What follows belongs to an exercise in optimizing a design on an open flow for small area and a short achievable clock period; a production flow would make more cautious choices.
RTL that was checked went through simulation tests only; none was proved equivalent to the original.
Not every run is shown, and edits may drop behaviour that the tests do not exercise.
No functional check of the RTL was part of runs 1 to 3, 11, 13, 14, 17 and 18.
No activity file was given, so power comes from the tool's default toggle rates.

$ cat design/flow/design.v
module alu_top(CLK, OP1, OP2, OPRN, OUT, ZERO);
	input CLK;
	input [31:0] OP1;
	input [31:0] OP2;
	input [5:0] OPRN;
	output [31:0] OUT;
	output ZERO;
	reg [31:0] op1_q, op2_q;
	reg [5:0] oprn_q;
	reg [31:0] out_q;
	reg zero_q;
	wire [31:0] alu_out;
	wire alu_zero;
	ALU alu_inst(alu_out, alu_zero, op1_q, op2_q, oprn_q);
	always @(posedge CLK) begin
		op1_q <= OP1;
		op2_q <= OP2;
		oprn_q <= OPRN;
		out_q <= alu_out;
		zero_q <= alu_zero;
	end
	assign OUT = out_q;
	assign ZERO = zero_q;
endmodule

`timescale 1ns/10ps
`timescale 1ns/10ps
module ALU(OUT, ZERO, OP1, OP2, OPRN);
	input [(32 -1):0] OP1;
	input [(32 -1):0] OP2;
	input [(6 -1):0] OPRN;
	output [(32 -1):0] OUT;
	output ZERO;
	wire [3:0] op = OPRN[3:0];
	wire is_mul = (op == 4'h3);
	wire is_shl = (op == 4'h4);
	wire is_shr = (op == 4'h5);
	wire is_and = (op == 4'h6);
	wire is_or  = (op == 4'h7);
	wire is_nor = (op == 4'h8);
	wire is_sh  = is_shl | is_shr;
	wire is_log = is_and | is_or | is_nor;
	wire is_sub = (op == 4'h2) | (op == 4'ha) | (op == 4'hb) | (op == 4'he) | (op == 4'hf);
	wire is_ari = ~(is_mul | is_sh | is_log);
	wire [31:0] arev;
	genvar gi;
	generate for (gi = 0; gi < 32; gi = gi + 1) begin : rev_a
		assign arev[gi] = OP1[31-gi];
	end endgenerate
	wire [31:0] x = is_shr ? arev : OP1;
	wire [32:0] yb = {OP2, 1'b0};
	wire sh_ok = ~|OP2[31:5];
	wire [15:0] one, two, neg;
	generate for (gi = 0; gi < 16; gi = gi + 1) begin : enc
		wire y0 = yb[2*gi], y1 = yb[2*gi+1], y2 = yb[2*gi+2];
		wire hit = (OP2[4:1] == gi);
		assign one[gi] = (is_sh & hit & ~OP2[0]) | (is_mul & (y0 ^ y1)) | (is_ari & (gi == 0));
		assign two[gi] = (is_sh & hit & OP2[0]) | (is_mul & ((y2 & ~y1 & ~y0) | (~y2 & y1 & y0)));
		assign neg[gi] = is_mul & y2;
	end endgenerate
	wire pp0_0 = ((x[0] & one[0]) | (1'b0 & two[0])) ^ neg[0];
	wire pp0_1 = ((x[1] & one[0]) | (x[0] & two[0])) ^ neg[0];
	wire pp0_2 = ((x[2] & one[0]) | (x[1] & two[0])) ^ neg[0];
	wire pp0_3 = ((x[3] & one[0]) | (x[2] & two[0])) ^ neg[0];
	wire pp0_4 = ((x[4] & one[0]) | (x[3] & two[0])) ^ neg[0];
	wire pp0_5 = ((x[5] & one[0]) | (x[4] & two[0])) ^ neg[0];
	wire pp0_6 = ((x[6] & one[0]) | (x[5] & two[0])) ^ neg[0];
	wire pp0_7 = ((x[7] & one[0]) | (x[6] & two[0])) ^ neg[0];
	wire pp0_8 = ((x[8] & one[0]) | (x[7] & two[0])) ^ neg[0];
	wire pp0_9 = ((x[9] & one[0]) | (x[8] & two[0])) ^ neg[0];
	wire pp0_10 = ((x[10] & one[0]) | (x[9] & two[0])) ^ neg[0];
	wire pp0_11 = ((x[11] & one[0]) | (x[10] & two[0])) ^ neg[0];
	wire pp0_12 = ((x[12] & one[0]) | (x[11] & two[0])) ^ neg[0];
	wire pp0_13 = ((x[13] & one[0]) | (x[12] & two[0])) ^ neg[0];
	wire pp0_14 = ((x[14] & one[0]) | (x[13] & two[0])) ^ neg[0];
	wire pp0_15 = ((x[15] & one[0]) | (x[14] & two[0])) ^ neg[0];
	wire pp0_16 = ((x[16] & one[0]) | (x[15] & two[0])) ^ neg[0];
	wire pp0_17 = ((x[17] & one[0]) | (x[16] & two[0])) ^ neg[0];
	wire pp0_18 = ((x[18] & one[0]) | (x[17] & two[0])) ^ neg[0];
	wire pp0_19 = ((x[19] & one[0]) | (x[18] & two[0])) ^ neg[0];
	wire pp0_20 = ((x[20] & one[0]) | (x[19] & two[0])) ^ neg[0];
	wire pp0_21 = ((x[21] & one[0]) | (x[20] & two[0])) ^ neg[0];
	wire pp0_22 = ((x[22] & one[0]) | (x[21] & two[0])) ^ neg[0];
	wire pp0_23 = ((x[23] & one[0]) | (x[22] & two[0])) ^ neg[0];
	wire pp0_24 = ((x[24] & one[0]) | (x[23] & two[0])) ^ neg[0];
	wire pp0_25 = ((x[25] & one[0]) | (x[24] & two[0])) ^ neg[0];
	wire pp0_26 = ((x[26] & one[0]) | (x[25] & two[0])) ^ neg[0];
	wire pp0_27 = ((x[27] & one[0]) | (x[26] & two[0])) ^ neg[0];
	wire pp0_28 = ((x[28] & one[0]) | (x[27] & two[0])) ^ neg[0];
	wire pp0_29 = ((x[29] & one[0]) | (x[28] & two[0])) ^ neg[0];
	wire pp0_30 = ((x[30] & one[0]) | (x[29] & two[0])) ^ neg[0];
	wire pp0_31 = ((x[31] & one[0]) | (x[30] & two[0])) ^ neg[0];
	wire pp1_0 = ((x[0] & one[1]) | (1'b0 & two[1])) ^ neg[1];
	wire pp1_1 = ((x[1] & one[1]) | (x[0] & two[1])) ^ neg[1];
	wire pp1_2 = ((x[2] & one[1]) | (x[1] & two[1])) ^ neg[1];
	wire pp1_3 = ((x[3] & one[1]) | (x[2] & two[1])) ^ neg[1];
	wire pp1_4 = ((x[4] & one[1]) | (x[3] & two[1])) ^ neg[1];
	wire pp1_5 = ((x[5] & one[1]) | (x[4] & two[1])) ^ neg[1];
	wire pp1_6 = ((x[6] & one[1]) | (x[5] & two[1])) ^ neg[1];
	wire pp1_7 = ((x[7] & one[1]) | (x[6] & two[1])) ^ neg[1];
	wire pp1_8 = ((x[8] & one[1]) | (x[7] & two[1])) ^ neg[1];
	wire pp1_9 = ((x[9] & one[1]) | (x[8] & two[1])) ^ neg[1];
	wire pp1_10 = ((x[10] & one[1]) | (x[9] & two[1])) ^ neg[1];
	wire pp1_11 = ((x[11] & one[1]) | (x[10] & two[1])) ^ neg[1];
	wire pp1_12 = ((x[12] & one[1]) | (x[11] & two[1])) ^ neg[1];
	wire pp1_13 = ((x[13] & one[1]) | (x[12] & two[1])) ^ neg[1];
	wire pp1_14 = ((x[14] & one[1]) | (x[13] & two[1])) ^ neg[1];
	wire pp1_15 = ((x[15] & one[1]) | (x[14] & two[1])) ^ neg[1];
	wire pp1_16 = ((x[16] & one[1]) | (x[15] & two[1])) ^ neg[1];
	wire pp1_17 = ((x[17] & one[1]) | (x[16] & two[1])) ^ neg[1];
	wire pp1_18 = ((x[18] & one[1]) | (x[17] & two[1])) ^ neg[1];
	wire pp1_19 = ((x[19] & one[1]) | (x[18] & two[1])) ^ neg[1];
	wire pp1_20 = ((x[20] & one[1]) | (x[19] & two[1])) ^ neg[1];
	wire pp1_21 = ((x[21] & one[1]) | (x[20] & two[1])) ^ neg[1];
	wire pp1_22 = ((x[22] & one[1]) | (x[21] & two[1])) ^ neg[1];
	wire pp1_23 = ((x[23] & one[1]) | (x[22] & two[1])) ^ neg[1];
	wire pp1_24 = ((x[24] & one[1]) | (x[23] & two[1])) ^ neg[1];
	wire pp1_25 = ((x[25] & one[1]) | (x[24] & two[1])) ^ neg[1];
	wire pp1_26 = ((x[26] & one[1]) | (x[25] & two[1])) ^ neg[1];
	wire pp1_27 = ((x[27] & one[1]) | (x[26] & two[1])) ^ neg[1];
	wire pp1_28 = ((x[28] & one[1]) | (x[27] & two[1])) ^ neg[1];
	wire pp1_29 = ((x[29] & one[1]) | (x[28] & two[1])) ^ neg[1];
	wire pp2_0 = ((x[0] & one[2]) | (1'b0 & two[2])) ^ neg[2];
	wire pp2_1 = ((x[1] & one[2]) | (x[0] & two[2])) ^ neg[2];
	wire pp2_2 = ((x[2] & one[2]) | (x[1] & two[2])) ^ neg[2];
	wire pp2_3 = ((x[3] & one[2]) | (x[2] & two[2])) ^ neg[2];
	wire pp2_4 = ((x[4] & one[2]) | (x[3] & two[2])) ^ neg[2];
	wire pp2_5 = ((x[5] & one[2]) | (x[4] & two[2])) ^ neg[2];
	wire pp2_6 = ((x[6] & one[2]) | (x[5] & two[2])) ^ neg[2];
	wire pp2_7 = ((x[7] & one[2]) | (x[6] & two[2])) ^ neg[2];
	wire pp2_8 = ((x[8] & one[2]) | (x[7] & two[2])) ^ neg[2];
	wire pp2_9 = ((x[9] & one[2]) | (x[8] & two[2])) ^ neg[2];
	wire pp2_10 = ((x[10] & one[2]) | (x[9] & two[2])) ^ neg[2];
	wire pp2_11 = ((x[11] & one[2]) | (x[10] & two[2])) ^ neg[2];
	wire pp2_12 = ((x[12] & one[2]) | (x[11] & two[2])) ^ neg[2];
	wire pp2_13 = ((x[13] & one[2]) | (x[12] & two[2])) ^ neg[2];
	wire pp2_14 = ((x[14] & one[2]) | (x[13] & two[2])) ^ neg[2];
	wire pp2_15 = ((x[15] & one[2]) | (x[14] & two[2])) ^ neg[2];
	wire pp2_16 = ((x[16] & one[2]) | (x[15] & two[2])) ^ neg[2];
	wire pp2_17 = ((x[17] & one[2]) | (x[16] & two[2])) ^ neg[2];
	wire pp2_18 = ((x[18] & one[2]) | (x[17] & two[2])) ^ neg[2];
	wire pp2_19 = ((x[19] & one[2]) | (x[18] & two[2])) ^ neg[2];
	wire pp2_20 = ((x[20] & one[2]) | (x[19] & two[2])) ^ neg[2];
	wire pp2_21 = ((x[21] & one[2]) | (x[20] & two[2])) ^ neg[2];
	wire pp2_22 = ((x[22] & one[2]) | (x[21] & two[2])) ^ neg[2];
	wire pp2_23 = ((x[23] & one[2]) | (x[22] & two[2])) ^ neg[2];
	wire pp2_24 = ((x[24] & one[2]) | (x[23] & two[2])) ^ neg[2];
	wire pp2_25 = ((x[25] & one[2]) | (x[24] & two[2])) ^ neg[2];
	wire pp2_26 = ((x[26] & one[2]) | (x[25] & two[2])) ^ neg[2];
	wire pp2_27 = ((x[27] & one[2]) | (x[26] & two[2])) ^ neg[2];
	wire pp3_0 = ((x[0] & one[3]) | (1'b0 & two[3])) ^ neg[3];
	wire pp3_1 = ((x[1] & one[3]) | (x[0] & two[3])) ^ neg[3];
	wire pp3_2 = ((x[2] & one[3]) | (x[1] & two[3])) ^ neg[3];
	wire pp3_3 = ((x[3] & one[3]) | (x[2] & two[3])) ^ neg[3];
	wire pp3_4 = ((x[4] & one[3]) | (x[3] & two[3])) ^ neg[3];
	wire pp3_5 = ((x[5] & one[3]) | (x[4] & two[3])) ^ neg[3];
	wire pp3_6 = ((x[6] & one[3]) | (x[5] & two[3])) ^ neg[3];
	wire pp3_7 = ((x[7] & one[3]) | (x[6] & two[3])) ^ neg[3];
	wire pp3_8 = ((x[8] & one[3]) | (x[7] & two[3])) ^ neg[3];
	wire pp3_9 = ((x[9] & one[3]) | (x[8] & two[3])) ^ neg[3];
	wire pp3_10 = ((x[10] & one[3]) | (x[9] & two[3])) ^ neg[3];
	wire pp3_11 = ((x[11] & one[3]) | (x[10] & two[3])) ^ neg[3];
	wire pp3_12 = ((x[12] & one[3]) | (x[11] & two[3])) ^ neg[3];
	wire pp3_13 = ((x[13] & one[3]) | (x[12] & two[3])) ^ neg[3];
	wire pp3_14 = ((x[14] & one[3]) | (x[13] & two[3])) ^ neg[3];
	wire pp3_15 = ((x[15] & one[3]) | (x[14] & two[3])) ^ neg[3];
	wire pp3_16 = ((x[16] & one[3]) | (x[15] & two[3])) ^ neg[3];
	wire pp3_17 = ((x[17] & one[3]) | (x[16] & two[3])) ^ neg[3];
	wire pp3_18 = ((x[18] & one[3]) | (x[17] & two[3])) ^ neg[3];
	wire pp3_19 = ((x[19] & one[3]) | (x[18] & two[3])) ^ neg[3];
	wire pp3_20 = ((x[20] & one[3]) | (x[19] & two[3])) ^ neg[3];
	wire pp3_21 = ((x[21] & one[3]) | (x[20] & two[3])) ^ neg[3];
	wire pp3_22 = ((x[22] & one[3]) | (x[21] & two[3])) ^ neg[3];
	wire pp3_23 = ((x[23] & one[3]) | (x[22] & two[3])) ^ neg[3];
	wire pp3_24 = ((x[24] & one[3]) | (x[23] & two[3])) ^ neg[3];
	wire pp3_25 = ((x[25] & one[3]) | (x[24] & two[3])) ^ neg[3];
	wire pp4_0 = ((x[0] & one[4]) | (1'b0 & two[4])) ^ neg[4];
	wire pp4_1 = ((x[1] & one[4]) | (x[0] & two[4])) ^ neg[4];
	wire pp4_2 = ((x[2] & one[4]) | (x[1] & two[4])) ^ neg[4];
	wire pp4_3 = ((x[3] & one[4]) | (x[2] & two[4])) ^ neg[4];
	wire pp4_4 = ((x[4] & one[4]) | (x[3] & two[4])) ^ neg[4];
	wire pp4_5 = ((x[5] & one[4]) | (x[4] & two[4])) ^ neg[4];
	wire pp4_6 = ((x[6] & one[4]) | (x[5] & two[4])) ^ neg[4];
	wire pp4_7 = ((x[7] & one[4]) | (x[6] & two[4])) ^ neg[4];
	wire pp4_8 = ((x[8] & one[4]) | (x[7] & two[4])) ^ neg[4];
	wire pp4_9 = ((x[9] & one[4]) | (x[8] & two[4])) ^ neg[4];
	wire pp4_10 = ((x[10] & one[4]) | (x[9] & two[4])) ^ neg[4];
	wire pp4_11 = ((x[11] & one[4]) | (x[10] & two[4])) ^ neg[4];
	wire pp4_12 = ((x[12] & one[4]) | (x[11] & two[4])) ^ neg[4];
	wire pp4_13 = ((x[13] & one[4]) | (x[12] & two[4])) ^ neg[4];
	wire pp4_14 = ((x[14] & one[4]) | (x[13] & two[4])) ^ neg[4];
	wire pp4_15 = ((x[15] & one[4]) | (x[14] & two[4])) ^ neg[4];
	wire pp4_16 = ((x[16] & one[4]) | (x[15] & two[4])) ^ neg[4];
	wire pp4_17 = ((x[17] & one[4]) | (x[16] & two[4])) ^ neg[4];
	wire pp4_18 = ((x[18] & one[4]) | (x[17] & two[4])) ^ neg[4];
	wire pp4_19 = ((x[19] & one[4]) | (x[18] & two[4])) ^ neg[4];
	wire pp4_20 = ((x[20] & one[4]) | (x[19] & two[4])) ^ neg[4];
	wire pp4_21 = ((x[21] & one[4]) | (x[20] & two[4])) ^ neg[4];
	wire pp4_22 = ((x[22] & one[4]) | (x[21] & two[4])) ^ neg[4];
	wire pp4_23 = ((x[23] & one[4]) | (x[22] & two[4])) ^ neg[4];
	wire pp5_0 = ((x[0] & one[5]) | (1'b0 & two[5])) ^ neg[5];
	wire pp5_1 = ((x[1] & one[5]) | (x[0] & two[5])) ^ neg[5];
	wire pp5_2 = ((x[2] & one[5]) | (x[1] & two[5])) ^ neg[5];
	wire pp5_3 = ((x[3] & one[5]) | (x[2] & two[5])) ^ neg[5];
	wire pp5_4 = ((x[4] & one[5]) | (x[3] & two[5])) ^ neg[5];
	wire pp5_5 = ((x[5] & one[5]) | (x[4] & two[5])) ^ neg[5];
	wire pp5_6 = ((x[6] & one[5]) | (x[5] & two[5])) ^ neg[5];
	wire pp5_7 = ((x[7] & one[5]) | (x[6] & two[5])) ^ neg[5];
	wire pp5_8 = ((x[8] & one[5]) | (x[7] & two[5])) ^ neg[5];
	wire pp5_9 = ((x[9] & one[5]) | (x[8] & two[5])) ^ neg[5];
	wire pp5_10 = ((x[10] & one[5]) | (x[9] & two[5])) ^ neg[5];
	wire pp5_11 = ((x[11] & one[5]) | (x[10] & two[5])) ^ neg[5];
	wire pp5_12 = ((x[12] & one[5]) | (x[11] & two[5])) ^ neg[5];
	wire pp5_13 = ((x[13] & one[5]) | (x[12] & two[5])) ^ neg[5];
	wire pp5_14 = ((x[14] & one[5]) | (x[13] & two[5])) ^ neg[5];
	wire pp5_15 = ((x[15] & one[5]) | (x[14] & two[5])) ^ neg[5];
	wire pp5_16 = ((x[16] & one[5]) | (x[15] & two[5])) ^ neg[5];
	wire pp5_17 = ((x[17] & one[5]) | (x[16] & two[5])) ^ neg[5];
	wire pp5_18 = ((x[18] & one[5]) | (x[17] & two[5])) ^ neg[5];
	wire pp5_19 = ((x[19] & one[5]) | (x[18] & two[5])) ^ neg[5];
	wire pp5_20 = ((x[20] & one[5]) | (x[19] & two[5])) ^ neg[5];
	wire pp5_21 = ((x[21] & one[5]) | (x[20] & two[5])) ^ neg[5];
	wire pp6_0 = ((x[0] & one[6]) | (1'b0 & two[6])) ^ neg[6];
	wire pp6_1 = ((x[1] & one[6]) | (x[0] & two[6])) ^ neg[6];
	wire pp6_2 = ((x[2] & one[6]) | (x[1] & two[6])) ^ neg[6];
	wire pp6_3 = ((x[3] & one[6]) | (x[2] & two[6])) ^ neg[6];
	wire pp6_4 = ((x[4] & one[6]) | (x[3] & two[6])) ^ neg[6];
	wire pp6_5 = ((x[5] & one[6]) | (x[4] & two[6])) ^ neg[6];
	wire pp6_6 = ((x[6] & one[6]) | (x[5] & two[6])) ^ neg[6];
	wire pp6_7 = ((x[7] & one[6]) | (x[6] & two[6])) ^ neg[6];
	wire pp6_8 = ((x[8] & one[6]) | (x[7] & two[6])) ^ neg[6];
	wire pp6_9 = ((x[9] & one[6]) | (x[8] & two[6])) ^ neg[6];
	wire pp6_10 = ((x[10] & one[6]) | (x[9] & two[6])) ^ neg[6];
	wire pp6_11 = ((x[11] & one[6]) | (x[10] & two[6])) ^ neg[6];
	wire pp6_12 = ((x[12] & one[6]) | (x[11] & two[6])) ^ neg[6];
	wire pp6_13 = ((x[13] & one[6]) | (x[12] & two[6])) ^ neg[6];
	wire pp6_14 = ((x[14] & one[6]) | (x[13] & two[6])) ^ neg[6];
	wire pp6_15 = ((x[15] & one[6]) | (x[14] & two[6])) ^ neg[6];
	wire pp6_16 = ((x[16] & one[6]) | (x[15] & two[6])) ^ neg[6];
	wire pp6_17 = ((x[17] & one[6]) | (x[16] & two[6])) ^ neg[6];
	wire pp6_18 = ((x[18] & one[6]) | (x[17] & two[6])) ^ neg[6];
	wire pp6_19 = ((x[19] & one[6]) | (x[18] & two[6])) ^ neg[6];
	wire pp7_0 = ((x[0] & one[7]) | (1'b0 & two[7])) ^ neg[7];
	wire pp7_1 = ((x[1] & one[7]) | (x[0] & two[7])) ^ neg[7];
	wire pp7_2 = ((x[2] & one[7]) | (x[1] & two[7])) ^ neg[7];
	wire pp7_3 = ((x[3] & one[7]) | (x[2] & two[7])) ^ neg[7];
	wire pp7_4 = ((x[4] & one[7]) | (x[3] & two[7])) ^ neg[7];
	wire pp7_5 = ((x[5] & one[7]) | (x[4] & two[7])) ^ neg[7];
	wire pp7_6 = ((x[6] & one[7]) | (x[5] & two[7])) ^ neg[7];
	wire pp7_7 = ((x[7] & one[7]) | (x[6] & two[7])) ^ neg[7];
	wire pp7_8 = ((x[8] & one[7]) | (x[7] & two[7])) ^ neg[7];
	wire pp7_9 = ((x[9] & one[7]) | (x[8] & two[7])) ^ neg[7];
	wire pp7_10 = ((x[10] & one[7]) | (x[9] & two[7])) ^ neg[7];
	wire pp7_11 = ((x[11] & one[7]) | (x[10] & two[7])) ^ neg[7];
	wire pp7_12 = ((x[12] & one[7]) | (x[11] & two[7])) ^ neg[7];
	wire pp7_13 = ((x[13] & one[7]) | (x[12] & two[7])) ^ neg[7];
	wire pp7_14 = ((x[14] & one[7]) | (x[13] & two[7])) ^ neg[7];
	wire pp7_15 = ((x[15] & one[7]) | (x[14] & two[7])) ^ neg[7];
	wire pp7_16 = ((x[16] & one[7]) | (x[15] & two[7])) ^ neg[7];
	wire pp7_17 = ((x[17] & one[7]) | (x[16] & two[7])) ^ neg[7];
	wire pp8_0 = ((x[0] & one[8]) | (1'b0 & two[8])) ^ neg[8];
	wire pp8_1 = ((x[1] & one[8]) | (x[0] & two[8])) ^ neg[8];
	wire pp8_2 = ((x[2] & one[8]) | (x[1] & two[8])) ^ neg[8];
	wire pp8_3 = ((x[3] & one[8]) | (x[2] & two[8])) ^ neg[8];
	wire pp8_4 = ((x[4] & one[8]) | (x[3] & two[8])) ^ neg[8];
	wire pp8_5 = ((x[5] & one[8]) | (x[4] & two[8])) ^ neg[8];
	wire pp8_6 = ((x[6] & one[8]) | (x[5] & two[8])) ^ neg[8];
	wire pp8_7 = ((x[7] & one[8]) | (x[6] & two[8])) ^ neg[8];
	wire pp8_8 = ((x[8] & one[8]) | (x[7] & two[8])) ^ neg[8];
	wire pp8_9 = ((x[9] & one[8]) | (x[8] & two[8])) ^ neg[8];
	wire pp8_10 = ((x[10] & one[8]) | (x[9] & two[8])) ^ neg[8];
	wire pp8_11 = ((x[11] & one[8]) | (x[10] & two[8])) ^ neg[8];
	wire pp8_12 = ((x[12] & one[8]) | (x[11] & two[8])) ^ neg[8];
	wire pp8_13 = ((x[13] & one[8]) | (x[12] & two[8])) ^ neg[8];
	wire pp8_14 = ((x[14] & one[8]) | (x[13] & two[8])) ^ neg[8];
	wire pp8_15 = ((x[15] & one[8]) | (x[14] & two[8])) ^ neg[8];
	wire pp9_0 = ((x[0] & one[9]) | (1'b0 & two[9])) ^ neg[9];
	wire pp9_1 = ((x[1] & one[9]) | (x[0] & two[9])) ^ neg[9];
	wire pp9_2 = ((x[2] & one[9]) | (x[1] & two[9])) ^ neg[9];
	wire pp9_3 = ((x[3] & one[9]) | (x[2] & two[9])) ^ neg[9];
	wire pp9_4 = ((x[4] & one[9]) | (x[3] & two[9])) ^ neg[9];
	wire pp9_5 = ((x[5] & one[9]) | (x[4] & two[9])) ^ neg[9];
	wire pp9_6 = ((x[6] & one[9]) | (x[5] & two[9])) ^ neg[9];
	wire pp9_7 = ((x[7] & one[9]) | (x[6] & two[9])) ^ neg[9];
	wire pp9_8 = ((x[8] & one[9]) | (x[7] & two[9])) ^ neg[9];
	wire pp9_9 = ((x[9] & one[9]) | (x[8] & two[9])) ^ neg[9];
	wire pp9_10 = ((x[10] & one[9]) | (x[9] & two[9])) ^ neg[9];
	wire pp9_11 = ((x[11] & one[9]) | (x[10] & two[9])) ^ neg[9];
	wire pp9_12 = ((x[12] & one[9]) | (x[11] & two[9])) ^ neg[9];
	wire pp9_13 = ((x[13] & one[9]) | (x[12] & two[9])) ^ neg[9];
	wire pp10_0 = ((x[0] & one[10]) | (1'b0 & two[10])) ^ neg[10];
	wire pp10_1 = ((x[1] & one[10]) | (x[0] & two[10])) ^ neg[10];
	wire pp10_2 = ((x[2] & one[10]) | (x[1] & two[10])) ^ neg[10];
	wire pp10_3 = ((x[3] & one[10]) | (x[2] & two[10])) ^ neg[10];
	wire pp10_4 = ((x[4] & one[10]) | (x[3] & two[10])) ^ neg[10];
	wire pp10_5 = ((x[5] & one[10]) | (x[4] & two[10])) ^ neg[10];
	wire pp10_6 = ((x[6] & one[10]) | (x[5] & two[10])) ^ neg[10];
	wire pp10_7 = ((x[7] & one[10]) | (x[6] & two[10])) ^ neg[10];
	wire pp10_8 = ((x[8] & one[10]) | (x[7] & two[10])) ^ neg[10];
	wire pp10_9 = ((x[9] & one[10]) | (x[8] & two[10])) ^ neg[10];
	wire pp10_10 = ((x[10] & one[10]) | (x[9] & two[10])) ^ neg[10];
	wire pp10_11 = ((x[11] & one[10]) | (x[10] & two[10])) ^ neg[10];
	wire pp11_0 = ((x[0] & one[11]) | (1'b0 & two[11])) ^ neg[11];
	wire pp11_1 = ((x[1] & one[11]) | (x[0] & two[11])) ^ neg[11];
	wire pp11_2 = ((x[2] & one[11]) | (x[1] & two[11])) ^ neg[11];
	wire pp11_3 = ((x[3] & one[11]) | (x[2] & two[11])) ^ neg[11];
	wire pp11_4 = ((x[4] & one[11]) | (x[3] & two[11])) ^ neg[11];
	wire pp11_5 = ((x[5] & one[11]) | (x[4] & two[11])) ^ neg[11];
	wire pp11_6 = ((x[6] & one[11]) | (x[5] & two[11])) ^ neg[11];
	wire pp11_7 = ((x[7] & one[11]) | (x[6] & two[11])) ^ neg[11];
	wire pp11_8 = ((x[8] & one[11]) | (x[7] & two[11])) ^ neg[11];
	wire pp11_9 = ((x[9] & one[11]) | (x[8] & two[11])) ^ neg[11];
	wire pp12_0 = ((x[0] & one[12]) | (1'b0 & two[12])) ^ neg[12];
	wire pp12_1 = ((x[1] & one[12]) | (x[0] & two[12])) ^ neg[12];
	wire pp12_2 = ((x[2] & one[12]) | (x[1] & two[12])) ^ neg[12];
	wire pp12_3 = ((x[3] & one[12]) | (x[2] & two[12])) ^ neg[12];
	wire pp12_4 = ((x[4] & one[12]) | (x[3] & two[12])) ^ neg[12];
	wire pp12_5 = ((x[5] & one[12]) | (x[4] & two[12])) ^ neg[12];
	wire pp12_6 = ((x[6] & one[12]) | (x[5] & two[12])) ^ neg[12];
	wire pp12_7 = ((x[7] & one[12]) | (x[6] & two[12])) ^ neg[12];
	wire pp13_0 = ((x[0] & one[13]) | (1'b0 & two[13])) ^ neg[13];
	wire pp13_1 = ((x[1] & one[13]) | (x[0] & two[13])) ^ neg[13];
	wire pp13_2 = ((x[2] & one[13]) | (x[1] & two[13])) ^ neg[13];
	wire pp13_3 = ((x[3] & one[13]) | (x[2] & two[13])) ^ neg[13];
	wire pp13_4 = ((x[4] & one[13]) | (x[3] & two[13])) ^ neg[13];
	wire pp13_5 = ((x[5] & one[13]) | (x[4] & two[13])) ^ neg[13];
	wire pp14_0 = ((x[0] & one[14]) | (1'b0 & two[14])) ^ neg[14];
	wire pp14_1 = ((x[1] & one[14]) | (x[0] & two[14])) ^ neg[14];
	wire pp14_2 = ((x[2] & one[14]) | (x[1] & two[14])) ^ neg[14];
	wire pp14_3 = ((x[3] & one[14]) | (x[2] & two[14])) ^ neg[14];
	wire pp15_0 = ((x[0] & one[15]) | (1'b0 & two[15])) ^ neg[15];
	wire pp15_1 = ((x[1] & one[15]) | (x[0] & two[15])) ^ neg[15];
	wire s0, c0;
	fa u_fa0(s0, c0, neg[1], pp0_2, pp1_0);
	wire hs0, hc0;
	ha u_ha0(hs0, hc0, pp0_3, pp1_1);
	wire s1, c1;
	fa u_fa1(s1, c1, neg[2], pp0_4, pp1_2);
	wire s2, c2;
	fa u_fa2(s2, c2, pp2_0, hc0, s1);
	wire s3, c3;
	fa u_fa3(s3, c3, pp0_5, pp1_3, pp2_1);
	wire hs1, hc1;
	ha u_ha1(hs1, hc1, c1, s3);
	wire s4, c4;
	fa u_fa4(s4, c4, neg[3], pp0_6, pp1_4);
	wire s5, c5;
	fa u_fa5(s5, c5, pp2_2, pp3_0, c3);
	wire s6, c6;
	fa u_fa6(s6, c6, s4, hc1, s5);
	wire s7, c7;
	fa u_fa7(s7, c7, pp0_7, pp1_5, pp2_3);
	wire s8, c8;
	fa u_fa8(s8, c8, pp3_1, c4, s7);
	wire hs2, hc2;
	ha u_ha2(hs2, hc2, c5, s8);
	wire s9, c9;
	fa u_fa9(s9, c9, neg[4], pp0_8, pp1_6);
	wire s10, c10;
	fa u_fa10(s10, c10, pp2_4, pp3_2, pp4_0);
	wire s11, c11;
	fa u_fa11(s11, c11, c7, s9, s10);
	wire hs3, hc3;
	ha u_ha3(hs3, hc3, c8, s11);
	wire s12, c12;
	fa u_fa12(s12, c12, pp0_9, pp1_7, pp2_5);
	wire s13, c13;
	fa u_fa13(s13, c13, pp3_3, pp4_1, c9);
	wire s14, c14;
	fa u_fa14(s14, c14, c10, s12, s13);
	wire s15, c15;
	fa u_fa15(s15, c15, c11, hc3, s14);
	wire s16, c16;
	fa u_fa16(s16, c16, neg[5], pp0_10, pp1_8);
	wire s17, c17;
	fa u_fa17(s17, c17, pp2_6, pp3_4, pp4_2);
	wire s18, c18;
	fa u_fa18(s18, c18, pp5_0, c12, s16);
	wire s19, c19;
	fa u_fa19(s19, c19, s17, c13, s18);
	wire hs4, hc4;
	ha u_ha4(hs4, hc4, c14, s19);
	wire s20, c20;
	fa u_fa20(s20, c20, pp0_11, pp1_9, pp2_7);
	wire s21, c21;
	fa u_fa21(s21, c21, pp3_5, pp4_3, pp5_1);
	wire s22, c22;
	fa u_fa22(s22, c22, c16, c17, s20);
	wire s23, c23;
	fa u_fa23(s23, c23, s21, c18, s22);
	wire hs5, hc5;
	ha u_ha5(hs5, hc5, c19, s23);
	wire s24, c24;
	fa u_fa24(s24, c24, neg[6], pp0_12, pp1_10);
	wire s25, c25;
	fa u_fa25(s25, c25, pp2_8, pp3_6, pp4_4);
	wire s26, c26;
	fa u_fa26(s26, c26, pp5_2, pp6_0, c20);
	wire s27, c27;
	fa u_fa27(s27, c27, c21, s24, s25);
	wire s28, c28;
	fa u_fa28(s28, c28, s26, c22, s27);
	wire hs6, hc6;
	ha u_ha6(hs6, hc6, c23, s28);
	wire s29, c29;
	fa u_fa29(s29, c29, pp0_13, pp1_11, pp2_9);
	wire s30, c30;
	fa u_fa30(s30, c30, pp3_7, pp4_5, pp5_3);
	wire s31, c31;
	fa u_fa31(s31, c31, pp6_1, c24, c25);
	wire s32, c32;
	fa u_fa32(s32, c32, s29, s30, c26);
	wire s33, c33;
	fa u_fa33(s33, c33, s31, c27, s32);
	wire s34, c34;
	fa u_fa34(s34, c34, c28, hc6, s33);
	wire s35, c35;
	fa u_fa35(s35, c35, neg[7], pp0_14, pp1_12);
	wire s36, c36;
	fa u_fa36(s36, c36, pp2_10, pp3_8, pp4_6);
	wire s37, c37;
	fa u_fa37(s37, c37, pp5_4, pp6_2, pp7_0);
	wire s38, c38;
	fa u_fa38(s38, c38, c29, c30, s35);
	wire s39, c39;
	fa u_fa39(s39, c39, s36, s37, c31);
	wire s40, c40;
	fa u_fa40(s40, c40, s38, c32, s39);
	wire hs7, hc7;
	ha u_ha7(hs7, hc7, c33, s40);
	wire s41, c41;
	fa u_fa41(s41, c41, pp0_15, pp1_13, pp2_11);
	wire s42, c42;
	fa u_fa42(s42, c42, pp3_9, pp4_7, pp5_5);
	wire s43, c43;
	fa u_fa43(s43, c43, pp6_3, pp7_1, c35);
	wire s44, c44;
	fa u_fa44(s44, c44, c36, c37, s41);
	wire s45, c45;
	fa u_fa45(s45, c45, s42, s43, c38);
	wire s46, c46;
	fa u_fa46(s46, c46, s44, c39, s45);
	wire s47, c47;
	fa u_fa47(s47, c47, c40, s46, hc7);
	wire s48, c48;
	fa u_fa48(s48, c48, neg[8], pp0_16, pp1_14);
	wire s49, c49;
	fa u_fa49(s49, c49, pp2_12, pp3_10, pp4_8);
	wire s50, c50;
	fa u_fa50(s50, c50, pp5_6, pp6_4, pp7_2);
	wire s51, c51;
	fa u_fa51(s51, c51, pp8_0, c41, c42);
	wire s52, c52;
	fa u_fa52(s52, c52, s48, s49, s50);
	wire s53, c53;
	fa u_fa53(s53, c53, c43, s51, c44);
	wire s54, c54;
	fa u_fa54(s54, c54, s52, c45, s53);
	wire hs8, hc8;
	ha u_ha8(hs8, hc8, c46, s54);
	wire s55, c55;
	fa u_fa55(s55, c55, pp0_17, pp1_15, pp2_13);
	wire s56, c56;
	fa u_fa56(s56, c56, pp3_11, pp4_9, pp5_7);
	wire s57, c57;
	fa u_fa57(s57, c57, pp6_5, pp7_3, pp8_1);
	wire s58, c58;
	fa u_fa58(s58, c58, c48, c49, c50);
	wire s59, c59;
	fa u_fa59(s59, c59, s55, s56, s57);
	wire s60, c60;
	fa u_fa60(s60, c60, c51, s58, c52);
	wire s61, c61;
	fa u_fa61(s61, c61, s59, c53, s60);
	wire hs9, hc9;
	ha u_ha9(hs9, hc9, c54, s61);
	wire s62, c62;
	fa u_fa62(s62, c62, neg[9], pp0_18, pp1_16);
	wire s63, c63;
	fa u_fa63(s63, c63, pp2_14, pp3_12, pp4_10);
	wire s64, c64;
	fa u_fa64(s64, c64, pp5_8, pp6_6, pp7_4);
	wire s65, c65;
	fa u_fa65(s65, c65, pp8_2, pp9_0, c55);
	wire s66, c66;
	fa u_fa66(s66, c66, c56, c57, s62);
	wire s67, c67;
	fa u_fa67(s67, c67, s63, s64, c58);
	wire s68, c68;
	fa u_fa68(s68, c68, s65, c59, s66);
	wire s69, c69;
	fa u_fa69(s69, c69, c60, s67, s68);
	wire s70, c70;
	fa u_fa70(s70, c70, c61, s69, hc9);
	wire s71, c71;
	fa u_fa71(s71, c71, pp0_19, pp1_17, pp2_15);
	wire s72, c72;
	fa u_fa72(s72, c72, pp3_13, pp4_11, pp5_9);
	wire s73, c73;
	fa u_fa73(s73, c73, pp6_7, pp7_5, pp8_3);
	wire s74, c74;
	fa u_fa74(s74, c74, pp9_1, c62, c63);
	wire s75, c75;
	fa u_fa75(s75, c75, c64, s71, s72);
	wire s76, c76;
	fa u_fa76(s76, c76, s73, c65, s74);
	wire s77, c77;
	fa u_fa77(s77, c77, c66, s75, c67);
	wire s78, c78;
	fa u_fa78(s78, c78, c68, s76, s77);
	wire hs10, hc10;
	ha u_ha10(hs10, hc10, c69, s78);
	wire s79, c79;
	fa u_fa79(s79, c79, neg[10], pp0_20, pp1_18);
	wire s80, c80;
	fa u_fa80(s80, c80, pp2_16, pp3_14, pp4_12);
	wire s81, c81;
	fa u_fa81(s81, c81, pp5_10, pp6_8, pp7_6);
	wire s82, c82;
	fa u_fa82(s82, c82, pp8_4, pp9_2, pp10_0);
	wire s83, c83;
	fa u_fa83(s83, c83, c71, c72, c73);
	wire s84, c84;
	fa u_fa84(s84, c84, s79, s80, s81);
	wire s85, c85;
	fa u_fa85(s85, c85, s82, c74, s83);
	wire s86, c86;
	fa u_fa86(s86, c86, c75, s84, c76);
	wire s87, c87;
	fa u_fa87(s87, c87, s85, c77, s86);
	wire s88, c88;
	fa u_fa88(s88, c88, c78, s87, hc10);
	wire s89, c89;
	fa u_fa89(s89, c89, pp0_21, pp1_19, pp2_17);
	wire s90, c90;
	fa u_fa90(s90, c90, pp3_15, pp4_13, pp5_11);
	wire s91, c91;
	fa u_fa91(s91, c91, pp6_9, pp7_7, pp8_5);
	wire s92, c92;
	fa u_fa92(s92, c92, pp9_3, pp10_1, c79);
	wire s93, c93;
	fa u_fa93(s93, c93, c80, c81, c82);
	wire s94, c94;
	fa u_fa94(s94, c94, s89, s90, s91);
	wire s95, c95;
	fa u_fa95(s95, c95, c83, s92, s93);
	wire s96, c96;
	fa u_fa96(s96, c96, c84, s94, c85);
	wire s97, c97;
	fa u_fa97(s97, c97, s95, c86, s96);
	wire hs11, hc11;
	ha u_ha11(hs11, hc11, c87, s97);
	wire s98, c98;
	fa u_fa98(s98, c98, neg[11], pp0_22, pp1_20);
	wire s99, c99;
	fa u_fa99(s99, c99, pp2_18, pp3_16, pp4_14);
	wire s100, c100;
	fa u_fa100(s100, c100, pp5_12, pp6_10, pp7_8);
	wire s101, c101;
	fa u_fa101(s101, c101, pp8_6, pp9_4, pp10_2);
	wire s102, c102;
	fa u_fa102(s102, c102, pp11_0, c89, c90);
	wire s103, c103;
	fa u_fa103(s103, c103, c91, s98, s99);
	wire s104, c104;
	fa u_fa104(s104, c104, s100, s101, c92);
	wire s105, c105;
	fa u_fa105(s105, c105, c93, s102, c94);
	wire s106, c106;
	fa u_fa106(s106, c106, s103, c95, s104);
	wire s107, c107;
	fa u_fa107(s107, c107, s105, c96, s106);
	wire hs12, hc12;
	ha u_ha12(hs12, hc12, c97, s107);
	wire s108, c108;
	fa u_fa108(s108, c108, pp0_23, pp1_21, pp2_19);
	wire s109, c109;
	fa u_fa109(s109, c109, pp3_17, pp4_15, pp5_13);
	wire s110, c110;
	fa u_fa110(s110, c110, pp6_11, pp7_9, pp8_7);
	wire s111, c111;
	fa u_fa111(s111, c111, pp9_5, pp10_3, pp11_1);
	wire s112, c112;
	fa u_fa112(s112, c112, c98, c99, c100);
	wire s113, c113;
	fa u_fa113(s113, c113, c101, s108, s109);
	wire s114, c114;
	fa u_fa114(s114, c114, s110, s111, c102);
	wire s115, c115;
	fa u_fa115(s115, c115, s112, c103, s113);
	wire s116, c116;
	fa u_fa116(s116, c116, c104, c105, s114);
	wire s117, c117;
	fa u_fa117(s117, c117, s115, c106, s116);
	wire hs13, hc13;
	ha u_ha13(hs13, hc13, c107, s117);
	wire s118, c118;
	fa u_fa118(s118, c118, neg[12], pp0_24, pp1_22);
	wire s119, c119;
	fa u_fa119(s119, c119, pp2_20, pp3_18, pp4_16);
	wire s120, c120;
	fa u_fa120(s120, c120, pp5_14, pp6_12, pp7_10);
	wire s121, c121;
	fa u_fa121(s121, c121, pp8_8, pp9_6, pp10_4);
	wire s122, c122;
	fa u_fa122(s122, c122, pp11_2, pp12_0, c108);
	wire s123, c123;
	fa u_fa123(s123, c123, c109, c110, c111);
	wire s124, c124;
	fa u_fa124(s124, c124, s118, s119, s120);
	wire s125, c125;
	fa u_fa125(s125, c125, s121, c112, s122);
	wire s126, c126;
	fa u_fa126(s126, c126, s123, c113, s124);
	wire s127, c127;
	fa u_fa127(s127, c127, c114, c115, s125);
	wire s128, c128;
	fa u_fa128(s128, c128, s126, c116, s127);
	wire s129, c129;
	fa u_fa129(s129, c129, c117, s128, hc13);
	wire s130, c130;
	fa u_fa130(s130, c130, pp0_25, pp1_23, pp2_21);
	wire s131, c131;
	fa u_fa131(s131, c131, pp3_19, pp4_17, pp5_15);
	wire s132, c132;
	fa u_fa132(s132, c132, pp6_13, pp7_11, pp8_9);
	wire s133, c133;
	fa u_fa133(s133, c133, pp9_7, pp10_5, pp11_3);
	wire s134, c134;
	fa u_fa134(s134, c134, pp12_1, c118, c119);
	wire s135, c135;
	fa u_fa135(s135, c135, c120, c121, s130);
	wire s136, c136;
	fa u_fa136(s136, c136, s131, s132, s133);
	wire s137, c137;
	fa u_fa137(s137, c137, c122, c123, s134);
	wire s138, c138;
	fa u_fa138(s138, c138, c124, s135, s136);
	wire s139, c139;
	fa u_fa139(s139, c139, c125, c126, s137);
	wire s140, c140;
	fa u_fa140(s140, c140, s138, c127, s139);
	wire hs14, hc14;
	ha u_ha14(hs14, hc14, c128, s140);
	wire s141, c141;
	fa u_fa141(s141, c141, neg[13], pp0_26, pp1_24);
	wire s142, c142;
	fa u_fa142(s142, c142, pp2_22, pp3_20, pp4_18);
	wire s143, c143;
	fa u_fa143(s143, c143, pp5_16, pp6_14, pp7_12);
	wire s144, c144;
	fa u_fa144(s144, c144, pp8_10, pp9_8, pp10_6);
	wire s145, c145;
	fa u_fa145(s145, c145, pp11_4, pp12_2, pp13_0);
	wire s146, c146;
	fa u_fa146(s146, c146, c130, c131, c132);
	wire s147, c147;
	fa u_fa147(s147, c147, c133, s141, s142);
	wire s148, c148;
	fa u_fa148(s148, c148, s143, s144, s145);
	wire s149, c149;
	fa u_fa149(s149, c149, c134, s146, c135);
	wire s150, c150;
	fa u_fa150(s150, c150, c136, s147, s148);
	wire s151, c151;
	fa u_fa151(s151, c151, c137, c138, s149);
	wire s152, c152;
	fa u_fa152(s152, c152, s150, c139, s151);
	wire s153, c153;
	fa u_fa153(s153, c153, c140, s152, hc14);
	wire s154, c154;
	fa u_fa154(s154, c154, pp0_27, pp1_25, pp2_23);
	wire s155, c155;
	fa u_fa155(s155, c155, pp3_21, pp4_19, pp5_17);
	wire s156, c156;
	fa u_fa156(s156, c156, pp6_15, pp7_13, pp8_11);
	wire s157, c157;
	fa u_fa157(s157, c157, pp9_9, pp10_7, pp11_5);
	wire s158, c158;
	fa u_fa158(s158, c158, pp12_3, pp13_1, c141);
	wire s159, c159;
	fa u_fa159(s159, c159, c142, c143, c144);
	wire s160, c160;
	fa u_fa160(s160, c160, c145, s154, s155);
	wire s161, c161;
	fa u_fa161(s161, c161, s156, s157, c146);
	wire s162, c162;
	fa u_fa162(s162, c162, s158, s159, c147);
	wire s163, c163;
	fa u_fa163(s163, c163, c148, s160, c149);
	wire s164, c164;
	fa u_fa164(s164, c164, s161, c150, s162);
	wire s165, c165;
	fa u_fa165(s165, c165, c151, s163, s164);
	wire hs15, hc15;
	ha u_ha15(hs15, hc15, c152, s165);
	wire s166, c166;
	fa u_fa166(s166, c166, neg[14], pp0_28, pp1_26);
	wire s167, c167;
	fa u_fa167(s167, c167, pp2_24, pp3_22, pp4_20);
	wire s168, c168;
	fa u_fa168(s168, c168, pp5_18, pp6_16, pp7_14);
	wire s169, c169;
	fa u_fa169(s169, c169, pp8_12, pp9_10, pp10_8);
	wire s170, c170;
	fa u_fa170(s170, c170, pp11_6, pp12_4, pp13_2);
	wire s171, c171;
	fa u_fa171(s171, c171, pp14_0, c154, c155);
	wire s172, c172;
	fa u_fa172(s172, c172, c156, c157, s166);
	wire s173, c173;
	fa u_fa173(s173, c173, s167, s168, s169);
	wire s174, c174;
	fa u_fa174(s174, c174, s170, c158, c159);
	wire s175, c175;
	fa u_fa175(s175, c175, s171, c160, s172);
	wire s176, c176;
	fa u_fa176(s176, c176, s173, c161, c162);
	wire s177, c177;
	fa u_fa177(s177, c177, s174, s175, c163);
	wire s178, c178;
	fa u_fa178(s178, c178, c164, s176, s177);
	wire s179, c179;
	fa u_fa179(s179, c179, c165, hc15, s178);
	wire s180, c180;
	fa u_fa180(s180, c180, pp0_29, pp1_27, pp2_25);
	wire s181, c181;
	fa u_fa181(s181, c181, pp3_23, pp4_21, pp5_19);
	wire s182, c182;
	fa u_fa182(s182, c182, pp6_17, pp7_15, pp8_13);
	wire s183, c183;
	fa u_fa183(s183, c183, pp9_11, pp10_9, pp11_7);
	wire s184, c184;
	fa u_fa184(s184, c184, pp12_5, pp13_3, pp14_1);
	wire s185, c185;
	fa u_fa185(s185, c185, c166, c167, c168);
	wire s186, c186;
	fa u_fa186(s186, c186, c169, c170, s180);
	wire s187, c187;
	fa u_fa187(s187, c187, s181, s182, s183);
	wire s188, c188;
	fa u_fa188(s188, c188, s184, c171, s185);
	wire s189, c189;
	fa u_fa189(s189, c189, c172, c173, s186);
	wire s190, c190;
	fa u_fa190(s190, c190, s187, c174, c175);
	wire s191, c191;
	fa u_fa191(s191, c191, s188, s189, c176);
	wire s192, c192;
	fa u_fa192(s192, c192, s190, c177, s191);
	wire hs16, hc16;
	ha u_ha16(hs16, hc16, c178, s192);
	wire s193, c193;
	fa u_fa193(s193, c193, neg[15], pp0_30, pp1_28);
	wire s194, c194;
	fa u_fa194(s194, c194, pp2_26, pp3_24, pp4_22);
	wire s195, c195;
	fa u_fa195(s195, c195, pp5_20, pp6_18, pp7_16);
	wire s196, c196;
	fa u_fa196(s196, c196, pp8_14, pp9_12, pp10_10);
	wire s197, c197;
	fa u_fa197(s197, c197, pp11_8, pp12_6, pp13_4);
	wire s198, c198;
	fa u_fa198(s198, c198, pp14_2, pp15_0, c180);
	wire s199, c199;
	fa u_fa199(s199, c199, c181, c182, c183);
	wire s200, c200;
	fa u_fa200(s200, c200, c184, s193, s194);
	wire s201, c201;
	fa u_fa201(s201, c201, s195, s196, s197);
	wire s202, c202;
	fa u_fa202(s202, c202, c185, s198, s199);
	wire s203, c203;
	fa u_fa203(s203, c203, c186, c187, s200);
	wire s204, c204;
	fa u_fa204(s204, c204, s201, c188, c189);
	wire s205, c205;
	fa u_fa205(s205, c205, s202, s203, c190);
	wire s206, c206;
	fa u_fa206(s206, c206, s204, c191, s205);
	wire s207, c207;
	fa u_fa207(s207, c207, c192, s206, hc16);
	wire s208, c208;
	fa u_fa208(s208, c208, pp0_31, pp1_29, pp2_27);
	wire s209, c209;
	fa u_fa209(s209, c209, pp3_25, pp4_23, pp5_21);
	wire s210, c210;
	fa u_fa210(s210, c210, pp6_19, pp7_17, pp8_15);
	wire s211, c211;
	fa u_fa211(s211, c211, pp9_13, pp10_11, pp11_9);
	wire s212, c212;
	fa u_fa212(s212, c212, pp12_7, pp13_5, pp14_3);
	wire s213, c213;
	fa u_fa213(s213, c213, pp15_1, c193, c194);
	wire s214, c214;
	fa u_fa214(s214, c214, c195, c196, c197);
	wire s215, c215;
	fa u_fa215(s215, c215, s208, s209, s210);
	wire s216, c216;
	fa u_fa216(s216, c216, s211, s212, c198);
	wire s217, c217;
	fa u_fa217(s217, c217, c199, s213, s214);
	wire s218, c218;
	fa u_fa218(s218, c218, c200, c201, s215);
	wire s219, c219;
	fa u_fa219(s219, c219, c202, s216, c203);
	wire s220, c220;
	fa u_fa220(s220, c220, s217, s218, c204);
	wire s221, c221;
	fa u_fa221(s221, c221, s219, c205, s220);
	wire hs17, hc17;
	ha u_ha17(hs17, hc17, c206, s221);
	wire [31:0] ms = {hs17, s207, hs16, s179, hs15, s153, hs14, s129, hs13, hs12, hs11, s88, hs10, s70, hs9, hs8, s47, hs7, s34, hs6, hs5, hs4, s15, hs3, hs2, s6, hs1, s2, hs0, s0, pp0_1, pp0_0};
	wire [31:0] mc = {c207, 1'b0, c179, 1'b0, c153, 1'b0, c129, 1'b0, hc12, hc11, c88, 1'b0, c70, 1'b0, hc8, c47, 1'b0, c34, 1'b0, hc5, hc4, c15, 1'b0, hc2, c6, 1'b0, c2, 1'b0, c0, 1'b0, 1'b0, neg[0]};
	wire [31:0] fx = ms;
	wire [31:0] fy = mc | ({32{is_ari}} & (OP2 ^ {32{is_sub}}));
	wire fci = is_ari & is_sub;
	wire [31:0] pg_p = fx ^ fy;
	wire [31:0] pg_g = fx & fy;
	wire G0_0 = pg_g[0] | (pg_p[0] & fci);
	wire G1_0 = pg_g[1] | (pg_p[1] & G0_0);
	wire G3_2 = pg_g[3] | (pg_p[3] & pg_g[2]);
	wire P3_2 = pg_p[3] & pg_p[2];
	wire G5_4 = pg_g[5] | (pg_p[5] & pg_g[4]);
	wire P5_4 = pg_p[5] & pg_p[4];
	wire G7_6 = pg_g[7] | (pg_p[7] & pg_g[6]);
	wire P7_6 = pg_p[7] & pg_p[6];
	wire G9_8 = pg_g[9] | (pg_p[9] & pg_g[8]);
	wire P9_8 = pg_p[9] & pg_p[8];
	wire G11_10 = pg_g[11] | (pg_p[11] & pg_g[10]);
	wire P11_10 = pg_p[11] & pg_p[10];
	wire G13_12 = pg_g[13] | (pg_p[13] & pg_g[12]);
	wire P13_12 = pg_p[13] & pg_p[12];
	wire G15_14 = pg_g[15] | (pg_p[15] & pg_g[14]);
	wire P15_14 = pg_p[15] & pg_p[14];
	wire G17_16 = pg_g[17] | (pg_p[17] & pg_g[16]);
	wire P17_16 = pg_p[17] & pg_p[16];
	wire G19_18 = pg_g[19] | (pg_p[19] & pg_g[18]);
	wire P19_18 = pg_p[19] & pg_p[18];
	wire G21_20 = pg_g[21] | (pg_p[21] & pg_g[20]);
	wire P21_20 = pg_p[21] & pg_p[20];
	wire G23_22 = pg_g[23] | (pg_p[23] & pg_g[22]);
	wire P23_22 = pg_p[23] & pg_p[22];
	wire G25_24 = pg_g[25] | (pg_p[25] & pg_g[24]);
	wire P25_24 = pg_p[25] & pg_p[24];
	wire G27_26 = pg_g[27] | (pg_p[27] & pg_g[26]);
	wire P27_26 = pg_p[27] & pg_p[26];
	wire G29_28 = pg_g[29] | (pg_p[29] & pg_g[28]);
	wire P29_28 = pg_p[29] & pg_p[28];
	wire G31_30 = pg_g[31] | (pg_p[31] & pg_g[30]);
	wire P31_30 = pg_p[31] & pg_p[30];
	wire G2_0 = pg_g[2] | (pg_p[2] & G1_0);
	wire G3_0 = G3_2 | (P3_2 & G1_0);
	wire G6_4 = pg_g[6] | (pg_p[6] & G5_4);
	wire P6_4 = pg_p[6] & P5_4;
	wire G7_4 = G7_6 | (P7_6 & G5_4);
	wire P7_4 = P7_6 & P5_4;
	wire G10_8 = pg_g[10] | (pg_p[10] & G9_8);
	wire P10_8 = pg_p[10] & P9_8;
	wire G11_8 = G11_10 | (P11_10 & G9_8);
	wire P11_8 = P11_10 & P9_8;
	wire G14_12 = pg_g[14] | (pg_p[14] & G13_12);
	wire P14_12 = pg_p[14] & P13_12;
	wire G15_12 = G15_14 | (P15_14 & G13_12);
	wire P15_12 = P15_14 & P13_12;
	wire G18_16 = pg_g[18] | (pg_p[18] & G17_16);
	wire P18_16 = pg_p[18] & P17_16;
	wire G19_16 = G19_18 | (P19_18 & G17_16);
	wire P19_16 = P19_18 & P17_16;
	wire G22_20 = pg_g[22] | (pg_p[22] & G21_20);
	wire P22_20 = pg_p[22] & P21_20;
	wire G23_20 = G23_22 | (P23_22 & G21_20);
	wire P23_20 = P23_22 & P21_20;
	wire G26_24 = pg_g[26] | (pg_p[26] & G25_24);
	wire P26_24 = pg_p[26] & P25_24;
	wire G27_24 = G27_26 | (P27_26 & G25_24);
	wire P27_24 = P27_26 & P25_24;
	wire G30_28 = pg_g[30] | (pg_p[30] & G29_28);
	wire P30_28 = pg_p[30] & P29_28;
	wire G31_28 = G31_30 | (P31_30 & G29_28);
	wire P31_28 = P31_30 & P29_28;
	wire G4_0 = pg_g[4] | (pg_p[4] & G3_0);
	wire G5_0 = G5_4 | (P5_4 & G3_0);
	wire G6_0 = G6_4 | (P6_4 & G3_0);
	wire G7_0 = G7_4 | (P7_4 & G3_0);
	wire G12_8 = pg_g[12] | (pg_p[12] & G11_8);
	wire P12_8 = pg_p[12] & P11_8;
	wire G13_8 = G13_12 | (P13_12 & G11_8);
	wire P13_8 = P13_12 & P11_8;
	wire G14_8 = G14_12 | (P14_12 & G11_8);
	wire P14_8 = P14_12 & P11_8;
	wire G15_8 = G15_12 | (P15_12 & G11_8);
	wire P15_8 = P15_12 & P11_8;
	wire G20_16 = pg_g[20] | (pg_p[20] & G19_16);
	wire P20_16 = pg_p[20] & P19_16;
	wire G21_16 = G21_20 | (P21_20 & G19_16);
	wire P21_16 = P21_20 & P19_16;
	wire G22_16 = G22_20 | (P22_20 & G19_16);
	wire P22_16 = P22_20 & P19_16;
	wire G23_16 = G23_20 | (P23_20 & G19_16);
	wire P23_16 = P23_20 & P19_16;
	wire G28_24 = pg_g[28] | (pg_p[28] & G27_24);
	wire P28_24 = pg_p[28] & P27_24;
	wire G29_24 = G29_28 | (P29_28 & G27_24);
	wire P29_24 = P29_28 & P27_24;
	wire G30_24 = G30_28 | (P30_28 & G27_24);
	wire P30_24 = P30_28 & P27_24;
	wire G31_24 = G31_28 | (P31_28 & G27_24);
	wire P31_24 = P31_28 & P27_24;
	wire G8_0 = pg_g[8] | (pg_p[8] & G7_0);
	wire G9_0 = G9_8 | (P9_8 & G7_0);
	wire G10_0 = G10_8 | (P10_8 & G7_0);
	wire G11_0 = G11_8 | (P11_8 & G7_0);
	wire G12_0 = G12_8 | (P12_8 & G7_0);
	wire G13_0 = G13_8 | (P13_8 & G7_0);
	wire G14_0 = G14_8 | (P14_8 & G7_0);
	wire G15_0 = G15_8 | (P15_8 & G7_0);
	wire G24_16 = pg_g[24] | (pg_p[24] & G23_16);
	wire P24_16 = pg_p[24] & P23_16;
	wire G25_16 = G25_24 | (P25_24 & G23_16);
	wire P25_16 = P25_24 & P23_16;
	wire G26_16 = G26_24 | (P26_24 & G23_16);
	wire P26_16 = P26_24 & P23_16;
	wire G27_16 = G27_24 | (P27_24 & G23_16);
	wire P27_16 = P27_24 & P23_16;
	wire G28_16 = G28_24 | (P28_24 & G23_16);
	wire P28_16 = P28_24 & P23_16;
	wire G29_16 = G29_24 | (P29_24 & G23_16);
	wire P29_16 = P29_24 & P23_16;
	wire G30_16 = G30_24 | (P30_24 & G23_16);
	wire P30_16 = P30_24 & P23_16;
	wire G31_16 = G31_24 | (P31_24 & G23_16);
	wire P31_16 = P31_24 & P23_16;
	wire G16_0 = pg_g[16] | (pg_p[16] & G15_0);
	wire G17_0 = G17_16 | (P17_16 & G15_0);
	wire G18_0 = G18_16 | (P18_16 & G15_0);
	wire G19_0 = G19_16 | (P19_16 & G15_0);
	wire G20_0 = G20_16 | (P20_16 & G15_0);
	wire G21_0 = G21_16 | (P21_16 & G15_0);
	wire G22_0 = G22_16 | (P22_16 & G15_0);
	wire G23_0 = G23_16 | (P23_16 & G15_0);
	wire G24_0 = G24_16 | (P24_16 & G15_0);
	wire G25_0 = G25_16 | (P25_16 & G15_0);
	wire G26_0 = G26_16 | (P26_16 & G15_0);
	wire G27_0 = G27_16 | (P27_16 & G15_0);
	wire G28_0 = G28_16 | (P28_16 & G15_0);
	wire G29_0 = G29_16 | (P29_16 & G15_0);
	wire G30_0 = G30_16 | (P30_16 & G15_0);
	wire G31_0 = G31_16 | (P31_16 & G15_0);
	wire [31:0] cy = {G30_0, G29_0, G28_0, G27_0, G26_0, G25_0, G24_0, G23_0, G22_0, G21_0, G20_0, G19_0, G18_0, G17_0, G16_0, G15_0, G14_0, G13_0, G12_0, G11_0, G10_0, G9_0, G8_0, G7_0, G6_0, G5_0, G4_0, G3_0, G2_0, G1_0, G0_0, fci};
	wire [31:0] sum = pg_p ^ cy;
	wire [31:0] srev;
	generate for (gi = 0; gi < 32; gi = gi + 1) begin : rev_s
		assign srev[gi] = sum[31-gi];
	end endgenerate
	wire [31:0] lg = ({32{is_and}} & (OP1 & OP2)) | ({32{is_or}} & (OP1 | OP2)) | ({32{is_nor}} & ~(OP1 | OP2));
	wire sh_zero = is_sh & ~sh_ok;   
	assign OUT = ({32{~is_shr & ~is_log & ~sh_zero}} & sum) | ({32{is_shr & sh_ok}} & srev) | lg;
	wire [31:0] zq = {fx[30:0] | fy[30:0], 1'b0} | {32{fci}};
	wire zs = &(~(fx ^ fy ^ zq));
	assign ZERO = is_log ? ~|lg : (sh_zero | zs);
endmodule
module ha(s, co, a, b);
	input a, b;
	output s, co;
	assign s = a ^ b;
	assign co = a & b;
endmodule
module fa(s, co, a, b, c);
	input a, b, c;
	output s, co;
	assign s = a ^ b ^ c;
	assign co = (a & b) | (a & c) | (b & c);
endmodule
$ cat design/flow/constraint.sdc
create_clock -name core_clock -period 29.5 [get_ports {CLK}]
set_input_delay 5.9000 -clock core_clock [delete_from_list [all_inputs] [get_ports {CLK}]]
set_output_delay 5.9000 -clock core_clock [all_outputs]
set_load 0.01 [all_outputs]
$ cat design/flow/flow/run.sh
#!/bin/bash
set -euo pipefail
bash standard.sh SETUP_SLACK_MARGIN=22 finish > standard_flow.log 2>&1
$ cat design/flow/config.mk
export PLATFORM = sky130hd
export DESIGN_NAME = alu_top
export DESIGN_NICKNAME = alu_top
export VERILOG_FILES = /design/flow/design.v
export SDC_FILE = /design/flow/constraint.sdc
export NUM_CORES = 4
export LEC_CHECK = 0
export CAP_MARGIN = 20
export CORE_MARGIN = 2
export CORE_UTILIZATION = 40
export SLEW_MARGIN = 20
export SYNTH_HIERARCHICAL = 1
export SYNTH_MINIMUM_KEEP_SIZE = 0
$ cat design/flow/standard.sh
#!/bin/bash
# synth_recipe.tcl (not shown) runs the flow's synth.tcl, then flattens the netlist and writes it again
# the make line also repeats each setting of config.mk as NAME=value (left out here)
make -C /OpenROAD-flow-scripts/flow DESIGN_CONFIG=/design/flow/config.mk WORK_HOME=/design/flow/orfs CLKGATE_MAP_FILE= SYNTH_SCRIPT=/design/flow/synth_recipe.tcl "${@:-finish}"
Run 1, cell density map:
The die is cut into 21 by 21 equal tiles; dark purple is low, yellow is high, 0 to 100% covered.
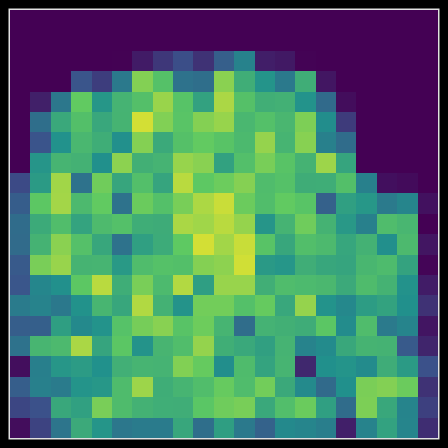
mean over tiles: 47%
fullest tile: 93%
densest ninth of the die: centre
tiles over 75% full: 17%
nearly empty tiles: 20%
final core occ: 50.80%
Initial Util: 40.45%
Core ar.: 42980 um2

Run 1, pin placement:
The bar under the picture is 50 um long. Pins as bars across the die edge, other pins in grey.
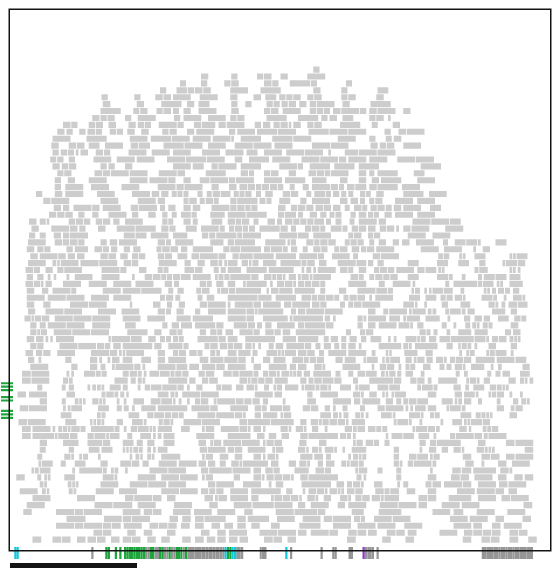
| colour | port | pins | direction | edge |
|---|---|---|---|---|
| purple | ZERO | 1 | output | south |
| green | OP2 | 32 | input | 24 south, 8 west |
| cyan | OPRN | 6 | input | south |
all pins by edge: 96 south, 8 west

Run 1, sequential cells grouped by signal name:
Other sequential cells in the stronger grey, the rest of the logic in the fainter grey.
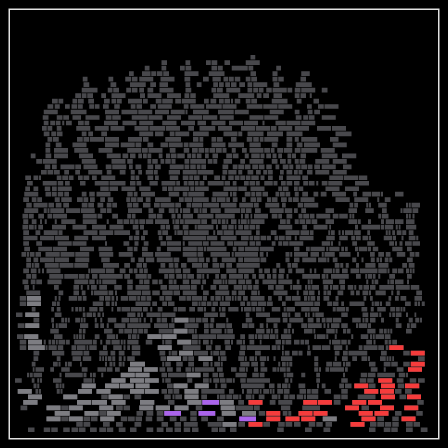
| colour | signal | flops | where |
|---|---|---|---|
| purple | oprn_q | 4 | south |
| red | out_q | 32 | south-east |
not coloured: 65
register area: 2044 um2
sequential share of cell area: 9.363%

==> qor.txt, run 1 <==
LEAKAGE: 8.727 nW
Worst-margin pin slew: 1.260 ns
Fin. max-slew vios: 0
Power share of the sequential group: 14.4%
DR top layer: met5
Internal power: 663.4 uW
Antenna violations before repair: 5
Post-CTS Hold Buffers: 0
Combinational Power: 1.01 mW
Clk root buf: clkbuf_16
Reg2reg end: out_q[31]
Crit path from: oprn_q[2]
Flop+latch power: 191 uW
GRT busiest layer: met2
Status: complete, no violations
Total Neg Setup Slack: 0 ns
Largest net degree at the start of global routing: 42
Fin worst setup slack: 21.90 ns
Fillers: 3945
M1 WL: 27680 um
Metal2 WL: 32180 um
Total gr overflow: 0
Met3 global-route usage: 8.626%
Final #Nets: 2408
CTS tree: yes
GR Util All Layers: 31.94%
Switching pwr: 662.4 uW
FF-to-FF path depth: 27
Via count: 16420
Die height: 212.5 um
Max Fclk: 131.6 MHz
Iteration-0 DRC Markers: 2137
Cts bufs inserted: 9
Placed Area: 19020 um2
Commonest non-fill, non-tap cell in the layout: xnor2_1
Power share of the clock group: 9.1%
Hold endpoint: out_q[26]
Antenna-violating nets left: 0
Area delta synth->final: 25.58%
I/O pin count: 104
Worst-path fanout max: 9
Max_cap viols: 0
Clock group: 121 uW
Vias per std cell: 6.315
Vias in the first global route: 16400
Hold Crit Class: flop to flop
Hpwl dp: 51010 um
Clk sinks: 101
Layout cells sized above 1: 19.95%
Num rows: 76
Post-Syn Instances: 1870
Slew HR: 14.96%
Critical path endpoint category: flop
Yosys warning total: 7
Kind of critical path: flop to flop
Final wirelength: 72780 um
Final worst-path cycle share: 25.75%
Number of port buffers: 101
First-pass GRT wire length: 105900 um
PD cells: 60.72 nW/um2
Final setup fails: 0
RSZ-0062 raised after global routing: yes
Met3 Wirelength: 8649 um
Clock tree buffer depth: 2
Hold path depth: 2
Comb power frac: 76.4%
Crit-path max cell delay: 0.68 ns
Dpl ws: 19.59 ns
Most frequent cells in the layout: xnor2_1, fa_1, o22ai_1
Post-layout min period: 7.598 ns
Residual DRC count: 0
Clock transition at the registers of the reported paths: 0.08 ns
Slowest-stage cell, CP: fa_2
DRT Pass-1 Iters: 7
Worst EP arrival: 7.84 ns
Top power group: combinational logic
Worst Clk Skew: 0.01178 ns
Die area: 45150 um2
Min-delay src: op2_q[26]
Post-CTS setup buffer count: 85
Diode count: 0
Die width: 212.5 um
Switching Fraction: 49.96%
Startpoint Class: flop
Post_cts resized: 154
Met2 usage: 50.39%
R2r setup slk: 21.90 ns
Routed len/inst: 27.99 um
Worst ir drop on vdd: 0.00005477 V
Count of final hold-check violations: 0
Met1 usage: 41.22%
Routability cong.: 0.9639
Post-synthesis cell area: 17390 um2
Final Cell Area: 21830 um2
Syn Area/Cell: 9.298 um2
Worst r2r src: oprn_q[2]
H-Tree Depth: 3
CP required: 29.74 ns
Most used cell, CP: fa_1
Clk Latency, worst-skew pair: 0.37 ns
Critical path endpoint: out_q[31]
## run 1: state kept, by name (all words and copies together) (netlist names)
signal,count
op1_q,32
op2_q,32
oprn_q,4
out_q,32
zero_q,1
## run 1: layout make-up
cell class	instances	area, um2	area share (%)
Clock buffer	9	225.2	1.031
Clock inverter	7	87.58	0.4011
Inverter	113	431.7	1.977
Multi-Input combinational cell	1508	15260	69.88
Sequential cell	101	2044	9.363
Tap cell	585	732.0	3.352
Timing Repair Buffer	277	3057	14.00
## run 1: critical path, delay by kind of cell, from the launching register on
family	cells	cell delay [ns]
buffers and inverters	7	0.91
adders and majority gates	7	3.32
DFF	1	0.36
xor gates and xnor gates	1	0.17
AOI/OAI and AO/OA	6	1.47
and+or+nand+nor	5	0.78
muxes	1	0.42
## run 1: stage by stage
step           total power, mW  utilization, %  cells  hold WS, ns
6_report                 1.326           50.80   2600       0.7351
5_1_grt                  1.394           50.80   2600       0.7827
4_1_cts                  1.267           49.39   2569       0.7255
3_5_place_dp             1.059           44.25   2452       0.7062
3_3_place_gp             1.049           44.24   2452       0.7041
2_1_floorplan           0.7408               -   1870       0.5226
Run 1, clock routing:
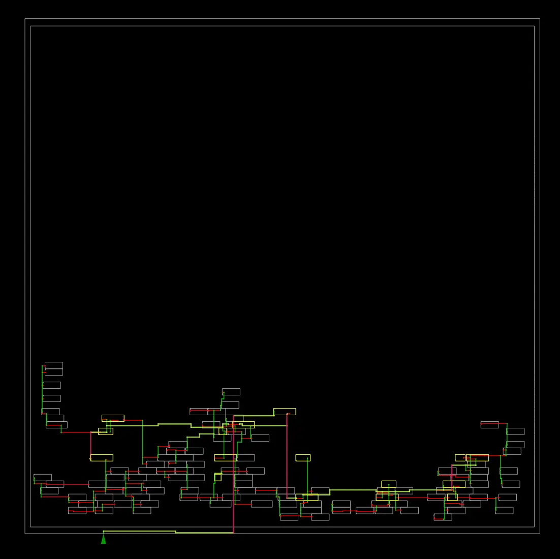

==> run 2, diff against run 1 <==
==> design/flow/flow/run.sh (replaced) <==
#!/bin/bash
set -euo pipefail
bash standard.sh SETUP_SLACK_MARGIN=23 finish > standard_flow.log 2>&1
Run 2, clock routing:
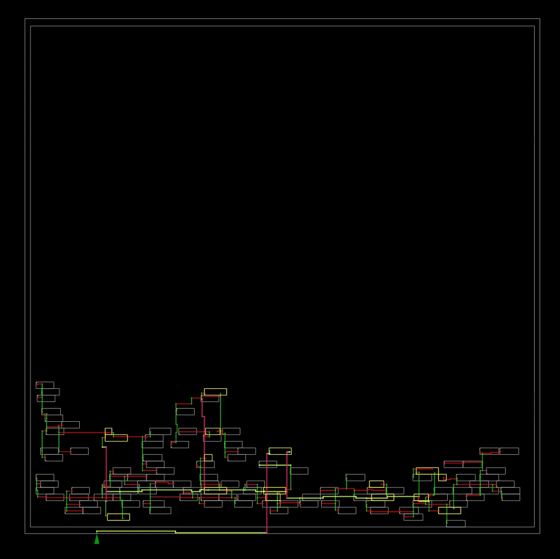
Clock group: 120 uW
Clk Latency, worst-skew pair: 0.36 ns
flip-flop and latch count: 101
cts bufs inserted: 9
clk sinks: 101

Run 2, sequential cells grouped by signal name:
Other sequential cells in the stronger grey, the rest of the logic in the fainter grey.
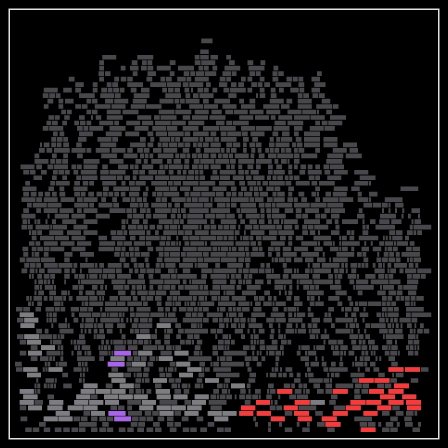
| colour | signal | flops | where |
|---|---|---|---|
| red | out_q | 32 | south-east |
| purple | oprn_q | 4 | south-west |
not coloured: 65

==> run 2 against run 1 <==
Against the previous run:
- still clean on timing, DRC and antenna
- area after synthesis unchanged
- clock skew down 0.0028 ns
- flip-flop and latch count unchanged
- clock-buffer cell count unchanged
- combinational power up 26%
- cell count up 3.2%
- largest cell class unchanged
- largest power group unchanged
==> qor.txt, run 2 <==
Worst r2r src: oprn_q[2]
Slew HR: 14.73%
Initial Util: 40.45%
Placed Area: 19300 um2
I/O pin count: 104
Clk root buf: clkbuf_16
Final worst-path cycle share: 25.16%
GR Util All Layers: 33.75%
Total Neg Setup Slack: 0 ns
Final Cell Area: 23690 um2
Diode count: 0
Routability cong.: 0.9312
Post-CTS Hold Buffers: 0
Yosys warning total: 7
Status: complete, no violations
Reg2reg end: out_q[31]
Most used cell, CP: fa_2
Die width: 212.5 um
Worst ir drop on vdd: 0.00006921 V
Worst-path fanout max: 6
Placed insts: 2448
DRT Pass-1 Iters: 6
Hold endpoint: out_q[26]
Worst Clk Skew: 0.009025 ns
RSZ-0062 raised after global routing: yes
H-Tree Depth: 3
CP required: 29.74 ns
Via count: 17330
Crit path from: oprn_q[2]
Syn Area/Cell: 9.298 um2
Number of port buffers: 101
Crit path depth: 28
Critical path endpoint category: flop
R2r setup slk: 22.08 ns
Total gr overflow: 0
Area delta synth->final: 36.27%
Layout cells sized above 1: 33.08%
Post-synthesis cell area: 17390 um2
Final setup fails: 0
Kind of critical path: flop to flop
LEAKAGE: 9.417 nW
Die area: 45150 um2
Die height: 212.5 um
Clock transition at the registers of the reported paths: 0.08 ns
Core ar.: 42980 um2
Hold_ws: 0.7516 ns
-- run 2: layer usage --
| metal | wire, um | track usage (%) | up-vias |
|---|---|---|---|
| li1 | - | - | 7120 |
| met1 | 28940 | 43.76 | 8614 |
| met2 | 33950 | 51.94 | 1268 |
| met3 | 9502 | 8.582 | 330 |
| met4 | 5725 | 17.46 | 2 |
| met5 | 12 | 0 | - |
-- run 2: repair_timing --
item | in CTS | in global routing
gates resized for setup | 388 | 176
buffers inserted | 129 | 67
setup endpoints to repair | 66 | 66
gates cloned | 21 | 2
pin swaps | 81 | 112
-- run 2: layout make-up --
class | count | area [um2]
well taps | 585 | 732.0
clock buffers | 9 | 225.2
multi-input cells | 1510 | 16250
repair buffers | 358 | 3890
inverters | 113 | 432.9
clock inverters | 7 | 90.09
fillers | 3752 | 19290
flip-flops and latches | 101 | 2069
-- run 2: report_power, final --
| group | switching (mW) | internal (mW) |
|---|---|---|
| combinational | 0.676 | 0.594 |
| clock | 0.0596 | 0.0609 |
| sequential | 0.0277 | 0.169 |
| total | 0.763 | 0.823 |
Run 2, cell density map:
The die is cut into 21 by 21 equal tiles; dark purple is low, yellow is high, 0 to 100% covered.
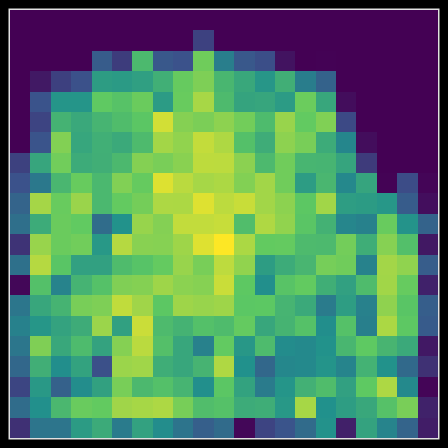

==> run 3, diff against run 2 <==
==> design/flow/flow/run.sh (replaced) <==
#!/bin/bash
set -euo pipefail
bash standard.sh SETUP_SLACK_MARGIN=21 finish > standard_flow.log 2>&1
Run 3, cell density map:
The die is cut into 21 by 21 equal tiles; dark purple is low, yellow is high, 0 to 100% covered.
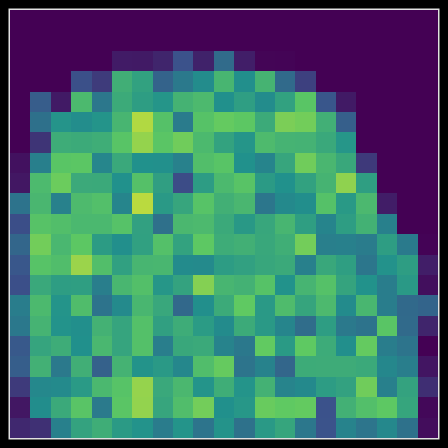
emptiest ninth of the die: north-east
mean over tiles: 42%
fullest tile: 90%
tiles over 75% full: 5.7%
nearly empty tiles: 21%

==> run 3 against run 2 <==
Against the previous run:
- cell count fell by 7.0%
- register-to-register slack got worse by 0.84 ns
- global-route usage fell by 3.8 points
- setup slack got worse by 0.84 ns
- area after synthesis did not move
- sequential power fell by 5%
- clock skew rose by 0.0056 ns
- first-iteration DRC count fell by 15%
- core utilization fell by 9.1 points
- critical path type unchanged
==> qor.txt, run 3 <==
CTS tree: yes
Comb power frac: 74.1%
Max Fclk: 121.1 MHz
Met3 Wirelength: 7311 um
Num rows: 76
Top Registers: op1_q (32), op2_q (32), out_q (32)
Hold endpoint: out_q[26]
Critical path endpoint: zero_q
Routed len/inst: 27.09 um
Post-synthesis cell area: 17390 um2
Hold_ws: 0.7311 ns
Status: complete, no violations
Metal2 WL: 30600 um
Switching pwr: 593.5 uW
Crit-path max cell delay: 0.65 ns
Fin. max-slew vios: 0
CP required: 29.79 ns
Final core occ: 46.03%
PD cells: 60.30 nW/um2
Clk Latency, worst-skew pair: 0.36 ns
Top Family by Delay on Critical Path: adder cells
GRT busiest layer: met2
Residual DRC count: 0
Critical path endpoint category: flop
Slowest-stage cell, CP: fa_1
Antenna-violating nets left: 0
M1 WL: 26830 um
LEAKAGE: 7.905 nW
Met1 usage: 39.88%
Via count: 15640
Core ar.: 42980 um2
Vias in the first global route: 15680
Most frequent cells in the layout: xnor2_1, fa_1, o22ai_1
FF-to-FF path depth: 26
Post-Syn Instances: 1870
RSZ-0062 raised after global routing: no
Most used cell, CP: fa_1
Power share of the sequential group: 15.8%
Initial Util: 40.45%
Non-filler cells, final: 2494
Total Neg Setup Slack: 0 ns
Crit path from: oprn_q[2]
Worst-path fanout max: 37
Area delta synth->final: 13.79%
Cts bufs inserted: 9
Hpwl dp: 50770 um
Internal power: 599.5 uW
First-pass GRT wire length: 99830 um
Largest net degree at the start of global routing: 53
Worst ir drop on vdd: 0.00004968 V
Dpl ws: 19.64 ns
Count of final hold-check violations: 0
Placed Area: 19000 um2
Hold Crit Class: flop to flop
Clk sinks: 101
Kind of critical path: flop to flop
Antenna violations before repair: 3
Slew HR: 22.19%
Commonest non-fill, non-tap cell in the layout: xnor2_1
I/O pin count: 104
Vias per std cell: 6.270
Fin worst setup slack: 21.24 ns
Total gr overflow: 0
DR top layer: met5
Power share of the clock group: 10.1%
Clock transition at the registers of the reported paths: 0.07 ns
Placed insts: 2461
Hold path depth: 2
Clk root buf: clkbuf_16
Layout cells sized above 1: 9.591%
Max_cap viols: 0
Met3 global-route usage: 8.021%
WP buf/inv: 4
Final #Nets: 2302
Worst-margin pin slew: 1.153 ns
Final wirelength: 67570 um
Syn Area/Cell: 9.298 um2
Startpoint Class: flop
Final Cell Area: 19780 um2
Clock tree buffer depth: 2
Worst EP arrival: 8.55 ns
Final setup fails: 0
Die area: 45150 um2
DRT Pass-1 Iters: 6
Crit path depth: 26
Worst r2r src: oprn_q[2]
H-Tree Depth: 3
Reg2reg end: zero_q
Final worst-path cycle share: 28.00%
Post-CTS Hold Buffers: 0
Worst Clk Skew: 0.01461 ns
Min-delay src: op2_q[26]
Switching Fraction: 49.75%
Yosys warning total: 7
Met2 usage: 46.60%
Post-layout min period: 8.261 ns
Iteration-0 DRC Markers: 1922
Run 3, pin placement:
The bar under the picture is 50 um long. Pins as bars across the die edge, other pins in grey.
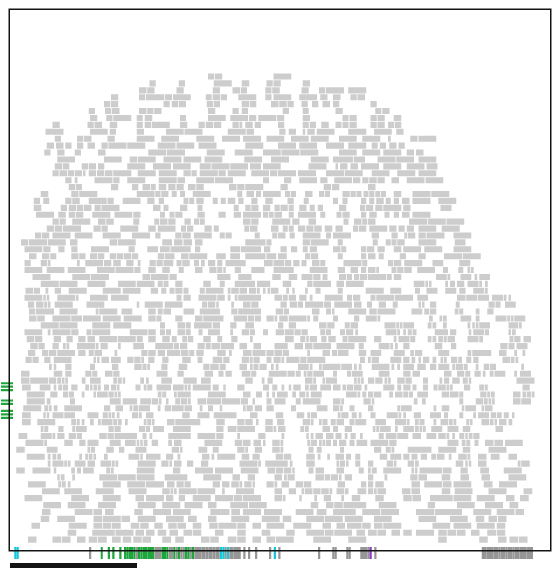
| colour | port | pins | direction | edge |
|---|---|---|---|---|
| purple | ZERO | 1 | output | south |
| cyan | OPRN | 6 | input | south |
| green | OP2 | 32 | input | 24 south, 8 west |
die height: 212.5 um
die width: 212.5 um
number of port buffers: 101

-- run 3: cell types whose count changed in the layout (fill, tap and decap cells not counted), sizes merged --
| cell | change |
|---|---|
| a22o | -1 |
| bufinv | +1 |
| inv | +1 |
| bufbuf | -10 |
| clkbuf | +1 |
| mux2 | -4 |
| clkdlybuf4s50 | +33 |
| diode | +1 |
| clkinv | -2 |
| buf | -208 |
| clkinvlp | -1 |
-- run 3: power by group through the flow --
stage	Combinational (mW)	Clock (mW)	Sequential, mW
finish	0.884	0.121	0.188
global route	0.956	0.130	0.190
detailed placement	0.857	0	0.190
floorplan	0.549	0	0.190
CTS	0.865	0.123	0.187
global placement	0.850	0	0.189
-- run 3: timing repair --
item | CTS | global route
cloned | 0 | 3
buffers inserted | 4 | 10
endpoints found under the setup margin | 30 | 7
pin swaps | 0 | 3
gates resized for setup | 35 | 34
-- run 3: cell type report --
cell class | count | area [um2]
Fill cell | 4220 | 23200
Tap cell | 585 | 732.0
Clock inverter | 6 | 80.08
Sequential cell | 101 | 2023
Clock buffer | 9 | 225.2
Antenna cell | 1 | 2.502
Timing Repair Buffer | 174 | 1692
Multi-Input combinational cell | 1505 | 14610
Inverter | 113 | 424.2
Run 3, clock routing:
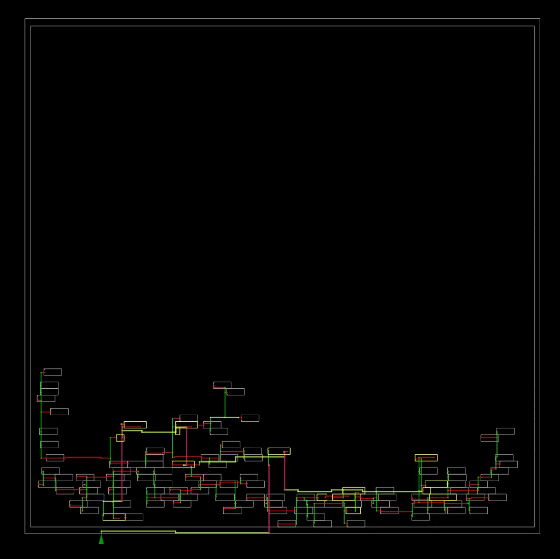

==> run 4, diff against run 3 <==
--- a/design/flow/design.v
+++ b/design/flow/design.v
@@ -47,16 +47,20 @@
 	generate for (gi = 0; gi < 32; gi = gi + 1) begin : rev_a
 		assign arev[gi] = OP1[31-gi];
 	end endgenerate
-	wire [31:0] x = is_shr ? arev : OP1;
+	wire m_rev = ~op[3] & op[2] & op[0];            
+	wire m_sh  = ~op[3] & op[2];                    
+	wire m_mul = ~op[3] & ~op[2] & op[1] & op[0];   
+	wire m_ari = op[3] | (~op[2] & ~(op[1] & op[0]));
+	wire [31:0] x = m_rev ? arev : OP1;
 	wire [32:0] yb = {OP2, 1'b0};
 	wire sh_ok = ~|OP2[31:5];
 	wire [15:0] one, two, neg;
 	generate for (gi = 0; gi < 16; gi = gi + 1) begin : enc
 		wire y0 = yb[2*gi], y1 = yb[2*gi+1], y2 = yb[2*gi+2];
 		wire hit = (OP2[4:1] == gi);
-		assign one[gi] = (is_sh & hit & ~OP2[0]) | (is_mul & (y0 ^ y1)) | (is_ari & (gi == 0));
-		assign two[gi] = (is_sh & hit & OP2[0]) | (is_mul & ((y2 & ~y1 & ~y0) | (~y2 & y1 & y0)));
-		assign neg[gi] = is_mul & y2;
+		assign one[gi] = (m_sh & hit & ~OP2[0]) | (m_mul & (y0 ^ y1)) | (m_ari & (gi == 0));
+		assign two[gi] = (m_sh & hit & OP2[0]) | (m_mul & ((y2 & ~y1 & ~y0) | (~y2 & y1 & y0)));
+		assign neg[gi] = m_mul & y2;
 	end endgenerate
 	wire pp0_0 = ((x[0] & one[0]) | (1'b0 & two[0])) ^ neg[0];
 	wire pp0_1 = ((x[1] & one[0]) | (x[0] & two[0])) ^ neg[0];
Run 4, clock routing:
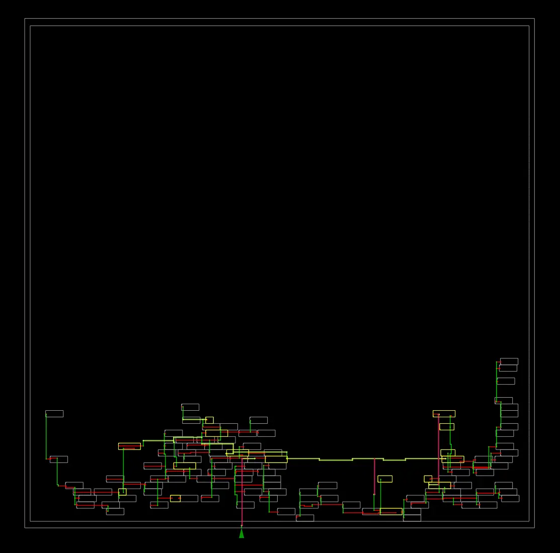
Worst Clk Skew: 0.01467 ns
# clk buffers: 9

Run 4, pin placement:
The bar under the picture is 50 um long. Pins as bars across the die edge, other pins in grey.
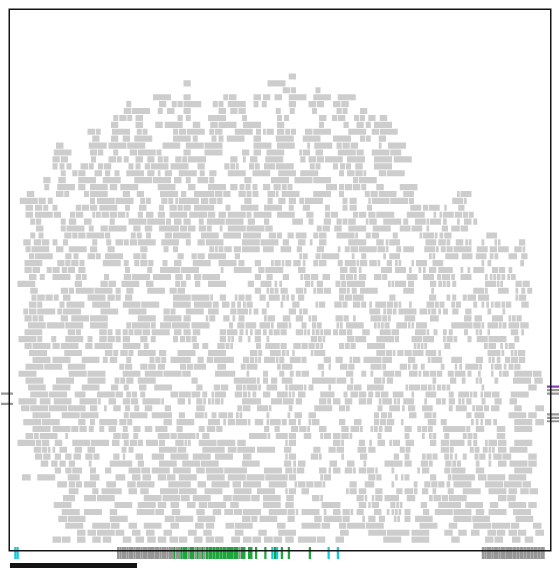
| colour | port | pins | direction | edge |
|---|---|---|---|---|
| green | OP2 | 32 | input | south |
| purple | ZERO | 1 | output | east |
| cyan | OPRN | 6 | input | south |
all pins by edge: 96 south, 6 east, 2 west

==> run 4 against run 3 <==
Against the previous run:
- core utilization is essentially flat
- critical path type unchanged
- maximum frequency barely moved
- clock skew barely moved
- area after synthesis hardly changed
- register-to-register slack hardly changed
- clock-buffer cell count is the same
- sequential power barely moved
- non-clock buffer count grew 4
- synthesized cell count is 2.4% higher
- power increased by 8.5%
- combinational power is 12% higher
==> qor.txt, run 4 <==
Crit path depth: 26
Reg2reg end: zero_q
Buffers excl. clock: 178
Number of non-clock inverters in the layout: 114
Final core occ: 45.99%
Top Registers: op1_q (32), op2_q (32), out_q (32)
Core ar.: 42980 um2
Placed Area: 19110 um2
Post-synthesis cell area: 17380 um2
Count of final hold-check violations: 0
Worst ir drop on vdd: 0.00005594 V
Num rows: 76
Startpoint Class: flop
Status: complete, no violations
Hold_ws: 0.9526 ns
Die area: 45140 um2
DRT Pass-1 Iters: 5
Clock network area share: 1.576%
Syn Area/Cell: 9.078 um2
Critical path endpoint category: flop
First-pass GRT wire length: 101900 um
Fillers: 4213
Number of port buffers: 101
PD cells: 65.45 nW/um2
Iteration-0 DRC Markers: 2532
Placed insts: 2495
Routed len/inst: 27.40 um
Commonest non-fill, non-tap cell in the layout: xnor2_1
LEAKAGE: 8.104 nW
Yosys warning total: 7
Well Taps: 585
Area delta synth->final: 13.72%
I/O pin count: 104
Dpl ws: 20.33 ns
Die width: 212.5 um
CTS tree: yes
Worst r2r src: oprn_q[1]
Post-Syn Instances: 1915
Crit path from: oprn_q[1]
Most used cell, CP: fa_1
Post-layout min period: 8.255 ns
Antenna violations before repair: 1
[run 4: power by group]
part           switching (mW)  internal, mW
registers              0.0217         0.166
clock network          0.0592        0.0611
logic                   0.590         0.396
[run 4: per-layer routing]
| metal | global-route usage, % | up-vias | wire length [um] |
|---|---|---|---|
| li1 | - | 6846 | - |
| met1 | 41.63 | 7991 | 27400 |
| met2 | 47.55 | 1079 | 30710 |
| met3 | 6.233 | 243 | 7677 |
| met4 | 12.61 | 2 | 3458 |
| met5 | 0 | - | 12 |
[run 4: how the worst min path moves through the flow]
stage / slack (ns) / to / depth (start not counted) / startpoint
after floorplan: 0.62 / out_q[23] / 4 / op1_q[23]
after global placement: 0.89 / out_q[28] / 3 / op1_q[28]
after detailed placement: 0.90 / out_q[28] / 3 / op1_q[28]
after CTS: 0.92 / out_q[28] / 3 / op1_q[28]
after global routing: 1.0 / out_q[14] / 3 / op1_q[14]
final: 0.95 / zero_q / 3 / oprn_q[1]
[run 4: timing repair]
action	4_1_cts	5_1_grt
hold buffers	0	0
endpoints found under the setup margin	27	27
setup buffers	7	4
cloned	4	1
resized for setup	6	26
pin swaps	1	1
Run 4, gate-type map:
The bar under the picture is 50 um long.
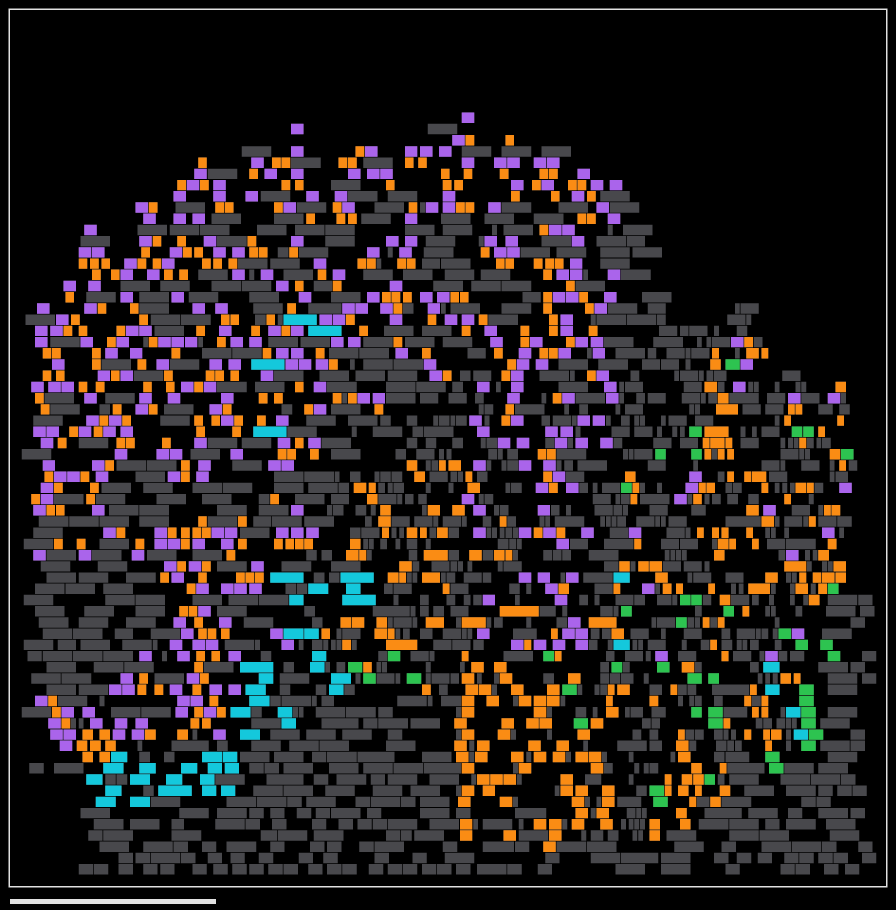

==> run 5, diff against run 4 <==
==> design/flow/flow/run.sh (replaced) <==
#!/bin/bash
set -euo pipefail
bash standard.sh SETUP_SLACK_MARGIN=22 finish > standard_flow.log 2>&1
Run 5, gate-type map:
The bar under the picture is 50 um long.
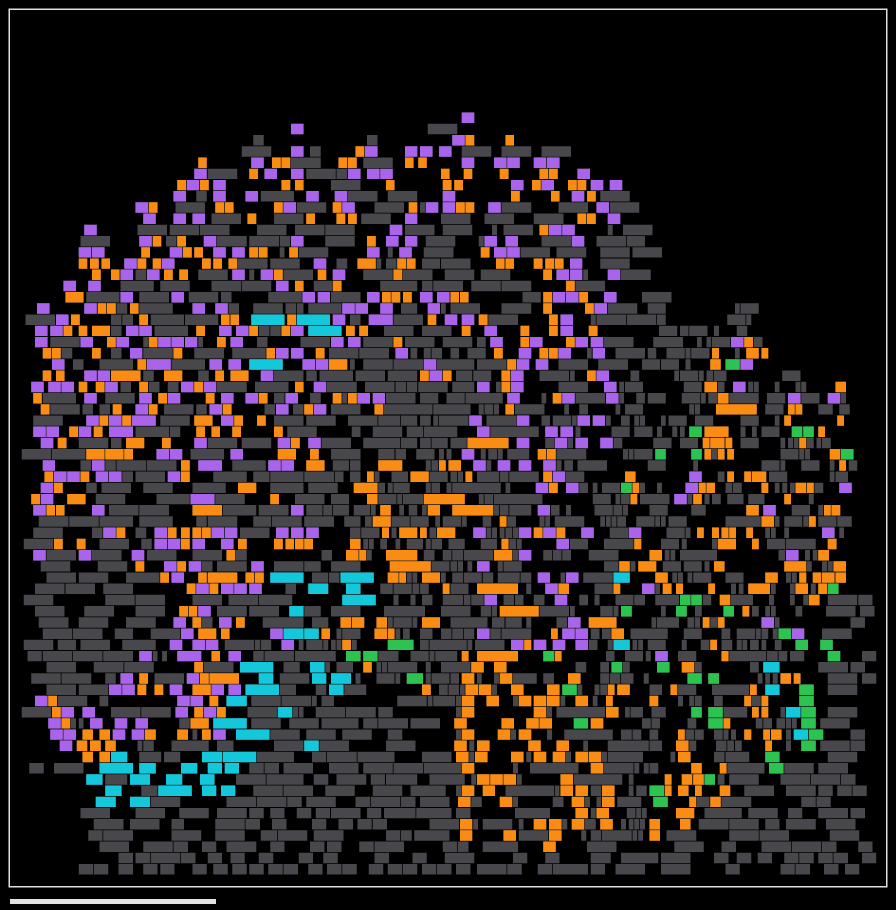
| colour | family | cells |
|---|---|---|
| purple | XOR/XNOR gates | 322 |
| cyan | multiplexers | 48 |
| orange | inverting AOI/OAI gates | 482 |
| green | AND-OR and OR-AND gates | 43 |

Run 5, cell density map:
The die is cut into 21 by 21 equal tiles; dark purple is low, yellow is high, 0 to 100% covered.
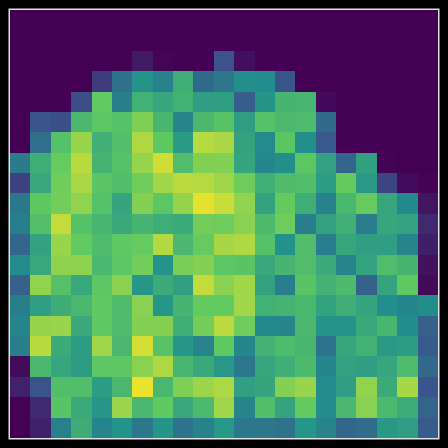
mean over tiles: 47%
tiles over 75% full: 19%
emptiest ninth of the die: north-east
fullest tile: 97%
nearly empty tiles: 22%
densest ninth of the die: centre

==> run 5 against run 4 <==
Against the previous run:
- flip-flop and latch count stayed put
- cell count is 4.2% higher
- final area is 12% higher
- area after synthesis stayed put
- core utilization is 5.3 points higher
- critical endpoint unchanged
- largest cell class unchanged
==> qor.txt, run 5 <==
Clk Latency, worst-skew pair: 0.36 ns
M1 WL: 27990 um
Hold endpoint: out_q[4]
Fin. max-slew vios: 0
Antenna-violating nets left: 0
Core ar.: 42980 um2
R2r setup slk: 22.08 ns
Via count: 17330
Kind of critical path: flop to flop
Startpoint Class: flop
Total gr overflow: 0
Routed len/inst: 29.12 um
Vias in the first global route: 16920
Number of port buffers: 101
Met3 global-route usage: 9.394%
Slowest-stage cell, CP: or4b_2
Hold Crit Class: flop to flop
Crit-path max cell delay: 0.65 ns
Min-delay src: op2_q[4]
LEAKAGE: 9.030 nW
Final wirelength: 76650 um
Critical path endpoint: zero_q
Metal2 WL: 32590 um
Worst-margin pin slew: 1.185 ns
Final Cell Area: 22050 um2
H-Tree Depth: 3
Top Registers: op1_q (32), op2_q (32), out_q (32)
Clock transition at the registers of the reported paths: 0.08 ns
Total Neg Setup Slack: 0 ns
Slew HR: 19.99%
Post-layout min period: 7.421 ns
Hpwl dp: 49290 um
PD cells: 62.07 nW/um2
DRT Pass-1 Iters: 10
Met3 Wirelength: 10290 um
Most used cell, CP: fa_1
Final core occ: 51.30%
CTS tree: yes
First-pass GRT wire length: 107100 um
Commonest non-fill, non-tap cell in the layout: xnor2_1
Crit path depth: 25
Met1 usage: 41.82%
Clk root buf: clkbuf_16
CP required: 29.80 ns
Worst ir drop on vdd: 0.00005820 V
Num rows: 76
GR Util All Layers: 32.37%
Die height: 212.5 um
Crit path from: oprn_q[0]
I/O pin count: 104
Fin worst setup slack: 22.08 ns
Antenna violations before repair: 1
Critical path endpoint category: flop
Worst Clk Skew: 0.01267 ns
Layout cells sized above 1: 19.05%
Worst EP arrival: 7.72 ns
Syn Area/Cell: 9.078 um2
Routability cong.: 0.9712
Vias per std cell: 6.585
Final #Nets: 2440
Worst-path fanout max: 11
Post-Syn Instances: 1915
Die width: 212.5 um
Top Family by Delay on Critical Path: adder cells
Largest net degree at the start of global routing: 40
Die area: 45140 um2
Met2 usage: 48.86%
GRT busiest layer: met2
Count of final hold-check violations: 0
Final worst-path cycle share: 25.15%
Area delta synth->final: 26.83%
DR top layer: met5
Post-synthesis cell area: 17380 um2
Residual DRC count: 0
FF-to-FF path depth: 25
RSZ-0062 raised after global routing: no
Final setup fails: 0
Status: complete, no violations
Max_cap viols: 0
Clk sinks: 101
Placed Area: 19110 um2
Iteration-0 DRC Markers: 2671
Initial Util: 40.45%
Reg2reg end: zero_q
Diode count: 0
Most frequent cells in the layout: xnor2_1, o22ai_1, fa_1
Clock tree buffer depth: 2
WP buf/inv: 6
Dpl ws: 20.33 ns
Cts bufs inserted: 9
Hold_ws: 0.9001 ns
Worst r2r src: oprn_q[0]
Hold path depth: 4
Max Fclk: 134.8 MHz
Yosys warning total: 7
## run 5: cell count changes in the layout (fill, tap and decap cells not counted), sizes merged
cell      before  now
clkinvlp       0    1
bufbuf         0    9
inv          118  117
buf           75  163
clkbuf        11   19
## run 5: what timing repair did
item	4_1_cts	5_1_grt
hold endpoints to repair	0	0
setup buffers	54	38
gates resized for setup	155	120
pin swaps	15	46
hold buffers	0	0
endpoints found under the setup margin	33	19
cloned	19	10
## run 5: area by class of cell
cell class                      instances  area [um2]
Fill cell                            3925       20930
Multi-Input combinational cell       1533       15230
Timing Repair Buffer                  283        3286
Sequential cell                       101        2054
Tap cell                              585       732.0
Inverter                              114       434.2
Clock buffer                            9       225.2
Clock inverter                          7       86.33
## run 5: per-stage QoR
stage / instances / total power [mW]
6_report: 2632 / 1.369
3_3_place_gp: 2495 / 1.131
2_1_floorplan: 1915 / 0.8001
4_1_cts: 2584 / 1.310
5_1_grt: 2632 / 1.449
3_5_place_dp: 2495 / 1.144
## run 5: report_power, final
group	internal (mW)	switching [mW]
Sequential	0.166	0.0220
Clock	0.0611	0.0596
Combinational	0.443	0.617
Run 5, sequential cells grouped by signal name:
Other sequential cells in the stronger grey, the rest of the logic in the fainter grey.
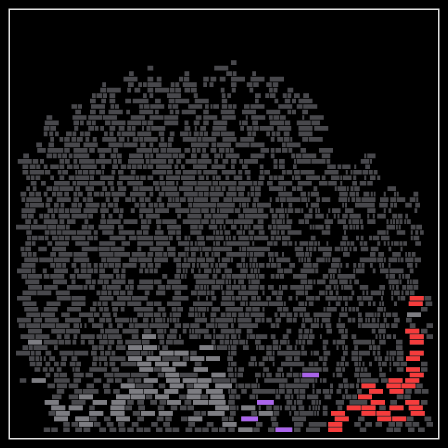

==> run 6, diff against run 5 <==
==> design/flow/flow/run.sh (replaced) <==
#!/bin/bash
set -euo pipefail
bash standard.sh "BUFFER_PORTS_ARGS=-buffer_cell sky130_fd_sc_hd__buf_1" SETUP_SLACK_MARGIN=21.5 finish > standard_flow.log 2>&1
Run 6, sequential cells grouped by signal name:
Other sequential cells in the stronger grey, the rest of the logic in the fainter grey.
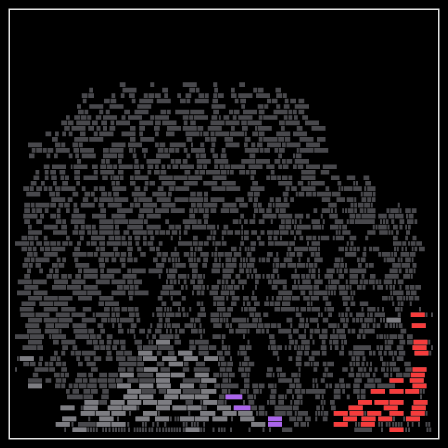
| colour | signal | flops | where |
|---|---|---|---|
| red | out_q | 32 | south-east |
| purple | oprn_q | 4 | south |
not coloured: 65

==> run 6 against run 5 <==
Against the previous run:
- power shrank 6.8%
- core utilization is 6.5 points lower
- clock-buffer cell count did not move
==> qor.txt, run 6 <==
Startpoint Class: flop
GRT busiest layer: met2
Die height: 212.5 um
CP required: 29.79 ns
Worst ir drop on vdd: 0.00004601 V
Yosys warning total: 7
Post-Syn Instances: 1915
Fin. max-slew vios: 0
Top Registers: op1_q (32), op2_q (32), out_q (32)
Hold endpoint: out_q[1]
Clk sinks: 101
Hold path depth: 4
Initial Util: 40.45%
Syn Area/Cell: 9.078 um2
Power share of the sequential group: 14.7%
Combinational Power: 962 uW
Total gr overflow: 0
Largest net degree at the start of global routing: 48
Fin worst setup slack: 21.55 ns
Clk root buf: clkbuf_16
Iteration-0 DRC Markers: 1806
Flop+latch power: 188 uW
WP buf/inv: 4
Kind of critical path: flop to flop
CTS tree: yes
R2r setup slk: 21.55 ns
Die area: 45140 um2
Placed insts: 2493
Count of final hold-check violations: 0
Status: complete, no violations
Clock transition at the registers of the reported paths: 0.08 ns
Antenna-violating nets left: 0
Worst r2r src: oprn_q[2]
Dpl ws: 20.64 ns
Switching pwr: 677.1 uW
Reg2reg end: zero_q
Worst EP arrival: 8.24 ns
PD cells: 66.22 nW/um2
Met3 global-route usage: 7.607%
Comb power frac: 75.4%
Met1 usage: 39.93%
Top power group: combinational logic
First-pass GRT wire length: 101100 um
Min-delay src: op2_q[1]
Vias in the first global route: 16000
Top Family by Delay on Critical Path: adder cells
Switching Fraction: 53.10%
Final setup fails: 0
Core ar.: 42980 um2
FF-to-FF path depth: 23
Critical path endpoint category: flop
Post-synthesis cell area: 17380 um2
Slew HR: 19.74%
Hpwl dp: 48990 um
Worst-path fanout max: 42
Met2 usage: 46.69%
Antenna violations before repair: 1
Diode count: 0
Clk Latency, worst-skew pair: 0.37 ns
PnR Total Power: 1.275 mW
I/O pin count: 104
Hold Crit Class: flop to flop
Final wirelength: 68320 um
Area delta synth->final: 10.77%
Clock group: 126 uW
Final worst-path cycle share: 26.94%
Post-CTS Hold Buffers: 0
Final Cell Area: 19260 um2
LEAKAGE: 7.895 nW
Worst-margin pin slew: 1.189 ns
RSZ-0062 raised after global routing: yes
Worst Clk Skew: 0.01202 ns
Vias per std cell: 6.412
Routed len/inst: 27.05 um
Crit-path max cell delay: 0.55 ns
Power share of the clock group: 9.9%
Run 6, gate-type map:
The bar under the picture is 50 um long.
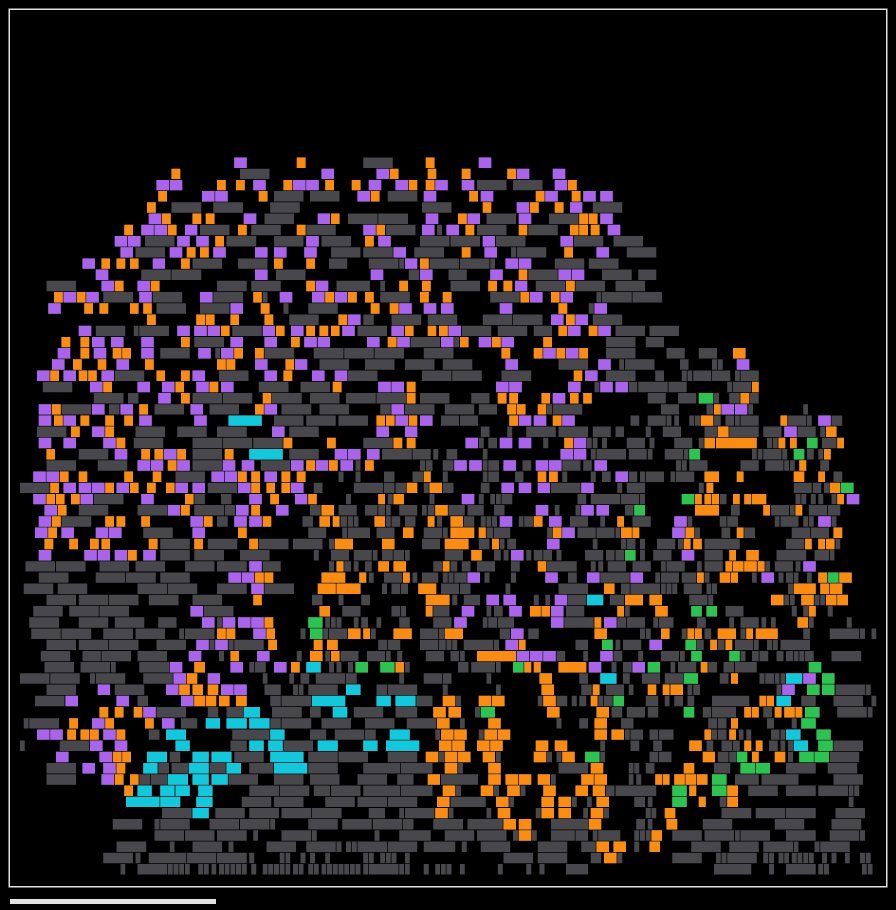
| colour | family | cells |
|---|---|---|
| green | AND-OR and OR-AND gates | 43 |
| purple | XOR/XNOR gates | 322 |
| cyan | multiplexers | 46 |
| orange | inverting AOI/OAI gates | 482 |
fraction of area in multi-input gates: 75.69%
non-filler cells, final: 2526
commonest non-fill, non-tap cell in the layout: xnor2_1

[run 6: final cells by class]
class                   count  share of cell area [%]
multi-input cells        1531                   75.69
clock inverters             7                  0.5133
flip-flops and latches    101                   10.57
inverters                 114                   2.222
well taps                 585                   3.801
repair buffers            179                   6.036
clock buffers               9                   1.170
[run 6: layer usage]
layer | routed length [um] | share of wire [%]
met1 | 26830 | 39
met4 | 3657 | 5.4
met2 | 30320 | 44
met3 | 7416 | 11
met5 | 105 | 0.15
[run 6: how the worst max path moves through the flow]
stage / startpoint / endpoint / slack [ns] / cells after the start
2_1_floorplan: oprn_q[2] / zero_q / 22.19 / 24
3_3_place_gp: oprn_q[3] / zero_q / 20.62 / 23
3_5_place_dp: oprn_q[3] / out_q[30] / 20.64 / 24
4_1_cts: op2_q[4] / zero_q / 21.51 / 22
5_1_grt: oprn_q[0] / zero_q / 21.44 / 25
6_report: oprn_q[2] / zero_q / 21.55 / 23
[run 6: repair_timing]
action / CTS / global route
cloned: 2 / 0
hold endpoints to repair: 0 / 0
pin swaps: 2 / 0
resized for setup: 23 / 40
setup endpoints to repair: 31 / 21
setup buffers: 15 / 0
Run 6, clock routing:
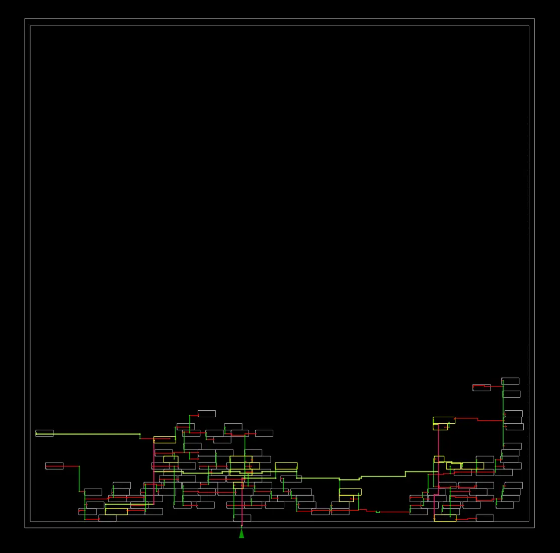

==> run 7, diff against run 6 <==
--- a/design/flow/config.mk
+++ b/design/flow/config.mk
@@ -8,6 +8,7 @@
 export CAP_MARGIN = 20
 export CORE_MARGIN = 2
 export CORE_UTILIZATION = 40
+export CTS_BUF_LIST = sky130_fd_sc_hd__clkbuf_4 sky130_fd_sc_hd__clkbuf_8
 export SLEW_MARGIN = 20
 export SYNTH_HIERARCHICAL = 1
 export SYNTH_MINIMUM_KEEP_SIZE = 0
Run 7, clock routing:
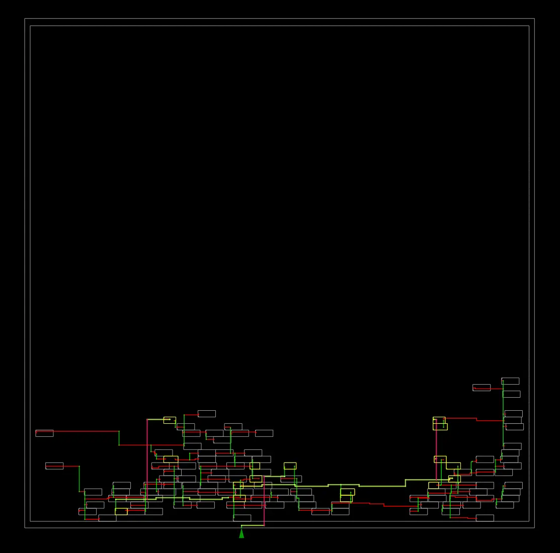
Clk Latency, worst-skew pair: 0.41 ns
Worst Clk Skew: 0.02110 ns

Run 7, pin placement:
The bar under the picture is 50 um long. Pins as bars across the die edge, other pins in grey.
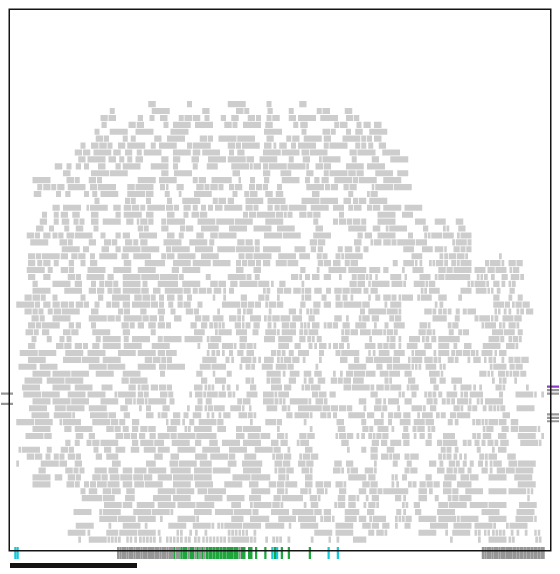
| colour | port | pins | direction | edge |
|---|---|---|---|---|
| cyan | OPRN | 6 | input | south |
| green | OP2 | 32 | input | south |
| purple | ZERO | 1 | output | east |

==> run 7 against run 6 <==
Against the previous run:
- die area is the same
- first-iteration DRC count grew 11%
- clock-buffer cell count is the same
- power shrank 2.3%
- combinational power is essentially flat
- critical path type unchanged
- maximum frequency grew 0.22%
==> qor.txt, run 7 <==
CP required: 29.84 ns
Via count: 16150
DRT Pass-1 Iters: 6
H-Tree Depth: 3
Slowest-stage cell, CP: or4_1
Top Registers: op1_q (32), op2_q (32), out_q (32)
Hold Crit Class: flop to flop
Hpwl dp: 48990 um
Slew HR: 14.20%
Number of port buffers: 101
Die height: 212.5 um
Final Cell Area: 19170 um2
Layout cells sized above 1: 9.835%
Diode count: 0
Kind of critical path: flop to flop
Post_cts resized: 25
Clk root buf: clkbuf_8
Post-CTS Hold Buffers: 0
Routability cong.: 1.003
Iteration-0 DRC Markers: 2013
Max_cap viols: 0
Worst-margin pin slew: 1.271 ns
Post-CTS setup buffer count: 15
Reg2reg end: zero_q
Top Family by Delay on Critical Path: adder cells
Startpoint Class: flop
Clock tree buffer depth: 2
Final setup fails: 0
Die area: 45140 um2
Status: complete, no violations
Met3 global-route usage: 6.780%
Num rows: 76
Worst r2r src: oprn_q[2]
RSZ-0062 raised after global routing: yes
Met1 usage: 40.40%
Fillers: 4191
First-pass GRT wire length: 101200 um
Antenna violations before repair: 1
Vias in the first global route: 15970
Final core occ: 44.60%
Yosys warning total: 7
Largest net degree at the start of global routing: 48
Die width: 212.5 um
Max Fclk: 126.1 MHz
Critical path endpoint: zero_q
Routed len/inst: 27.03 um
R2r setup slk: 21.57 ns
Post-layout min period: 7.929 ns
Cts bufs inserted: 9
Initial Util: 40.45%
Met2 usage: 46.78%
Post-Syn Instances: 1915
PD cells: 65.01 nW/um2
FF-to-FF path depth: 23
LEAKAGE: 7.856 nW
I/O pin count: 104
Worst-path fanout max: 42
Critical path endpoint category: flop
Crit path depth: 23
Antenna-violating nets left: 0
Most used cell, CP: fa_1
Dpl ws: 20.64 ns
Crit path from: oprn_q[2]
Area delta synth->final: 10.26%
Fin. max-slew vios: 0
Worst ir drop on vdd: 0.00004562 V
GR Util All Layers: 30.24%
Final wirelength: 68310 um
Clock transition at the registers of the reported paths: 0.11 ns
Core ar.: 42980 um2
Total Neg Setup Slack: 0 ns
Count of final hold-check violations: 0
Crit-path max cell delay: 0.55 ns
GRT busiest layer: met2
Total gr overflow: 0
Vias per std cell: 6.392
Placed insts: 2493
Clk sinks: 101
Syn Area/Cell: 9.078 um2
CP Cell Sequence: nor2b_2 > buf_8 > nand2_2 > buf_16 > mux2i_1 > clkbuf_8 > o22ai_1 > xnor2_1 > fa_1 > fa_1 > fa_1 > fa_1 > fa_1 > fa_1 > fa_1 > or2_2 > inv_1 > ha_1 > and3_1 > or4_1 > or4_1 > nor4b_4 > a211o_1
Post-synthesis cell area: 17380 um2
Final #Nets: 2335
Residual DRC count: 0
WP buf/inv: 4
Commonest non-fill, non-tap cell in the layout: xnor2_1
Placed Area: 18470 um2
Hold_ws: 0.9074 ns
PnR Total Power: 1.246 mW
Worst EP arrival: 8.26 ns
CTS tree: yes
Final worst-path cycle share: 26.88%
Fin worst setup slack: 21.57 ns
Most frequent cells in the layout: xnor2_1, o22ai_1, fa_1
Non-filler cells, final: 2527
==> run 7: cell type report <==
cell class / instances / area, um2 / area share, %
clock inverters: 7 / 98.84 / 0.5157
repair buffers: 180 / 1176 / 6.136
well taps: 585 / 732.0 / 3.819
multi-input cells: 1531 / 14580 / 76.04
inverters: 114 / 427.9 / 2.232
clock buffers: 9 / 123.9 / 0.6462
flip-flops and latches: 101 / 2034 / 10.61
==> run 7: worst min path at each step <==
stage              start         to  slack (ns)  cells after the start
2_1_floorplan  op1_q[23]  out_q[23]        0.62                      4
3_3_place_gp   op1_q[10]  out_q[10]        0.87                      5
3_5_place_dp   op1_q[15]  out_q[15]        0.88                      4
4_1_cts        op1_q[10]  out_q[10]        0.92                      5
5_1_grt         op2_q[1]   out_q[1]        0.94                      4
6_report        op2_q[1]   out_q[1]        0.91                      4
==> run 7: report_power, final <==
part | switching [mW] | internal [mW]
combinational | 0.593 | 0.369
clock | 0.0606 | 0.0361
sequential | 0.0212 | 0.166
==> run 7: routing by layer <==
metal  wire length, um  share of wire, %
met2             30090                44
met4              3693               5.4
met5               104              0.15
met3              7609                11
met1             26820                39
Run 7, gate-type map:
The bar under the picture is 50 um long.
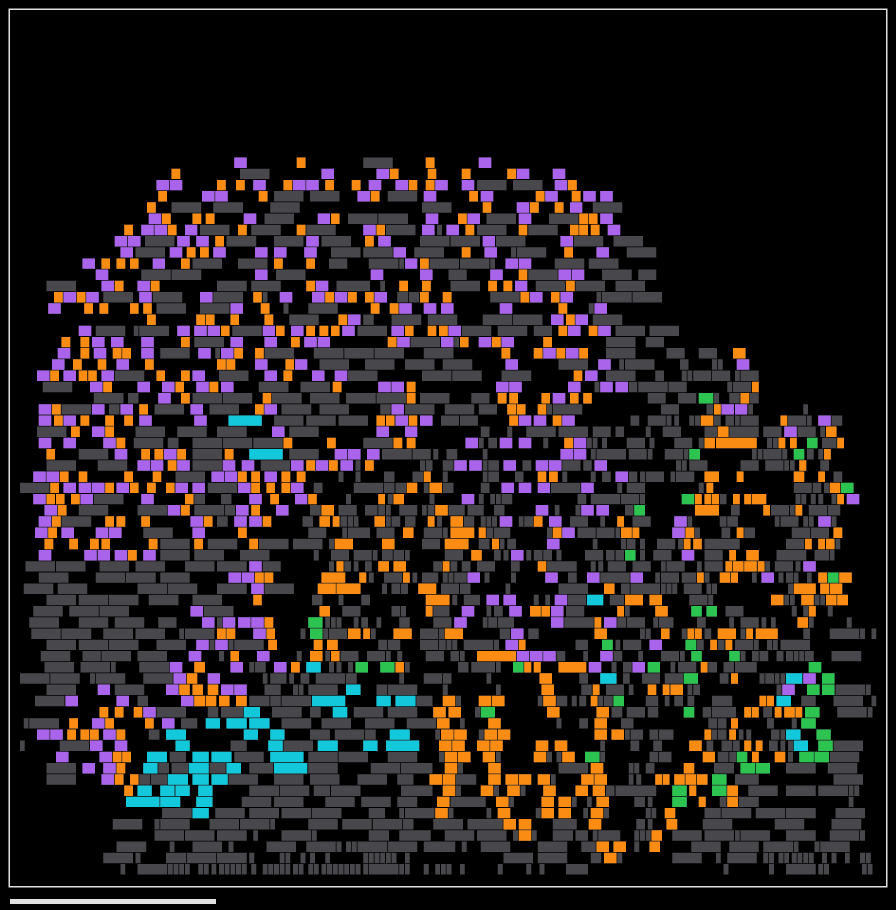

==> run 8, diff against run 7 <==
--- a/design/flow/config.mk
+++ b/design/flow/config.mk
@@ -7,8 +7,7 @@
 export LEC_CHECK = 0
 export CAP_MARGIN = 20
 export CORE_MARGIN = 2
-export CORE_UTILIZATION = 40
-export CTS_BUF_LIST = sky130_fd_sc_hd__clkbuf_4 sky130_fd_sc_hd__clkbuf_8
+export CORE_UTILIZATION = 65
 export SLEW_MARGIN = 20
 export SYNTH_HIERARCHICAL = 1
 export SYNTH_MINIMUM_KEEP_SIZE = 0
Run 8, gate-type map:
The bar under the picture is 50 um long.
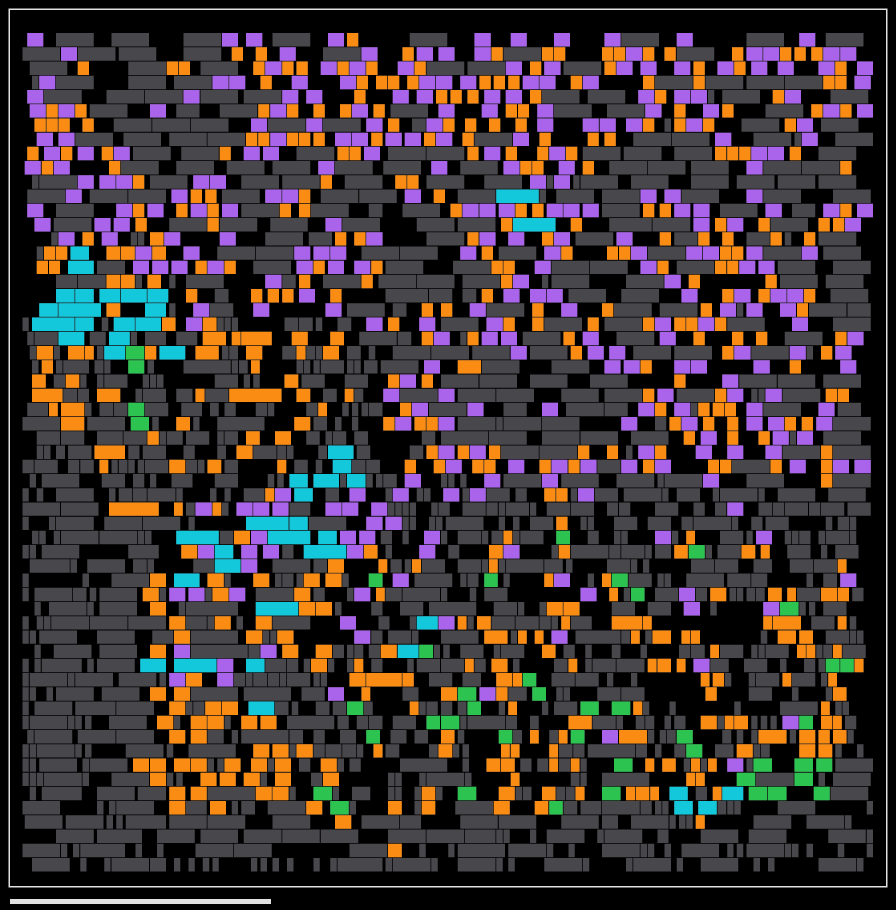
| colour | family | cells |
|---|---|---|
| green | AND-OR and OR-AND gates | 43 |
| cyan | multiplexers | 46 |
| orange | inverting AOI/OAI gates | 482 |
| purple | XOR/XNOR gates | 322 |

==> run 8 against run 7 <==
Against the previous run:
- still clean on timing, DRC and antenna
- register-to-register slack gained 0.07 ns
- clock-buffer cell count is the same
- combinational power shrank 4.7%
- first-iteration DRC count grew 38%
==> qor.txt, run 8 <==
Comb power frac: 74.5%
Placed Area: 18110 um2
Commonest non-fill, non-tap cell in the layout: xnor2_1
Routed len/inst: 29.28 um
PnR Total Power: 1.231 mW
Multi-input gate area: 14600 um2
Buffers excl. clock: 181
Sequential share of cell area: 10.67%
Clk Latency, worst-skew pair: 0.36 ns
Power share of the sequential group: 15.1%
#MultiIn Comb: 1531
H-Tree Depth: 3
Initial Util: 66.52%
Most frequent cells in the layout: xnor2_1, o22ai_1, fa_1
Slew HR: 10.08%
Internal power: 600.0 uW
Post-CTS setup buffer count: 10
Top class by area: multi-input gates
Hpwl dp: 45270 um
Cts bufs inserted: 9
Post-synthesis cell area: 17380 um2
Fraction of area in multi-input gates: 76.39%
CTS tree: yes
Antenna-violating nets left: 0
Layout non-clock buf frac: 6.810%
Clock tree buffer depth: 2
Vias per std cell: 7.334
Worst-path fanout max: 42
Yosys warning total: 7
Layout cells sized above 1: 10.04%
CP required: 29.79 ns
FF-to-FF path depth: 24
Post-CTS Hold Buffers: 0
Post_cts resized: 32
Core ar.: 26130 um2
Largest net degree at the start of global routing: 48
Hold Crit Class: flop to flop
Final #Nets: 2336
Well Taps: 335
Diode count: 0
Hold_ws: 0.9392 ns
Final core occ: 73.12%
Final setup fails: 0
Routability cong.: 0.9958
PD cells: 64.45 nW/um2
Worst EP arrival: 8.15 ns
Status: complete, no violations
Clk root buf: clkbuf_16
Startpoint Class: flop
Fin worst setup slack: 21.64 ns
Worst ir drop on vdd: 0.00005119 V
Flip-flop and latch count: 101
Num rows: 59
First-pass GRT wire length: 98250 um
Clock transition at the registers of the reported paths: 0.07 ns
Max_cap viols: 0
Final Cell Area: 19110 um2
Top Registers: op1_q (32), op2_q (32), out_q (32)
Number of port buffers: 101
RSZ-0062 raised after global routing: no
Switching Fraction: 51.27%
Switching pwr: 631.4 uW
Number of non-clock inverters in the layout: 114
Iteration-0 DRC Markers: 2774
GR Util All Layers: 46.49%
Clk sinks: 101
Final wirelength: 66700 um
Run 8, cell density map:
The die is cut into 17 by 17 equal tiles; dark purple is low, yellow is high, 0 to 100% covered.
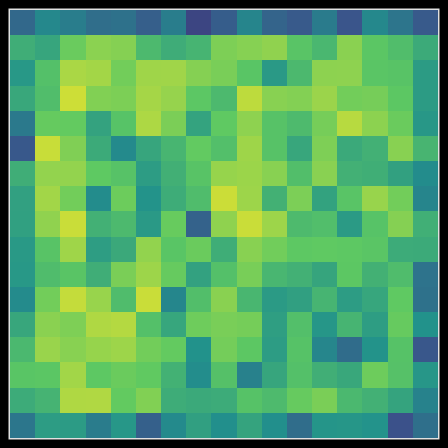
fullest tile: 93%
mean over tiles: 67%
tiles over 75% full: 37%

[run 8: worst max-delay path, cell delays in order (launching register included)]
cell and delay, ns:
dfxtp_4 0.42, nor2b_2 0.19, buf_8 0.19, nand2_2 0.14, buf_16 0.33, mux2i_4 0.36, buf_6 0.31, nor2_1 0.12
xnor2_1 0.20, fa_1 0.46, fa_1 0.43, fa_1 0.46, fa_1 0.54, fa_1 0.41, ha_1 0.21, fa_1 0.38
or2_2 0.33, inv_1 0.07, ha_1 0.36, a22oi_1 0.25, nand2_1 0.14, or4b_2 0.65, a211oi_2 0.27, nor4b_4 0.31
a211o_1 0.19
[run 8: layer usage]
metal / wire (um) / track usage (%) / up-vias
met5: 0 / 0 / -
met4: 5139 / 27.83 / 0
met3: 10490 / 14.98 / 377
met2: 27660 / 66.90 / 1544
met1: 23400 / 61.29 / 7939
li1: - / - / 6847
[run 8: path summary, 6_finish.rpt]
kind | startpoint | to | slack, ns
worst min register to register | oprn_q[1] | zero_q | 0.94
worst max register to register | oprn_q[2] | zero_q | 21.64
worst max-delay path | oprn_q[2] | zero_q | 21.64
worst min-delay path | oprn_q[1] | zero_q | 0.94
Run 8, pin placement:
The bar under the picture is 50 um long. Pins as bars across the die edge, other pins in grey.
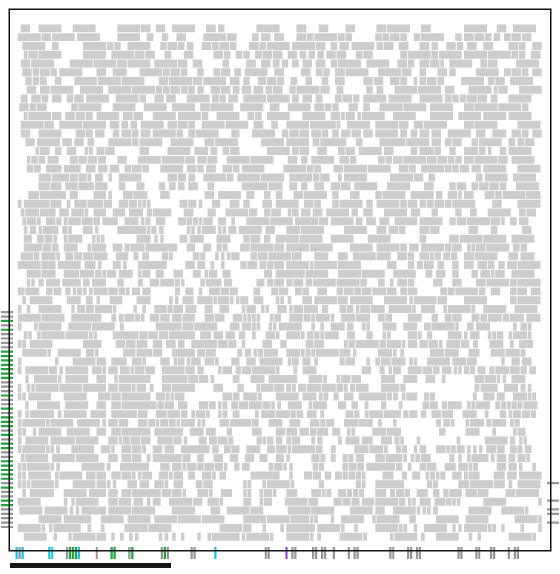

==> run 9, diff against run 8 <==
--- a/design/flow/config.mk
+++ b/design/flow/config.mk
@@ -5,9 +5,10 @@
 export SDC_FILE = /design/flow/constraint.sdc
 export NUM_CORES = 4
 export LEC_CHECK = 0
+export ABC_AREA = 1
 export CAP_MARGIN = 20
 export CORE_MARGIN = 2
-export CORE_UTILIZATION = 65
+export CORE_UTILIZATION = 40
 export SLEW_MARGIN = 20
 export SYNTH_HIERARCHICAL = 1
 export SYNTH_MINIMUM_KEEP_SIZE = 0
Run 9, pin placement:
The bar under the picture is 50 um long. Pins as bars across the die edge, other pins in grey.
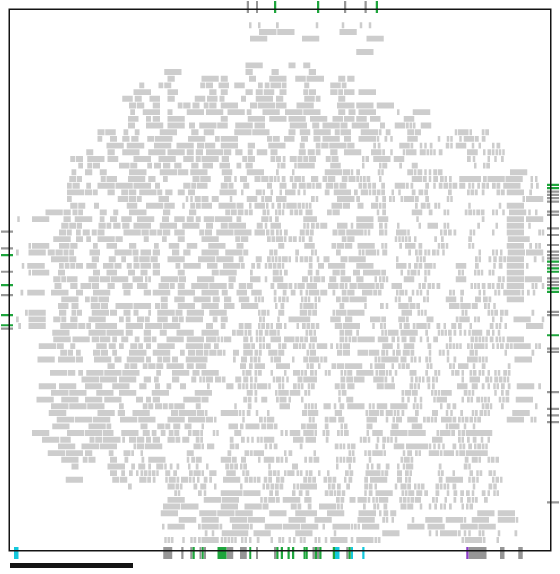
| colour | port | pins | direction | edge |
|---|---|---|---|---|
| green | OP2 | 32 | input | 17 south, 8 east, 4 west, 3 north |
| purple | ZERO | 1 | output | south |
| cyan | OPRN | 6 | input | south |
all pins by edge: 55 south, 33 east, 9 west, 7 north

Run 9, gate-type map:
The bar under the picture is 50 um long.
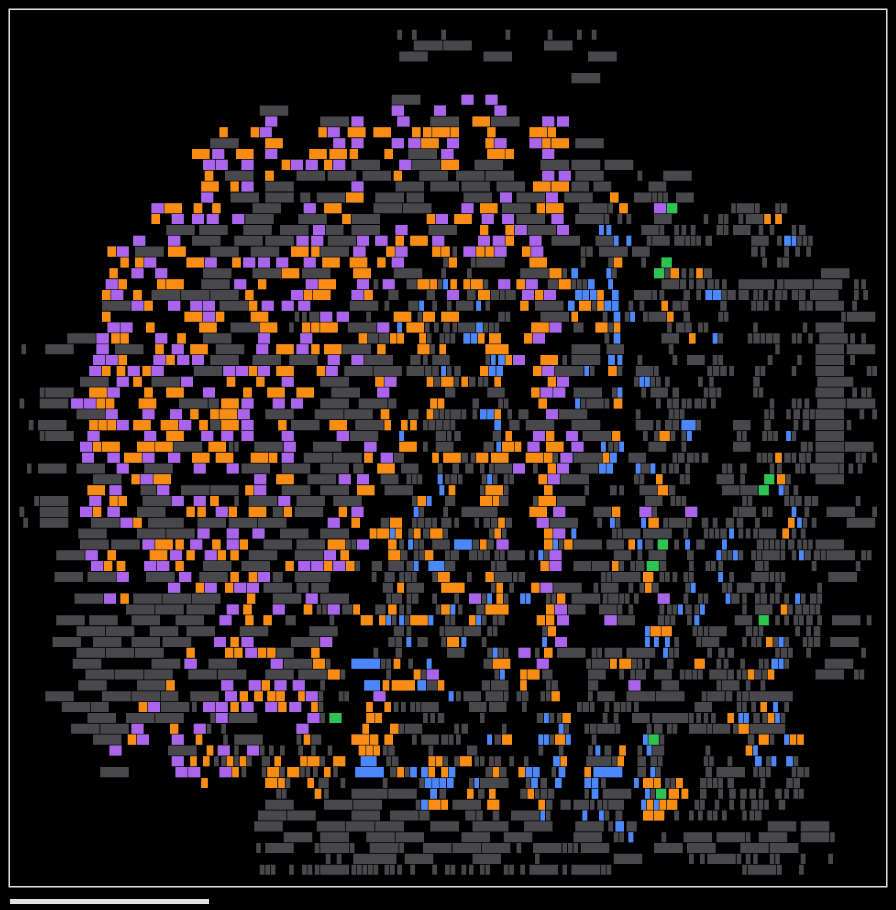
| colour | family | cells |
|---|---|---|
| blue | NOR gates | 165 |
| orange | inverting AOI/OAI gates | 450 |
| green | AND-OR and OR-AND gates | 11 |
| purple | XOR/XNOR gates | 279 |

==> run 9 against run 8 <==
Against the previous run:
- clock-buffer cell count stayed put
- combinational power is 18% higher
- first-iteration DRC count is 34% lower
- die area is 72% higher
- sequential power is 3% lower
- area after synthesis is 7.1% higher
- global-route usage is 17 points lower
- final area is 3.4% higher
- clock skew is 0.0060 ns higher
- core utilization is 30 points lower
- setup slack better by 0.063 ns
- maximum frequency is 0.80% higher
- largest power group unchanged
- highest routed layer unchanged
==> qor.txt, run 9 <==
Diode count: 0
Top Family by Delay on Critical Path: adder cells
Switching pwr: 786.7 uW
Yosys warning total: 7
M1 WL: 28320 um
Worst ir drop on vdd: 0.00005240 V
DR top layer: met4
Final setup fails: 0
First-pass GRT wire length: 104200 um
Layout cells sized above 1: 10.61%
Worst-path fanout max: 28
Slew HR: 25.46%
Post-Syn Instances: 2301
Placed insts: 2914
WP buf/inv: 5
Final core occ: 42.69%
Placed Area: 19330 um2
Critical path endpoint category: flop
Worst Clk Skew: 0.02136 ns
Slowest-stage cell, CP: inv_2
Area delta synth->final: 6.083%
Largest net degree at the start of global routing: 67
Hpwl dp: 51900 um
Commonest non-fill, non-tap cell in the layout: nand2_1
Num rows: 79
Clk Latency, worst-skew pair: 0.41 ns
Comb power frac: 77.2%
Metal2 WL: 31050 um
Via count: 17180
Fin. max-slew vios: 0
Combinational Power: 1.08 mW
Final wirelength: 70190 um
Antenna-violating nets left: 0
Most used cell, CP: fa_1
Internal power: 610.2 uW
Cts bufs inserted: 9
Post-layout min period: 7.798 ns
Met3 Wirelength: 7445 um
Post-CTS Hold Buffers: 0
Antenna violations before repair: 0
Vias per std cell: 5.853
RSZ-0062 raised after global routing: no
Crit-path max cell delay: 0.68 ns
Clock tree buffer depth: 2
Count of final hold-check violations: 0
Flop+latch power: 181 uW
Power share of the sequential group: 13.0%
Most frequent cells in the layout: nand2_1, xor2_1, inv_1
Hold_ws: 0.7967 ns
Post-synthesis cell area: 18620 um2
Residual DRC count: 0
Final #Nets: 2721
Startpoint Class: flop
Max Fclk: 128.2 MHz
Number of port buffers: 101
Core ar.: 46260 um2
LEAKAGE: 10.65 nW
PD cells: 70.74 nW/um2
Iteration-0 DRC Markers: 1822
Clk sinks: 101
Clock transition at the registers of the reported paths: 0.07 ns
Non-filler cells, final: 2935
PnR Total Power: 1.397 mW
Total gr overflow: 0
Max_cap viols: 0
Worst-margin pin slew: 1.118 ns
H-Tree Depth: 3
Kind of critical path: flop to flop
Dpl ws: 21.40 ns
Syn Area/Cell: 8.090 um2
Die area: 48280 um2
DRT Pass-1 Iters: 7
I/O pin count: 104
Final worst-path cycle share: 26.44%
Die width: 219.7 um
Clk root buf: clkbuf_16
Fin worst setup slack: 21.70 ns
GR Util All Layers: 29.12%
Worst EP arrival: 8.13 ns
Routability cong.: 0.9472
Routed len/inst: 23.92 um
Switching Fraction: 56.32%
Status: complete, no violations
run 9: worst min-delay path: stages, from the launching register on:
cell,delay (ns)
dfxtp_1,0.32
nor3_1,0.17
nor3_1,0.10
o21ai_0,0.08
inv_1,0.04
nand2_1,0.05
run 9: worst paths after layout:
check | startpoint | endpoint | slack [ns] | depth (start not counted)
worst min-delay path | op1_q[31] | out_q[31] | 0.80 | 5
worst max register to register | oprn_q[0] | zero_q | 21.70 | 28
worst max-delay path | oprn_q[0] | zero_q | 21.70 | 28
worst min register to register | op1_q[31] | out_q[31] | 0.80 | 5
run 9: layer usage:
metal / up-vias / GRT usage (%)
met3: 213 / 7.260
met4: 0 / 12.93
met1: 8379 / 38.20
li1: 7594 / -
met2: 993 / 45.27
met5: - / 0
run 9: area by class of cell:
cell class                 count  area [um2]
sequential                   101        2022
clock buffer                   9       225.2
inverter                     306        1170
clock inverter                 7       103.9
tap                          607       759.5
fill                        4699       26510
multi-input combinational   1761       14770
timing repair buffer         144       701.9
run 9: what timing repair did:
item / 4_1_cts / 5_1_grt
resized for setup: 2 / 9
buffers inserted: 0 / 4
endpoints found under the setup margin: 9 / 19
pin swaps: 0 / 2
cloned: 0 / 1
Run 9, clock routing:
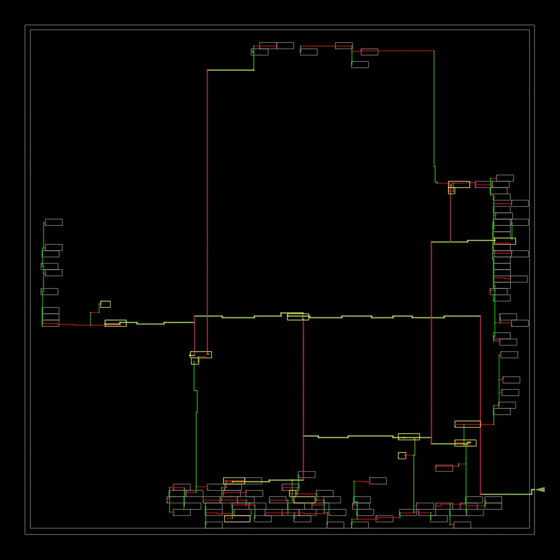

==> run 10, diff against run 9 <==
==> design/flow/flow/run.sh (replaced) <==
#!/bin/bash
set -euo pipefail
bash standard.sh SETUP_SLACK_MARGIN=21.5 finish > standard_flow.log 2>&1
--- a/design/flow/config.mk
+++ b/design/flow/config.mk
@@ -5,7 +5,6 @@
 export SDC_FILE = /design/flow/constraint.sdc
 export NUM_CORES = 4
 export LEC_CHECK = 0
-export ABC_AREA = 1
 export CAP_MARGIN = 20
 export CORE_MARGIN = 2
 export CORE_UTILIZATION = 40
Run 10, clock routing:
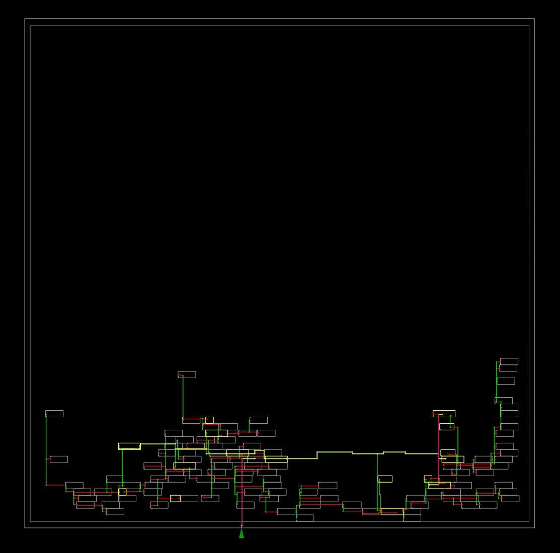
Worst Clk Skew: 0.01453 ns
Clk Latency, worst-skew pair: 0.36 ns
Clock group: 121 uW

==> run 10 against run 9 <==
Against the previous run:
- still clean on timing, DRC and antenna
- non-clock buffer count increased by 39
- final area increased by 1.8%
- via count decreased by 4.7%
- sequential power increased by 4%
- cell count decreased by 14%
- synthesized cell count decreased by 17%
- die area decreased by 6.5%
- sequential share of layout area decreased by 0.12 points
- clock skew decreased by 0.0068 ns
- largest power group unchanged
- highest routed layer is now met5
==> qor.txt, run 10 <==
Initial Util: 40.45%
Antenna-violating nets left: 0
Hold path depth: 4
Routability cong.: 0.9712
LEAKAGE: 8.207 nW
Cts bufs inserted: 9
Final #Nets: 2340
Most used cell, CP: fa_1
Area delta synth->final: 15.69%
R2r setup slk: 21.66 ns
Post-Syn Instances: 1915
Met3 global-route usage: 6.470%
Clk root buf: clkbuf_16
Die height: 212.5 um
RSZ-0062 raised after global routing: yes
DR top layer: met5
Largest net degree at the start of global routing: 45
Critical path endpoint category: flop
DRT Pass-1 Iters: 5
Post-CTS setup buffer count: 11
Total gr overflow: 0
Commonest non-fill, non-tap cell in the layout: xnor2_1
Syn Area/Cell: 9.078 um2
Number of port buffers: 101
Met3 Wirelength: 7813 um
Final wirelength: 70340 um
PnR Total Power: 1.317 mW
Placed Area: 19110 um2
Clock tree buffer depth: 2
Yosys warning total: 7
Worst-margin pin slew: 1.208 ns
Hold Crit Class: flop to flop
GR Util All Layers: 30.84%
CTS tree: yes
Post-synthesis cell area: 17380 um2
Die area: 45140 um2
CP required: 29.80 ns
Core ar.: 42980 um2
Num rows: 76
Slowest-stage cell, CP: fa_1
Fin worst setup slack: 21.66 ns
Crit path from: oprn_q[2]
Min-delay src: op2_q[1]
M1 WL: 27710 um
Count of final hold-check violations: 0
Total Neg Setup Slack: 0 ns
Vias in the first global route: 16160
First-pass GRT wire length: 102700 um
Max_cap viols: 0
Worst ir drop on vdd: 0.00005614 V
Final Cell Area: 20110 um2
Hold_ws: 0.8995 ns
Kind of critical path: flop to flop
Clk sinks: 101
Post-layout min period: 7.840 ns
FF-to-FF path depth: 23
Hpwl dp: 49290 um
Layout cells sized above 1: 10.43%
H-Tree Depth: 3
Final core occ: 46.79%
Status: complete, no violations
Slew HR: 18.48%
Met2 usage: 47.94%
Die width: 212.5 um
Startpoint Class: flop
Metal2 WL: 31230 um
Diode count: 0
Placed insts: 2495
Top Registers: op1_q (32), op2_q (32), out_q (32)
Worst EP arrival: 8.14 ns
Critical path endpoint: zero_q
Residual DRC count: 0
Dpl ws: 20.33 ns
I/O pin count: 104
Crit-path max cell delay: 0.51 ns
PD cells: 65.48 nW/um2
GRT busiest layer: met2
CP Cell Sequence: nor2b_2 > buf_12 > nand2_2 > buf_16 > mux2i_1 > buf_4 > o22ai_1 > xnor2_1 > fa_1 > fa_1 > fa_1 > fa_1 > fa_1 > fa_1 > fa_2 > or2_2 > inv_1 > ha_2 > and3_1 > or4_1 > or4_4 > nor4b_4 > a211o_1
Iteration-0 DRC Markers: 2236
Post_cts resized: 43
Post-CTS Hold Buffers: 0
Final worst-path cycle share: 26.57%
Antenna violations before repair: 1
Worst-path fanout max: 38
Fin. max-slew vios: 0
Max Fclk: 127.6 MHz
Met1 usage: 41.79%
Via count: 16370
Clock transition at the registers of the reported paths: 0.08 ns
Vias per std cell: 6.464
Reg2reg end: zero_q
Final setup fails: 0
Most frequent cells in the layout: xnor2_1, o22ai_1, fa_1
Routed len/inst: 27.78 um
Worst r2r src: oprn_q[2]
Run 10, gate-type map:
The bar under the picture is 50 um long.
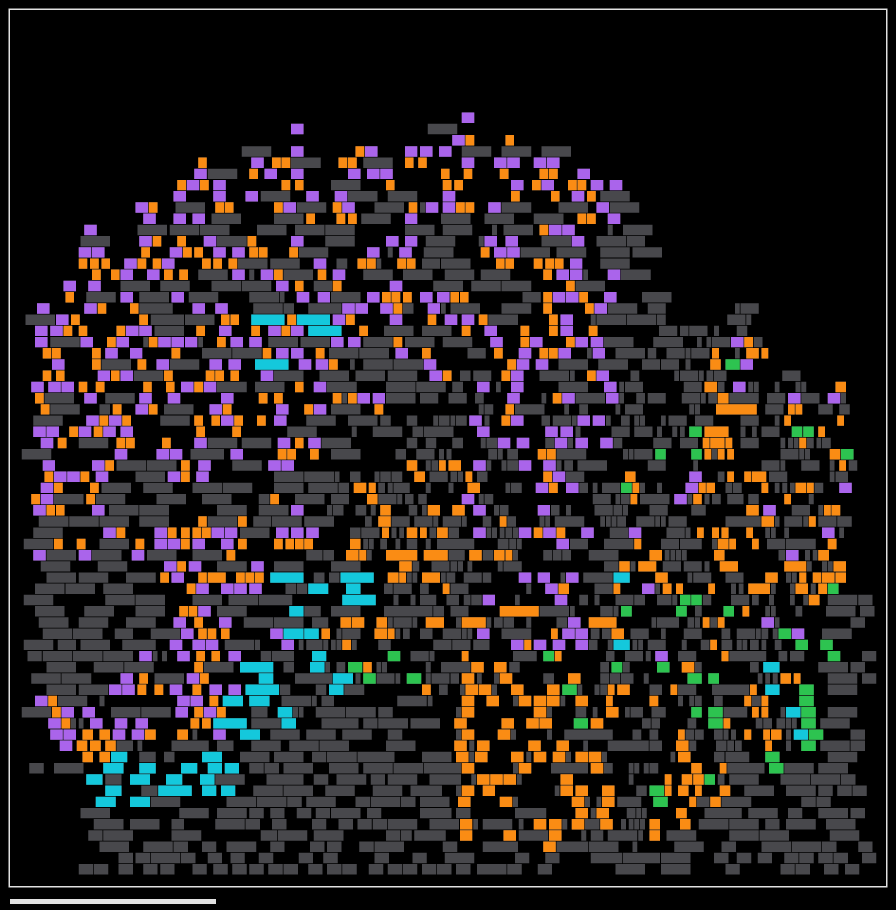
| colour | family | cells |
|---|---|---|
| orange | inverting AOI/OAI gates | 482 |
| green | AND-OR and OR-AND gates | 43 |
| cyan | multiplexers | 48 |
| purple | XOR/XNOR gates | 322 |
non-filler cells, final: 2532
fraction of area in multi-input gates: 72.88%

## run 10: worst min path at each step
stage / end / slack [ns]
6_report: out_q[1] / 0.90
5_1_grt: out_q[1] / 0.96
4_1_cts: out_q[1] / 0.86
3_5_place_dp: out_q[28] / 0.90
3_3_place_gp: out_q[28] / 0.89
2_1_floorplan: out_q[23] / 0.62
## run 10: worst max-delay path: cells and delay by family (launching register included)
family / cells / cell delay (ns)
flops: 1 / 0.46
xor+xnor: 1 / 0.18
mux: 1 / 0.20
fa+ha+maj: 8 / 3.48
buf+inv: 4 / 0.84
compound gates: 2 / 0.36
simple gates: 7 / 2.23
## run 10: cell type report
cell class | count | area (um2)
clock buffers | 9 | 225.2
clock inverters | 7 | 86.33
fillers | 4173 | 22870
inverters | 114 | 427.9
multi-input cells | 1533 | 14660
flip-flops and latches | 101 | 2034
well taps | 585 | 732.0
repair buffers | 183 | 1949
## run 10: where the power goes
part	leakage (nW)	switching (mW)	internal [mW]
Clock	0.151	0.0596	0.0611
Sequential	0.852	0.0221	0.166
Combinational	7.20	0.598	0.410
Total	8.21	0.679	0.638
Run 10, sequential cells grouped by signal name:
Other sequential cells in the stronger grey, the rest of the logic in the fainter grey.
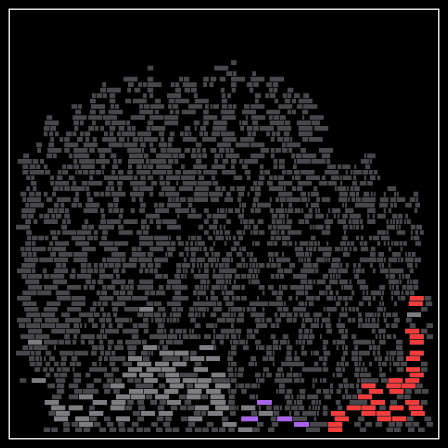

==> run 11, diff against run 10 <==
--- a/design/flow/design.v
+++ b/design/flow/design.v
@@ -32,25 +32,23 @@
 	output [(32 -1):0] OUT;
 	output ZERO;
 	wire [3:0] op = OPRN[3:0];
-	wire is_mul = (op == 4'h3);
-	wire is_shl = (op == 4'h4);
 	wire is_shr = (op == 4'h5);
 	wire is_and = (op == 4'h6);
 	wire is_or  = (op == 4'h7);
 	wire is_nor = (op == 4'h8);
-	wire is_sh  = is_shl | is_shr;
+	wire is_sh  = (op == 4'h4) | is_shr;
 	wire is_log = is_and | is_or | is_nor;
 	wire is_sub = (op == 4'h2) | (op == 4'ha) | (op == 4'hb) | (op == 4'he) | (op == 4'hf);
-	wire is_ari = ~(is_mul | is_sh | is_log);
+	wire is_ari = ~((op == 4'h3) | is_sh | is_log);
+	wire m_rev = ~op[3] & op[2] & op[0];            
+	wire m_sh  = ~op[3] & op[2];                    
+	wire m_mul = ~op[3] & ~op[2] & op[1] & op[0];   
+	wire m_ari = op[3] | (~op[2] & ~(op[1] & op[0]));   
 	wire [31:0] arev;
 	genvar gi;
 	generate for (gi = 0; gi < 32; gi = gi + 1) begin : rev_a
 		assign arev[gi] = OP1[31-gi];
 	end endgenerate
-	wire m_rev = ~op[3] & op[2] & op[0];            
-	wire m_sh  = ~op[3] & op[2];                    
-	wire m_mul = ~op[3] & ~op[2] & op[1] & op[0];   
-	wire m_ari = op[3] | (~op[2] & ~(op[1] & op[0]));
 	wire [31:0] x = m_rev ? arev : OP1;
 	wire [32:0] yb = {OP2, 1'b0};
 	wire sh_ok = ~|OP2[31:5];
@@ -816,9 +814,23 @@
 	ha u_ha17(hs17, hc17, c206, s221);
 	wire [31:0] ms = {hs17, s207, hs16, s179, hs15, s153, hs14, s129, hs13, hs12, hs11, s88, hs10, s70, hs9, hs8, s47, hs7, s34, hs6, hs5, hs4, s15, hs3, hs2, s6, hs1, s2, hs0, s0, pp0_1, pp0_0};
 	wire [31:0] mc = {c207, 1'b0, c179, 1'b0, c153, 1'b0, c129, 1'b0, hc12, hc11, c88, 1'b0, c70, 1'b0, hc8, c47, 1'b0, c34, 1'b0, hc5, hc4, c15, 1'b0, hc2, c6, 1'b0, c2, 1'b0, c0, 1'b0, 1'b0, neg[0]};
-	wire [31:0] fx = ms;
-	wire [31:0] fy = mc | ({32{is_ari}} & (OP2 ^ {32{is_sub}}));
+	wire [31:0] by = {32{is_ari}} & (OP2 ^ {32{is_sub}});
 	wire fci = is_ari & is_sub;
+	wire [31:0] lg = ({32{is_and}} & (OP1 & OP2)) | ({32{is_or}} & (OP1 | OP2)) | ({32{is_nor}} & ~(OP1 | OP2));
+	wire sh_zero = is_sh & ~sh_ok;   
+	wire sel_s = ~is_shr & ~is_log & ~sh_zero;
+	wire sel_r = is_shr & sh_ok;
+	wire zfix = is_log ? ~|lg : sh_zero;   
+	wire zuse = ~is_log;                  
+	alu_fin u_fin(OUT, ZERO, ms, mc, by, fci, sel_s, sel_r, lg, zfix, zuse);
+endmodule
+module alu_fin(OUT, ZERO, ms, mc, by, fci, sel_s, sel_r, lg, zfix, zuse);
+	output [31:0] OUT;
+	output ZERO;
+	input [31:0] ms, mc, by, lg;
+	input fci, sel_s, sel_r, zfix, zuse;
+	wire [31:0] fx = ms;
+	wire [31:0] fy = mc | by;
 	wire [31:0] pg_p = fx ^ fy;
 	wire [31:0] pg_g = fx & fy;
 	wire G0_0 = pg_g[0] | (pg_p[0] & fci);
@@ -954,15 +966,14 @@
 	wire [31:0] cy = {G30_0, G29_0, G28_0, G27_0, G26_0, G25_0, G24_0, G23_0, G22_0, G21_0, G20_0, G19_0, G18_0, G17_0, G16_0, G15_0, G14_0, G13_0, G12_0, G11_0, G10_0, G9_0, G8_0, G7_0, G6_0, G5_0, G4_0, G3_0, G2_0, G1_0, G0_0, fci};
 	wire [31:0] sum = pg_p ^ cy;
 	wire [31:0] srev;
+	genvar gi;
 	generate for (gi = 0; gi < 32; gi = gi + 1) begin : rev_s
 		assign srev[gi] = sum[31-gi];
 	end endgenerate
-	wire [31:0] lg = ({32{is_and}} & (OP1 & OP2)) | ({32{is_or}} & (OP1 | OP2)) | ({32{is_nor}} & ~(OP1 | OP2));
-	wire sh_zero = is_sh & ~sh_ok;   
-	assign OUT = ({32{~is_shr & ~is_log & ~sh_zero}} & sum) | ({32{is_shr & sh_ok}} & srev) | lg;
+	assign OUT = ({32{sel_s}} & sum) | ({32{sel_r}} & srev) | lg;
 	wire [31:0] zq = {fx[30:0] | fy[30:0], 1'b0} | {32{fci}};
-	wire zs = &(~(fx ^ fy ^ zq));
-	assign ZERO = is_log ? ~|lg : (sh_zero | zs);
+	wire zs = ~|(fx ^ fy ^ zq);
+	assign ZERO = zfix | (zuse & zs);
 endmodule
 module ha(s, co, a, b);
 	input a, b;
Run 11, sequential cells grouped by signal name:
Other sequential cells in the stronger grey, the rest of the logic in the fainter grey.
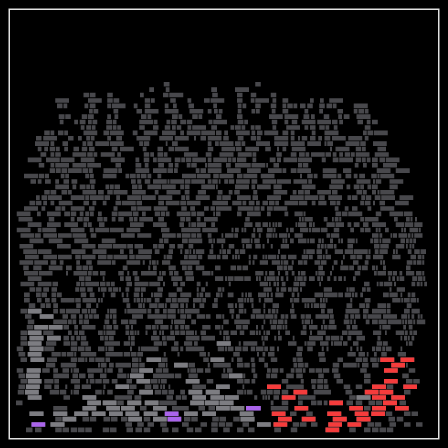
| colour | signal | flops |
|---|---|---|
| purple | oprn_q | 4 |
| red | out_q | 32 |

Run 11, gate-type map:
The bar under the picture is 50 um long.
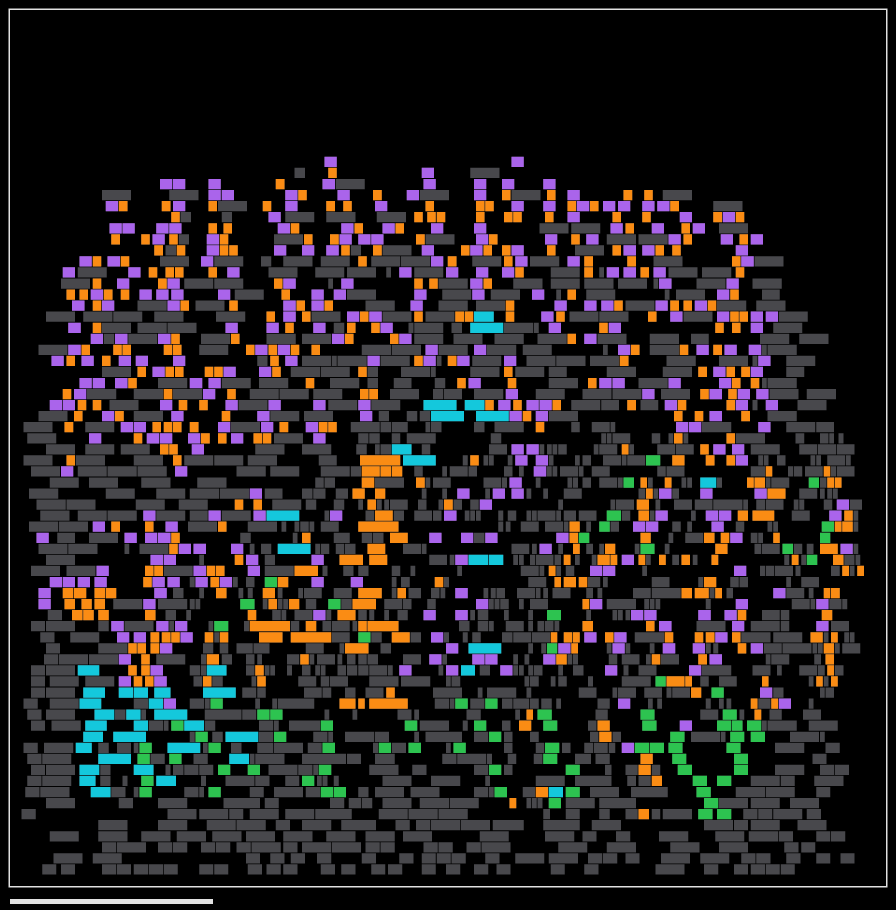
| colour | family | cells |
|---|---|---|
| green | AND-OR and OR-AND gates | 81 |
| cyan | multiplexers | 43 |
| orange | inverting AOI/OAI gates | 385 |
| purple | XOR/XNOR gates | 338 |
non-filler cells, final: 2524
fraction of area in multi-input gates: 73.63%

==> run 11 against run 10 <==
Against the previous run:
- sequential share of layout area about the same
- wire length decreased by 3.6%
- power increased by 3.1%
- critical path depth unchanged
- clock skew decreased by 0.0025 ns
- non-clock buffer count increased by 2
- critical endpoint is now out_q[31]
- hold slack got worse by 0.029 ns
- global-route usage decreased by 2.0 points
- first-iteration DRC count decreased by 22%
- highest routed layer is now met4
==> qor.txt, run 11 <==
Residual DRC count: 0
Clock transition at the registers of the reported paths: 0.07 ns
WP buf/inv: 2
Met1 usage: 39.28%
Count of final hold-check violations: 0
Clk root buf: clkbuf_16
Hold path depth: 3
Critical path endpoint category: flop
Post-synthesis cell area: 17900 um2
Core ar.: 44220 um2
Antenna violations before repair: 1
Total gr overflow: 0
Most used cell, CP: fa_1
Final worst-path cycle share: 26.47%
Top power group: combinational logic
DRT Pass-1 Iters: 6
Post-Syn Instances: 1881
Crit path depth: 23
Die width: 215.5 um
Met3 Wirelength: 6854 um
Met2 usage: 45.04%
RSZ-0062 raised after global routing: no
Dpl ws: 20.77 ns
Slew HR: 22.73%
Critical path endpoint: out_q[31]
LEAKAGE: 8.401 nW
Metal2 WL: 30320 um
GRT busiest layer: met2
Die area: 46460 um2
Clock tree buffer depth: 2
M1 WL: 27720 um
Total Neg Setup Slack: 0 ns
Startpoint Class: flop
CTS tree: yes
Worst r2r src: oprn_q[2]
Status: complete, no violations
Post-CTS Hold Buffers: 0
Fin. max-slew vios: 0
Worst EP arrival: 8.09 ns
Largest net degree at the start of global routing: 48
Hold endpoint: out_q[12]
Crit-path max cell delay: 0.99 ns
GR Util All Layers: 28.86%
FF-to-FF path depth: 23
Worst Clk Skew: 0.01202 ns
Num rows: 77
Max_cap viols: 0
Switching Fraction: 50.71%
Iteration-0 DRC Markers: 1751
CP Cell Sequence: nor2b_4 > buf_12 > nand2_8 > mux2i_2 > o22ai_1 > xnor2_1 > fa_1 > fa_1 > fa_1 > fa_1 > fa_1 > ha_1 > fa_1 > or2_2 > inv_1 > ha_1 > a21oi_1 > nand2_1 > a21oi_1 > o21ai_2 > a211o_2 > or4b_1 > nand3_1
Antenna-violating nets left: 0
Number of port buffers: 101
Combinational Power: 1.05 mW
Initial Util: 40.48%
Vias per std cell: 6.161
==> run 11: through the flow <==
step / hold WS (ns) / instance area (um2) / power (mW) / instances
finish: 0.8707 / 20060 / 1.357 / 2524
detailed placement: 0.8461 / 19250 / 1.213 / 2471
floorplan: 0.6471 / 17950 / 0.8667 / 1893
global placement: 0.8415 / 19250 / 1.196 / 2471
global route: 0.8916 / 20060 / 1.444 / 2523
CTS: 0.8609 / 19800 / 1.344 / 2507
==> run 11: area by class of cell <==
type | count | area (um2)
fill | 4213 | 24160
antenna | 1 | 2.502
timing repair buffer | 185 | 1762
sequential | 101 | 2024
clock inverter | 7 | 81.33
inverter | 121 | 454.2
clock buffer | 9 | 225.2
multi-input combinational | 1508 | 14770
tap | 592 | 740.7
==> run 11: repair_timing <==
action | 4_1_cts | 5_1_grt
buffers inserted | 18 | 15
pin swaps | 3 | 4
resized for setup | 10 | 19
hold endpoints to repair | 0 | 0
setup endpoints to repair | 19 | 15
gates cloned | 2 | 1
Run 11, clock routing:
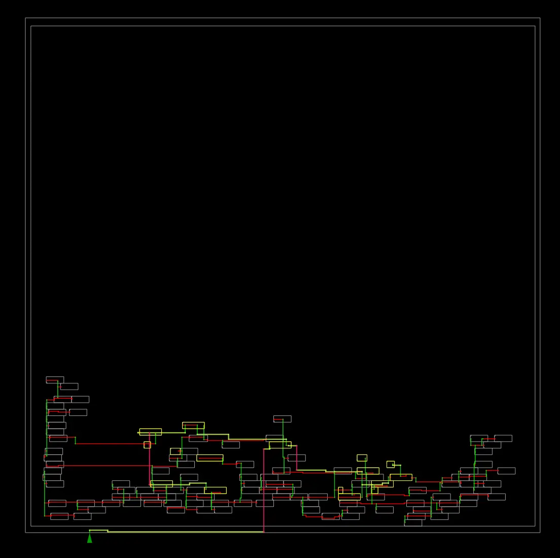

==> run 12, diff against run 11 <==
--- a/design/flow/design.v
+++ b/design/flow/design.v
@@ -60,6 +60,9 @@
 		assign two[gi] = (m_sh & hit & OP2[0]) | (m_mul & ((y2 & ~y1 & ~y0) | (~y2 & y1 & y0)));
 		assign neg[gi] = m_mul & y2;
 	end endgenerate
+	wire sub = op[1];   
+	wire [31:0] by = {32{m_ari}} & (OP2 ^ {32{sub}});
+	wire fci = m_ari & sub;
 	wire pp0_0 = ((x[0] & one[0]) | (1'b0 & two[0])) ^ neg[0];
 	wire pp0_1 = ((x[1] & one[0]) | (x[0] & two[0])) ^ neg[0];
 	wire pp0_2 = ((x[2] & one[0]) | (x[1] & two[0])) ^ neg[0];
@@ -92,36 +95,37 @@
 	wire pp0_29 = ((x[29] & one[0]) | (x[28] & two[0])) ^ neg[0];
 	wire pp0_30 = ((x[30] & one[0]) | (x[29] & two[0])) ^ neg[0];
 	wire pp0_31 = ((x[31] & one[0]) | (x[30] & two[0])) ^ neg[0];
-	wire pp1_0 = ((x[0] & one[1]) | (1'b0 & two[1])) ^ neg[1];
-	wire pp1_1 = ((x[1] & one[1]) | (x[0] & two[1])) ^ neg[1];
-	wire pp1_2 = ((x[2] & one[1]) | (x[1] & two[1])) ^ neg[1];
-	wire pp1_3 = ((x[3] & one[1]) | (x[2] & two[1])) ^ neg[1];
-	wire pp1_4 = ((x[4] & one[1]) | (x[3] & two[1])) ^ neg[1];
-	wire pp1_5 = ((x[5] & one[1]) | (x[4] & two[1])) ^ neg[1];
-	wire pp1_6 = ((x[6] & one[1]) | (x[5] & two[1])) ^ neg[1];
-	wire pp1_7 = ((x[7] & one[1]) | (x[6] & two[1])) ^ neg[1];
-	wire pp1_8 = ((x[8] & one[1]) | (x[7] & two[1])) ^ neg[1];
-	wire pp1_9 = ((x[9] & one[1]) | (x[8] & two[1])) ^ neg[1];
-	wire pp1_10 = ((x[10] & one[1]) | (x[9] & two[1])) ^ neg[1];
-	wire pp1_11 = ((x[11] & one[1]) | (x[10] & two[1])) ^ neg[1];
-	wire pp1_12 = ((x[12] & one[1]) | (x[11] & two[1])) ^ neg[1];
-	wire pp1_13 = ((x[13] & one[1]) | (x[12] & two[1])) ^ neg[1];
-	wire pp1_14 = ((x[14] & one[1]) | (x[13] & two[1])) ^ neg[1];
-	wire pp1_15 = ((x[15] & one[1]) | (x[14] & two[1])) ^ neg[1];
-	wire pp1_16 = ((x[16] & one[1]) | (x[15] & two[1])) ^ neg[1];
-	wire pp1_17 = ((x[17] & one[1]) | (x[16] & two[1])) ^ neg[1];
-	wire pp1_18 = ((x[18] & one[1]) | (x[17] & two[1])) ^ neg[1];
-	wire pp1_19 = ((x[19] & one[1]) | (x[18] & two[1])) ^ neg[1];
-	wire pp1_20 = ((x[20] & one[1]) | (x[19] & two[1])) ^ neg[1];
-	wire pp1_21 = ((x[21] & one[1]) | (x[20] & two[1])) ^ neg[1];
-	wire pp1_22 = ((x[22] & one[1]) | (x[21] & two[1])) ^ neg[1];
-	wire pp1_23 = ((x[23] & one[1]) | (x[22] & two[1])) ^ neg[1];
-	wire pp1_24 = ((x[24] & one[1]) | (x[23] & two[1])) ^ neg[1];
-	wire pp1_25 = ((x[25] & one[1]) | (x[24] & two[1])) ^ neg[1];
-	wire pp1_26 = ((x[26] & one[1]) | (x[25] & two[1])) ^ neg[1];
-	wire pp1_27 = ((x[27] & one[1]) | (x[26] & two[1])) ^ neg[1];
-	wire pp1_28 = ((x[28] & one[1]) | (x[27] & two[1])) ^ neg[1];
-	wire pp1_29 = ((x[29] & one[1]) | (x[28] & two[1])) ^ neg[1];
+	wire neg0b = neg[0] | by[0];
+	wire pp1_0 = ((x[0] & one[1]) | (1'b0 & two[1]) | by[2]) ^ neg[1];
+	wire pp1_1 = ((x[1] & one[1]) | (x[0] & two[1]) | by[3]) ^ neg[1];
+	wire pp1_2 = ((x[2] & one[1]) | (x[1] & two[1]) | by[4]) ^ neg[1];
+	wire pp1_3 = ((x[3] & one[1]) | (x[2] & two[1]) | by[5]) ^ neg[1];
+	wire pp1_4 = ((x[4] & one[1]) | (x[3] & two[1]) | by[6]) ^ neg[1];
+	wire pp1_5 = ((x[5] & one[1]) | (x[4] & two[1]) | by[7]) ^ neg[1];
+	wire pp1_6 = ((x[6] & one[1]) | (x[5] & two[1]) | by[8]) ^ neg[1];
+	wire pp1_7 = ((x[7] & one[1]) | (x[6] & two[1]) | by[9]) ^ neg[1];
+	wire pp1_8 = ((x[8] & one[1]) | (x[7] & two[1]) | by[10]) ^ neg[1];
+	wire pp1_9 = ((x[9] & one[1]) | (x[8] & two[1]) | by[11]) ^ neg[1];
+	wire pp1_10 = ((x[10] & one[1]) | (x[9] & two[1]) | by[12]) ^ neg[1];
+	wire pp1_11 = ((x[11] & one[1]) | (x[10] & two[1]) | by[13]) ^ neg[1];
+	wire pp1_12 = ((x[12] & one[1]) | (x[11] & two[1]) | by[14]) ^ neg[1];
+	wire pp1_13 = ((x[13] & one[1]) | (x[12] & two[1]) | by[15]) ^ neg[1];
+	wire pp1_14 = ((x[14] & one[1]) | (x[13] & two[1]) | by[16]) ^ neg[1];
+	wire pp1_15 = ((x[15] & one[1]) | (x[14] & two[1]) | by[17]) ^ neg[1];
+	wire pp1_16 = ((x[16] & one[1]) | (x[15] & two[1]) | by[18]) ^ neg[1];
+	wire pp1_17 = ((x[17] & one[1]) | (x[16] & two[1]) | by[19]) ^ neg[1];
+	wire pp1_18 = ((x[18] & one[1]) | (x[17] & two[1]) | by[20]) ^ neg[1];
+	wire pp1_19 = ((x[19] & one[1]) | (x[18] & two[1]) | by[21]) ^ neg[1];
+	wire pp1_20 = ((x[20] & one[1]) | (x[19] & two[1]) | by[22]) ^ neg[1];
+	wire pp1_21 = ((x[21] & one[1]) | (x[20] & two[1]) | by[23]) ^ neg[1];
+	wire pp1_22 = ((x[22] & one[1]) | (x[21] & two[1]) | by[24]) ^ neg[1];
+	wire pp1_23 = ((x[23] & one[1]) | (x[22] & two[1]) | by[25]) ^ neg[1];
+	wire pp1_24 = ((x[24] & one[1]) | (x[23] & two[1]) | by[26]) ^ neg[1];
+	wire pp1_25 = ((x[25] & one[1]) | (x[24] & two[1]) | by[27]) ^ neg[1];
+	wire pp1_26 = ((x[26] & one[1]) | (x[25] & two[1]) | by[28]) ^ neg[1];
+	wire pp1_27 = ((x[27] & one[1]) | (x[26] & two[1]) | by[29]) ^ neg[1];
+	wire pp1_28 = ((x[28] & one[1]) | (x[27] & two[1]) | by[30]) ^ neg[1];
+	wire pp1_29 = ((x[29] & one[1]) | (x[28] & two[1]) | by[31]) ^ neg[1];
 	wire pp2_0 = ((x[0] & one[2]) | (1'b0 & two[2])) ^ neg[2];
 	wire pp2_1 = ((x[1] & one[2]) | (x[0] & two[2])) ^ neg[2];
 	wire pp2_2 = ((x[2] & one[2]) | (x[1] & two[2])) ^ neg[2];
@@ -812,25 +816,23 @@
 	fa u_fa221(s221, c221, s219, c205, s220);
 	wire hs17, hc17;
 	ha u_ha17(hs17, hc17, c206, s221);
-	wire [31:0] ms = {hs17, s207, hs16, s179, hs15, s153, hs14, s129, hs13, hs12, hs11, s88, hs10, s70, hs9, hs8, s47, hs7, s34, hs6, hs5, hs4, s15, hs3, hs2, s6, hs1, s2, hs0, s0, pp0_1, pp0_0};
-	wire [31:0] mc = {c207, 1'b0, c179, 1'b0, c153, 1'b0, c129, 1'b0, hc12, hc11, c88, 1'b0, c70, 1'b0, hc8, c47, 1'b0, c34, 1'b0, hc5, hc4, c15, 1'b0, hc2, c6, 1'b0, c2, 1'b0, c0, 1'b0, 1'b0, neg[0]};
-	wire [31:0] by = {32{is_ari}} & (OP2 ^ {32{is_sub}});
-	wire fci = is_ari & is_sub;
+	wire [31:0] ms = {c207, s207, c179, s179, c153, s153, c129, s129, hc12, hc11, c88, s88, c70, s70, hc8, c47, s47, c34, s34, hc5, hc4, c15, s15, hc2, c6, s6, c2, s2, c0, s0, pp0_1, pp0_0};
+	wire [31:0] mc = {hs17, 1'b0, hs16, 1'b0, hs15, 1'b0, hs14, 1'b0, hs13, hs12, hs11, 1'b0, hs10, 1'b0, hs9, hs8, 1'b0, hs7, 1'b0, hs6, hs5, hs4, 1'b0, hs3, hs2, 1'b0, hs1, 1'b0, hs0, 1'b0, by[1], neg0b};
 	wire [31:0] lg = ({32{is_and}} & (OP1 & OP2)) | ({32{is_or}} & (OP1 | OP2)) | ({32{is_nor}} & ~(OP1 | OP2));
 	wire sh_zero = is_sh & ~sh_ok;   
 	wire sel_s = ~is_shr & ~is_log & ~sh_zero;
 	wire sel_r = is_shr & sh_ok;
 	wire zfix = is_log ? ~|lg : sh_zero;   
 	wire zuse = ~is_log;                  
-	alu_fin u_fin(OUT, ZERO, ms, mc, by, fci, sel_s, sel_r, lg, zfix, zuse);
+	alu_fin u_fin(OUT, ZERO, ms, mc, fci, sel_s, sel_r, lg, zfix, zuse);
 endmodule
-module alu_fin(OUT, ZERO, ms, mc, by, fci, sel_s, sel_r, lg, zfix, zuse);
+module alu_fin(OUT, ZERO, ms, mc, fci, sel_s, sel_r, lg, zfix, zuse);
 	output [31:0] OUT;
 	output ZERO;
-	input [31:0] ms, mc, by, lg;
+	input [31:0] ms, mc, lg;
 	input fci, sel_s, sel_r, zfix, zuse;
 	wire [31:0] fx = ms;
-	wire [31:0] fy = mc | by;
+	wire [31:0] fy = mc;
 	wire [31:0] pg_p = fx ^ fy;
 	wire [31:0] pg_g = fx & fy;
 	wire G0_0 = pg_g[0] | (pg_p[0] & fci);
==> design/flow/flow/run.sh (replaced) <==
#!/bin/bash
set -euo pipefail
bash standard.sh "BUFFER_PORTS_ARGS=-buffer_cell sky130_fd_sc_hd__buf_1" SETUP_SLACK_MARGIN=21.5 finish > standard_flow.log 2>&1
Run 12, clock routing:
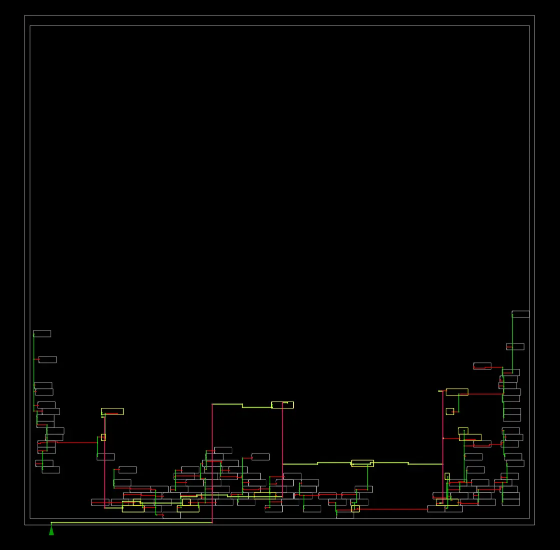
Worst Clk Skew: 0.008547 ns
Clock group: 113 uW

==> run 12 against run 11 <==
Against the previous run:
- setup slack worse by 0.056 ns
- clock-buffer cell count unchanged
- cell count down 0.59%
- synthesized cell count fell by 0.85%
- final area down 3.5%
- critical path depth shrank 1
- sequential share of layout area is 0.45 points higher
- sequential power is 3% higher
- flip-flop and latch count unchanged
- clock skew down 0.0035 ns
- critical endpoint is now zero_q
- highest routed layer unchanged
==> qor.txt, run 12 <==
Hold_ws: 0.8554 ns
Post-CTS Hold Buffers: 0
CTS tree: yes
Top Family by Delay on Critical Path: adder cells
Switching Fraction: 54.79%
Fillers: 4239
Placed Area: 18630 um2
GR Util All Layers: 29.00%
First-pass GRT wire length: 97470 um
Fin. max-slew vios: 0
Final #Nets: 2317
Area delta synth->final: 9.992%
Worst r2r src: oprn_q[0]
Slew HR: 22.83%
Combinational Power: 1.31 mW
Max_cap viols: 0
Worst ir drop on vdd: 0.00008246 V
Slowest-stage cell, CP: fa_2
Diode count: 0
Routed len/inst: 26.18 um
Largest net degree at the start of global routing: 63
Yosys warning total: 7
Kind of critical path: flop to flop
Most frequent cells in the layout: xnor2_1, o22ai_1, fa_1
Post-synthesis cell area: 17590 um2
Hpwl dp: 48690 um
Startpoint Class: flop
Cts bufs inserted: 9
Layout cells sized above 1: 10.03%
Commonest non-fill, non-tap cell in the layout: xnor2_1
Buffers excl. clock: 177
PD cells: 83.37 nW/um2
Power share of the clock group: 7.0%
Final Cell Area: 19350 um2
Sequential share of cell area: 10.55%
Worst-margin pin slew: 1.147 ns
DRT Pass-1 Iters: 12
Count of final hold-check violations: 0
Vias per std cell: 6.212
Top class by area: multi-input gates
Multi-input gate area: 14760 um2
WP buf/inv: 3
Clock network area share: 1.455%
Antenna violations before repair: 0
Initial Util: 40.66%
Clock tree buffer depth: 2
Comb power frac: 81.2%
Final worst-path cycle share: 26.67%
Post-Syn Instances: 1865
Crit-path max cell delay: 0.63 ns
Status: complete, no violations
Post-layout min period: 7.866 ns
Internal power: 729.4 uW
Min-delay src: op1_q[29]
CP required: 29.75 ns
Max Fclk: 127.1 MHz
Total gr overflow: 0
Syn Area/Cell: 9.433 um2
Clk root buf: clkbuf_16
Hold endpoint: out_q[29]
Final wirelength: 65690 um
Reg2reg end: zero_q
Antenna-violating nets left: 0
LEAKAGE: 8.027 nW
Routability cong.: 0.9703
Flop+latch power: 191 uW
Hold path depth: 4
Final setup fails: 0
I/O pin count: 104
Final core occ: 44.73%
Fraction of area in multi-input gates: 76.26%
Via count: 15590
Clock transition at the registers of the reported paths: 0.07 ns
Flip-flop and latch count: 101
Vias in the first global route: 15370
Hold Crit Class: flop to flop
Clk sinks: 101
Power share of the sequential group: 11.9%
Residual DRC count: 0
R2r setup slk: 21.63 ns
Switching pwr: 883.8 uW
Top Registers: op1_q (32), op2_q (32), out_q (32)
Number of non-clock inverters in the layout: 122
Die area: 45680 um2
Critical path endpoint category: flop
FF-to-FF path depth: 22
Run 12, pin placement:
The bar under the picture is 50 um long. Pins as bars across the die edge, other pins in grey.
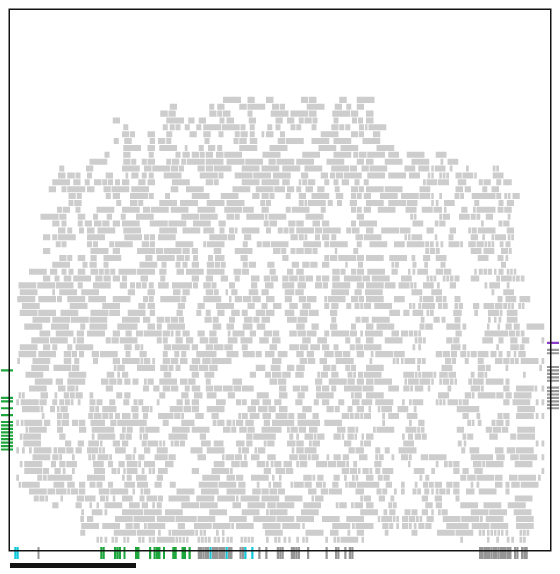
| colour | port | pins | direction | edge |
|---|---|---|---|---|
| green | OP2 | 32 | input | 18 south, 14 west |
| cyan | OPRN | 6 | input | south |
| purple | ZERO | 1 | output | east |

==> run 12: layer usage <==
metal | routed length (um) | global-route usage [%] | vias to the layer above
met5 | 0 | 0 | -
met2 | 29950 | 45.79 | 925
met4 | 3074 | 11.95 | 0
met3 | 6352 | 5.785 | 170
met1 | 26320 | 38.89 | 7782
li1 | - | - | 6709
==> run 12: worst max-delay path by stage <==
stage	depth (start not counted)	start	endpoint	slack, ns
finish	22	oprn_q[0]	zero_q	21.63
global route	22	oprn_q[0]	zero_q	21.49
CTS	20	oprn_q[2]	zero_q	21.50
detailed placement	22	oprn_q[1]	zero_q	19.86
global placement	22	oprn_q[1]	zero_q	19.88
floorplan	24	op2_q[3]	zero_q	22.30
==> run 12: metrics by stage <==
stage	power, mW	worst slack (ns)	std cells
6_report	1.613	21.63	2509
5_1_grt	1.731	21.49	2509
4_1_cts	1.585	21.50	2498
3_5_place_dp	1.461	19.86	2473
3_3_place_gp	1.440	19.88	2473
2_1_floorplan	1.039	22.30	1889
==> run 12: what timing repair did <==
item                                    in CTS  in global routing
pin swaps                                    5                  7
setup buffers                                6                  7
resized for setup                           31                 26
gates cloned                                 3                  4
endpoints found under the setup margin      33                  7
Run 12, cell density map:
The die is cut into 21 by 21 equal tiles; dark purple is low, yellow is high, 0 to 100% covered.
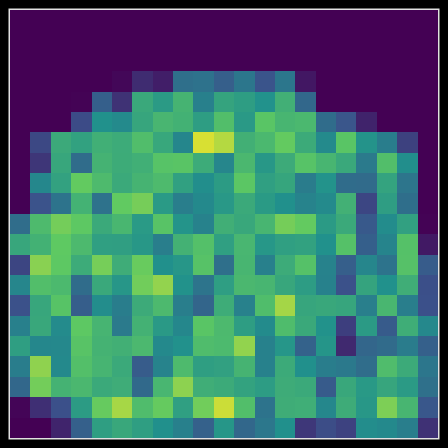

==> run 13, diff against run 12 <==
--- a/design/flow/design.v
+++ b/design/flow/design.v
@@ -973,10 +973,17 @@
 		assign srev[gi] = sum[31-gi];
 	end endgenerate
 	assign OUT = ({32{sel_s}} & sum) | ({32{sel_r}} & srev) | lg;
-	wire [31:0] zq = {fx[30:0] | fy[30:0], 1'b0} | {32{fci}};
-	wire zs = ~|(fx ^ fy ^ zq);
+	wire zs;
+	alu_zd u_zd(zs, pg_p, pg_p | pg_g, fci);
 	assign ZERO = zfix | (zuse & zs);
 endmodule
+module alu_zd(zs, p, t, fci);
+	output zs;
+	input [31:0] p, t;
+	input fci;
+	wire [31:0] zq = {t[30:0], 1'b0} | {32{fci}};
+	assign zs = ~|(p ^ zq);
+endmodule
 module ha(s, co, a, b);
 	input a, b;
 	output s, co;
Run 13, cell density map:
The die is cut into 21 by 21 equal tiles; dark purple is low, yellow is high, 0 to 100% covered.
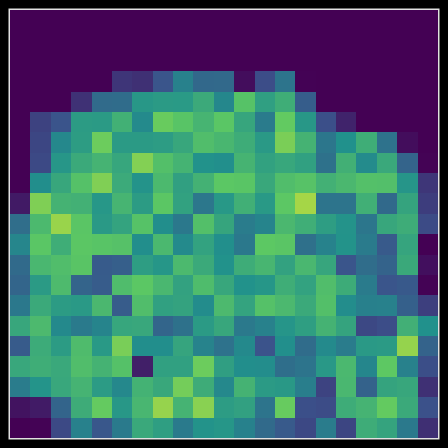
mean over tiles: 40%
tiles over 75% full: 4.1%
fullest tile: 86%
nearly empty tiles: 22%

Run 13, gate-type map:
The bar under the picture is 50 um long.
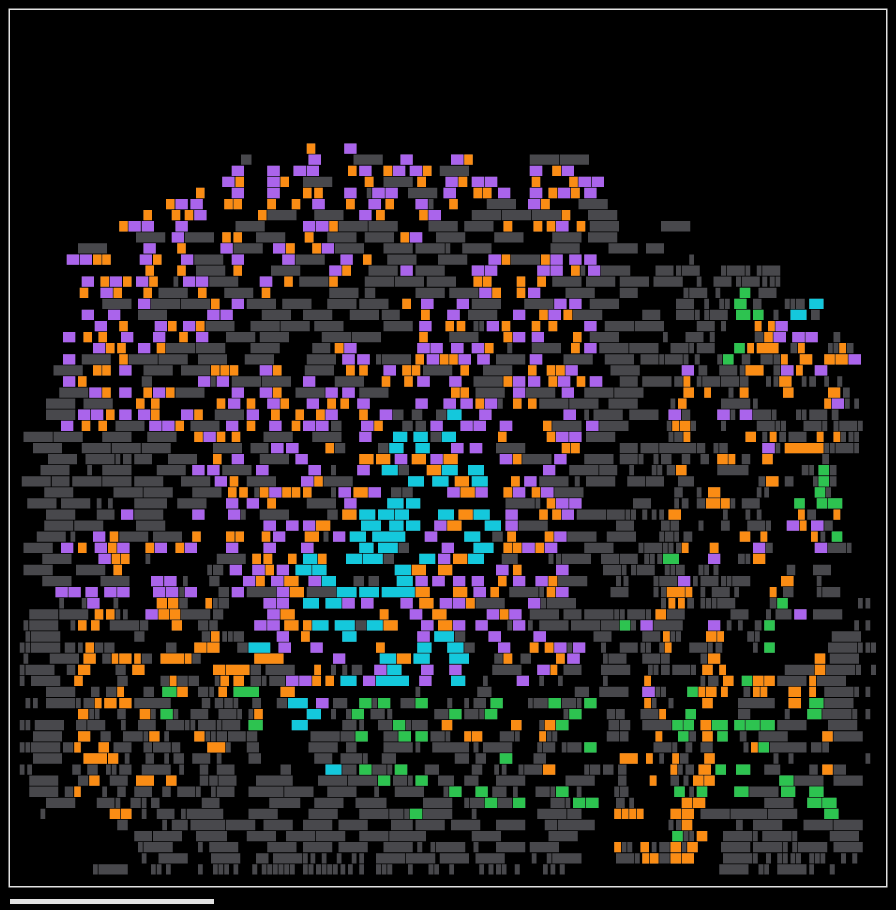
| colour | family | cells |
|---|---|---|
| orange | inverting AOI/OAI gates | 422 |
| cyan | multiplexers | 65 |
| purple | XOR/XNOR gates | 327 |
| green | AND-OR and OR-AND gates | 77 |

==> run 13 against run 12 <==
Against the previous run:
- still clean on timing, DRC and antenna
- largest cell class unchanged
- register-to-register slack better by 0.03 ns
- flip-flop and latch count stayed put
- core utilization fell by 0.78 points
- clock power is essentially flat
==> qor.txt, run 13 <==
Post-synthesis cell area: 17790 um2
Critical path endpoint category: flop
Number of port buffers: 101
Total gr overflow: 0
Most used cell, CP: fa_1
Cts bufs inserted: 9
Crit path from: op2_q[3]
Top Family by Delay on Critical Path: adder cells
Startpoint Class: flop
Vias in the first global route: 15400
Vias per std cell: 6.151
Clk root buf: clkbuf_16
Yosys warning total: 7
Worst ir drop on vdd: 0.00008783 V
Number of non-clock inverters in the layout: 158
Core ar.: 44030 um2
Fin. max-slew vios: 0
Final Cell Area: 19350 um2
Largest net degree at the start of global routing: 62
PnR Total Power: 1.650 mW
Layout non-clock buf frac: 4.605%
Clk Latency, worst-skew pair: 0.36 ns
Max_cap viols: 0
Initial Util: 40.40%
Most frequent cells in the layout: xnor2_1, o22ai_1, fa_1
Dpl ws: 19.91 ns
Kind of critical path: flop to flop
Top Registers: op1_q (32), op2_q (32), out_q (32)
Routability cong.: 0.9380
RSZ-0062 raised after global routing: yes
Power share of the sequential group: 11.6%
Via count: 15670
First-pass GRT wire length: 97470 um
Final worst-path cycle share: 26.58%
Multi-input gate area: 14800 um2
GR Util All Layers: 27.83%
Hold_ws: 0.8860 ns
Switching pwr: 908.1 uW
Met3 Wirelength: 5834 um
CTS tree: yes
Slew HR: 30.46%
Register area: 2033 um2
Iteration-0 DRC Markers: 1573
Top class by area: multi-input gates
# clk buffers: 10
Worst-margin pin slew: 1.034 ns
Worst-path fanout max: 29
I/O pin count: 104
Buffers excl. clock: 161
Clock network area share: 1.513%
H-Tree Depth: 3
Hold Crit Class: flop to flop
Worst r2r src: op2_q[3]
Antenna-violating nets left: 0
Final #Nets: 2350
WP buf/inv: 3
Placed Area: 18850 um2
Total Neg Setup Slack: 0 ns
Count of final hold-check violations: 0
Worst EP arrival: 8.15 ns
Worst Clk Skew: 0.01134 ns
Residual DRC count: 0
Die width: 214.9 um
Switching Fraction: 55.04%
Layout cells sized above 1: 8.282%
Syn Area/Cell: 9.314 um2
Comb power frac: 81.4%
Non-filler cells, final: 2548
Min-delay src: op1_q[29]
Num rows: 77
Status: complete, no violations
Fillers: 4334
Crit-path max cell delay: 0.60 ns
Flip-flop and latch count: 101
Routed len/inst: 25.46 um
Hpwl dp: 49120 um
Power share of the clock group: 7.0%
Max Fclk: 127.5 MHz
LEAKAGE: 8.085 nW
Final setup fails: 0
Area delta synth->final: 8.756%
Internal power: 741.8 uW
## run 13: power groups by stage
| stage | sequential [mW] | clock (mW) | combinational, mW |
|---|---|---|---|
| 2_1_floorplan | 0.194 | 0 | 0.880 |
| 4_1_cts | 0.191 | 0.116 | 1.32 |
| 3_3_place_gp | 0.193 | 0 | 1.29 |
| 3_5_place_dp | 0.193 | 0 | 1.31 |
| 6_report | 0.191 | 0.115 | 1.34 |
| 5_1_grt | 0.193 | 0.123 | 1.47 |
## run 13: layer usage
| metal | track usage, % | vias up |
|---|---|---|
| li1 | - | 6795 |
| met1 | 37.65 | 7831 |
| met2 | 44.70 | 892 |
| met3 | 4.713 | 154 |
| met4 | 10.21 | 0 |
| met5 | 0 | - |
## run 13: timing repair
action	in CTS	in global routing
endpoints found under the setup margin	33	15
cloned	1	1
hold buffers	0	0
gates resized for setup	25	10
buffers inserted	3	1
pin swaps	2	3
hold endpoints to repair	0	0
## run 13: worst paths after layout
kind                     to  slack (ns)  cells past startpoint
setup / recovery     zero_q       21.66                     22
hold reg to reg   out_q[29]        0.89                      4
setup reg to reg     zero_q       21.66                     22
hold / removal    out_q[29]        0.89                      4
Run 13, sequential cells grouped by signal name:
Other sequential cells in the stronger grey, the rest of the logic in the fainter grey.
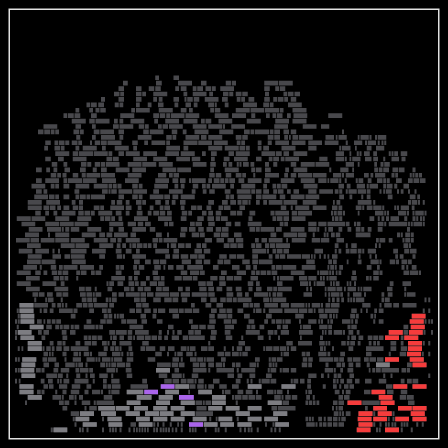

==> run 14, diff against run 13 <==
==> design/flow/flow/run.sh (replaced) <==
#!/bin/bash
set -euo pipefail
bash standard.sh "BUFFER_PORTS_ARGS=-buffer_cell sky130_fd_sc_hd__buf_1" SETUP_SLACK_MARGIN=22 finish > standard_flow.log 2>&1
Run 14, sequential cells grouped by signal name:
Other sequential cells in the stronger grey, the rest of the logic in the fainter grey.
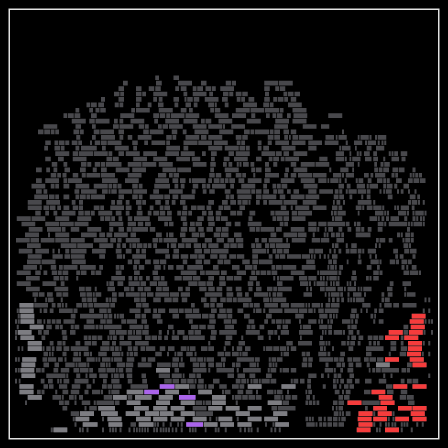
| colour | signal | flops | where |
|---|---|---|---|
| purple | oprn_q | 4 | south |
| red | out_q | 32 | south-east |
not coloured: 65
register area: 2052 um2
sequential share of cell area: 10.25%
final core occ: 45.48%
Flop+latch power: 191 uW

==> run 14 against run 13 <==
Against the previous run:
- still clean on timing, DRC and antenna
- cell count up 1.5%
- register-to-register slack better by 0.28 ns
- power up 3.0%
- core utilization up 1.5 points
- die area unchanged
- flip-flop and latch count unchanged
- hold slack worse by 0.016 ns
- sequential share of layout area down 0.26 points
- synthesized cell count unchanged
- largest cell class unchanged
- highest routed layer unchanged
==> qor.txt, run 14 <==
Number of port buffers: 101
Die area: 46180 um2
Routed len/inst: 25.91 um
Clock transition at the registers of the reported paths: 0.07 ns
Post-Syn Instances: 1910
Internal power: 775.4 uW
Clk Latency, worst-skew pair: 0.36 ns
Worst Clk Skew: 0.01119 ns
Final Cell Area: 20020 um2
Met3 global-route usage: 4.926%
Vias in the first global route: 15480
DRT Pass-1 Iters: 7
Cts bufs inserted: 9
CP required: 29.81 ns
Clock tree buffer depth: 2
Worst ir drop on vdd: 0.00008938 V
Post-layout min period: 7.557 ns
Critical path endpoint category: flop
Commonest non-fill, non-tap cell in the layout: xnor2_1
Clk root buf: clkbuf_16
CTS tree: yes
Largest net degree at the start of global routing: 62
Core ar.: 44030 um2
Area delta synth->final: 12.55%
Top Registers: op1_q (32), op2_q (32), out_q (32)
First-pass GRT wire length: 98150 um
Residual DRC count: 0
Initial Util: 40.40%
Post_cts resized: 36
Post-CTS Hold Buffers: 0
Fin worst setup slack: 21.94 ns
Vias per std cell: 6.178
Placed insts: 2526
RSZ-0062 raised after global routing: yes
Max_cap viols: 0
Met2 usage: 44.95%
Layout cells sized above 1: 12.14%
Antenna-violating nets left: 0
Met3 Wirelength: 6265 um
Status: complete, no violations
Worst EP arrival: 7.86 ns
Hpwl dp: 49120 um
Switching pwr: 924.5 uW
GRT busiest layer: met2
Final wirelength: 67010 um
Final worst-path cycle share: 25.62%
Metal2 WL: 30790 um
PnR Total Power: 1.700 mW
H-Tree Depth: 3
Worst-margin pin slew: 1.059 ns
Num rows: 77
PD cells: 84.90 nW/um2
Max Fclk: 132.3 MHz
Worst-path fanout max: 19
Kind of critical path: flop to flop
Yosys warning total: 7
Hold Crit Class: flop to flop
Post-CTS setup buffer count: 5
DR top layer: met4
GR Util All Layers: 28.06%
Final setup fails: 0
Comb power frac: 82.0%
Total Neg Setup Slack: 0 ns
Via count: 15980
Clk sinks: 101
Met1 usage: 37.99%
Power share of the sequential group: 11.2%
Die width: 214.9 um
Dpl ws: 19.91 ns
Die height: 214.9 um
M1 WL: 26910 um
I/O pin count: 104
LEAKAGE: 8.353 nW
Total gr overflow: 0
Clock group: 115 uW
Fin. max-slew vios: 0
Post-synthesis cell area: 17790 um2
Routability cong.: 0.9380
Placed Area: 18850 um2
Switching Fraction: 54.38%
Combinational Power: 1.39 mW
Hold_ws: 0.8696 ns
Slew HR: 28.76%
Diode count: 0
Syn Area/Cell: 9.314 um2
Run 14, gate-type map:
The bar under the picture is 50 um long.
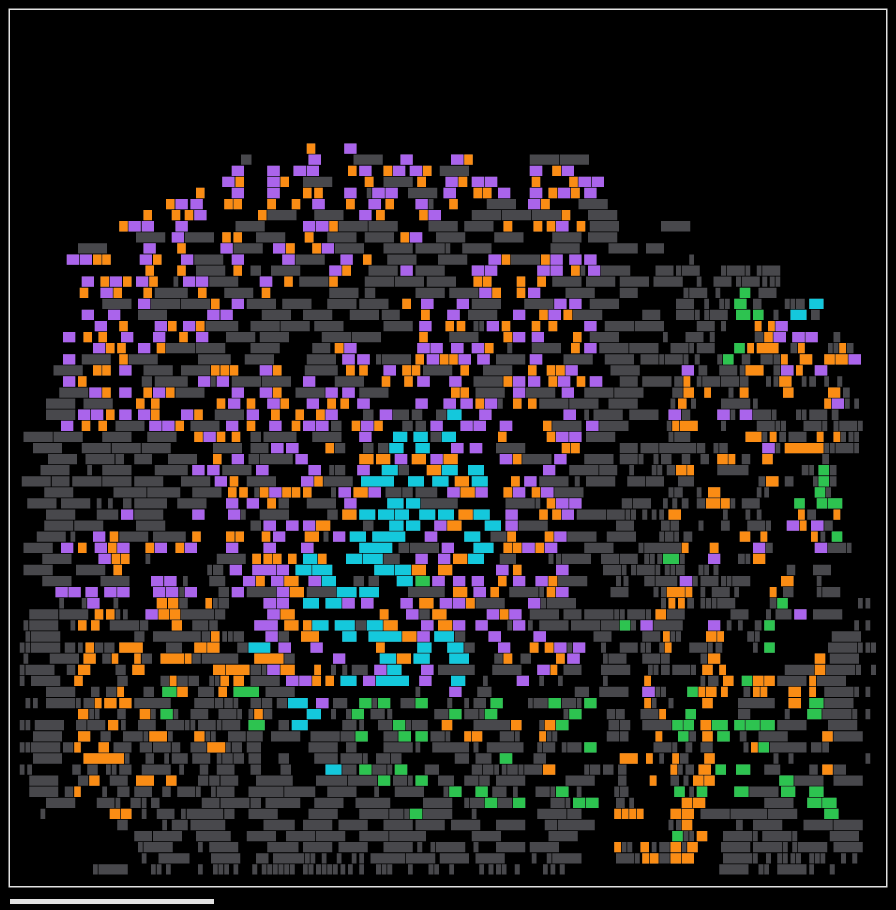
| colour | family | cells |
|---|---|---|
| orange | inverting AOI/OAI gates | 422 |
| green | AND-OR and OR-AND gates | 78 |
| cyan | multiplexers | 65 |
| purple | XOR/XNOR gates | 327 |
non-filler cells, final: 2586
fraction of area in multi-input gates: 74.73%

## run 14: path summary, 6_finish.rpt
kind	start	endpoint	slack, ns	cells after the start
worst max-delay path	oprn_q[0]	zero_q	21.94	22
worst max register to register	oprn_q[0]	zero_q	21.94	22
worst min register to register	op1_q[29]	out_q[29]	0.87	4
worst min-delay path	op1_q[29]	out_q[29]	0.87	4
## run 14: layout make-up
type                    count  area (um2)  area share [%]
clock buffers              10       239.0           1.194
clock inverters             6       53.80          0.2687
inverters                 158       593.1           2.962
multi-input cells        1521       14960           74.73
flip-flops and latches    101        2052           10.25
well taps                 592       740.7           3.699
repair buffers            198        1381           6.899
## run 14: worst max-delay path, cell delays in order, from the launching register on
cell,delay [ns]
dfxtp_4,0.37
buf_12,0.16
nand3b_1,0.21
buf_6,0.17
buf_12,0.17
mux2_2,0.36
a222oi_1,0.41
xnor2_1,0.24
fa_1,0.65
fa_1,0.47
fa_2,0.35
fa_2,0.35
fa_1,0.49
fa_1,0.56
fa_2,0.53
inv_2,0.12
ha_4,0.22
or3_4,0.33
a211oi_2,0.22
o22ai_1,0.11
or4_4,0.45
nor4_4,0.37
a21o_1,0.18
Run 14, cell density map:
The die is cut into 21 by 21 equal tiles; dark purple is low, yellow is high, 0 to 100% covered.
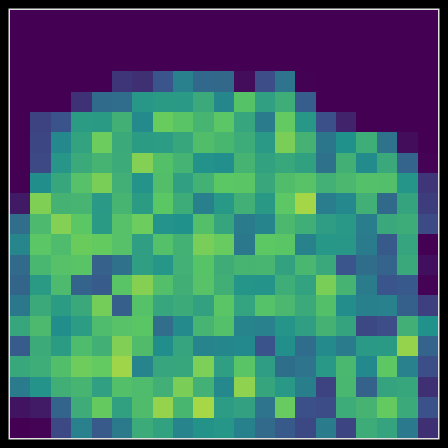

==> run 15, diff against run 14 <==
--- a/design/flow/design.v
+++ b/design/flow/design.v
@@ -973,17 +973,10 @@
 		assign srev[gi] = sum[31-gi];
 	end endgenerate
 	assign OUT = ({32{sel_s}} & sum) | ({32{sel_r}} & srev) | lg;
-	wire zs;
-	alu_zd u_zd(zs, pg_p, pg_p | pg_g, fci);
+	wire [31:0] zq = {fx[30:0] | fy[30:0], 1'b0} | {32{fci}};
+	wire zs = ~|(fx ^ fy ^ zq);
 	assign ZERO = zfix | (zuse & zs);
 endmodule
-module alu_zd(zs, p, t, fci);
-	output zs;
-	input [31:0] p, t;
-	input fci;
-	wire [31:0] zq = {t[30:0], 1'b0} | {32{fci}};
-	assign zs = ~|(p ^ zq);
-endmodule
 module ha(s, co, a, b);
 	input a, b;
 	output s, co;
Run 15, cell density map:
The die is cut into 21 by 21 equal tiles; dark purple is low, yellow is high, 0 to 100% covered.
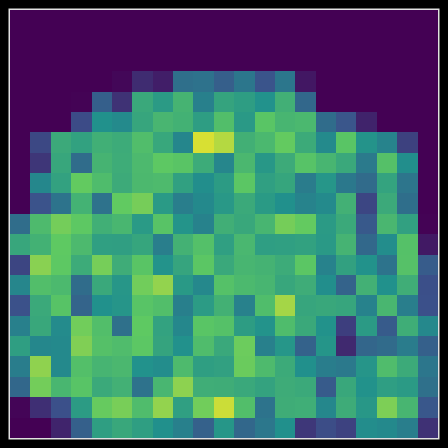
mean over tiles: 42%
nearly empty tiles: 23%
fullest tile: 94%
tiles over 75% full: 6.1%
Initial Util: 40.66%
Core ar.: 43270 um2

==> run 15 against run 14 <==
Against the previous run:
- still clean
- sequential power about the same
- setup slack better by 0.17 ns
- global-route usage up 1.4 points
- via count down 1.4%
- largest cell class unchanged
- largest power group unchanged
==> qor.txt, run 15 <==
Worst Clk Skew: 0.007899 ns
Routed len/inst: 26.49 um
Register area: 2043 um2
Num rows: 76
Switching Fraction: 54.31%
Residual DRC count: 0
Hold_ws: 0.8595 ns
Number of port buffers: 101
Multi-input gate area: 14910 um2
CTS tree: yes
Total gr overflow: 0
CP required: 29.75 ns
Clock transition at the registers of the reported paths: 0.07 ns
Placed Area: 18630 um2
Final worst-path cycle share: 25.04%
Final wirelength: 66800 um
Clock group: 113 uW
Hpwl dp: 48690 um
Die height: 213.7 um
Status: complete, no violations
Count of final hold-check violations: 0
LEAKAGE: 8.167 nW
PD cells: 84.82 nW/um2
Switching pwr: 910.4 uW
Post-CTS setup buffer count: 14
Vias per std cell: 6.249
Vias in the first global route: 15520
Comb power frac: 81.8%
Largest net degree at the start of global routing: 39
Syn Area/Cell: 9.433 um2
Clk root buf: clkbuf_16
Yosys warning total: 7
Worst ir drop on vdd: 0.00007455 V
Via count: 15760
Routability cong.: 0.9703
Top Registers: op1_q (32), op2_q (32), out_q (32)
Fin worst setup slack: 22.11 ns
Worst EP arrival: 7.64 ns
Die area: 45680 um2
Iteration-0 DRC Markers: 1947
Post-CTS Hold Buffers: 0
Clk sinks: 101
GR Util All Layers: 29.48%
Top power group: combinational logic
Placed insts: 2473
Power share of the sequential group: 11.4%
Slew HR: 20.88%
Hold Crit Class: flop to flop
Antenna-violating nets left: 0
Internal power: 766.0 uW
Worst-margin pin slew: 1.176 ns
Clk Latency, worst-skew pair: 0.37 ns
Dpl ws: 19.86 ns
Critical path endpoint category: flop
PnR Total Power: 1.676 mW
Kind of critical path: flop to flop
Post-synthesis cell area: 17590 um2
Startpoint Class: flop
Most frequent cells in the layout: xnor2_1, o22ai_1, fa_1
Cts bufs inserted: 9
Diode count: 0
Post-Syn Instances: 1865
R2r setup slk: 22.11 ns
Final Cell Area: 19770 um2
Area delta synth->final: 12.35%
Non-filler cells, final: 2522
I/O pin count: 104
Final setup fails: 0
First-pass GRT wire length: 98990 um
DRT Pass-1 Iters: 6
Worst-path fanout max: 10
Power share of the clock group: 6.8%
Commonest non-fill, non-tap cell in the layout: xnor2_1
H-Tree Depth: 3
Die width: 213.7 um
Fin. max-slew vios: 0
Run 15, gate-type map:
The bar under the picture is 50 um long.
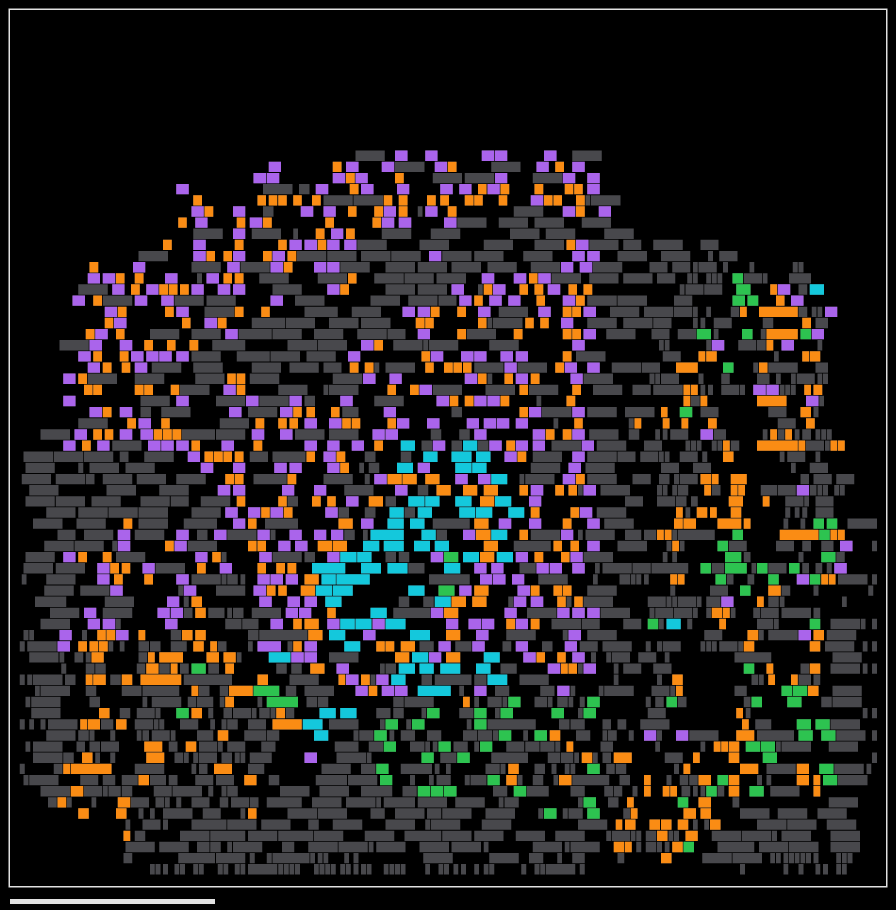
| colour | family | cells |
|---|---|---|
| green | AND-OR and OR-AND gates | 81 |
| purple | XOR/XNOR gates | 323 |
| cyan | multiplexers | 65 |
| orange | inverting AOI/OAI gates | 425 |

## run 15: cell type report
type                    instances  area share (%)
well taps                     585           3.703
repair buffers                189           6.761
clock buffers                   9           1.139
flip-flops and latches        101           10.34
inverters                     122           2.317
clock inverters                 7          0.2849
multi-input cells            1509           75.46
## run 15: per-layer routing
layer	track usage, %	vias to the layer above	part of all wire [%]
met4	11.28	0	4.0
met3	6.224	151	10
met5	0	-	0
met1	39.08	7951	40
met2	47.23	923	46
li1	-	6736	-
## run 15: critical path, cell delays in order (launching register included)
cell and delay, ns:
dfxtp_2 0.46, and2b_1 0.34, and2_1 0.35, a32oi_4 0.50, o22ai_1 0.19, xnor2_1 0.18
fa_1 0.64, fa_1 0.44, fa_1 0.40, fa_1 0.55, fa_1 0.43, ha_1 0.22
fa_2 0.62, inv_2 0.07, ha_4 0.27, a21oi_1 0.04, or3b_4 0.40, or4_4 0.44
a2111oi_4 0.27, nand4_1 0.17, o41ai_2 0.29
## run 15: final timing paths
path	start	to	cells after the start
min reg2reg	op1_q[29]	out_q[29]	4
max	oprn_q[3]	zero_q	20
max reg2reg	oprn_q[3]	zero_q	20
min	op1_q[29]	out_q[29]	4
Run 15, sequential cells grouped by signal name:
Other sequential cells in the stronger grey, the rest of the logic in the fainter grey.
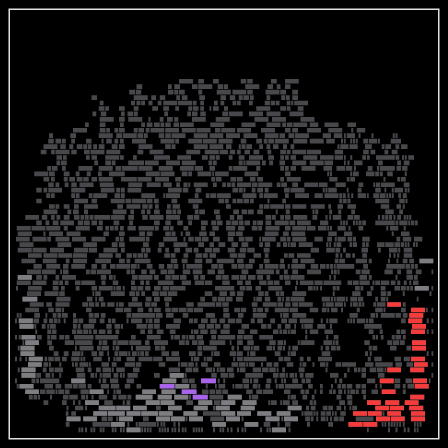

==> run 16, diff against run 15 <==
==> design/flow/flow/run.sh (replaced) <==
#!/bin/bash
set -euo pipefail
bash standard.sh "BUFFER_PORTS_ARGS=-buffer_cell sky130_fd_sc_hd__buf_1" SETUP_SLACK_MARGIN=22.5 finish > standard_flow.log 2>&1
Run 16, sequential cells grouped by signal name:
Other sequential cells in the stronger grey, the rest of the logic in the fainter grey.
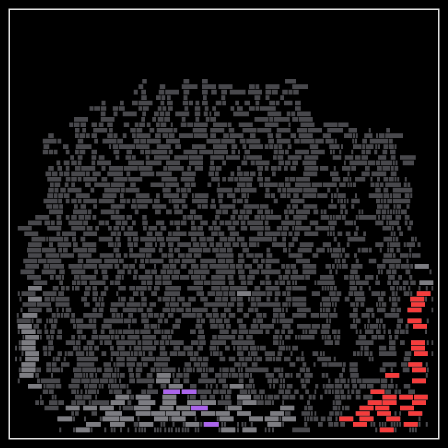
| colour | signal | flops | where |
|---|---|---|---|
| red | out_q | 32 | south-east |
| purple | oprn_q | 4 | south |
not coloured: 65

==> run 16 against run 15 <==
Against the previous run:
- synthesized cell count stayed put
- setup slack worse by 0.11 ns
- highest routed layer unchanged
- flip-flop and latch count stayed put
- global-route usage is 1.2 points higher
- core utilization is 2.7 points higher
- sequential share of layout area is 0.53 points lower
- hold slack worse by 0.010 ns
- clock-buffer cell count is 1 higher
- still clean on timing, DRC and antenna
- register-to-register slack worse by 0.11 ns
- first-iteration DRC count is 4.9% lower
==> qor.txt, run 16 <==
Status: complete, no violations
Largest net degree at the start of global routing: 35
I/O pin count: 104
Area delta synth->final: 19.01%
Critical path endpoint category: flop
Hold_ws: 0.8490 ns
Min-delay src: op1_q[1]
Worst-margin pin slew: 0.8267 ns
Hold Crit Class: flop to flop
Worst r2r src: oprn_q[1]
Post-CTS Hold Buffers: 0
Post-Syn Instances: 1865
Top power group: combinational logic
Slew HR: 44.76%
Combinational Power: 1.50 mW
CP required: 29.77 ns
Top Registers: op1_q (32), op2_q (32), out_q (32)
Max_cap viols: 0
Routed len/inst: 26.68 um
Worst-path fanout max: 29
Total Neg Setup Slack: 0 ns
Final core occ: 48.39%
Multi-input gate area: 15290 um2
Initial Util: 40.66%
Clk root buf: clkbuf_16
Number of port buffers: 101
Fillers: 4054
Final Cell Area: 20940 um2
Most used cell, CP: fa_2
Commonest non-fill, non-tap cell in the layout: xnor2_1
Placed insts: 2473
Internal power: 853.1 uW
Cts bufs inserted: 9
Hold path depth: 4
Switching Fraction: 52.92%
Routability cong.: 0.9516
Switching pwr: 958.7 uW
R2r setup slk: 22.01 ns
Flop+latch power: 191 uW
Crit-path max cell delay: 0.65 ns
Yosys warning total: 7
Layout cells sized above 1: 19.25%
Num rows: 76
Iteration-0 DRC Markers: 1851
DRT Pass-1 Iters: 12
Fin. max-slew vios: 0
Hold endpoint: out_q[1]
H-Tree Depth: 3
Post_cts resized: 122
Reg2reg end: zero_q
Hpwl dp: 49000 um
Antenna-violating nets left: 0
Comb power frac: 82.5%
Crit path from: oprn_q[1]
Most frequent cells in the layout: xnor2_1, o22ai_1, fa_1
Startpoint Class: flop
Count of final hold-check violations: 0
Via count: 16320
CP Cell Sequence: buf_12 > and4bb_4 > buf_12 > a32o_2 > buf_8 > a222oi_1 > xnor2_1 > fa_2 > fa_1 > fa_2 > fa_2 > fa_1 > fa_1 > fa_2 > inv_2 > ha_4 > a21oi_1 > or3b_2 > or4_4 > a2111oi_4 > nand4_1 > o41ai_2
Clock group: 126 uW
GR Util All Layers: 30.66%
Clk sinks: 101
Max Fclk: 133.4 MHz
Die area: 45680 um2
Post-CTS setup buffer count: 51
Final setup fails: 0
RSZ-0062 raised after global routing: yes
Power share of the sequential group: 10.5%
Vias in the first global route: 16260
Critical path endpoint: zero_q
Non-filler cells, final: 2586
Placed Area: 18640 um2
Worst Clk Skew: 0.02121 ns
Post-synthesis cell area: 17590 um2
PnR Total Power: 1.812 mW
Final worst-path cycle share: 25.41%
Clock tree buffer depth: 2
Core ar.: 43270 um2
Final #Nets: 2393
Post-layout min period: 7.495 ns
Fin worst setup slack: 22.01 ns
Vias per std cell: 6.312
Final wirelength: 69000 um
Slowest-stage cell, CP: fa_2
Dpl ws: 20.40 ns
Worst EP arrival: 7.76 ns
Antenna violations before repair: 1
Clock transition at the registers of the reported paths: 0.09 ns
Run 16, pin placement:
The bar under the picture is 50 um long. Pins as bars across the die edge, other pins in grey.
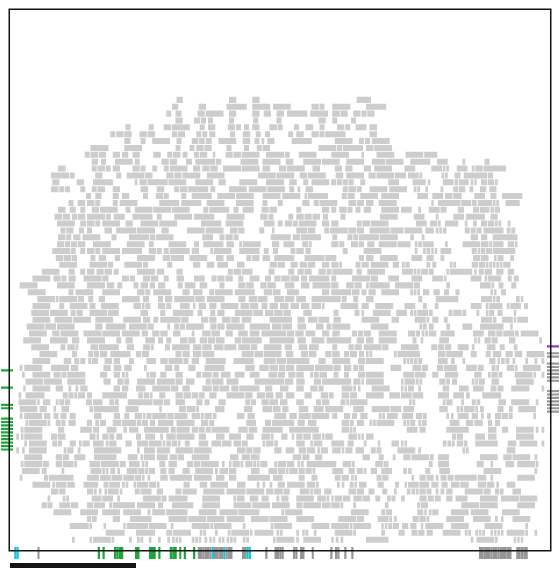
| colour | port | pins | direction | edge |
|---|---|---|---|---|
| green | OP2 | 32 | input | 18 south, 14 west |
| cyan | OPRN | 6 | input | south |
| purple | ZERO | 1 | output | east |
all pins by edge: 74 south, 16 east, 14 west
die width: 213.7 um
die height: 213.7 um

[run 16: changes by cell type in the layout (fill, tap and decap cells not counted), moves of 11 or more]
| cell | previous run | this run |
|---|---|---|
| buf_4 | 60 | 100 |
| fa_1 | 218 | 185 |
| fa_2 | 10 | 43 |
| ha_1 | 95 | 82 |
| o22ai_1 | 231 | 219 |
| o22ai_2 | 0 | 11 |
[run 16: metal layers]
layer	GRT usage [%]	part of all wire [%]	vias up
li1	-	-	6880
met1	39.88	38	8144
met2	48.41	46	1069
met3	7.909	11	231
met4	12.91	4.9	0
met5	0	0	-
[run 16: worst max-delay path: cells and delay by family (launching register included)]
family,cells,cell delay [ns]
adders and majority gates,8,3.53
xor gates and xnor gates,1,0.19
and+or+nand+nor,4,1.41
AOI/OAI and AO/OA,5,1.34
buffers and inverters,4,0.56
DFF,1,0.37
[run 16: layout make-up]
type	instances	share of cell area [%]
diodes	1	0.01195
flip-flops and latches	101	9.812
multi-input cells	1507	73.05
repair buffers	254	9.932
well taps	585	3.496
inverters	122	2.187
clock buffers	10	1.141
clock inverters	6	0.3705
Run 16, gate-type map:
The bar under the picture is 50 um long.
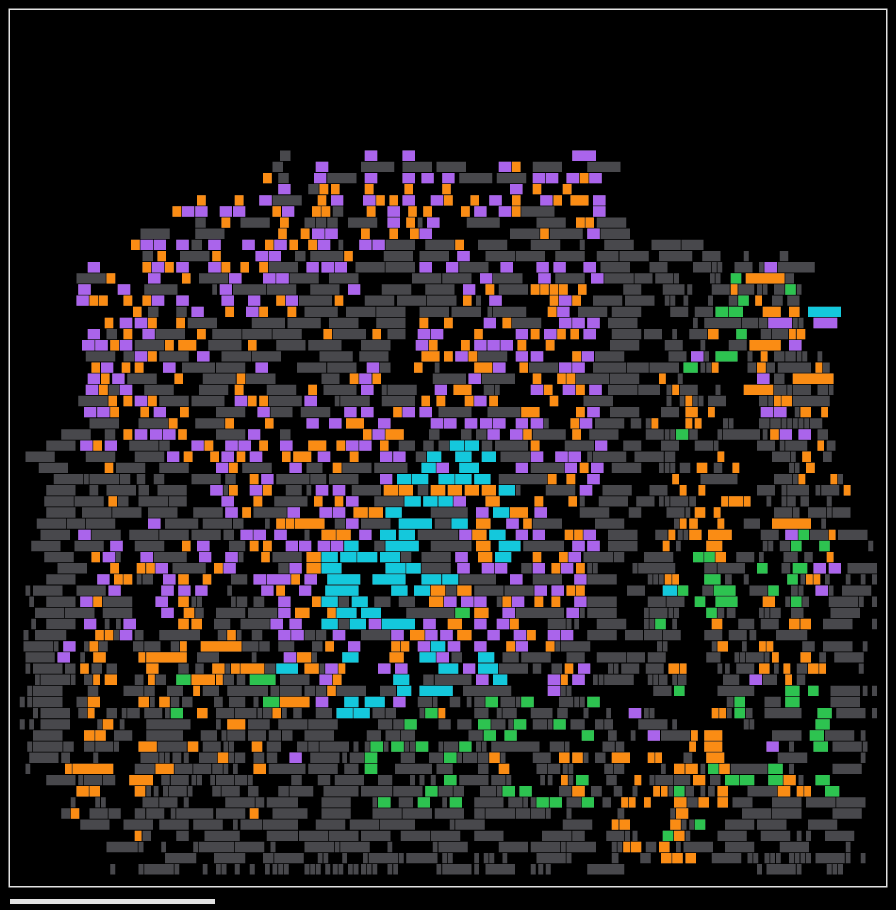

==> run 17, diff against run 16 <==
--- a/design/flow/design.v
+++ b/design/flow/design.v
@@ -973,10 +973,90 @@
 		assign srev[gi] = sum[31-gi];
 	end endgenerate
 	assign OUT = ({32{sel_s}} & sum) | ({32{sel_r}} & srev) | lg;
-	wire [31:0] zq = {fx[30:0] | fy[30:0], 1'b0} | {32{fci}};
-	wire zs = ~|(fx ^ fy ^ zq);
+	wire zs;
+	alu_zd u_zd(zs, pg_p, pg_p | pg_g, fci);
 	assign ZERO = zfix | (zuse & zs);
 endmodule
+module alu_zd(zs, p, t, fci);
+	output zs;
+	input [31:0] p, t;
+	input fci;
+	wire [31:0] zq = {t[30:0], 1'b0} | {32{fci}};
+	wire [31:0] e = ~(p ^ zq);   
+	wire z0_0;
+	z_nand2 u_z0_0(z0_0, e[0], e[1]);
+	wire z0_1;
+	z_nand2 u_z0_1(z0_1, e[2], e[3]);
+	wire z0_2;
+	z_nand2 u_z0_2(z0_2, e[4], e[5]);
+	wire z0_3;
+	z_nand2 u_z0_3(z0_3, e[6], e[7]);
+	wire z0_4;
+	z_nand2 u_z0_4(z0_4, e[8], e[9]);
+	wire z0_5;
+	z_nand2 u_z0_5(z0_5, e[10], e[11]);
+	wire z0_6;
+	z_nand2 u_z0_6(z0_6, e[12], e[13]);
+	wire z0_7;
+	z_nand2 u_z0_7(z0_7, e[14], e[15]);
+	wire z0_8;
+	z_nand2 u_z0_8(z0_8, e[16], e[17]);
+	wire z0_9;
+	z_nand2 u_z0_9(z0_9, e[18], e[19]);
+	wire z0_10;
+	z_nand2 u_z0_10(z0_10, e[20], e[21]);
+	wire z0_11;
+	z_nand2 u_z0_11(z0_11, e[22], e[23]);
+	wire z0_12;
+	z_nand2 u_z0_12(z0_12, e[24], e[25]);
+	wire z0_13;
+	z_nand2 u_z0_13(z0_13, e[26], e[27]);
+	wire z0_14;
+	z_nand2 u_z0_14(z0_14, e[28], e[29]);
+	wire z0_15;
+	z_nand2 u_z0_15(z0_15, e[30], e[31]);
+	wire z1_0;
+	z_nor2 u_z1_0(z1_0, z0_0, z0_1);
+	wire z1_1;
+	z_nor2 u_z1_1(z1_1, z0_2, z0_3);
+	wire z1_2;
+	z_nor2 u_z1_2(z1_2, z0_4, z0_5);
+	wire z1_3;
+	z_nor2 u_z1_3(z1_3, z0_6, z0_7);
+	wire z1_4;
+	z_nor2 u_z1_4(z1_4, z0_8, z0_9);
+	wire z1_5;
+	z_nor2 u_z1_5(z1_5, z0_10, z0_11);
+	wire z1_6;
+	z_nor2 u_z1_6(z1_6, z0_12, z0_13);
+	wire z1_7;
+	z_nor2 u_z1_7(z1_7, z0_14, z0_15);
+	wire z2_0;
+	z_nand2 u_z2_0(z2_0, z1_0, z1_1);
+	wire z2_1;
+	z_nand2 u_z2_1(z2_1, z1_2, z1_3);
+	wire z2_2;
+	z_nand2 u_z2_2(z2_2, z1_4, z1_5);
+	wire z2_3;
+	z_nand2 u_z2_3(z2_3, z1_6, z1_7);
+	wire z3_0;
+	z_nor2 u_z3_0(z3_0, z2_0, z2_1);
+	wire z3_1;
+	z_nor2 u_z3_1(z3_1, z2_2, z2_3);
+	wire z4_0;
+	z_nand2 u_z4_0(z4_0, z3_0, z3_1);
+	assign zs = ~z4_0;
+endmodule
+module z_nand2(y, a, b);
+	output y;
+	input a, b;
+	assign y = ~(a & b);
+endmodule
+module z_nor2(y, a, b);
+	output y;
+	input a, b;
+	assign y = ~(a | b);
+endmodule
 module ha(s, co, a, b);
 	input a, b;
 	output s, co;
==> design/flow/flow/run.sh (replaced) <==
#!/bin/bash
set -euo pipefail
bash standard.sh "BUFFER_PORTS_ARGS=-buffer_cell sky130_fd_sc_hd__buf_1" SETUP_SLACK_MARGIN=22 finish > standard_flow.log 2>&1
Run 17, gate-type map:
The bar under the picture is 50 um long.
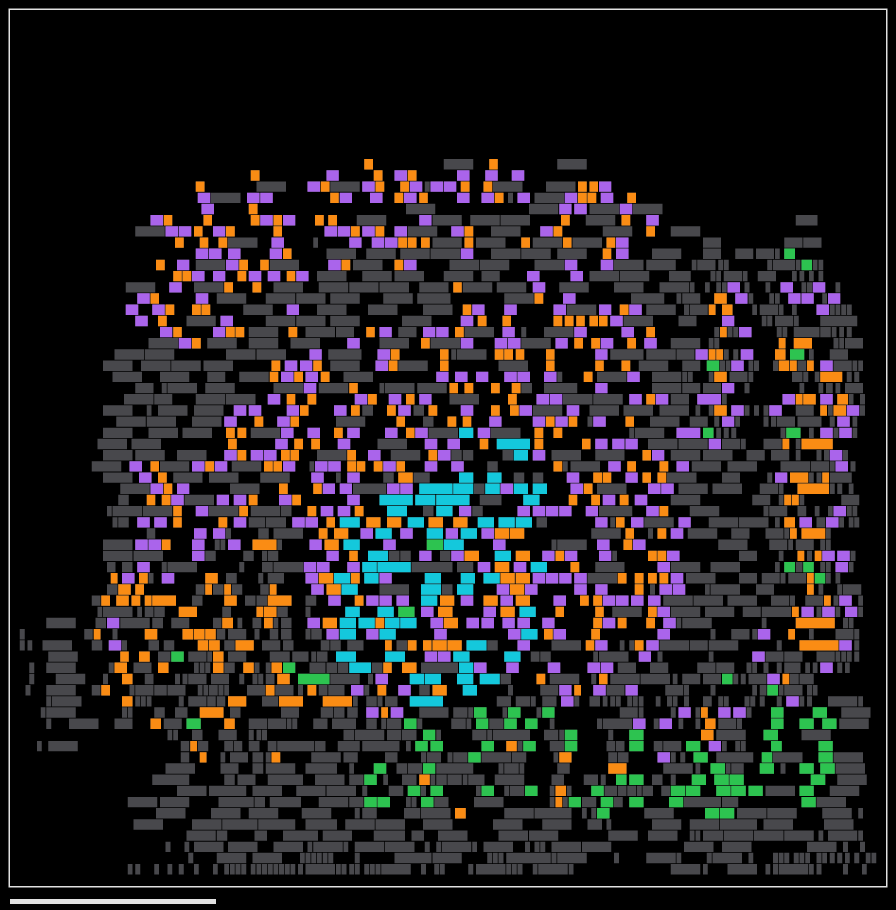
| colour | family | cells |
|---|---|---|
| green | AND-OR and OR-AND gates | 81 |
| orange | inverting AOI/OAI gates | 353 |
| cyan | multiplexers | 63 |
| purple | XOR/XNOR gates | 358 |
non-filler cells, final: 2519
fraction of area in multi-input gates: 75.13%

==> run 17 against run 16 <==
Against the previous run:
- power fell by 11%
- synthesized cell count fell by 0.48%
- area after synthesis fell by 0.74%
- setup slack improved by 0.17 ns
- combinational power fell by 14%
- register-to-register slack improved by 0.17 ns
- final area fell by 6.6%
- clock power barely moved
- sequential share of layout area rose by 0.63 points
- highest routed layer unchanged
- die area fell by 0.72%
- hold slack got worse by 0.026 ns
- critical path depth rose by 1
==> qor.txt, run 17 <==
Slowest-stage cell, CP: fa_1
Total Neg Setup Slack: 0 ns
Power share of the sequential group: 12.0%
Clock group: 123 uW
Slew HR: 29.19%
RSZ-0062 raised after global routing: no
Routability cong.: 0.9608
Die width: 212.9 um
Antenna violations before repair: 0
LEAKAGE: 8.248 nW
Post-Syn Instances: 1856
Placed insts: 2473
Worst-margin pin slew: 1.052 ns
Vias per std cell: 5.996
Comb power frac: 80.4%
Top power group: combinational logic
Kind of critical path: flop to flop
Hold_ws: 0.8226 ns
Diode count: 0
Antenna-violating nets left: 0
Dpl ws: 20.32 ns
Top Family by Delay on Critical Path: adder cells
Yosys warning total: 7
Clock tree buffer depth: 2
Number of port buffers: 101
CP Cell Sequence: and2b_1 > and2_2 > a22oi_1 > buf_6 > o22ai_1 > xnor2_1 > fa_1 > fa_2 > fa_2 > fa_1 > fa_1 > ha_2 > fa_1 > inv_1 > ha_4 > nand3_4 > nor3_4 > o2111ai_4 > a311o_1 > o21ai_2 > a21oi_2 > xnor2_2 > a221o_1
H-Tree Depth: 3
Worst-path fanout max: 22
Worst ir drop on vdd: 0.00009434 V
DRT Pass-1 Iters: 11
Iteration-0 DRC Markers: 1770
R2r setup slk: 22.18 ns
CP required: 29.72 ns
Clk Latency, worst-skew pair: 0.35 ns
Area delta synth->final: 11.95%
Most used cell, CP: fa_1
Fin worst setup slack: 22.18 ns
Clk sinks: 101
Die area: 45350 um2
Worst Clk Skew: 0.009243 ns
Initial Util: 40.54%
Internal power: 745.3 uW
Switching Fraction: 53.64%
Clock transition at the registers of the reported paths: 0.07 ns
First-pass GRT wire length: 93000 um
Hpwl dp: 45220 um
Crit-path max cell delay: 0.60 ns
Final #Nets: 2328
Residual DRC count: 0
CTS tree: yes
Largest net degree at the start of global routing: 44
Core ar.: 43080 um2
Routed len/inst: 24.85 um
Max_cap viols: 0
Commonest non-fill, non-tap cell in the layout: xnor2_1
Fin. max-slew vios: 0
Final setup fails: 0
Layout cells sized above 1: 11.63%
Status: complete, no violations
Critical path endpoint category: flop
Cts bufs inserted: 9
Top Registers: op1_q (32), op2_q (32), out_q (32)
Startpoint Class: flop
I/O pin count: 104
Worst EP arrival: 7.55 ns
Count of final hold-check violations: 0
Power share of the clock group: 7.6%
PD cells: 82.23 nW/um2
Final wirelength: 62590 um
Final Cell Area: 19550 um2
Via count: 15110
WP buf/inv: 2
Most frequent cells in the layout: xnor2_1, o22ai_1, fa_1
Vias in the first global route: 15280
Clk root buf: clkbuf_16
Syn Area/Cell: 9.409 um2
PnR Total Power: 1.608 mW
Max Fclk: 136.5 MHz
Post-layout min period: 7.324 ns
Post-synthesis cell area: 17460 um2
Total gr overflow: 0
Run 17, sequential cells grouped by signal name:
Other sequential cells in the stronger grey, the rest of the logic in the fainter grey.
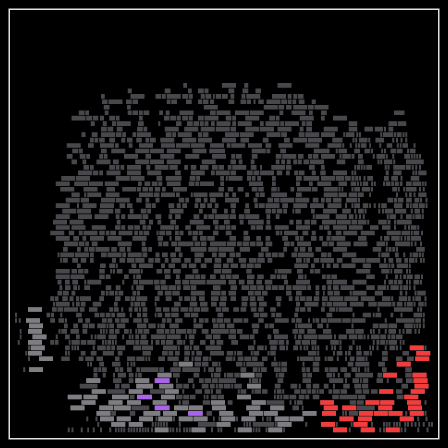
| colour | signal | flops |
|---|---|---|
| purple | oprn_q | 4 |
| red | out_q | 32 |
register area: 2042 um2
Flop+latch power: 192 uW
final core occ: 45.38%
sequential share of cell area: 10.44%

-- run 17: cell type report --
cell class              count  area share [%]
clock buffers              10           1.222
clock inverters             6          0.3840
inverters                 156           2.995
multi-input cells        1474           75.13
flip-flops and latches    101           10.44
well taps                 585           3.744
repair buffers            187           6.080
-- run 17: timing repair --
item,in CTS,in global routing
setup buffers,6,13
cloned,5,6
pin swaps,6,24
resized for setup,40,54
hold buffers,0,0
endpoints found under the setup margin,33,15
-- run 17: tightest hold or removal path, cell delays in order (launching register included) --
cell,delay [ns]
dfxtp_1,0.39
nor2_1,0.14
a22o_1,0.16
a221o_1,0.11
-- run 17: worst paths after layout --
path,from,end,cells after the start
max reg2reg,oprn_q[3],out_q[2],23
min reg2reg,op1_q[1],out_q[1],3
min,op1_q[1],out_q[1],3
max,oprn_q[3],out_q[2],23
-- run 17: layer usage --
layer	vias up	routed length, um	track usage [%]
li1	6573	-	-
met1	7465	24020	34.78
met2	901	28850	44.78
met3	166	7157	8.104
met4	0	2563	8.994
met5	-	0	0
Run 17, pin placement:
The bar under the picture is 50 um long. Pins as bars across the die edge, other pins in grey.
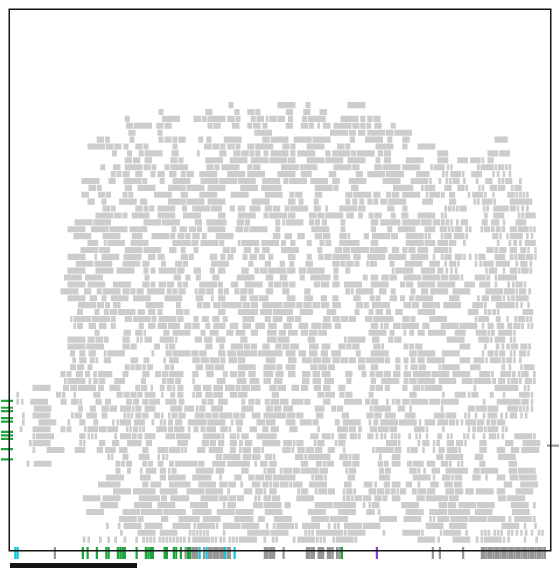

==> run 18, diff against run 17 <==
==> design/flow/flow/run.sh (replaced) <==
#!/bin/bash
set -euo pipefail
bash standard.sh "BUFFER_PORTS_ARGS=-buffer_cell sky130_fd_sc_hd__buf_1" SETUP_SLACK_MARGIN=22.5 finish > standard_flow.log 2>&1
Run 18, pin placement:
The bar under the picture is 50 um long. Pins as bars across the die edge, other pins in grey.
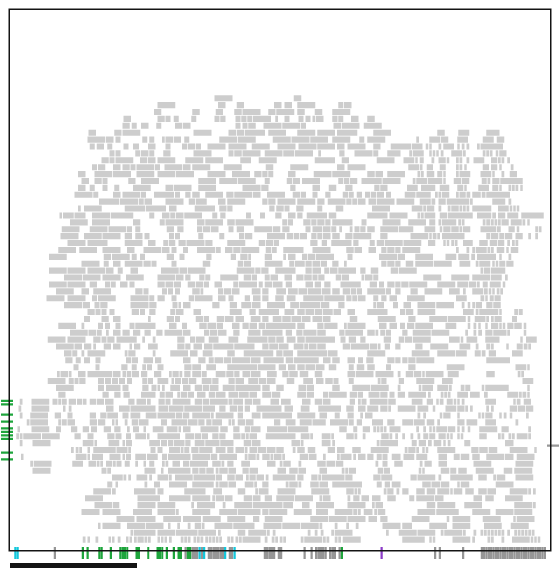
| colour | port | pins | direction | edge |
|---|---|---|---|---|
| green | OP2 | 32 | input | 22 south, 10 west |
| cyan | OPRN | 6 | input | south |
| purple | ZERO | 1 | output | south |

Run 18, cell density map:
The die is cut into 21 by 21 equal tiles; dark purple is low, yellow is high, 0 to 100% covered.
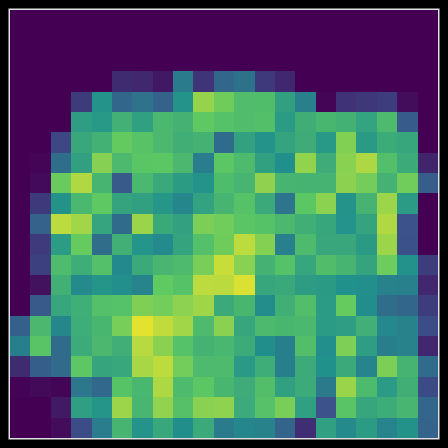
emptiest ninth of the die: north-west
tiles over 75% full: 13%
nearly empty tiles: 24%
fullest tile: 96%
final core occ: 47.74%
Core ar.: 43080 um2
Initial Util: 40.54%

==> run 18 against run 17 <==
Against the previous run:
- core utilization grew 2.4 points
- die area is the same
- power grew 9.2%
- final area grew 5.2%
- non-clock buffer count grew 52
- maximum frequency grew 3.0%
- first-iteration DRC count grew 7.8%
- setup slack gained 0.21 ns
==> qor.txt, run 18 <==
Reg2reg end: out_q[29]
Status: complete, no violations
Top Family by Delay on Critical Path: adder cells
Post-layout min period: 7.110 ns
Startpoint Class: flop
Placed insts: 2470
Total gr overflow: 0
Dpl ws: 20.61 ns
Area delta synth->final: 17.75%
Fin. max-slew vios: 0
Worst-margin pin slew: 1.116 ns
Switching pwr: 934.5 uW
PnR Total Power: 1.756 mW
CP required: 29.73 ns
R2r setup slk: 22.39 ns
Hold Crit Class: flop to flop
Hpwl dp: 45520 um
Slew HR: 24.92%
Final #Nets: 2378
Placed Area: 18550 um2
Post-CTS setup buffer count: 51
Largest net degree at the start of global routing: 36
Layout cells sized above 1: 15.78%
CTS tree: yes
Total Neg Setup Slack: 0 ns
WP buf/inv: 6
I/O pin count: 104
Crit-path max cell delay: 0.56 ns
Die area: 45350 um2
LEAKAGE: 8.675 nW
Num rows: 76
Worst EP arrival: 7.34 ns
Post-synthesis cell area: 17460 um2
Number of port buffers: 101
Comb power frac: 82.5%
Combinational Power: 1.45 mW
Clk Latency, worst-skew pair: 0.36 ns
Switching Fraction: 53.23%
Yosys warning total: 7
Iteration-0 DRC Markers: 1908
Antenna violations before repair: 0
Worst Clk Skew: 0.009509 ns
Count of final hold-check violations: 0
Antenna-violating nets left: 0
Worst ir drop on vdd: 0.0001199 V
Clock group: 115 uW
Power share of the clock group: 6.6%
Via count: 15650
Vias in the first global route: 15810
Critical path endpoint category: flop
Routed len/inst: 25.23 um
Die width: 212.9 um
Final setup fails: 0
Die height: 212.9 um
DRT Pass-1 Iters: 6
Worst r2r src: oprn_q[0]
Post_cts resized: 137
Clk sinks: 101
Flop+latch power: 192 uW
Internal power: 821.1 uW
Power share of the sequential group: 10.9%
Cts bufs inserted: 9
H-Tree Depth: 3
Slowest-stage cell, CP: fa_2
Most frequent cells in the layout: xnor2_1, o22ai_1, fa_1
Kind of critical path: flop to flop
Commonest non-fill, non-tap cell in the layout: xnor2_1
Crit path from: oprn_q[0]
Final worst-path cycle share: 24.10%
Hold_ws: 0.8669 ns
Max Fclk: 140.6 MHz
Crit path depth: 26
Max_cap viols: 0
PD cells: 85.37 nW/um2
Clock transition at the registers of the reported paths: 0.07 ns
RSZ-0062 raised after global routing: yes
Syn Area/Cell: 9.409 um2
Post-CTS Hold Buffers: 0
Top Registers: op1_q (32), op2_q (32), out_q (32)
Residual DRC count: 0
Diode count: 0
Non-filler cells, final: 2569
Post-Syn Instances: 1856
GR Util All Layers: 28.80%
FF-to-FF path depth: 26
Vias per std cell: 6.093
Routability cong.: 0.9568
Final wirelength: 64820 um
Fin worst setup slack: 22.39 ns
run 18: worst min path at each step:
stage / from / endpoint / slack, ns / cells after the start
2_1_floorplan: op1_q[6] / out_q[6] / 0.66 / 3
3_3_place_gp: op1_q[1] / out_q[1] / 0.81 / 3
3_5_place_dp: op1_q[30] / out_q[30] / 0.82 / 3
4_1_cts: op1_q[30] / out_q[30] / 0.84 / 3
5_1_grt: op1_q[30] / out_q[30] / 0.88 / 3
6_report: op1_q[30] / out_q[30] / 0.87 / 3
run 18: cell type report:
class	count	area, um2
well taps	585	732.0
clock inverters	5	43.79
flip-flops and latches	101	2054
clock buffers	11	252.7
repair buffers	239	1942
fillers	4004	22510
inverters	156	588.1
multi-input cells	1472	14950
run 18: worst register-to-register path: cells and delay by family (launching register included):
kind                     cells  cell delay (ns)
flip-flops                   1             0.35
AO/OA/AOI/OAI                6             1.39
adder cells (fa/ha/maj)      8             3.19
buffers and inverters        6             0.99
multiplexers                 1             0.20
AND/OR/NAND/NOR              3             0.48
XOR/XNOR                     2             0.37
run 18: layer usage:
layer,track usage (%),vias to the layer above,wire length [um]
met1,37.04,7823,24910
li1,-,6675,-
met5,0,-,0
met4,12.01,0,3356
met3,7.619,228,6924
met2,45.79,928,29630
Run 18, sequential cells grouped by signal name:
Other sequential cells in the stronger grey, the rest of the logic in the fainter grey.
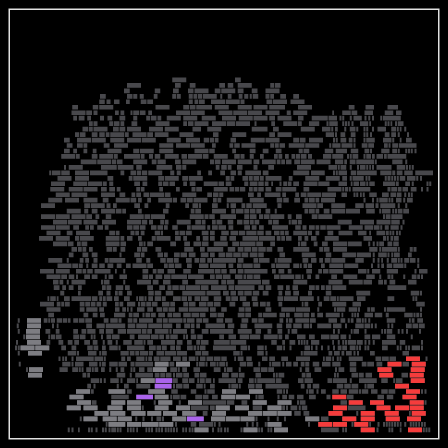

==> run 19, diff against run 18 <==
--- a/design/flow/design.v
+++ b/design/flow/design.v
@@ -817,6 +817,7 @@
 	wire hs17, hc17;
 	ha u_ha17(hs17, hc17, c206, s221);
 	wire [31:0] ms = {c207, s207, c179, s179, c153, s153, c129, s129, hc12, hc11, c88, s88, c70, s70, hc8, c47, s47, c34, s34, hc5, hc4, c15, s15, hc2, c6, s6, c2, s2, c0, s0, pp0_1, pp0_0};
+	wire [19:0] mcn = {hs17, hs16, hs15, hs14, hs13, hs12, hs11, hs10, hs9, hs8, hs7, hs6, hs5, hs4, hs3, hs2, hs1, hs0, by[1], neg0b};
 	wire [31:0] mc = {hs17, 1'b0, hs16, 1'b0, hs15, 1'b0, hs14, 1'b0, hs13, hs12, hs11, 1'b0, hs10, 1'b0, hs9, hs8, 1'b0, hs7, 1'b0, hs6, hs5, hs4, 1'b0, hs3, hs2, 1'b0, hs1, 1'b0, hs0, 1'b0, by[1], neg0b};
 	wire [31:0] lg = ({32{is_and}} & (OP1 & OP2)) | ({32{is_or}} & (OP1 | OP2)) | ({32{is_nor}} & ~(OP1 | OP2));
 	wire sh_zero = is_sh & ~sh_ok;   
@@ -824,12 +825,14 @@
 	wire sel_r = is_shr & sh_ok;
 	wire zfix = is_log ? ~|lg : sh_zero;   
 	wire zuse = ~is_log;                  
-	alu_fin u_fin(OUT, ZERO, ms, mc, fci, sel_s, sel_r, lg, zfix, zuse);
+	alu_fin u_fin(OUT, ZERO, ms, mcn, fci, sel_s, sel_r, lg, zfix, zuse);
 endmodule
-module alu_fin(OUT, ZERO, ms, mc, fci, sel_s, sel_r, lg, zfix, zuse);
+module alu_fin(OUT, ZERO, ms, mcn, fci, sel_s, sel_r, lg, zfix, zuse);
 	output [31:0] OUT;
 	output ZERO;
-	input [31:0] ms, mc, lg;
+	input [31:0] ms, lg;
+	input [19:0] mcn;
+	wire [31:0] mc = {mcn[19], 1'b0, mcn[18], 1'b0, mcn[17], 1'b0, mcn[16], 1'b0, mcn[15], mcn[14], mcn[13], 1'b0, mcn[12], 1'b0, mcn[11], mcn[10], 1'b0, mcn[9], 1'b0, mcn[8], mcn[7], mcn[6], 1'b0, mcn[5], mcn[4], 1'b0, mcn[3], 1'b0, mcn[2], 1'b0, mcn[1], mcn[0]};
 	input fci, sel_s, sel_r, zfix, zuse;
 	wire [31:0] fx = ms;
 	wire [31:0] fy = mc;
--- a/design/flow/config.mk
+++ b/design/flow/config.mk
@@ -8,6 +8,7 @@
 export CAP_MARGIN = 20
 export CORE_MARGIN = 2
 export CORE_UTILIZATION = 40
+export CTS_BUF_LIST = sky130_fd_sc_hd__clkbuf_8
 export SLEW_MARGIN = 20
 export SYNTH_HIERARCHICAL = 1
 export SYNTH_MINIMUM_KEEP_SIZE = 0
Run 19, sequential cells grouped by signal name:
Other sequential cells in the stronger grey, the rest of the logic in the fainter grey.
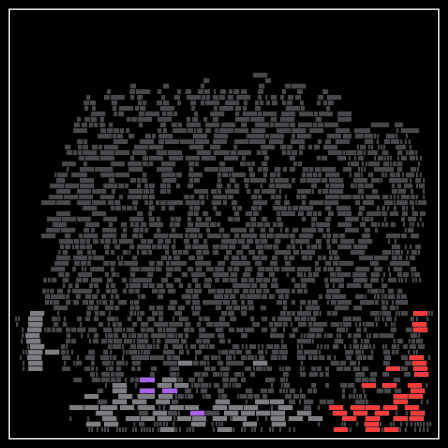
| colour | signal | flops |
|---|---|---|
| red | out_q | 32 |
| purple | oprn_q | 4 |
Flop+latch power: 189 uW
sequential share of cell area: 10.80%
register area: 2041 um2
final core occ: 45.03%

==> run 19 against run 18 <==
Against the previous run:
- synthesized cell count fell by 3.3%
- setup slack improved by 0.15 ns
- clock-buffer cell count fell by 1
- sequential share of layout area rose by 0.81 points
- final area fell by 8.2%
- maximum frequency rose by 2.1%
- clock skew rose by 0.0035 ns
- first-iteration DRC count fell by 0.37%
- die area fell by 2.6%
- area after synthesis fell by 2.7%
- combinational power fell by 23%
- register-to-register slack improved by 0.15 ns
- critical endpoint is now out_q[9]
- largest cell class unchanged
- largest power group unchanged
==> qor.txt, run 19 <==
Die area: 44150 um2
Residual DRC count: 0
Clk root buf: clkbuf_8
Switching Fraction: 52.11%
Post-Syn Instances: 1795
Total Neg Setup Slack: 0 ns
Cts bufs inserted: 9
Crit-path max cell delay: 0.84 ns
Total gr overflow: 0
Routability cong.: 0.9431
DRT Pass-1 Iters: 8
Commonest non-fill, non-tap cell in the layout: xnor2_1
M1 WL: 24180 um
Number of port buffers: 101
# clk buffers: 10
Max_cap viols: 0
Antenna violations before repair: 0
Fraction of area in multi-input gates: 76.08%
Power share of the clock group: 6.0%
Fillers: 4065
Buffers excl. clock: 184
Flip-flop and latch count: 101
Yosys warning total: 7
Hold_ws: 0.8789 ns
Worst Clk Skew: 0.01305 ns
Slew HR: 28.47%
Met1 usage: 37.30%
Worst-path fanout max: 40
Post-layout min period: 6.964 ns
Critical path endpoint category: flop
Core ar.: 41950 um2
Clock group: 83.5 uW
Worst ir drop on vdd: 0.00006648 V
Met2 usage: 43.83%
Area delta synth->final: 11.12%
CP required: 29.78 ns
Startpoint Class: flop
Metal2 WL: 28080 um
Top Family by Delay on Critical Path: adder cells
Clock transition at the registers of the reported paths: 0.10 ns
Met3 global-route usage: 6.838%
RSZ-0062 raised after global routing: no
Most used cell, CP: fa_1
Final #Nets: 2215
I/O pin count: 104
Hpwl dp: 44500 um
Routed len/inst: 25.88 um
Count of final hold-check violations: 0
Fin worst setup slack: 22.54 ns
GR Util All Layers: 27.85%
Layout cells sized above 1: 12.09%
Hold Crit Class: flop to flop
Die width: 210.1 um
Vias in the first global route: 14920
Diode count: 1
Comb power frac: 80.3%
LEAKAGE: 7.765 nW
Number of non-clock inverters in the layout: 112
Status: complete, no violations
Fin. max-slew vios: 0
Initial Util: 40.52%
Syn Area/Cell: 9.469 um2
Dpl ws: 20.75 ns
Top power group: combinational logic
#MultiIn Comb: 1432
First-pass GRT wire length: 92440 um
Worst EP arrival: 7.24 ns
Vias per std cell: 6.224
DR top layer: met4
Placed insts: 2338
Clock network area share: 1.014%
Post-synthesis cell area: 17000 um2
CP Cell Sequence: buf_12 > nand3b_1 > buf_6 > buf_12 > mux2i_2 > o22ai_1 > xnor2_1 > fa_1 > fa_1 > fa_1 > fa_1 > ha_1 > fa_1 > inv_1 > ha_1 > a21oi_1 > nor2_1 > and3_2 > a311oi_4 > xnor2_1 > a221o_1
Max Fclk: 143.6 MHz
Final worst-path cycle share: 23.61%
Most frequent cells in the layout: xnor2_1, o22ai_1, fa_1
Kind of critical path: flop to flop
Largest net degree at the start of global routing: 44
Layout non-clock buf frac: 6.287%
Slowest-stage cell, CP: mux2i_2
Die height: 210.1 um
Top class by area: multi-input gates
Via count: 14840
WP buf/inv: 4
Clk sinks: 101
GRT busiest layer: met2
Switching pwr: 722.0 uW
Run 19, cell density map:
The die is cut into 21 by 21 equal tiles; dark purple is low, yellow is high, 0 to 100% covered.
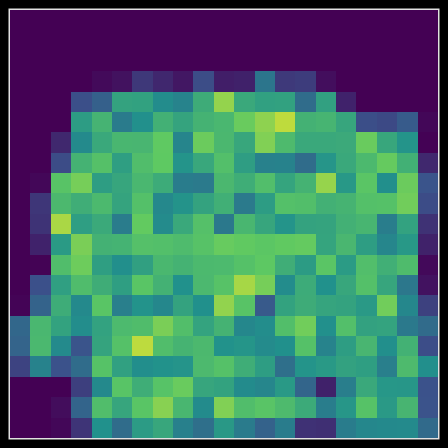
mean over tiles: 41%
nearly empty tiles: 24%
fullest tile: 90%
emptiest ninth of the die: north-west
tiles over 75% full: 7.0%

[run 19: cell types whose count changed in the layout (fill, tap and decap cells not counted), moves of 8 or more]
cell | before | now
buf_4 | 92 | 61
bufbuf_16 | 9 | 0
clkbuf_16 | 10 | 2
clkbuf_8 | 2 | 11
conb_1 | 24 | 0
fa_1 | 208 | 218
fa_2 | 20 | 8
ha_1 | 89 | 67
inv_1 | 150 | 110
nand2_1 | 56 | 65
[run 19: path summary, 6_finish.rpt]
path | cells past startpoint | from | slack (ns) | end
max | 21 | oprn_q[0] | 22.54 | out_q[9]
max reg2reg | 21 | oprn_q[0] | 22.54 | out_q[9]
min | 3 | op2_q[1] | 0.88 | out_q[1]
min reg2reg | 3 | op2_q[1] | 0.88 | out_q[1]
[run 19: stage by stage]
stage               cell area, um2  utilization [%]
finish                       18890            45.03
CTS                          18550            44.23
global placement             17920            42.72
detailed placement           17920            42.72
global route                 18880            45.02
floorplan                    17000                -
[run 19: repair_timing]
action | 4_1_cts | 5_1_grt
hold buffers | 0 | 0
endpoints found under the setup margin | 33 | 19
resized for setup | 53 | 49
buffers inserted | 9 | 11
gates cloned | 7 | 3
pin swaps | 6 | 17
Run 19, gate-type map:
The bar under the picture is 50 um long.
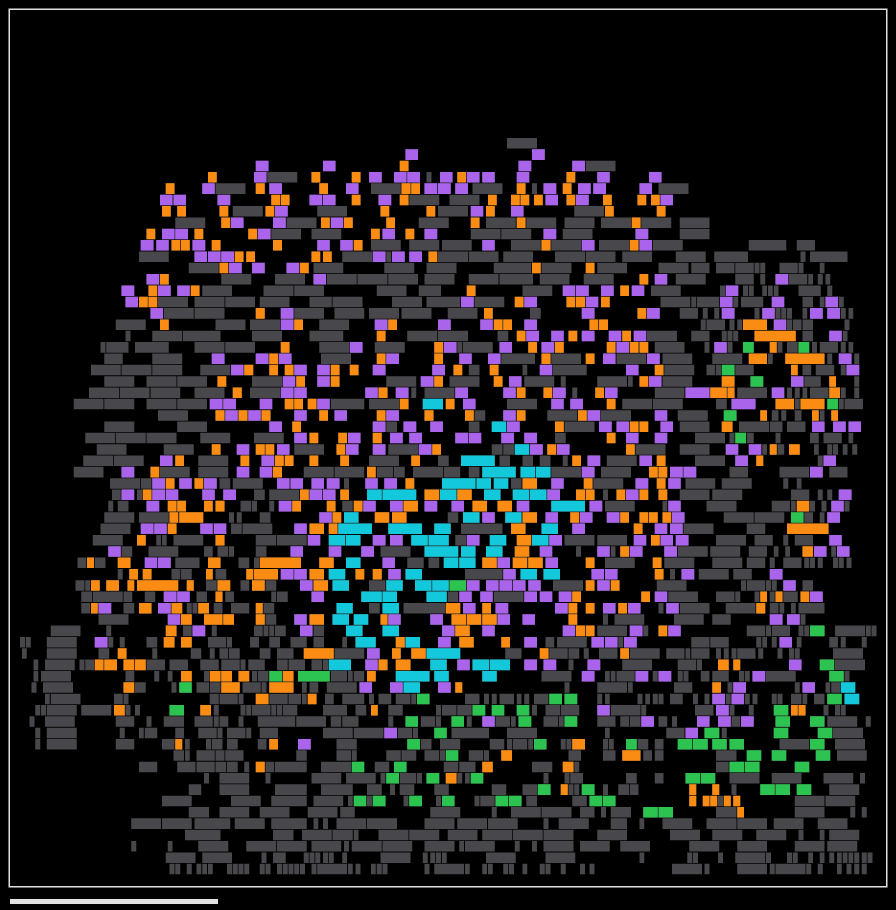

==> run 20, diff against run 19 <==
--- a/design/flow/config.mk
+++ b/design/flow/config.mk
@@ -8,7 +8,6 @@
 export CAP_MARGIN = 20
 export CORE_MARGIN = 2
 export CORE_UTILIZATION = 40
-export CTS_BUF_LIST = sky130_fd_sc_hd__clkbuf_8
 export SLEW_MARGIN = 20
 export SYNTH_HIERARCHICAL = 1
 export SYNTH_MINIMUM_KEEP_SIZE = 0
Run 20, gate-type map:
The bar under the picture is 50 um long.
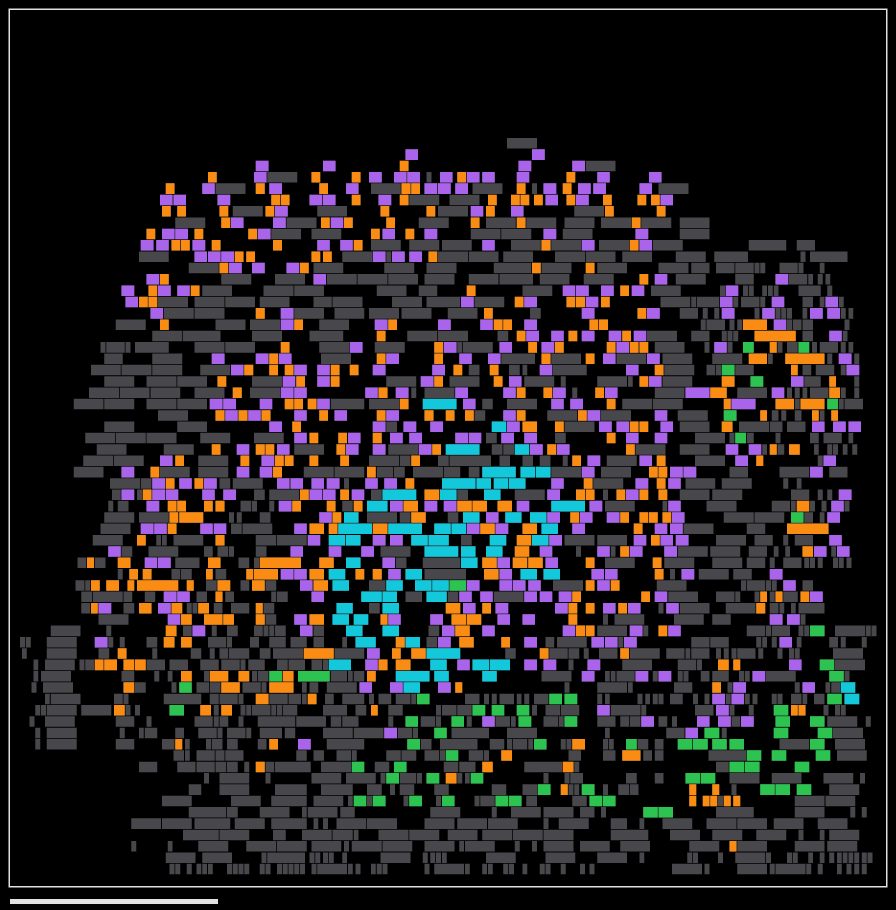
| colour | family | cells |
|---|---|---|
| orange | inverting AOI/OAI gates | 350 |
| green | AND-OR and OR-AND gates | 71 |
| cyan | multiplexers | 66 |
| purple | XOR/XNOR gates | 357 |
non-filler cells, final: 2396
fraction of area in multi-input gates: 75.18%

==> run 20 against run 19 <==
Against the previous run:
- final area up 1.3%
- via count up 0.17%
- hold slack better by 0.0029 ns
- critical path depth up 3
- clock skew down 0.0060 ns
- sequential power about the same
- largest power group unchanged
==> qor.txt, run 20 <==
Status: complete, no violations
Clock tree buffer depth: 2
Final wirelength: 62320 um
Final worst-path cycle share: 23.15%
Switching Fraction: 51.40%
Num rows: 75
Hold path depth: 3
Die width: 210.1 um
Kind of critical path: flop to flop
PnR Total Power: 1.413 mW
Slew HR: 34.96%
Placed Area: 17920 um2
Clock group: 114 uW
Initial Util: 40.52%
Total gr overflow: 0
Comb power frac: 78.6%
Final setup fails: 0
Final core occ: 45.61%
Die area: 44150 um2
Slowest-stage cell, CP: fa_1
Via count: 14870
Antenna-violating nets left: 0
Post-layout min period: 6.830 ns
CP required: 29.73 ns
Most frequent cells in the layout: xnor2_1, o22ai_1, fa_1
Diode count: 0
WP buf/inv: 5
Antenna violations before repair: 0
Worst Clk Skew: 0.007069 ns
Final #Nets: 2227
Hold Crit Class: flop to flop
Max Fclk: 146.4 MHz
Hold_ws: 0.8818 ns
Hold endpoint: out_q[1]
Vias in the first global route: 14980
Residual DRC count: 0
Core ar.: 41950 um2
Die height: 210.1 um
Top Registers: op1_q (32), op2_q (32), out_q (32)
Final Cell Area: 19130 um2
Layout cells sized above 1: 12.65%
Vias per std cell: 6.206
PD cells: 73.88 nW/um2
CP Cell Sequence: buf_12 > and4bb_4 > buf_12 > buf_4 > a22oi_1 > buf_4 > o22ai_1 > xnor2_1 > fa_1 > fa_1 > fa_1 > fa_1 > fa_1 > ha_4 > fa_2 > inv_1 > ha_1 > a21o_1 > a31oi_2 > a21oi_4 > a22o_1 > a21oi_2 > xnor2_2 > a221o_1
Dpl ws: 20.75 ns
Cts bufs inserted: 9
Post-Syn Instances: 1795
Clk root buf: clkbuf_16
Register area: 2043 um2
Top Family by Delay on Critical Path: adder cells
LEAKAGE: 7.888 nW
Crit-path max cell delay: 0.54 ns
Max_cap viols: 0
Routability cong.: 0.9431
Switching pwr: 726.5 uW
Syn Area/Cell: 9.469 um2
Multi-input gate area: 14380 um2
Yosys warning total: 7
Area delta synth->final: 12.56%
Total Neg Setup Slack: 0 ns
Reg2reg end: out_q[31]
Fillers: 4034
Clk sinks: 101
Combinational Power: 1.11 mW
Count of final hold-check violations: 0
Worst EP arrival: 7.06 ns
Flop+latch power: 189 uW
Power share of the sequential group: 13.4%
Fin. max-slew vios: 0
Internal power: 686.9 uW
Commonest non-fill, non-tap cell in the layout: xnor2_1
Worst r2r src: oprn_q[1]
Critical path endpoint category: flop
Worst-margin pin slew: 0.9667 ns
Top power group: combinational logic
Fin worst setup slack: 22.67 ns
Worst-path fanout max: 26
Largest net degree at the start of global routing: 44
DRT Pass-1 Iters: 9
Most used cell, CP: fa_1
Clk Latency, worst-skew pair: 0.35 ns
Iteration-0 DRC Markers: 1877
Routed len/inst: 26.01 um
Power share of the clock group: 8.1%
Placed insts: 2338
R2r setup slk: 22.67 ns
Startpoint Class: flop
First-pass GRT wire length: 92450 um
I/O pin count: 104
RSZ-0062 raised after global routing: no
Number of port buffers: 101
Clock transition at the registers of the reported paths: 0.07 ns
Post-synthesis cell area: 17000 um2
CTS tree: yes
Min-delay src: op2_q[1]
GR Util All Layers: 27.83%
FF-to-FF path depth: 24
Hpwl dp: 44500 um
Worst ir drop on vdd: 0.00006556 V
H-Tree Depth: 3
Run 20, sequential cells grouped by signal name:
Other sequential cells in the stronger grey, the rest of the logic in the fainter grey.
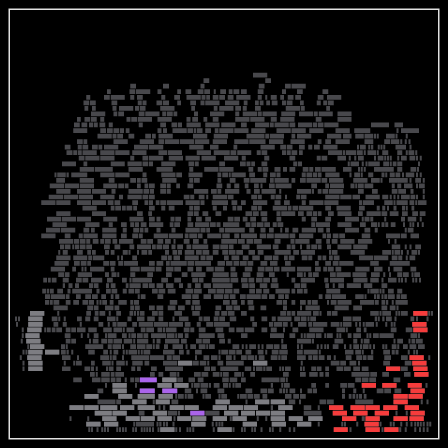
| colour | signal | flops |
|---|---|---|
| red | out_q | 32 |
| purple | oprn_q | 4 |
not coloured: 65

run 20: area by class of cell:
cell class / count / share of cell area (%)
Sequential cell: 101 / 10.68
Clock buffer: 10 / 1.249
Tap cell: 539 / 3.525
Multi-Input combinational cell: 1432 / 75.18
Clock inverter: 6 / 0.2812
Timing Repair Buffer: 196 / 6.887
Inverter: 112 / 2.198
run 20: per-layer routing:
layer | vias up | track usage [%] | share of wire (%)
met3 | 205 | 6.436 | 11
met5 | - | 0 | 0
met4 | 0 | 10.30 | 4.6
met2 | 908 | 43.97 | 45
met1 | 7348 | 37.20 | 39
li1 | 6408 | - | -
run 20: worst max-delay path by stage:
stage	from	endpoint	slack (ns)	cells after the start
after detailed placement	oprn_q[1]	out_q[30]	20.75	20
after global routing	oprn_q[1]	out_q[31]	22.46	24
final	oprn_q[1]	out_q[31]	22.67	24
after CTS	op2_q[1]	out_q[28]	22.50	23
after global placement	oprn_q[1]	out_q[1]	20.77	20
after floorplan	op2_q[3]	out_q[0]	22.59	25
run 20: repair_timing:
action	in CTS	in global routing
pin swaps	6	14
cloned	7	4
hold buffers	0	0
endpoints found under the hold margin	0	0
setup endpoints to repair	33	19
resized for setup	52	56
buffers inserted	9	22
Run 20, cell density map:
The die is cut into 21 by 21 equal tiles; dark purple is low, yellow is high, 0 to 100% covered.
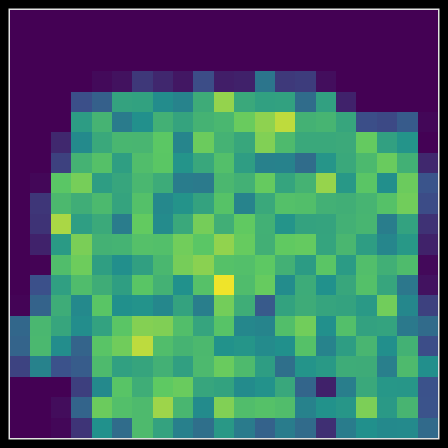

==> run 21, diff against run 20 <==
==> design/flow/flow/run.sh (replaced) <==
#!/bin/bash
set -euo pipefail
bash standard.sh "BUFFER_PORTS_ARGS=-buffer_cell sky130_fd_sc_hd__buf_1" SETUP_SLACK_MARGIN=22 finish > standard_flow.log 2>&1
Run 21, cell density map:
The die is cut into 21 by 21 equal tiles; dark purple is low, yellow is high, 0 to 100% covered.
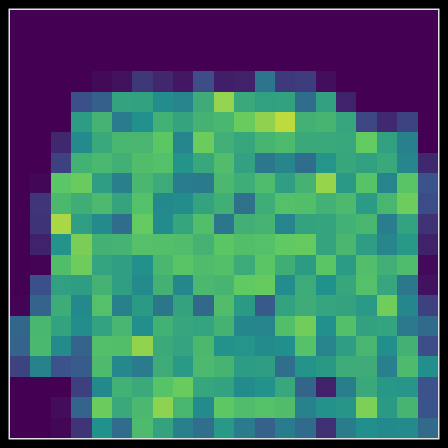
densest ninth of the die: centre
fullest tile: 90%
mean over tiles: 40%

==> run 21 against run 20 <==
Against the previous run:
- still clean on timing, DRC and antenna
- sequential share of layout area up 0.29 points
- area after synthesis is the same
- final area down 3.1%
- wire length down 2.1%
- setup slack got worse by 0.41 ns
- sequential power barely moved
- critical path depth down 5
- power shrank 4.6%
- combinational power fell by 6%
- core utilization decreased by 1.4 points
- via count decreased by 1.5%
- cell count shrank 1.2%
- critical path type unchanged
==> qor.txt, run 21 <==
Hold Crit Class: flop to flop
Internal power: 639.3 uW
Core ar.: 41950 um2
DRT Pass-1 Iters: 8
Comb power frac: 77.5%
Crit-path max cell delay: 0.79 ns
Via count: 14640
Vias in the first global route: 14740
Die height: 210.1 um
H-Tree Depth: 3
Clock transition at the registers of the reported paths: 0.07 ns
Syn Area/Cell: 9.469 um2
Power share of the clock group: 8.4%
Switching Fraction: 52.57%
CP Cell Sequence: and2b_1 > and2_1 > a32oi_2 > o22ai_1 > xnor2_1 > fa_1 > fa_1 > fa_1 > fa_1 > fa_1 > ha_1 > inv_1 > ha_1 > and4_1 > nand2_1 > a211oi_1 > o21ai_1 > xnor2_1 > a221o_1
Post-CTS Hold Buffers: 0
PnR Total Power: 1.348 mW
Residual DRC count: 0
Worst EP arrival: 7.47 ns
Post-layout min period: 7.244 ns
Top Family by Delay on Critical Path: adder cells
Status: complete, no violations
Power share of the sequential group: 14.0%
Routability cong.: 0.9431
Worst-margin pin slew: 1.001 ns
Hpwl dp: 44500 um
Slowest-stage cell, CP: a32oi_2
CP required: 29.73 ns
Most frequent cells in the layout: xnor2_1, o22ai_1, fa_1
Hold path depth: 3
Min-delay src: op1_q[1]
Hold endpoint: out_q[1]
First-pass GRT wire length: 91420 um
Commonest non-fill, non-tap cell in the layout: xnor2_1
Routed len/inst: 25.77 um
CTS tree: yes
Top power group: combinational logic
Post-CTS setup buffer count: 3
Post_cts resized: 22
Clock tree buffer depth: 2
Cts bufs inserted: 9
Run 21, pin placement:
The bar under the picture is 50 um long. Pins as bars across the die edge, other pins in grey.
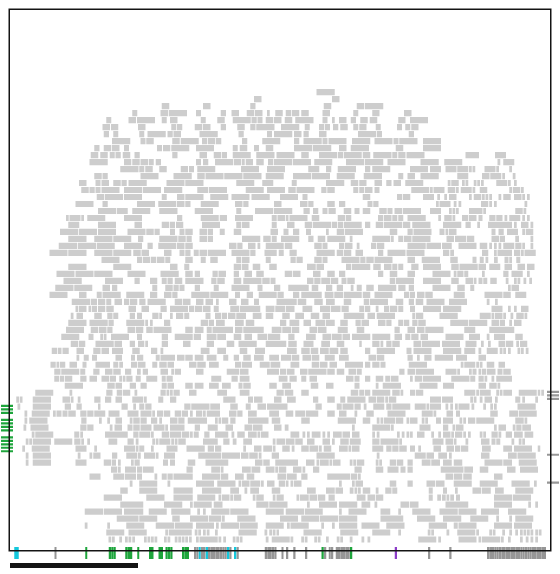
| colour | port | pins | direction | edge |
|---|---|---|---|---|
| purple | ZERO | 1 | output | south |
| cyan | OPRN | 6 | input | south |
| green | OP2 | 32 | input | 20 south, 12 west |

==> run 21: final cells by class <==
class / instances / area [um2]
clock buffer: 10 / 239.0
clock inverter: 6 / 53.80
fill: 4112 / 23420
inverter: 112 / 420.4
multi-input combinational: 1431 / 14160
sequential: 101 / 2033
tap: 539 / 674.4
timing repair buffer: 169 / 948.4
==> run 21: worst min-delay path, delay by kind of cell, from the launching register on <==
kind               cells  cell delay, ns
AOI/OAI and AO/OA      2            0.31
DFF                    1            0.39
and+or+nand+nor        1            0.13
==> run 21: metal layers <==
layer | track usage (%) | part of all wire, %
met1 | 37.19 | 40
met2 | 43.62 | 46
met3 | 5.721 | 9.6
met4 | 9.562 | 4.1
met5 | 0 | 0
==> run 21: metrics by stage <==
| stage | hold WS, ns | area (um2) | setup slack [ns] |
|---|---|---|---|
| 4_1_cts | 0.8655 | 18380 | 22.01 |
| 3_3_place_gp | 0.8211 | 17920 | 20.77 |
| 6_report | 0.8718 | 18530 | 22.26 |
| 2_1_floorplan | 0.6506 | 17000 | 22.59 |
| 5_1_grt | 0.9152 | 18530 | 22.05 |
| 3_5_place_dp | 0.8257 | 17920 | 20.75 |
Run 21, clock routing:
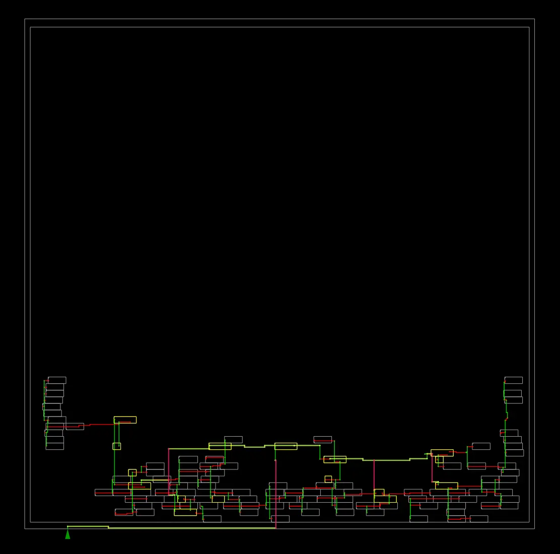

==> run 22, diff against run 21 <==
--- a/design/flow/design.v
+++ b/design/flow/design.v
@@ -61,7 +61,8 @@
 		assign neg[gi] = m_mul & y2;
 	end endgenerate
 	wire sub = op[1];   
-	wire [31:0] by = {32{m_ari}} & (OP2 ^ {32{sub}});
+	wire [31:0] by = {{30{m_ari}} & OP2[31:2], {2{m_ari}} & (OP2[1:0] ^ {2{sub}})};
+	wire neg1s = neg[1] | (m_ari & sub);
 	wire fci = m_ari & sub;
 	wire pp0_0 = ((x[0] & one[0]) | (1'b0 & two[0])) ^ neg[0];
 	wire pp0_1 = ((x[1] & one[0]) | (x[0] & two[0])) ^ neg[0];
@@ -96,36 +97,36 @@
 	wire pp0_30 = ((x[30] & one[0]) | (x[29] & two[0])) ^ neg[0];
 	wire pp0_31 = ((x[31] & one[0]) | (x[30] & two[0])) ^ neg[0];
 	wire neg0b = neg[0] | by[0];
-	wire pp1_0 = ((x[0] & one[1]) | (1'b0 & two[1]) | by[2]) ^ neg[1];
-	wire pp1_1 = ((x[1] & one[1]) | (x[0] & two[1]) | by[3]) ^ neg[1];
-	wire pp1_2 = ((x[2] & one[1]) | (x[1] & two[1]) | by[4]) ^ neg[1];
-	wire pp1_3 = ((x[3] & one[1]) | (x[2] & two[1]) | by[5]) ^ neg[1];
-	wire pp1_4 = ((x[4] & one[1]) | (x[3] & two[1]) | by[6]) ^ neg[1];
-	wire pp1_5 = ((x[5] & one[1]) | (x[4] & two[1]) | by[7]) ^ neg[1];
-	wire pp1_6 = ((x[6] & one[1]) | (x[5] & two[1]) | by[8]) ^ neg[1];
-	wire pp1_7 = ((x[7] & one[1]) | (x[6] & two[1]) | by[9]) ^ neg[1];
-	wire pp1_8 = ((x[8] & one[1]) | (x[7] & two[1]) | by[10]) ^ neg[1];
-	wire pp1_9 = ((x[9] & one[1]) | (x[8] & two[1]) | by[11]) ^ neg[1];
-	wire pp1_10 = ((x[10] & one[1]) | (x[9] & two[1]) | by[12]) ^ neg[1];
-	wire pp1_11 = ((x[11] & one[1]) | (x[10] & two[1]) | by[13]) ^ neg[1];
-	wire pp1_12 = ((x[12] & one[1]) | (x[11] & two[1]) | by[14]) ^ neg[1];
-	wire pp1_13 = ((x[13] & one[1]) | (x[12] & two[1]) | by[15]) ^ neg[1];
-	wire pp1_14 = ((x[14] & one[1]) | (x[13] & two[1]) | by[16]) ^ neg[1];
-	wire pp1_15 = ((x[15] & one[1]) | (x[14] & two[1]) | by[17]) ^ neg[1];
-	wire pp1_16 = ((x[16] & one[1]) | (x[15] & two[1]) | by[18]) ^ neg[1];
-	wire pp1_17 = ((x[17] & one[1]) | (x[16] & two[1]) | by[19]) ^ neg[1];
-	wire pp1_18 = ((x[18] & one[1]) | (x[17] & two[1]) | by[20]) ^ neg[1];
-	wire pp1_19 = ((x[19] & one[1]) | (x[18] & two[1]) | by[21]) ^ neg[1];
-	wire pp1_20 = ((x[20] & one[1]) | (x[19] & two[1]) | by[22]) ^ neg[1];
-	wire pp1_21 = ((x[21] & one[1]) | (x[20] & two[1]) | by[23]) ^ neg[1];
-	wire pp1_22 = ((x[22] & one[1]) | (x[21] & two[1]) | by[24]) ^ neg[1];
-	wire pp1_23 = ((x[23] & one[1]) | (x[22] & two[1]) | by[25]) ^ neg[1];
-	wire pp1_24 = ((x[24] & one[1]) | (x[23] & two[1]) | by[26]) ^ neg[1];
-	wire pp1_25 = ((x[25] & one[1]) | (x[24] & two[1]) | by[27]) ^ neg[1];
-	wire pp1_26 = ((x[26] & one[1]) | (x[25] & two[1]) | by[28]) ^ neg[1];
-	wire pp1_27 = ((x[27] & one[1]) | (x[26] & two[1]) | by[29]) ^ neg[1];
-	wire pp1_28 = ((x[28] & one[1]) | (x[27] & two[1]) | by[30]) ^ neg[1];
-	wire pp1_29 = ((x[29] & one[1]) | (x[28] & two[1]) | by[31]) ^ neg[1];
+	wire pp1_0 = ((x[0] & one[1]) | (1'b0 & two[1]) | by[2]) ^ neg1s;
+	wire pp1_1 = ((x[1] & one[1]) | (x[0] & two[1]) | by[3]) ^ neg1s;
+	wire pp1_2 = ((x[2] & one[1]) | (x[1] & two[1]) | by[4]) ^ neg1s;
+	wire pp1_3 = ((x[3] & one[1]) | (x[2] & two[1]) | by[5]) ^ neg1s;
+	wire pp1_4 = ((x[4] & one[1]) | (x[3] & two[1]) | by[6]) ^ neg1s;
+	wire pp1_5 = ((x[5] & one[1]) | (x[4] & two[1]) | by[7]) ^ neg1s;
+	wire pp1_6 = ((x[6] & one[1]) | (x[5] & two[1]) | by[8]) ^ neg1s;
+	wire pp1_7 = ((x[7] & one[1]) | (x[6] & two[1]) | by[9]) ^ neg1s;
+	wire pp1_8 = ((x[8] & one[1]) | (x[7] & two[1]) | by[10]) ^ neg1s;
+	wire pp1_9 = ((x[9] & one[1]) | (x[8] & two[1]) | by[11]) ^ neg1s;
+	wire pp1_10 = ((x[10] & one[1]) | (x[9] & two[1]) | by[12]) ^ neg1s;
+	wire pp1_11 = ((x[11] & one[1]) | (x[10] & two[1]) | by[13]) ^ neg1s;
+	wire pp1_12 = ((x[12] & one[1]) | (x[11] & two[1]) | by[14]) ^ neg1s;
+	wire pp1_13 = ((x[13] & one[1]) | (x[12] & two[1]) | by[15]) ^ neg1s;
+	wire pp1_14 = ((x[14] & one[1]) | (x[13] & two[1]) | by[16]) ^ neg1s;
+	wire pp1_15 = ((x[15] & one[1]) | (x[14] & two[1]) | by[17]) ^ neg1s;
+	wire pp1_16 = ((x[16] & one[1]) | (x[15] & two[1]) | by[18]) ^ neg1s;
+	wire pp1_17 = ((x[17] & one[1]) | (x[16] & two[1]) | by[19]) ^ neg1s;
+	wire pp1_18 = ((x[18] & one[1]) | (x[17] & two[1]) | by[20]) ^ neg1s;
+	wire pp1_19 = ((x[19] & one[1]) | (x[18] & two[1]) | by[21]) ^ neg1s;
+	wire pp1_20 = ((x[20] & one[1]) | (x[19] & two[1]) | by[22]) ^ neg1s;
+	wire pp1_21 = ((x[21] & one[1]) | (x[20] & two[1]) | by[23]) ^ neg1s;
+	wire pp1_22 = ((x[22] & one[1]) | (x[21] & two[1]) | by[24]) ^ neg1s;
+	wire pp1_23 = ((x[23] & one[1]) | (x[22] & two[1]) | by[25]) ^ neg1s;
+	wire pp1_24 = ((x[24] & one[1]) | (x[23] & two[1]) | by[26]) ^ neg1s;
+	wire pp1_25 = ((x[25] & one[1]) | (x[24] & two[1]) | by[27]) ^ neg1s;
+	wire pp1_26 = ((x[26] & one[1]) | (x[25] & two[1]) | by[28]) ^ neg1s;
+	wire pp1_27 = ((x[27] & one[1]) | (x[26] & two[1]) | by[29]) ^ neg1s;
+	wire pp1_28 = ((x[28] & one[1]) | (x[27] & two[1]) | by[30]) ^ neg1s;
+	wire pp1_29 = ((x[29] & one[1]) | (x[28] & two[1]) | by[31]) ^ neg1s;
 	wire pp2_0 = ((x[0] & one[2]) | (1'b0 & two[2])) ^ neg[2];
 	wire pp2_1 = ((x[1] & one[2]) | (x[0] & two[2])) ^ neg[2];
 	wire pp2_2 = ((x[2] & one[2]) | (x[1] & two[2])) ^ neg[2];
==> design/flow/flow/run.sh (replaced) <==
#!/bin/bash
set -euo pipefail
bash standard.sh "BUFFER_PORTS_ARGS=-buffer_cell sky130_fd_sc_hd__buf_1" SETUP_SLACK_MARGIN=22.5 finish > standard_flow.log 2>&1
Run 22, clock routing:
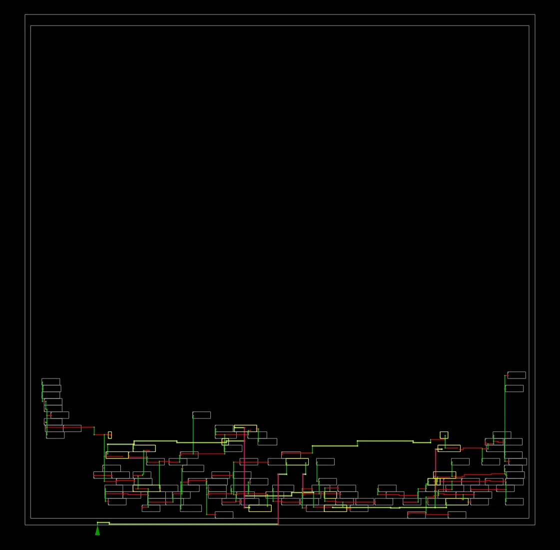
Clock group: 121 uW
# clk buffers: 12
Worst Clk Skew: 0.01461 ns

==> run 22 against run 21 <==
Against the previous run:
- still clean
- maximum frequency increased by 4.8%
- clock-buffer cell count increased by 2
- sequential power about the same
- largest power group unchanged
==> qor.txt, run 22 <==
Power share of the sequential group: 12.2%
Switching Fraction: 51.29%
Hpwl dp: 43030 um
Final setup fails: 0
Diode count: 0
Status: complete, no violations
Syn Area/Cell: 9.497 um2
Clk sinks: 101
Clock network area share: 1.602%
Worst EP arrival: 7.14 ns
Flip-flop and latch count: 101
Final wirelength: 61750 um
Combinational Power: 1.23 mW
Antenna violations before repair: 0
Largest net degree at the start of global routing: 36
Hold Crit Class: flop to flop
Iteration-0 DRC Markers: 2229
Run 22, gate-type map:
The bar under the picture is 50 um long.
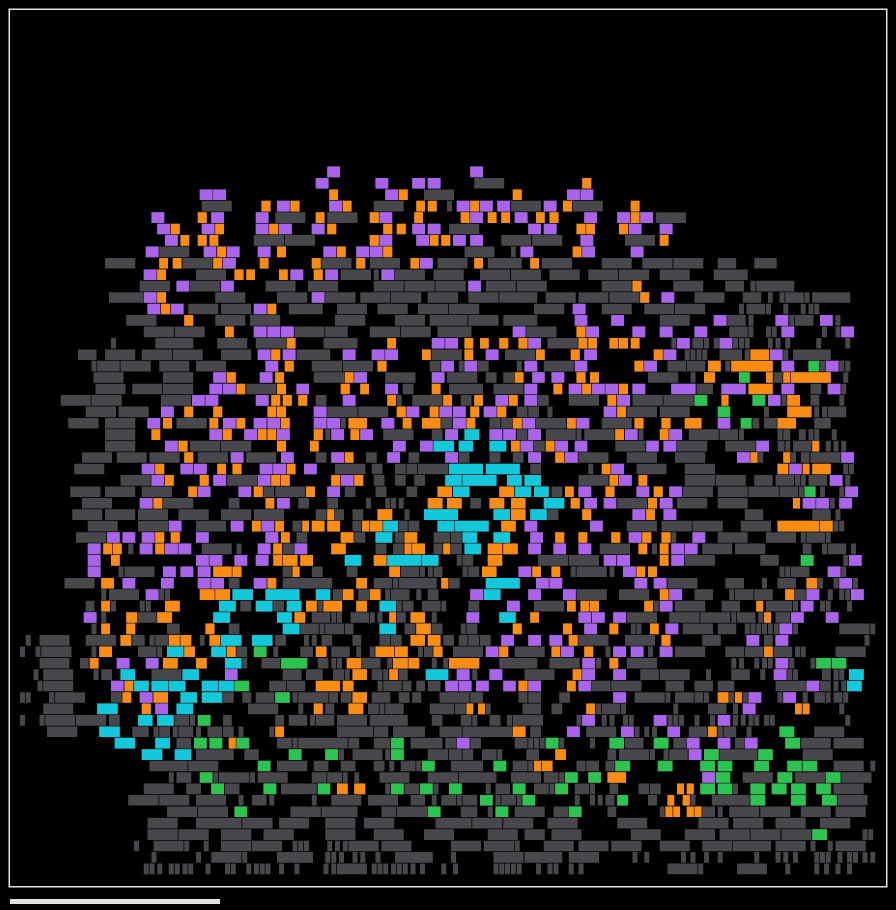
| colour | family | cells |
|---|---|---|
| orange | inverting AOI/OAI gates | 348 |
| purple | XOR/XNOR gates | 327 |
| green | AND-OR and OR-AND gates | 70 |
| cyan | multiplexers | 67 |

[run 22: path summary, 6_finish.rpt]
| check | cells past startpoint | endpoint | from |
|---|---|---|---|
| hold reg to reg | 4 | out_q[4] | op2_q[4] |
| setup reg to reg | 22 | out_q[0] | oprn_q[1] |
| hold / removal | 4 | out_q[4] | op2_q[4] |
| setup / recovery | 22 | out_q[0] | oprn_q[1] |

==> notes/layouts.md <==
Pictures saved along the way, in no particular order.

Cell density map.
panel A
The die is cut into 21 by 21 equal tiles; dark purple is low, yellow is high, 0 to 100% covered.
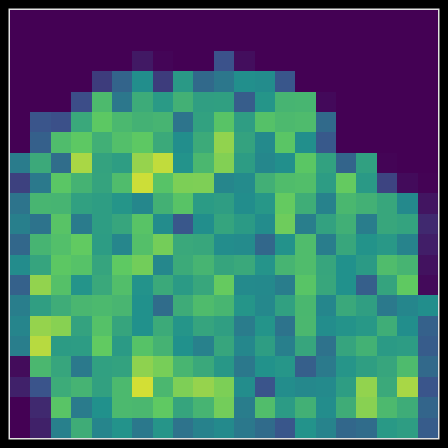
panel B
The die is cut into 22 by 22 equal tiles; dark purple is low, yellow is high, 0 to 100% covered.
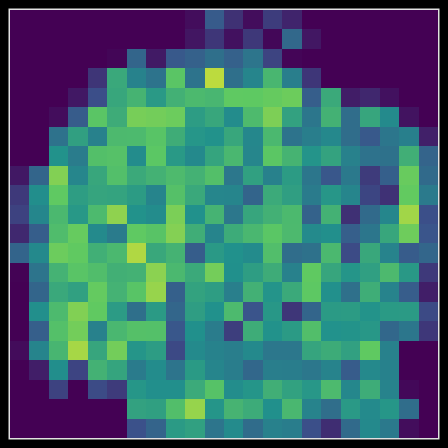
panel C
The die is cut into 21 by 21 equal tiles; dark purple is low, yellow is high, 0 to 100% covered.
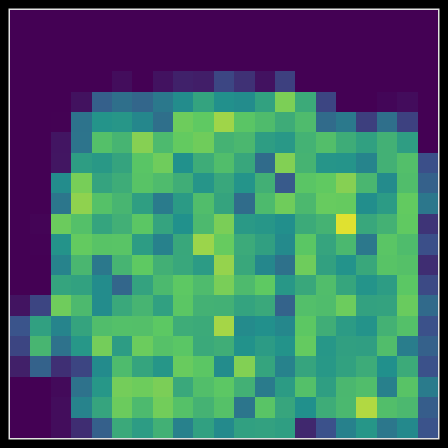
panel D
The die is cut into 21 by 21 equal tiles; dark purple is low, yellow is high, 0 to 100% covered.
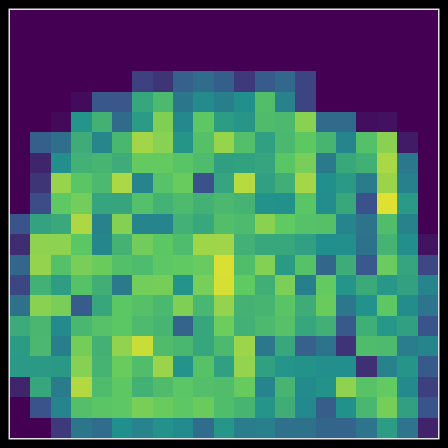
run 4: panel A
run 16: panel D
run 9: panel B
run 17: panel C

Key to panel C:
tiles over 75% full: 10%
mean over tiles: 42%
emptiest ninth of the die: north-west

==> afterwards: timing with drivers on the ports <==
The flow's constraints put no driver on any port. The routed layouts listed below were extracted and timed again, unchanged, in two steps. Step 1 (the two cells are an assumption about what drives the block):
set clk [get_ports {CLK}]
set_driving_cell -lib_cell sky130_fd_sc_hd__clkbuf_16 $clk
set_driving_cell -lib_cell sky130_fd_sc_hd__buf_2 [delete_from_list [all_inputs] $clk]
Step 2 also shifts input and output timing later by t, the mid clock arrival at the registers, as if the neighbouring blocks saw the same clock. Slacks: ideal / step 1 / step 2; pairs: ideal / step 1.
| run | t, ns | setup slack, ns | latest minus earliest clock arrival (ns) |
|---|---|---|---|
| run 1 | 0.405 | 21.903 / 21.903 / 21.903 | 0.012 / 0.011 |
| run 2 | 0.397 | 22.077 / 22.077 / 22.077 | 0.009 / 0.009 |
| run 3 | 0.390 | 21.240 / 21.240 / 21.240 | 0.014 / 0.015 |
| run 4 | 0.384 | 21.245 / 21.245 / 21.245 | 0.014 / 0.015 |
| run 5 | 0.384 | 22.079 / 22.079 / 22.079 | 0.013 / 0.013 |
| run 6 | 0.388 | 21.553 / 21.553 / 21.553 | 0.012 / 0.012 |
| run 7 | 0.424 | 21.571 / 21.571 / 21.571 | 0.021 / 0.021 |
| run 8 | 0.395 | 21.639 / 21.639 / 21.639 | 0.015 / 0.016 |
| run 9 | 0.453 | 21.702 / 21.702 / 21.702 | 0.023 / 0.022 |
| run 10 | 0.384 | 21.660 / 21.660 / 21.660 | 0.015 / 0.014 |
| run 11 | 0.387 | 21.690 / 21.690 / 21.690 | 0.012 / 0.012 |
| run 12 | 0.406 | 21.634 / 21.634 / 21.634 | 0.009 / 0.009 |
| run 13 | 0.399 | 21.659 / 21.659 / 21.659 | 0.012 / 0.011 |
| run 14 | 0.394 | 21.943 / 21.943 / 21.943 | 0.011 / 0.011 |
| run 15 | 0.409 | 22.114 / 22.114 / 22.114 | 0.008 / 0.008 |
| run 16 | 0.407 | 22.005 / 22.005 / 22.005 | 0.021 / 0.021 |
| run 17 | 0.384 | 22.176 / 22.176 / 22.176 | 0.010 / 0.010 |
| run 18 | 0.390 | 22.390 / 22.390 / 22.390 | 0.010 / 0.010 |
| run 19 | 0.409 | 22.536 / 22.536 / 22.536 | 0.013 / 0.013 |
| run 20 | 0.389 | 22.670 / 22.670 / 22.670 | 0.007 / 0.008 |
| run 21 | 0.386 | 22.257 / 22.257 / 22.257 | 0.006 / 0.007 |
| run 22 | 0.387 | 22.589 / 22.589 / 22.589 | 0.015 / 0.015 |
After both steps every run listed still meets setup and hold.
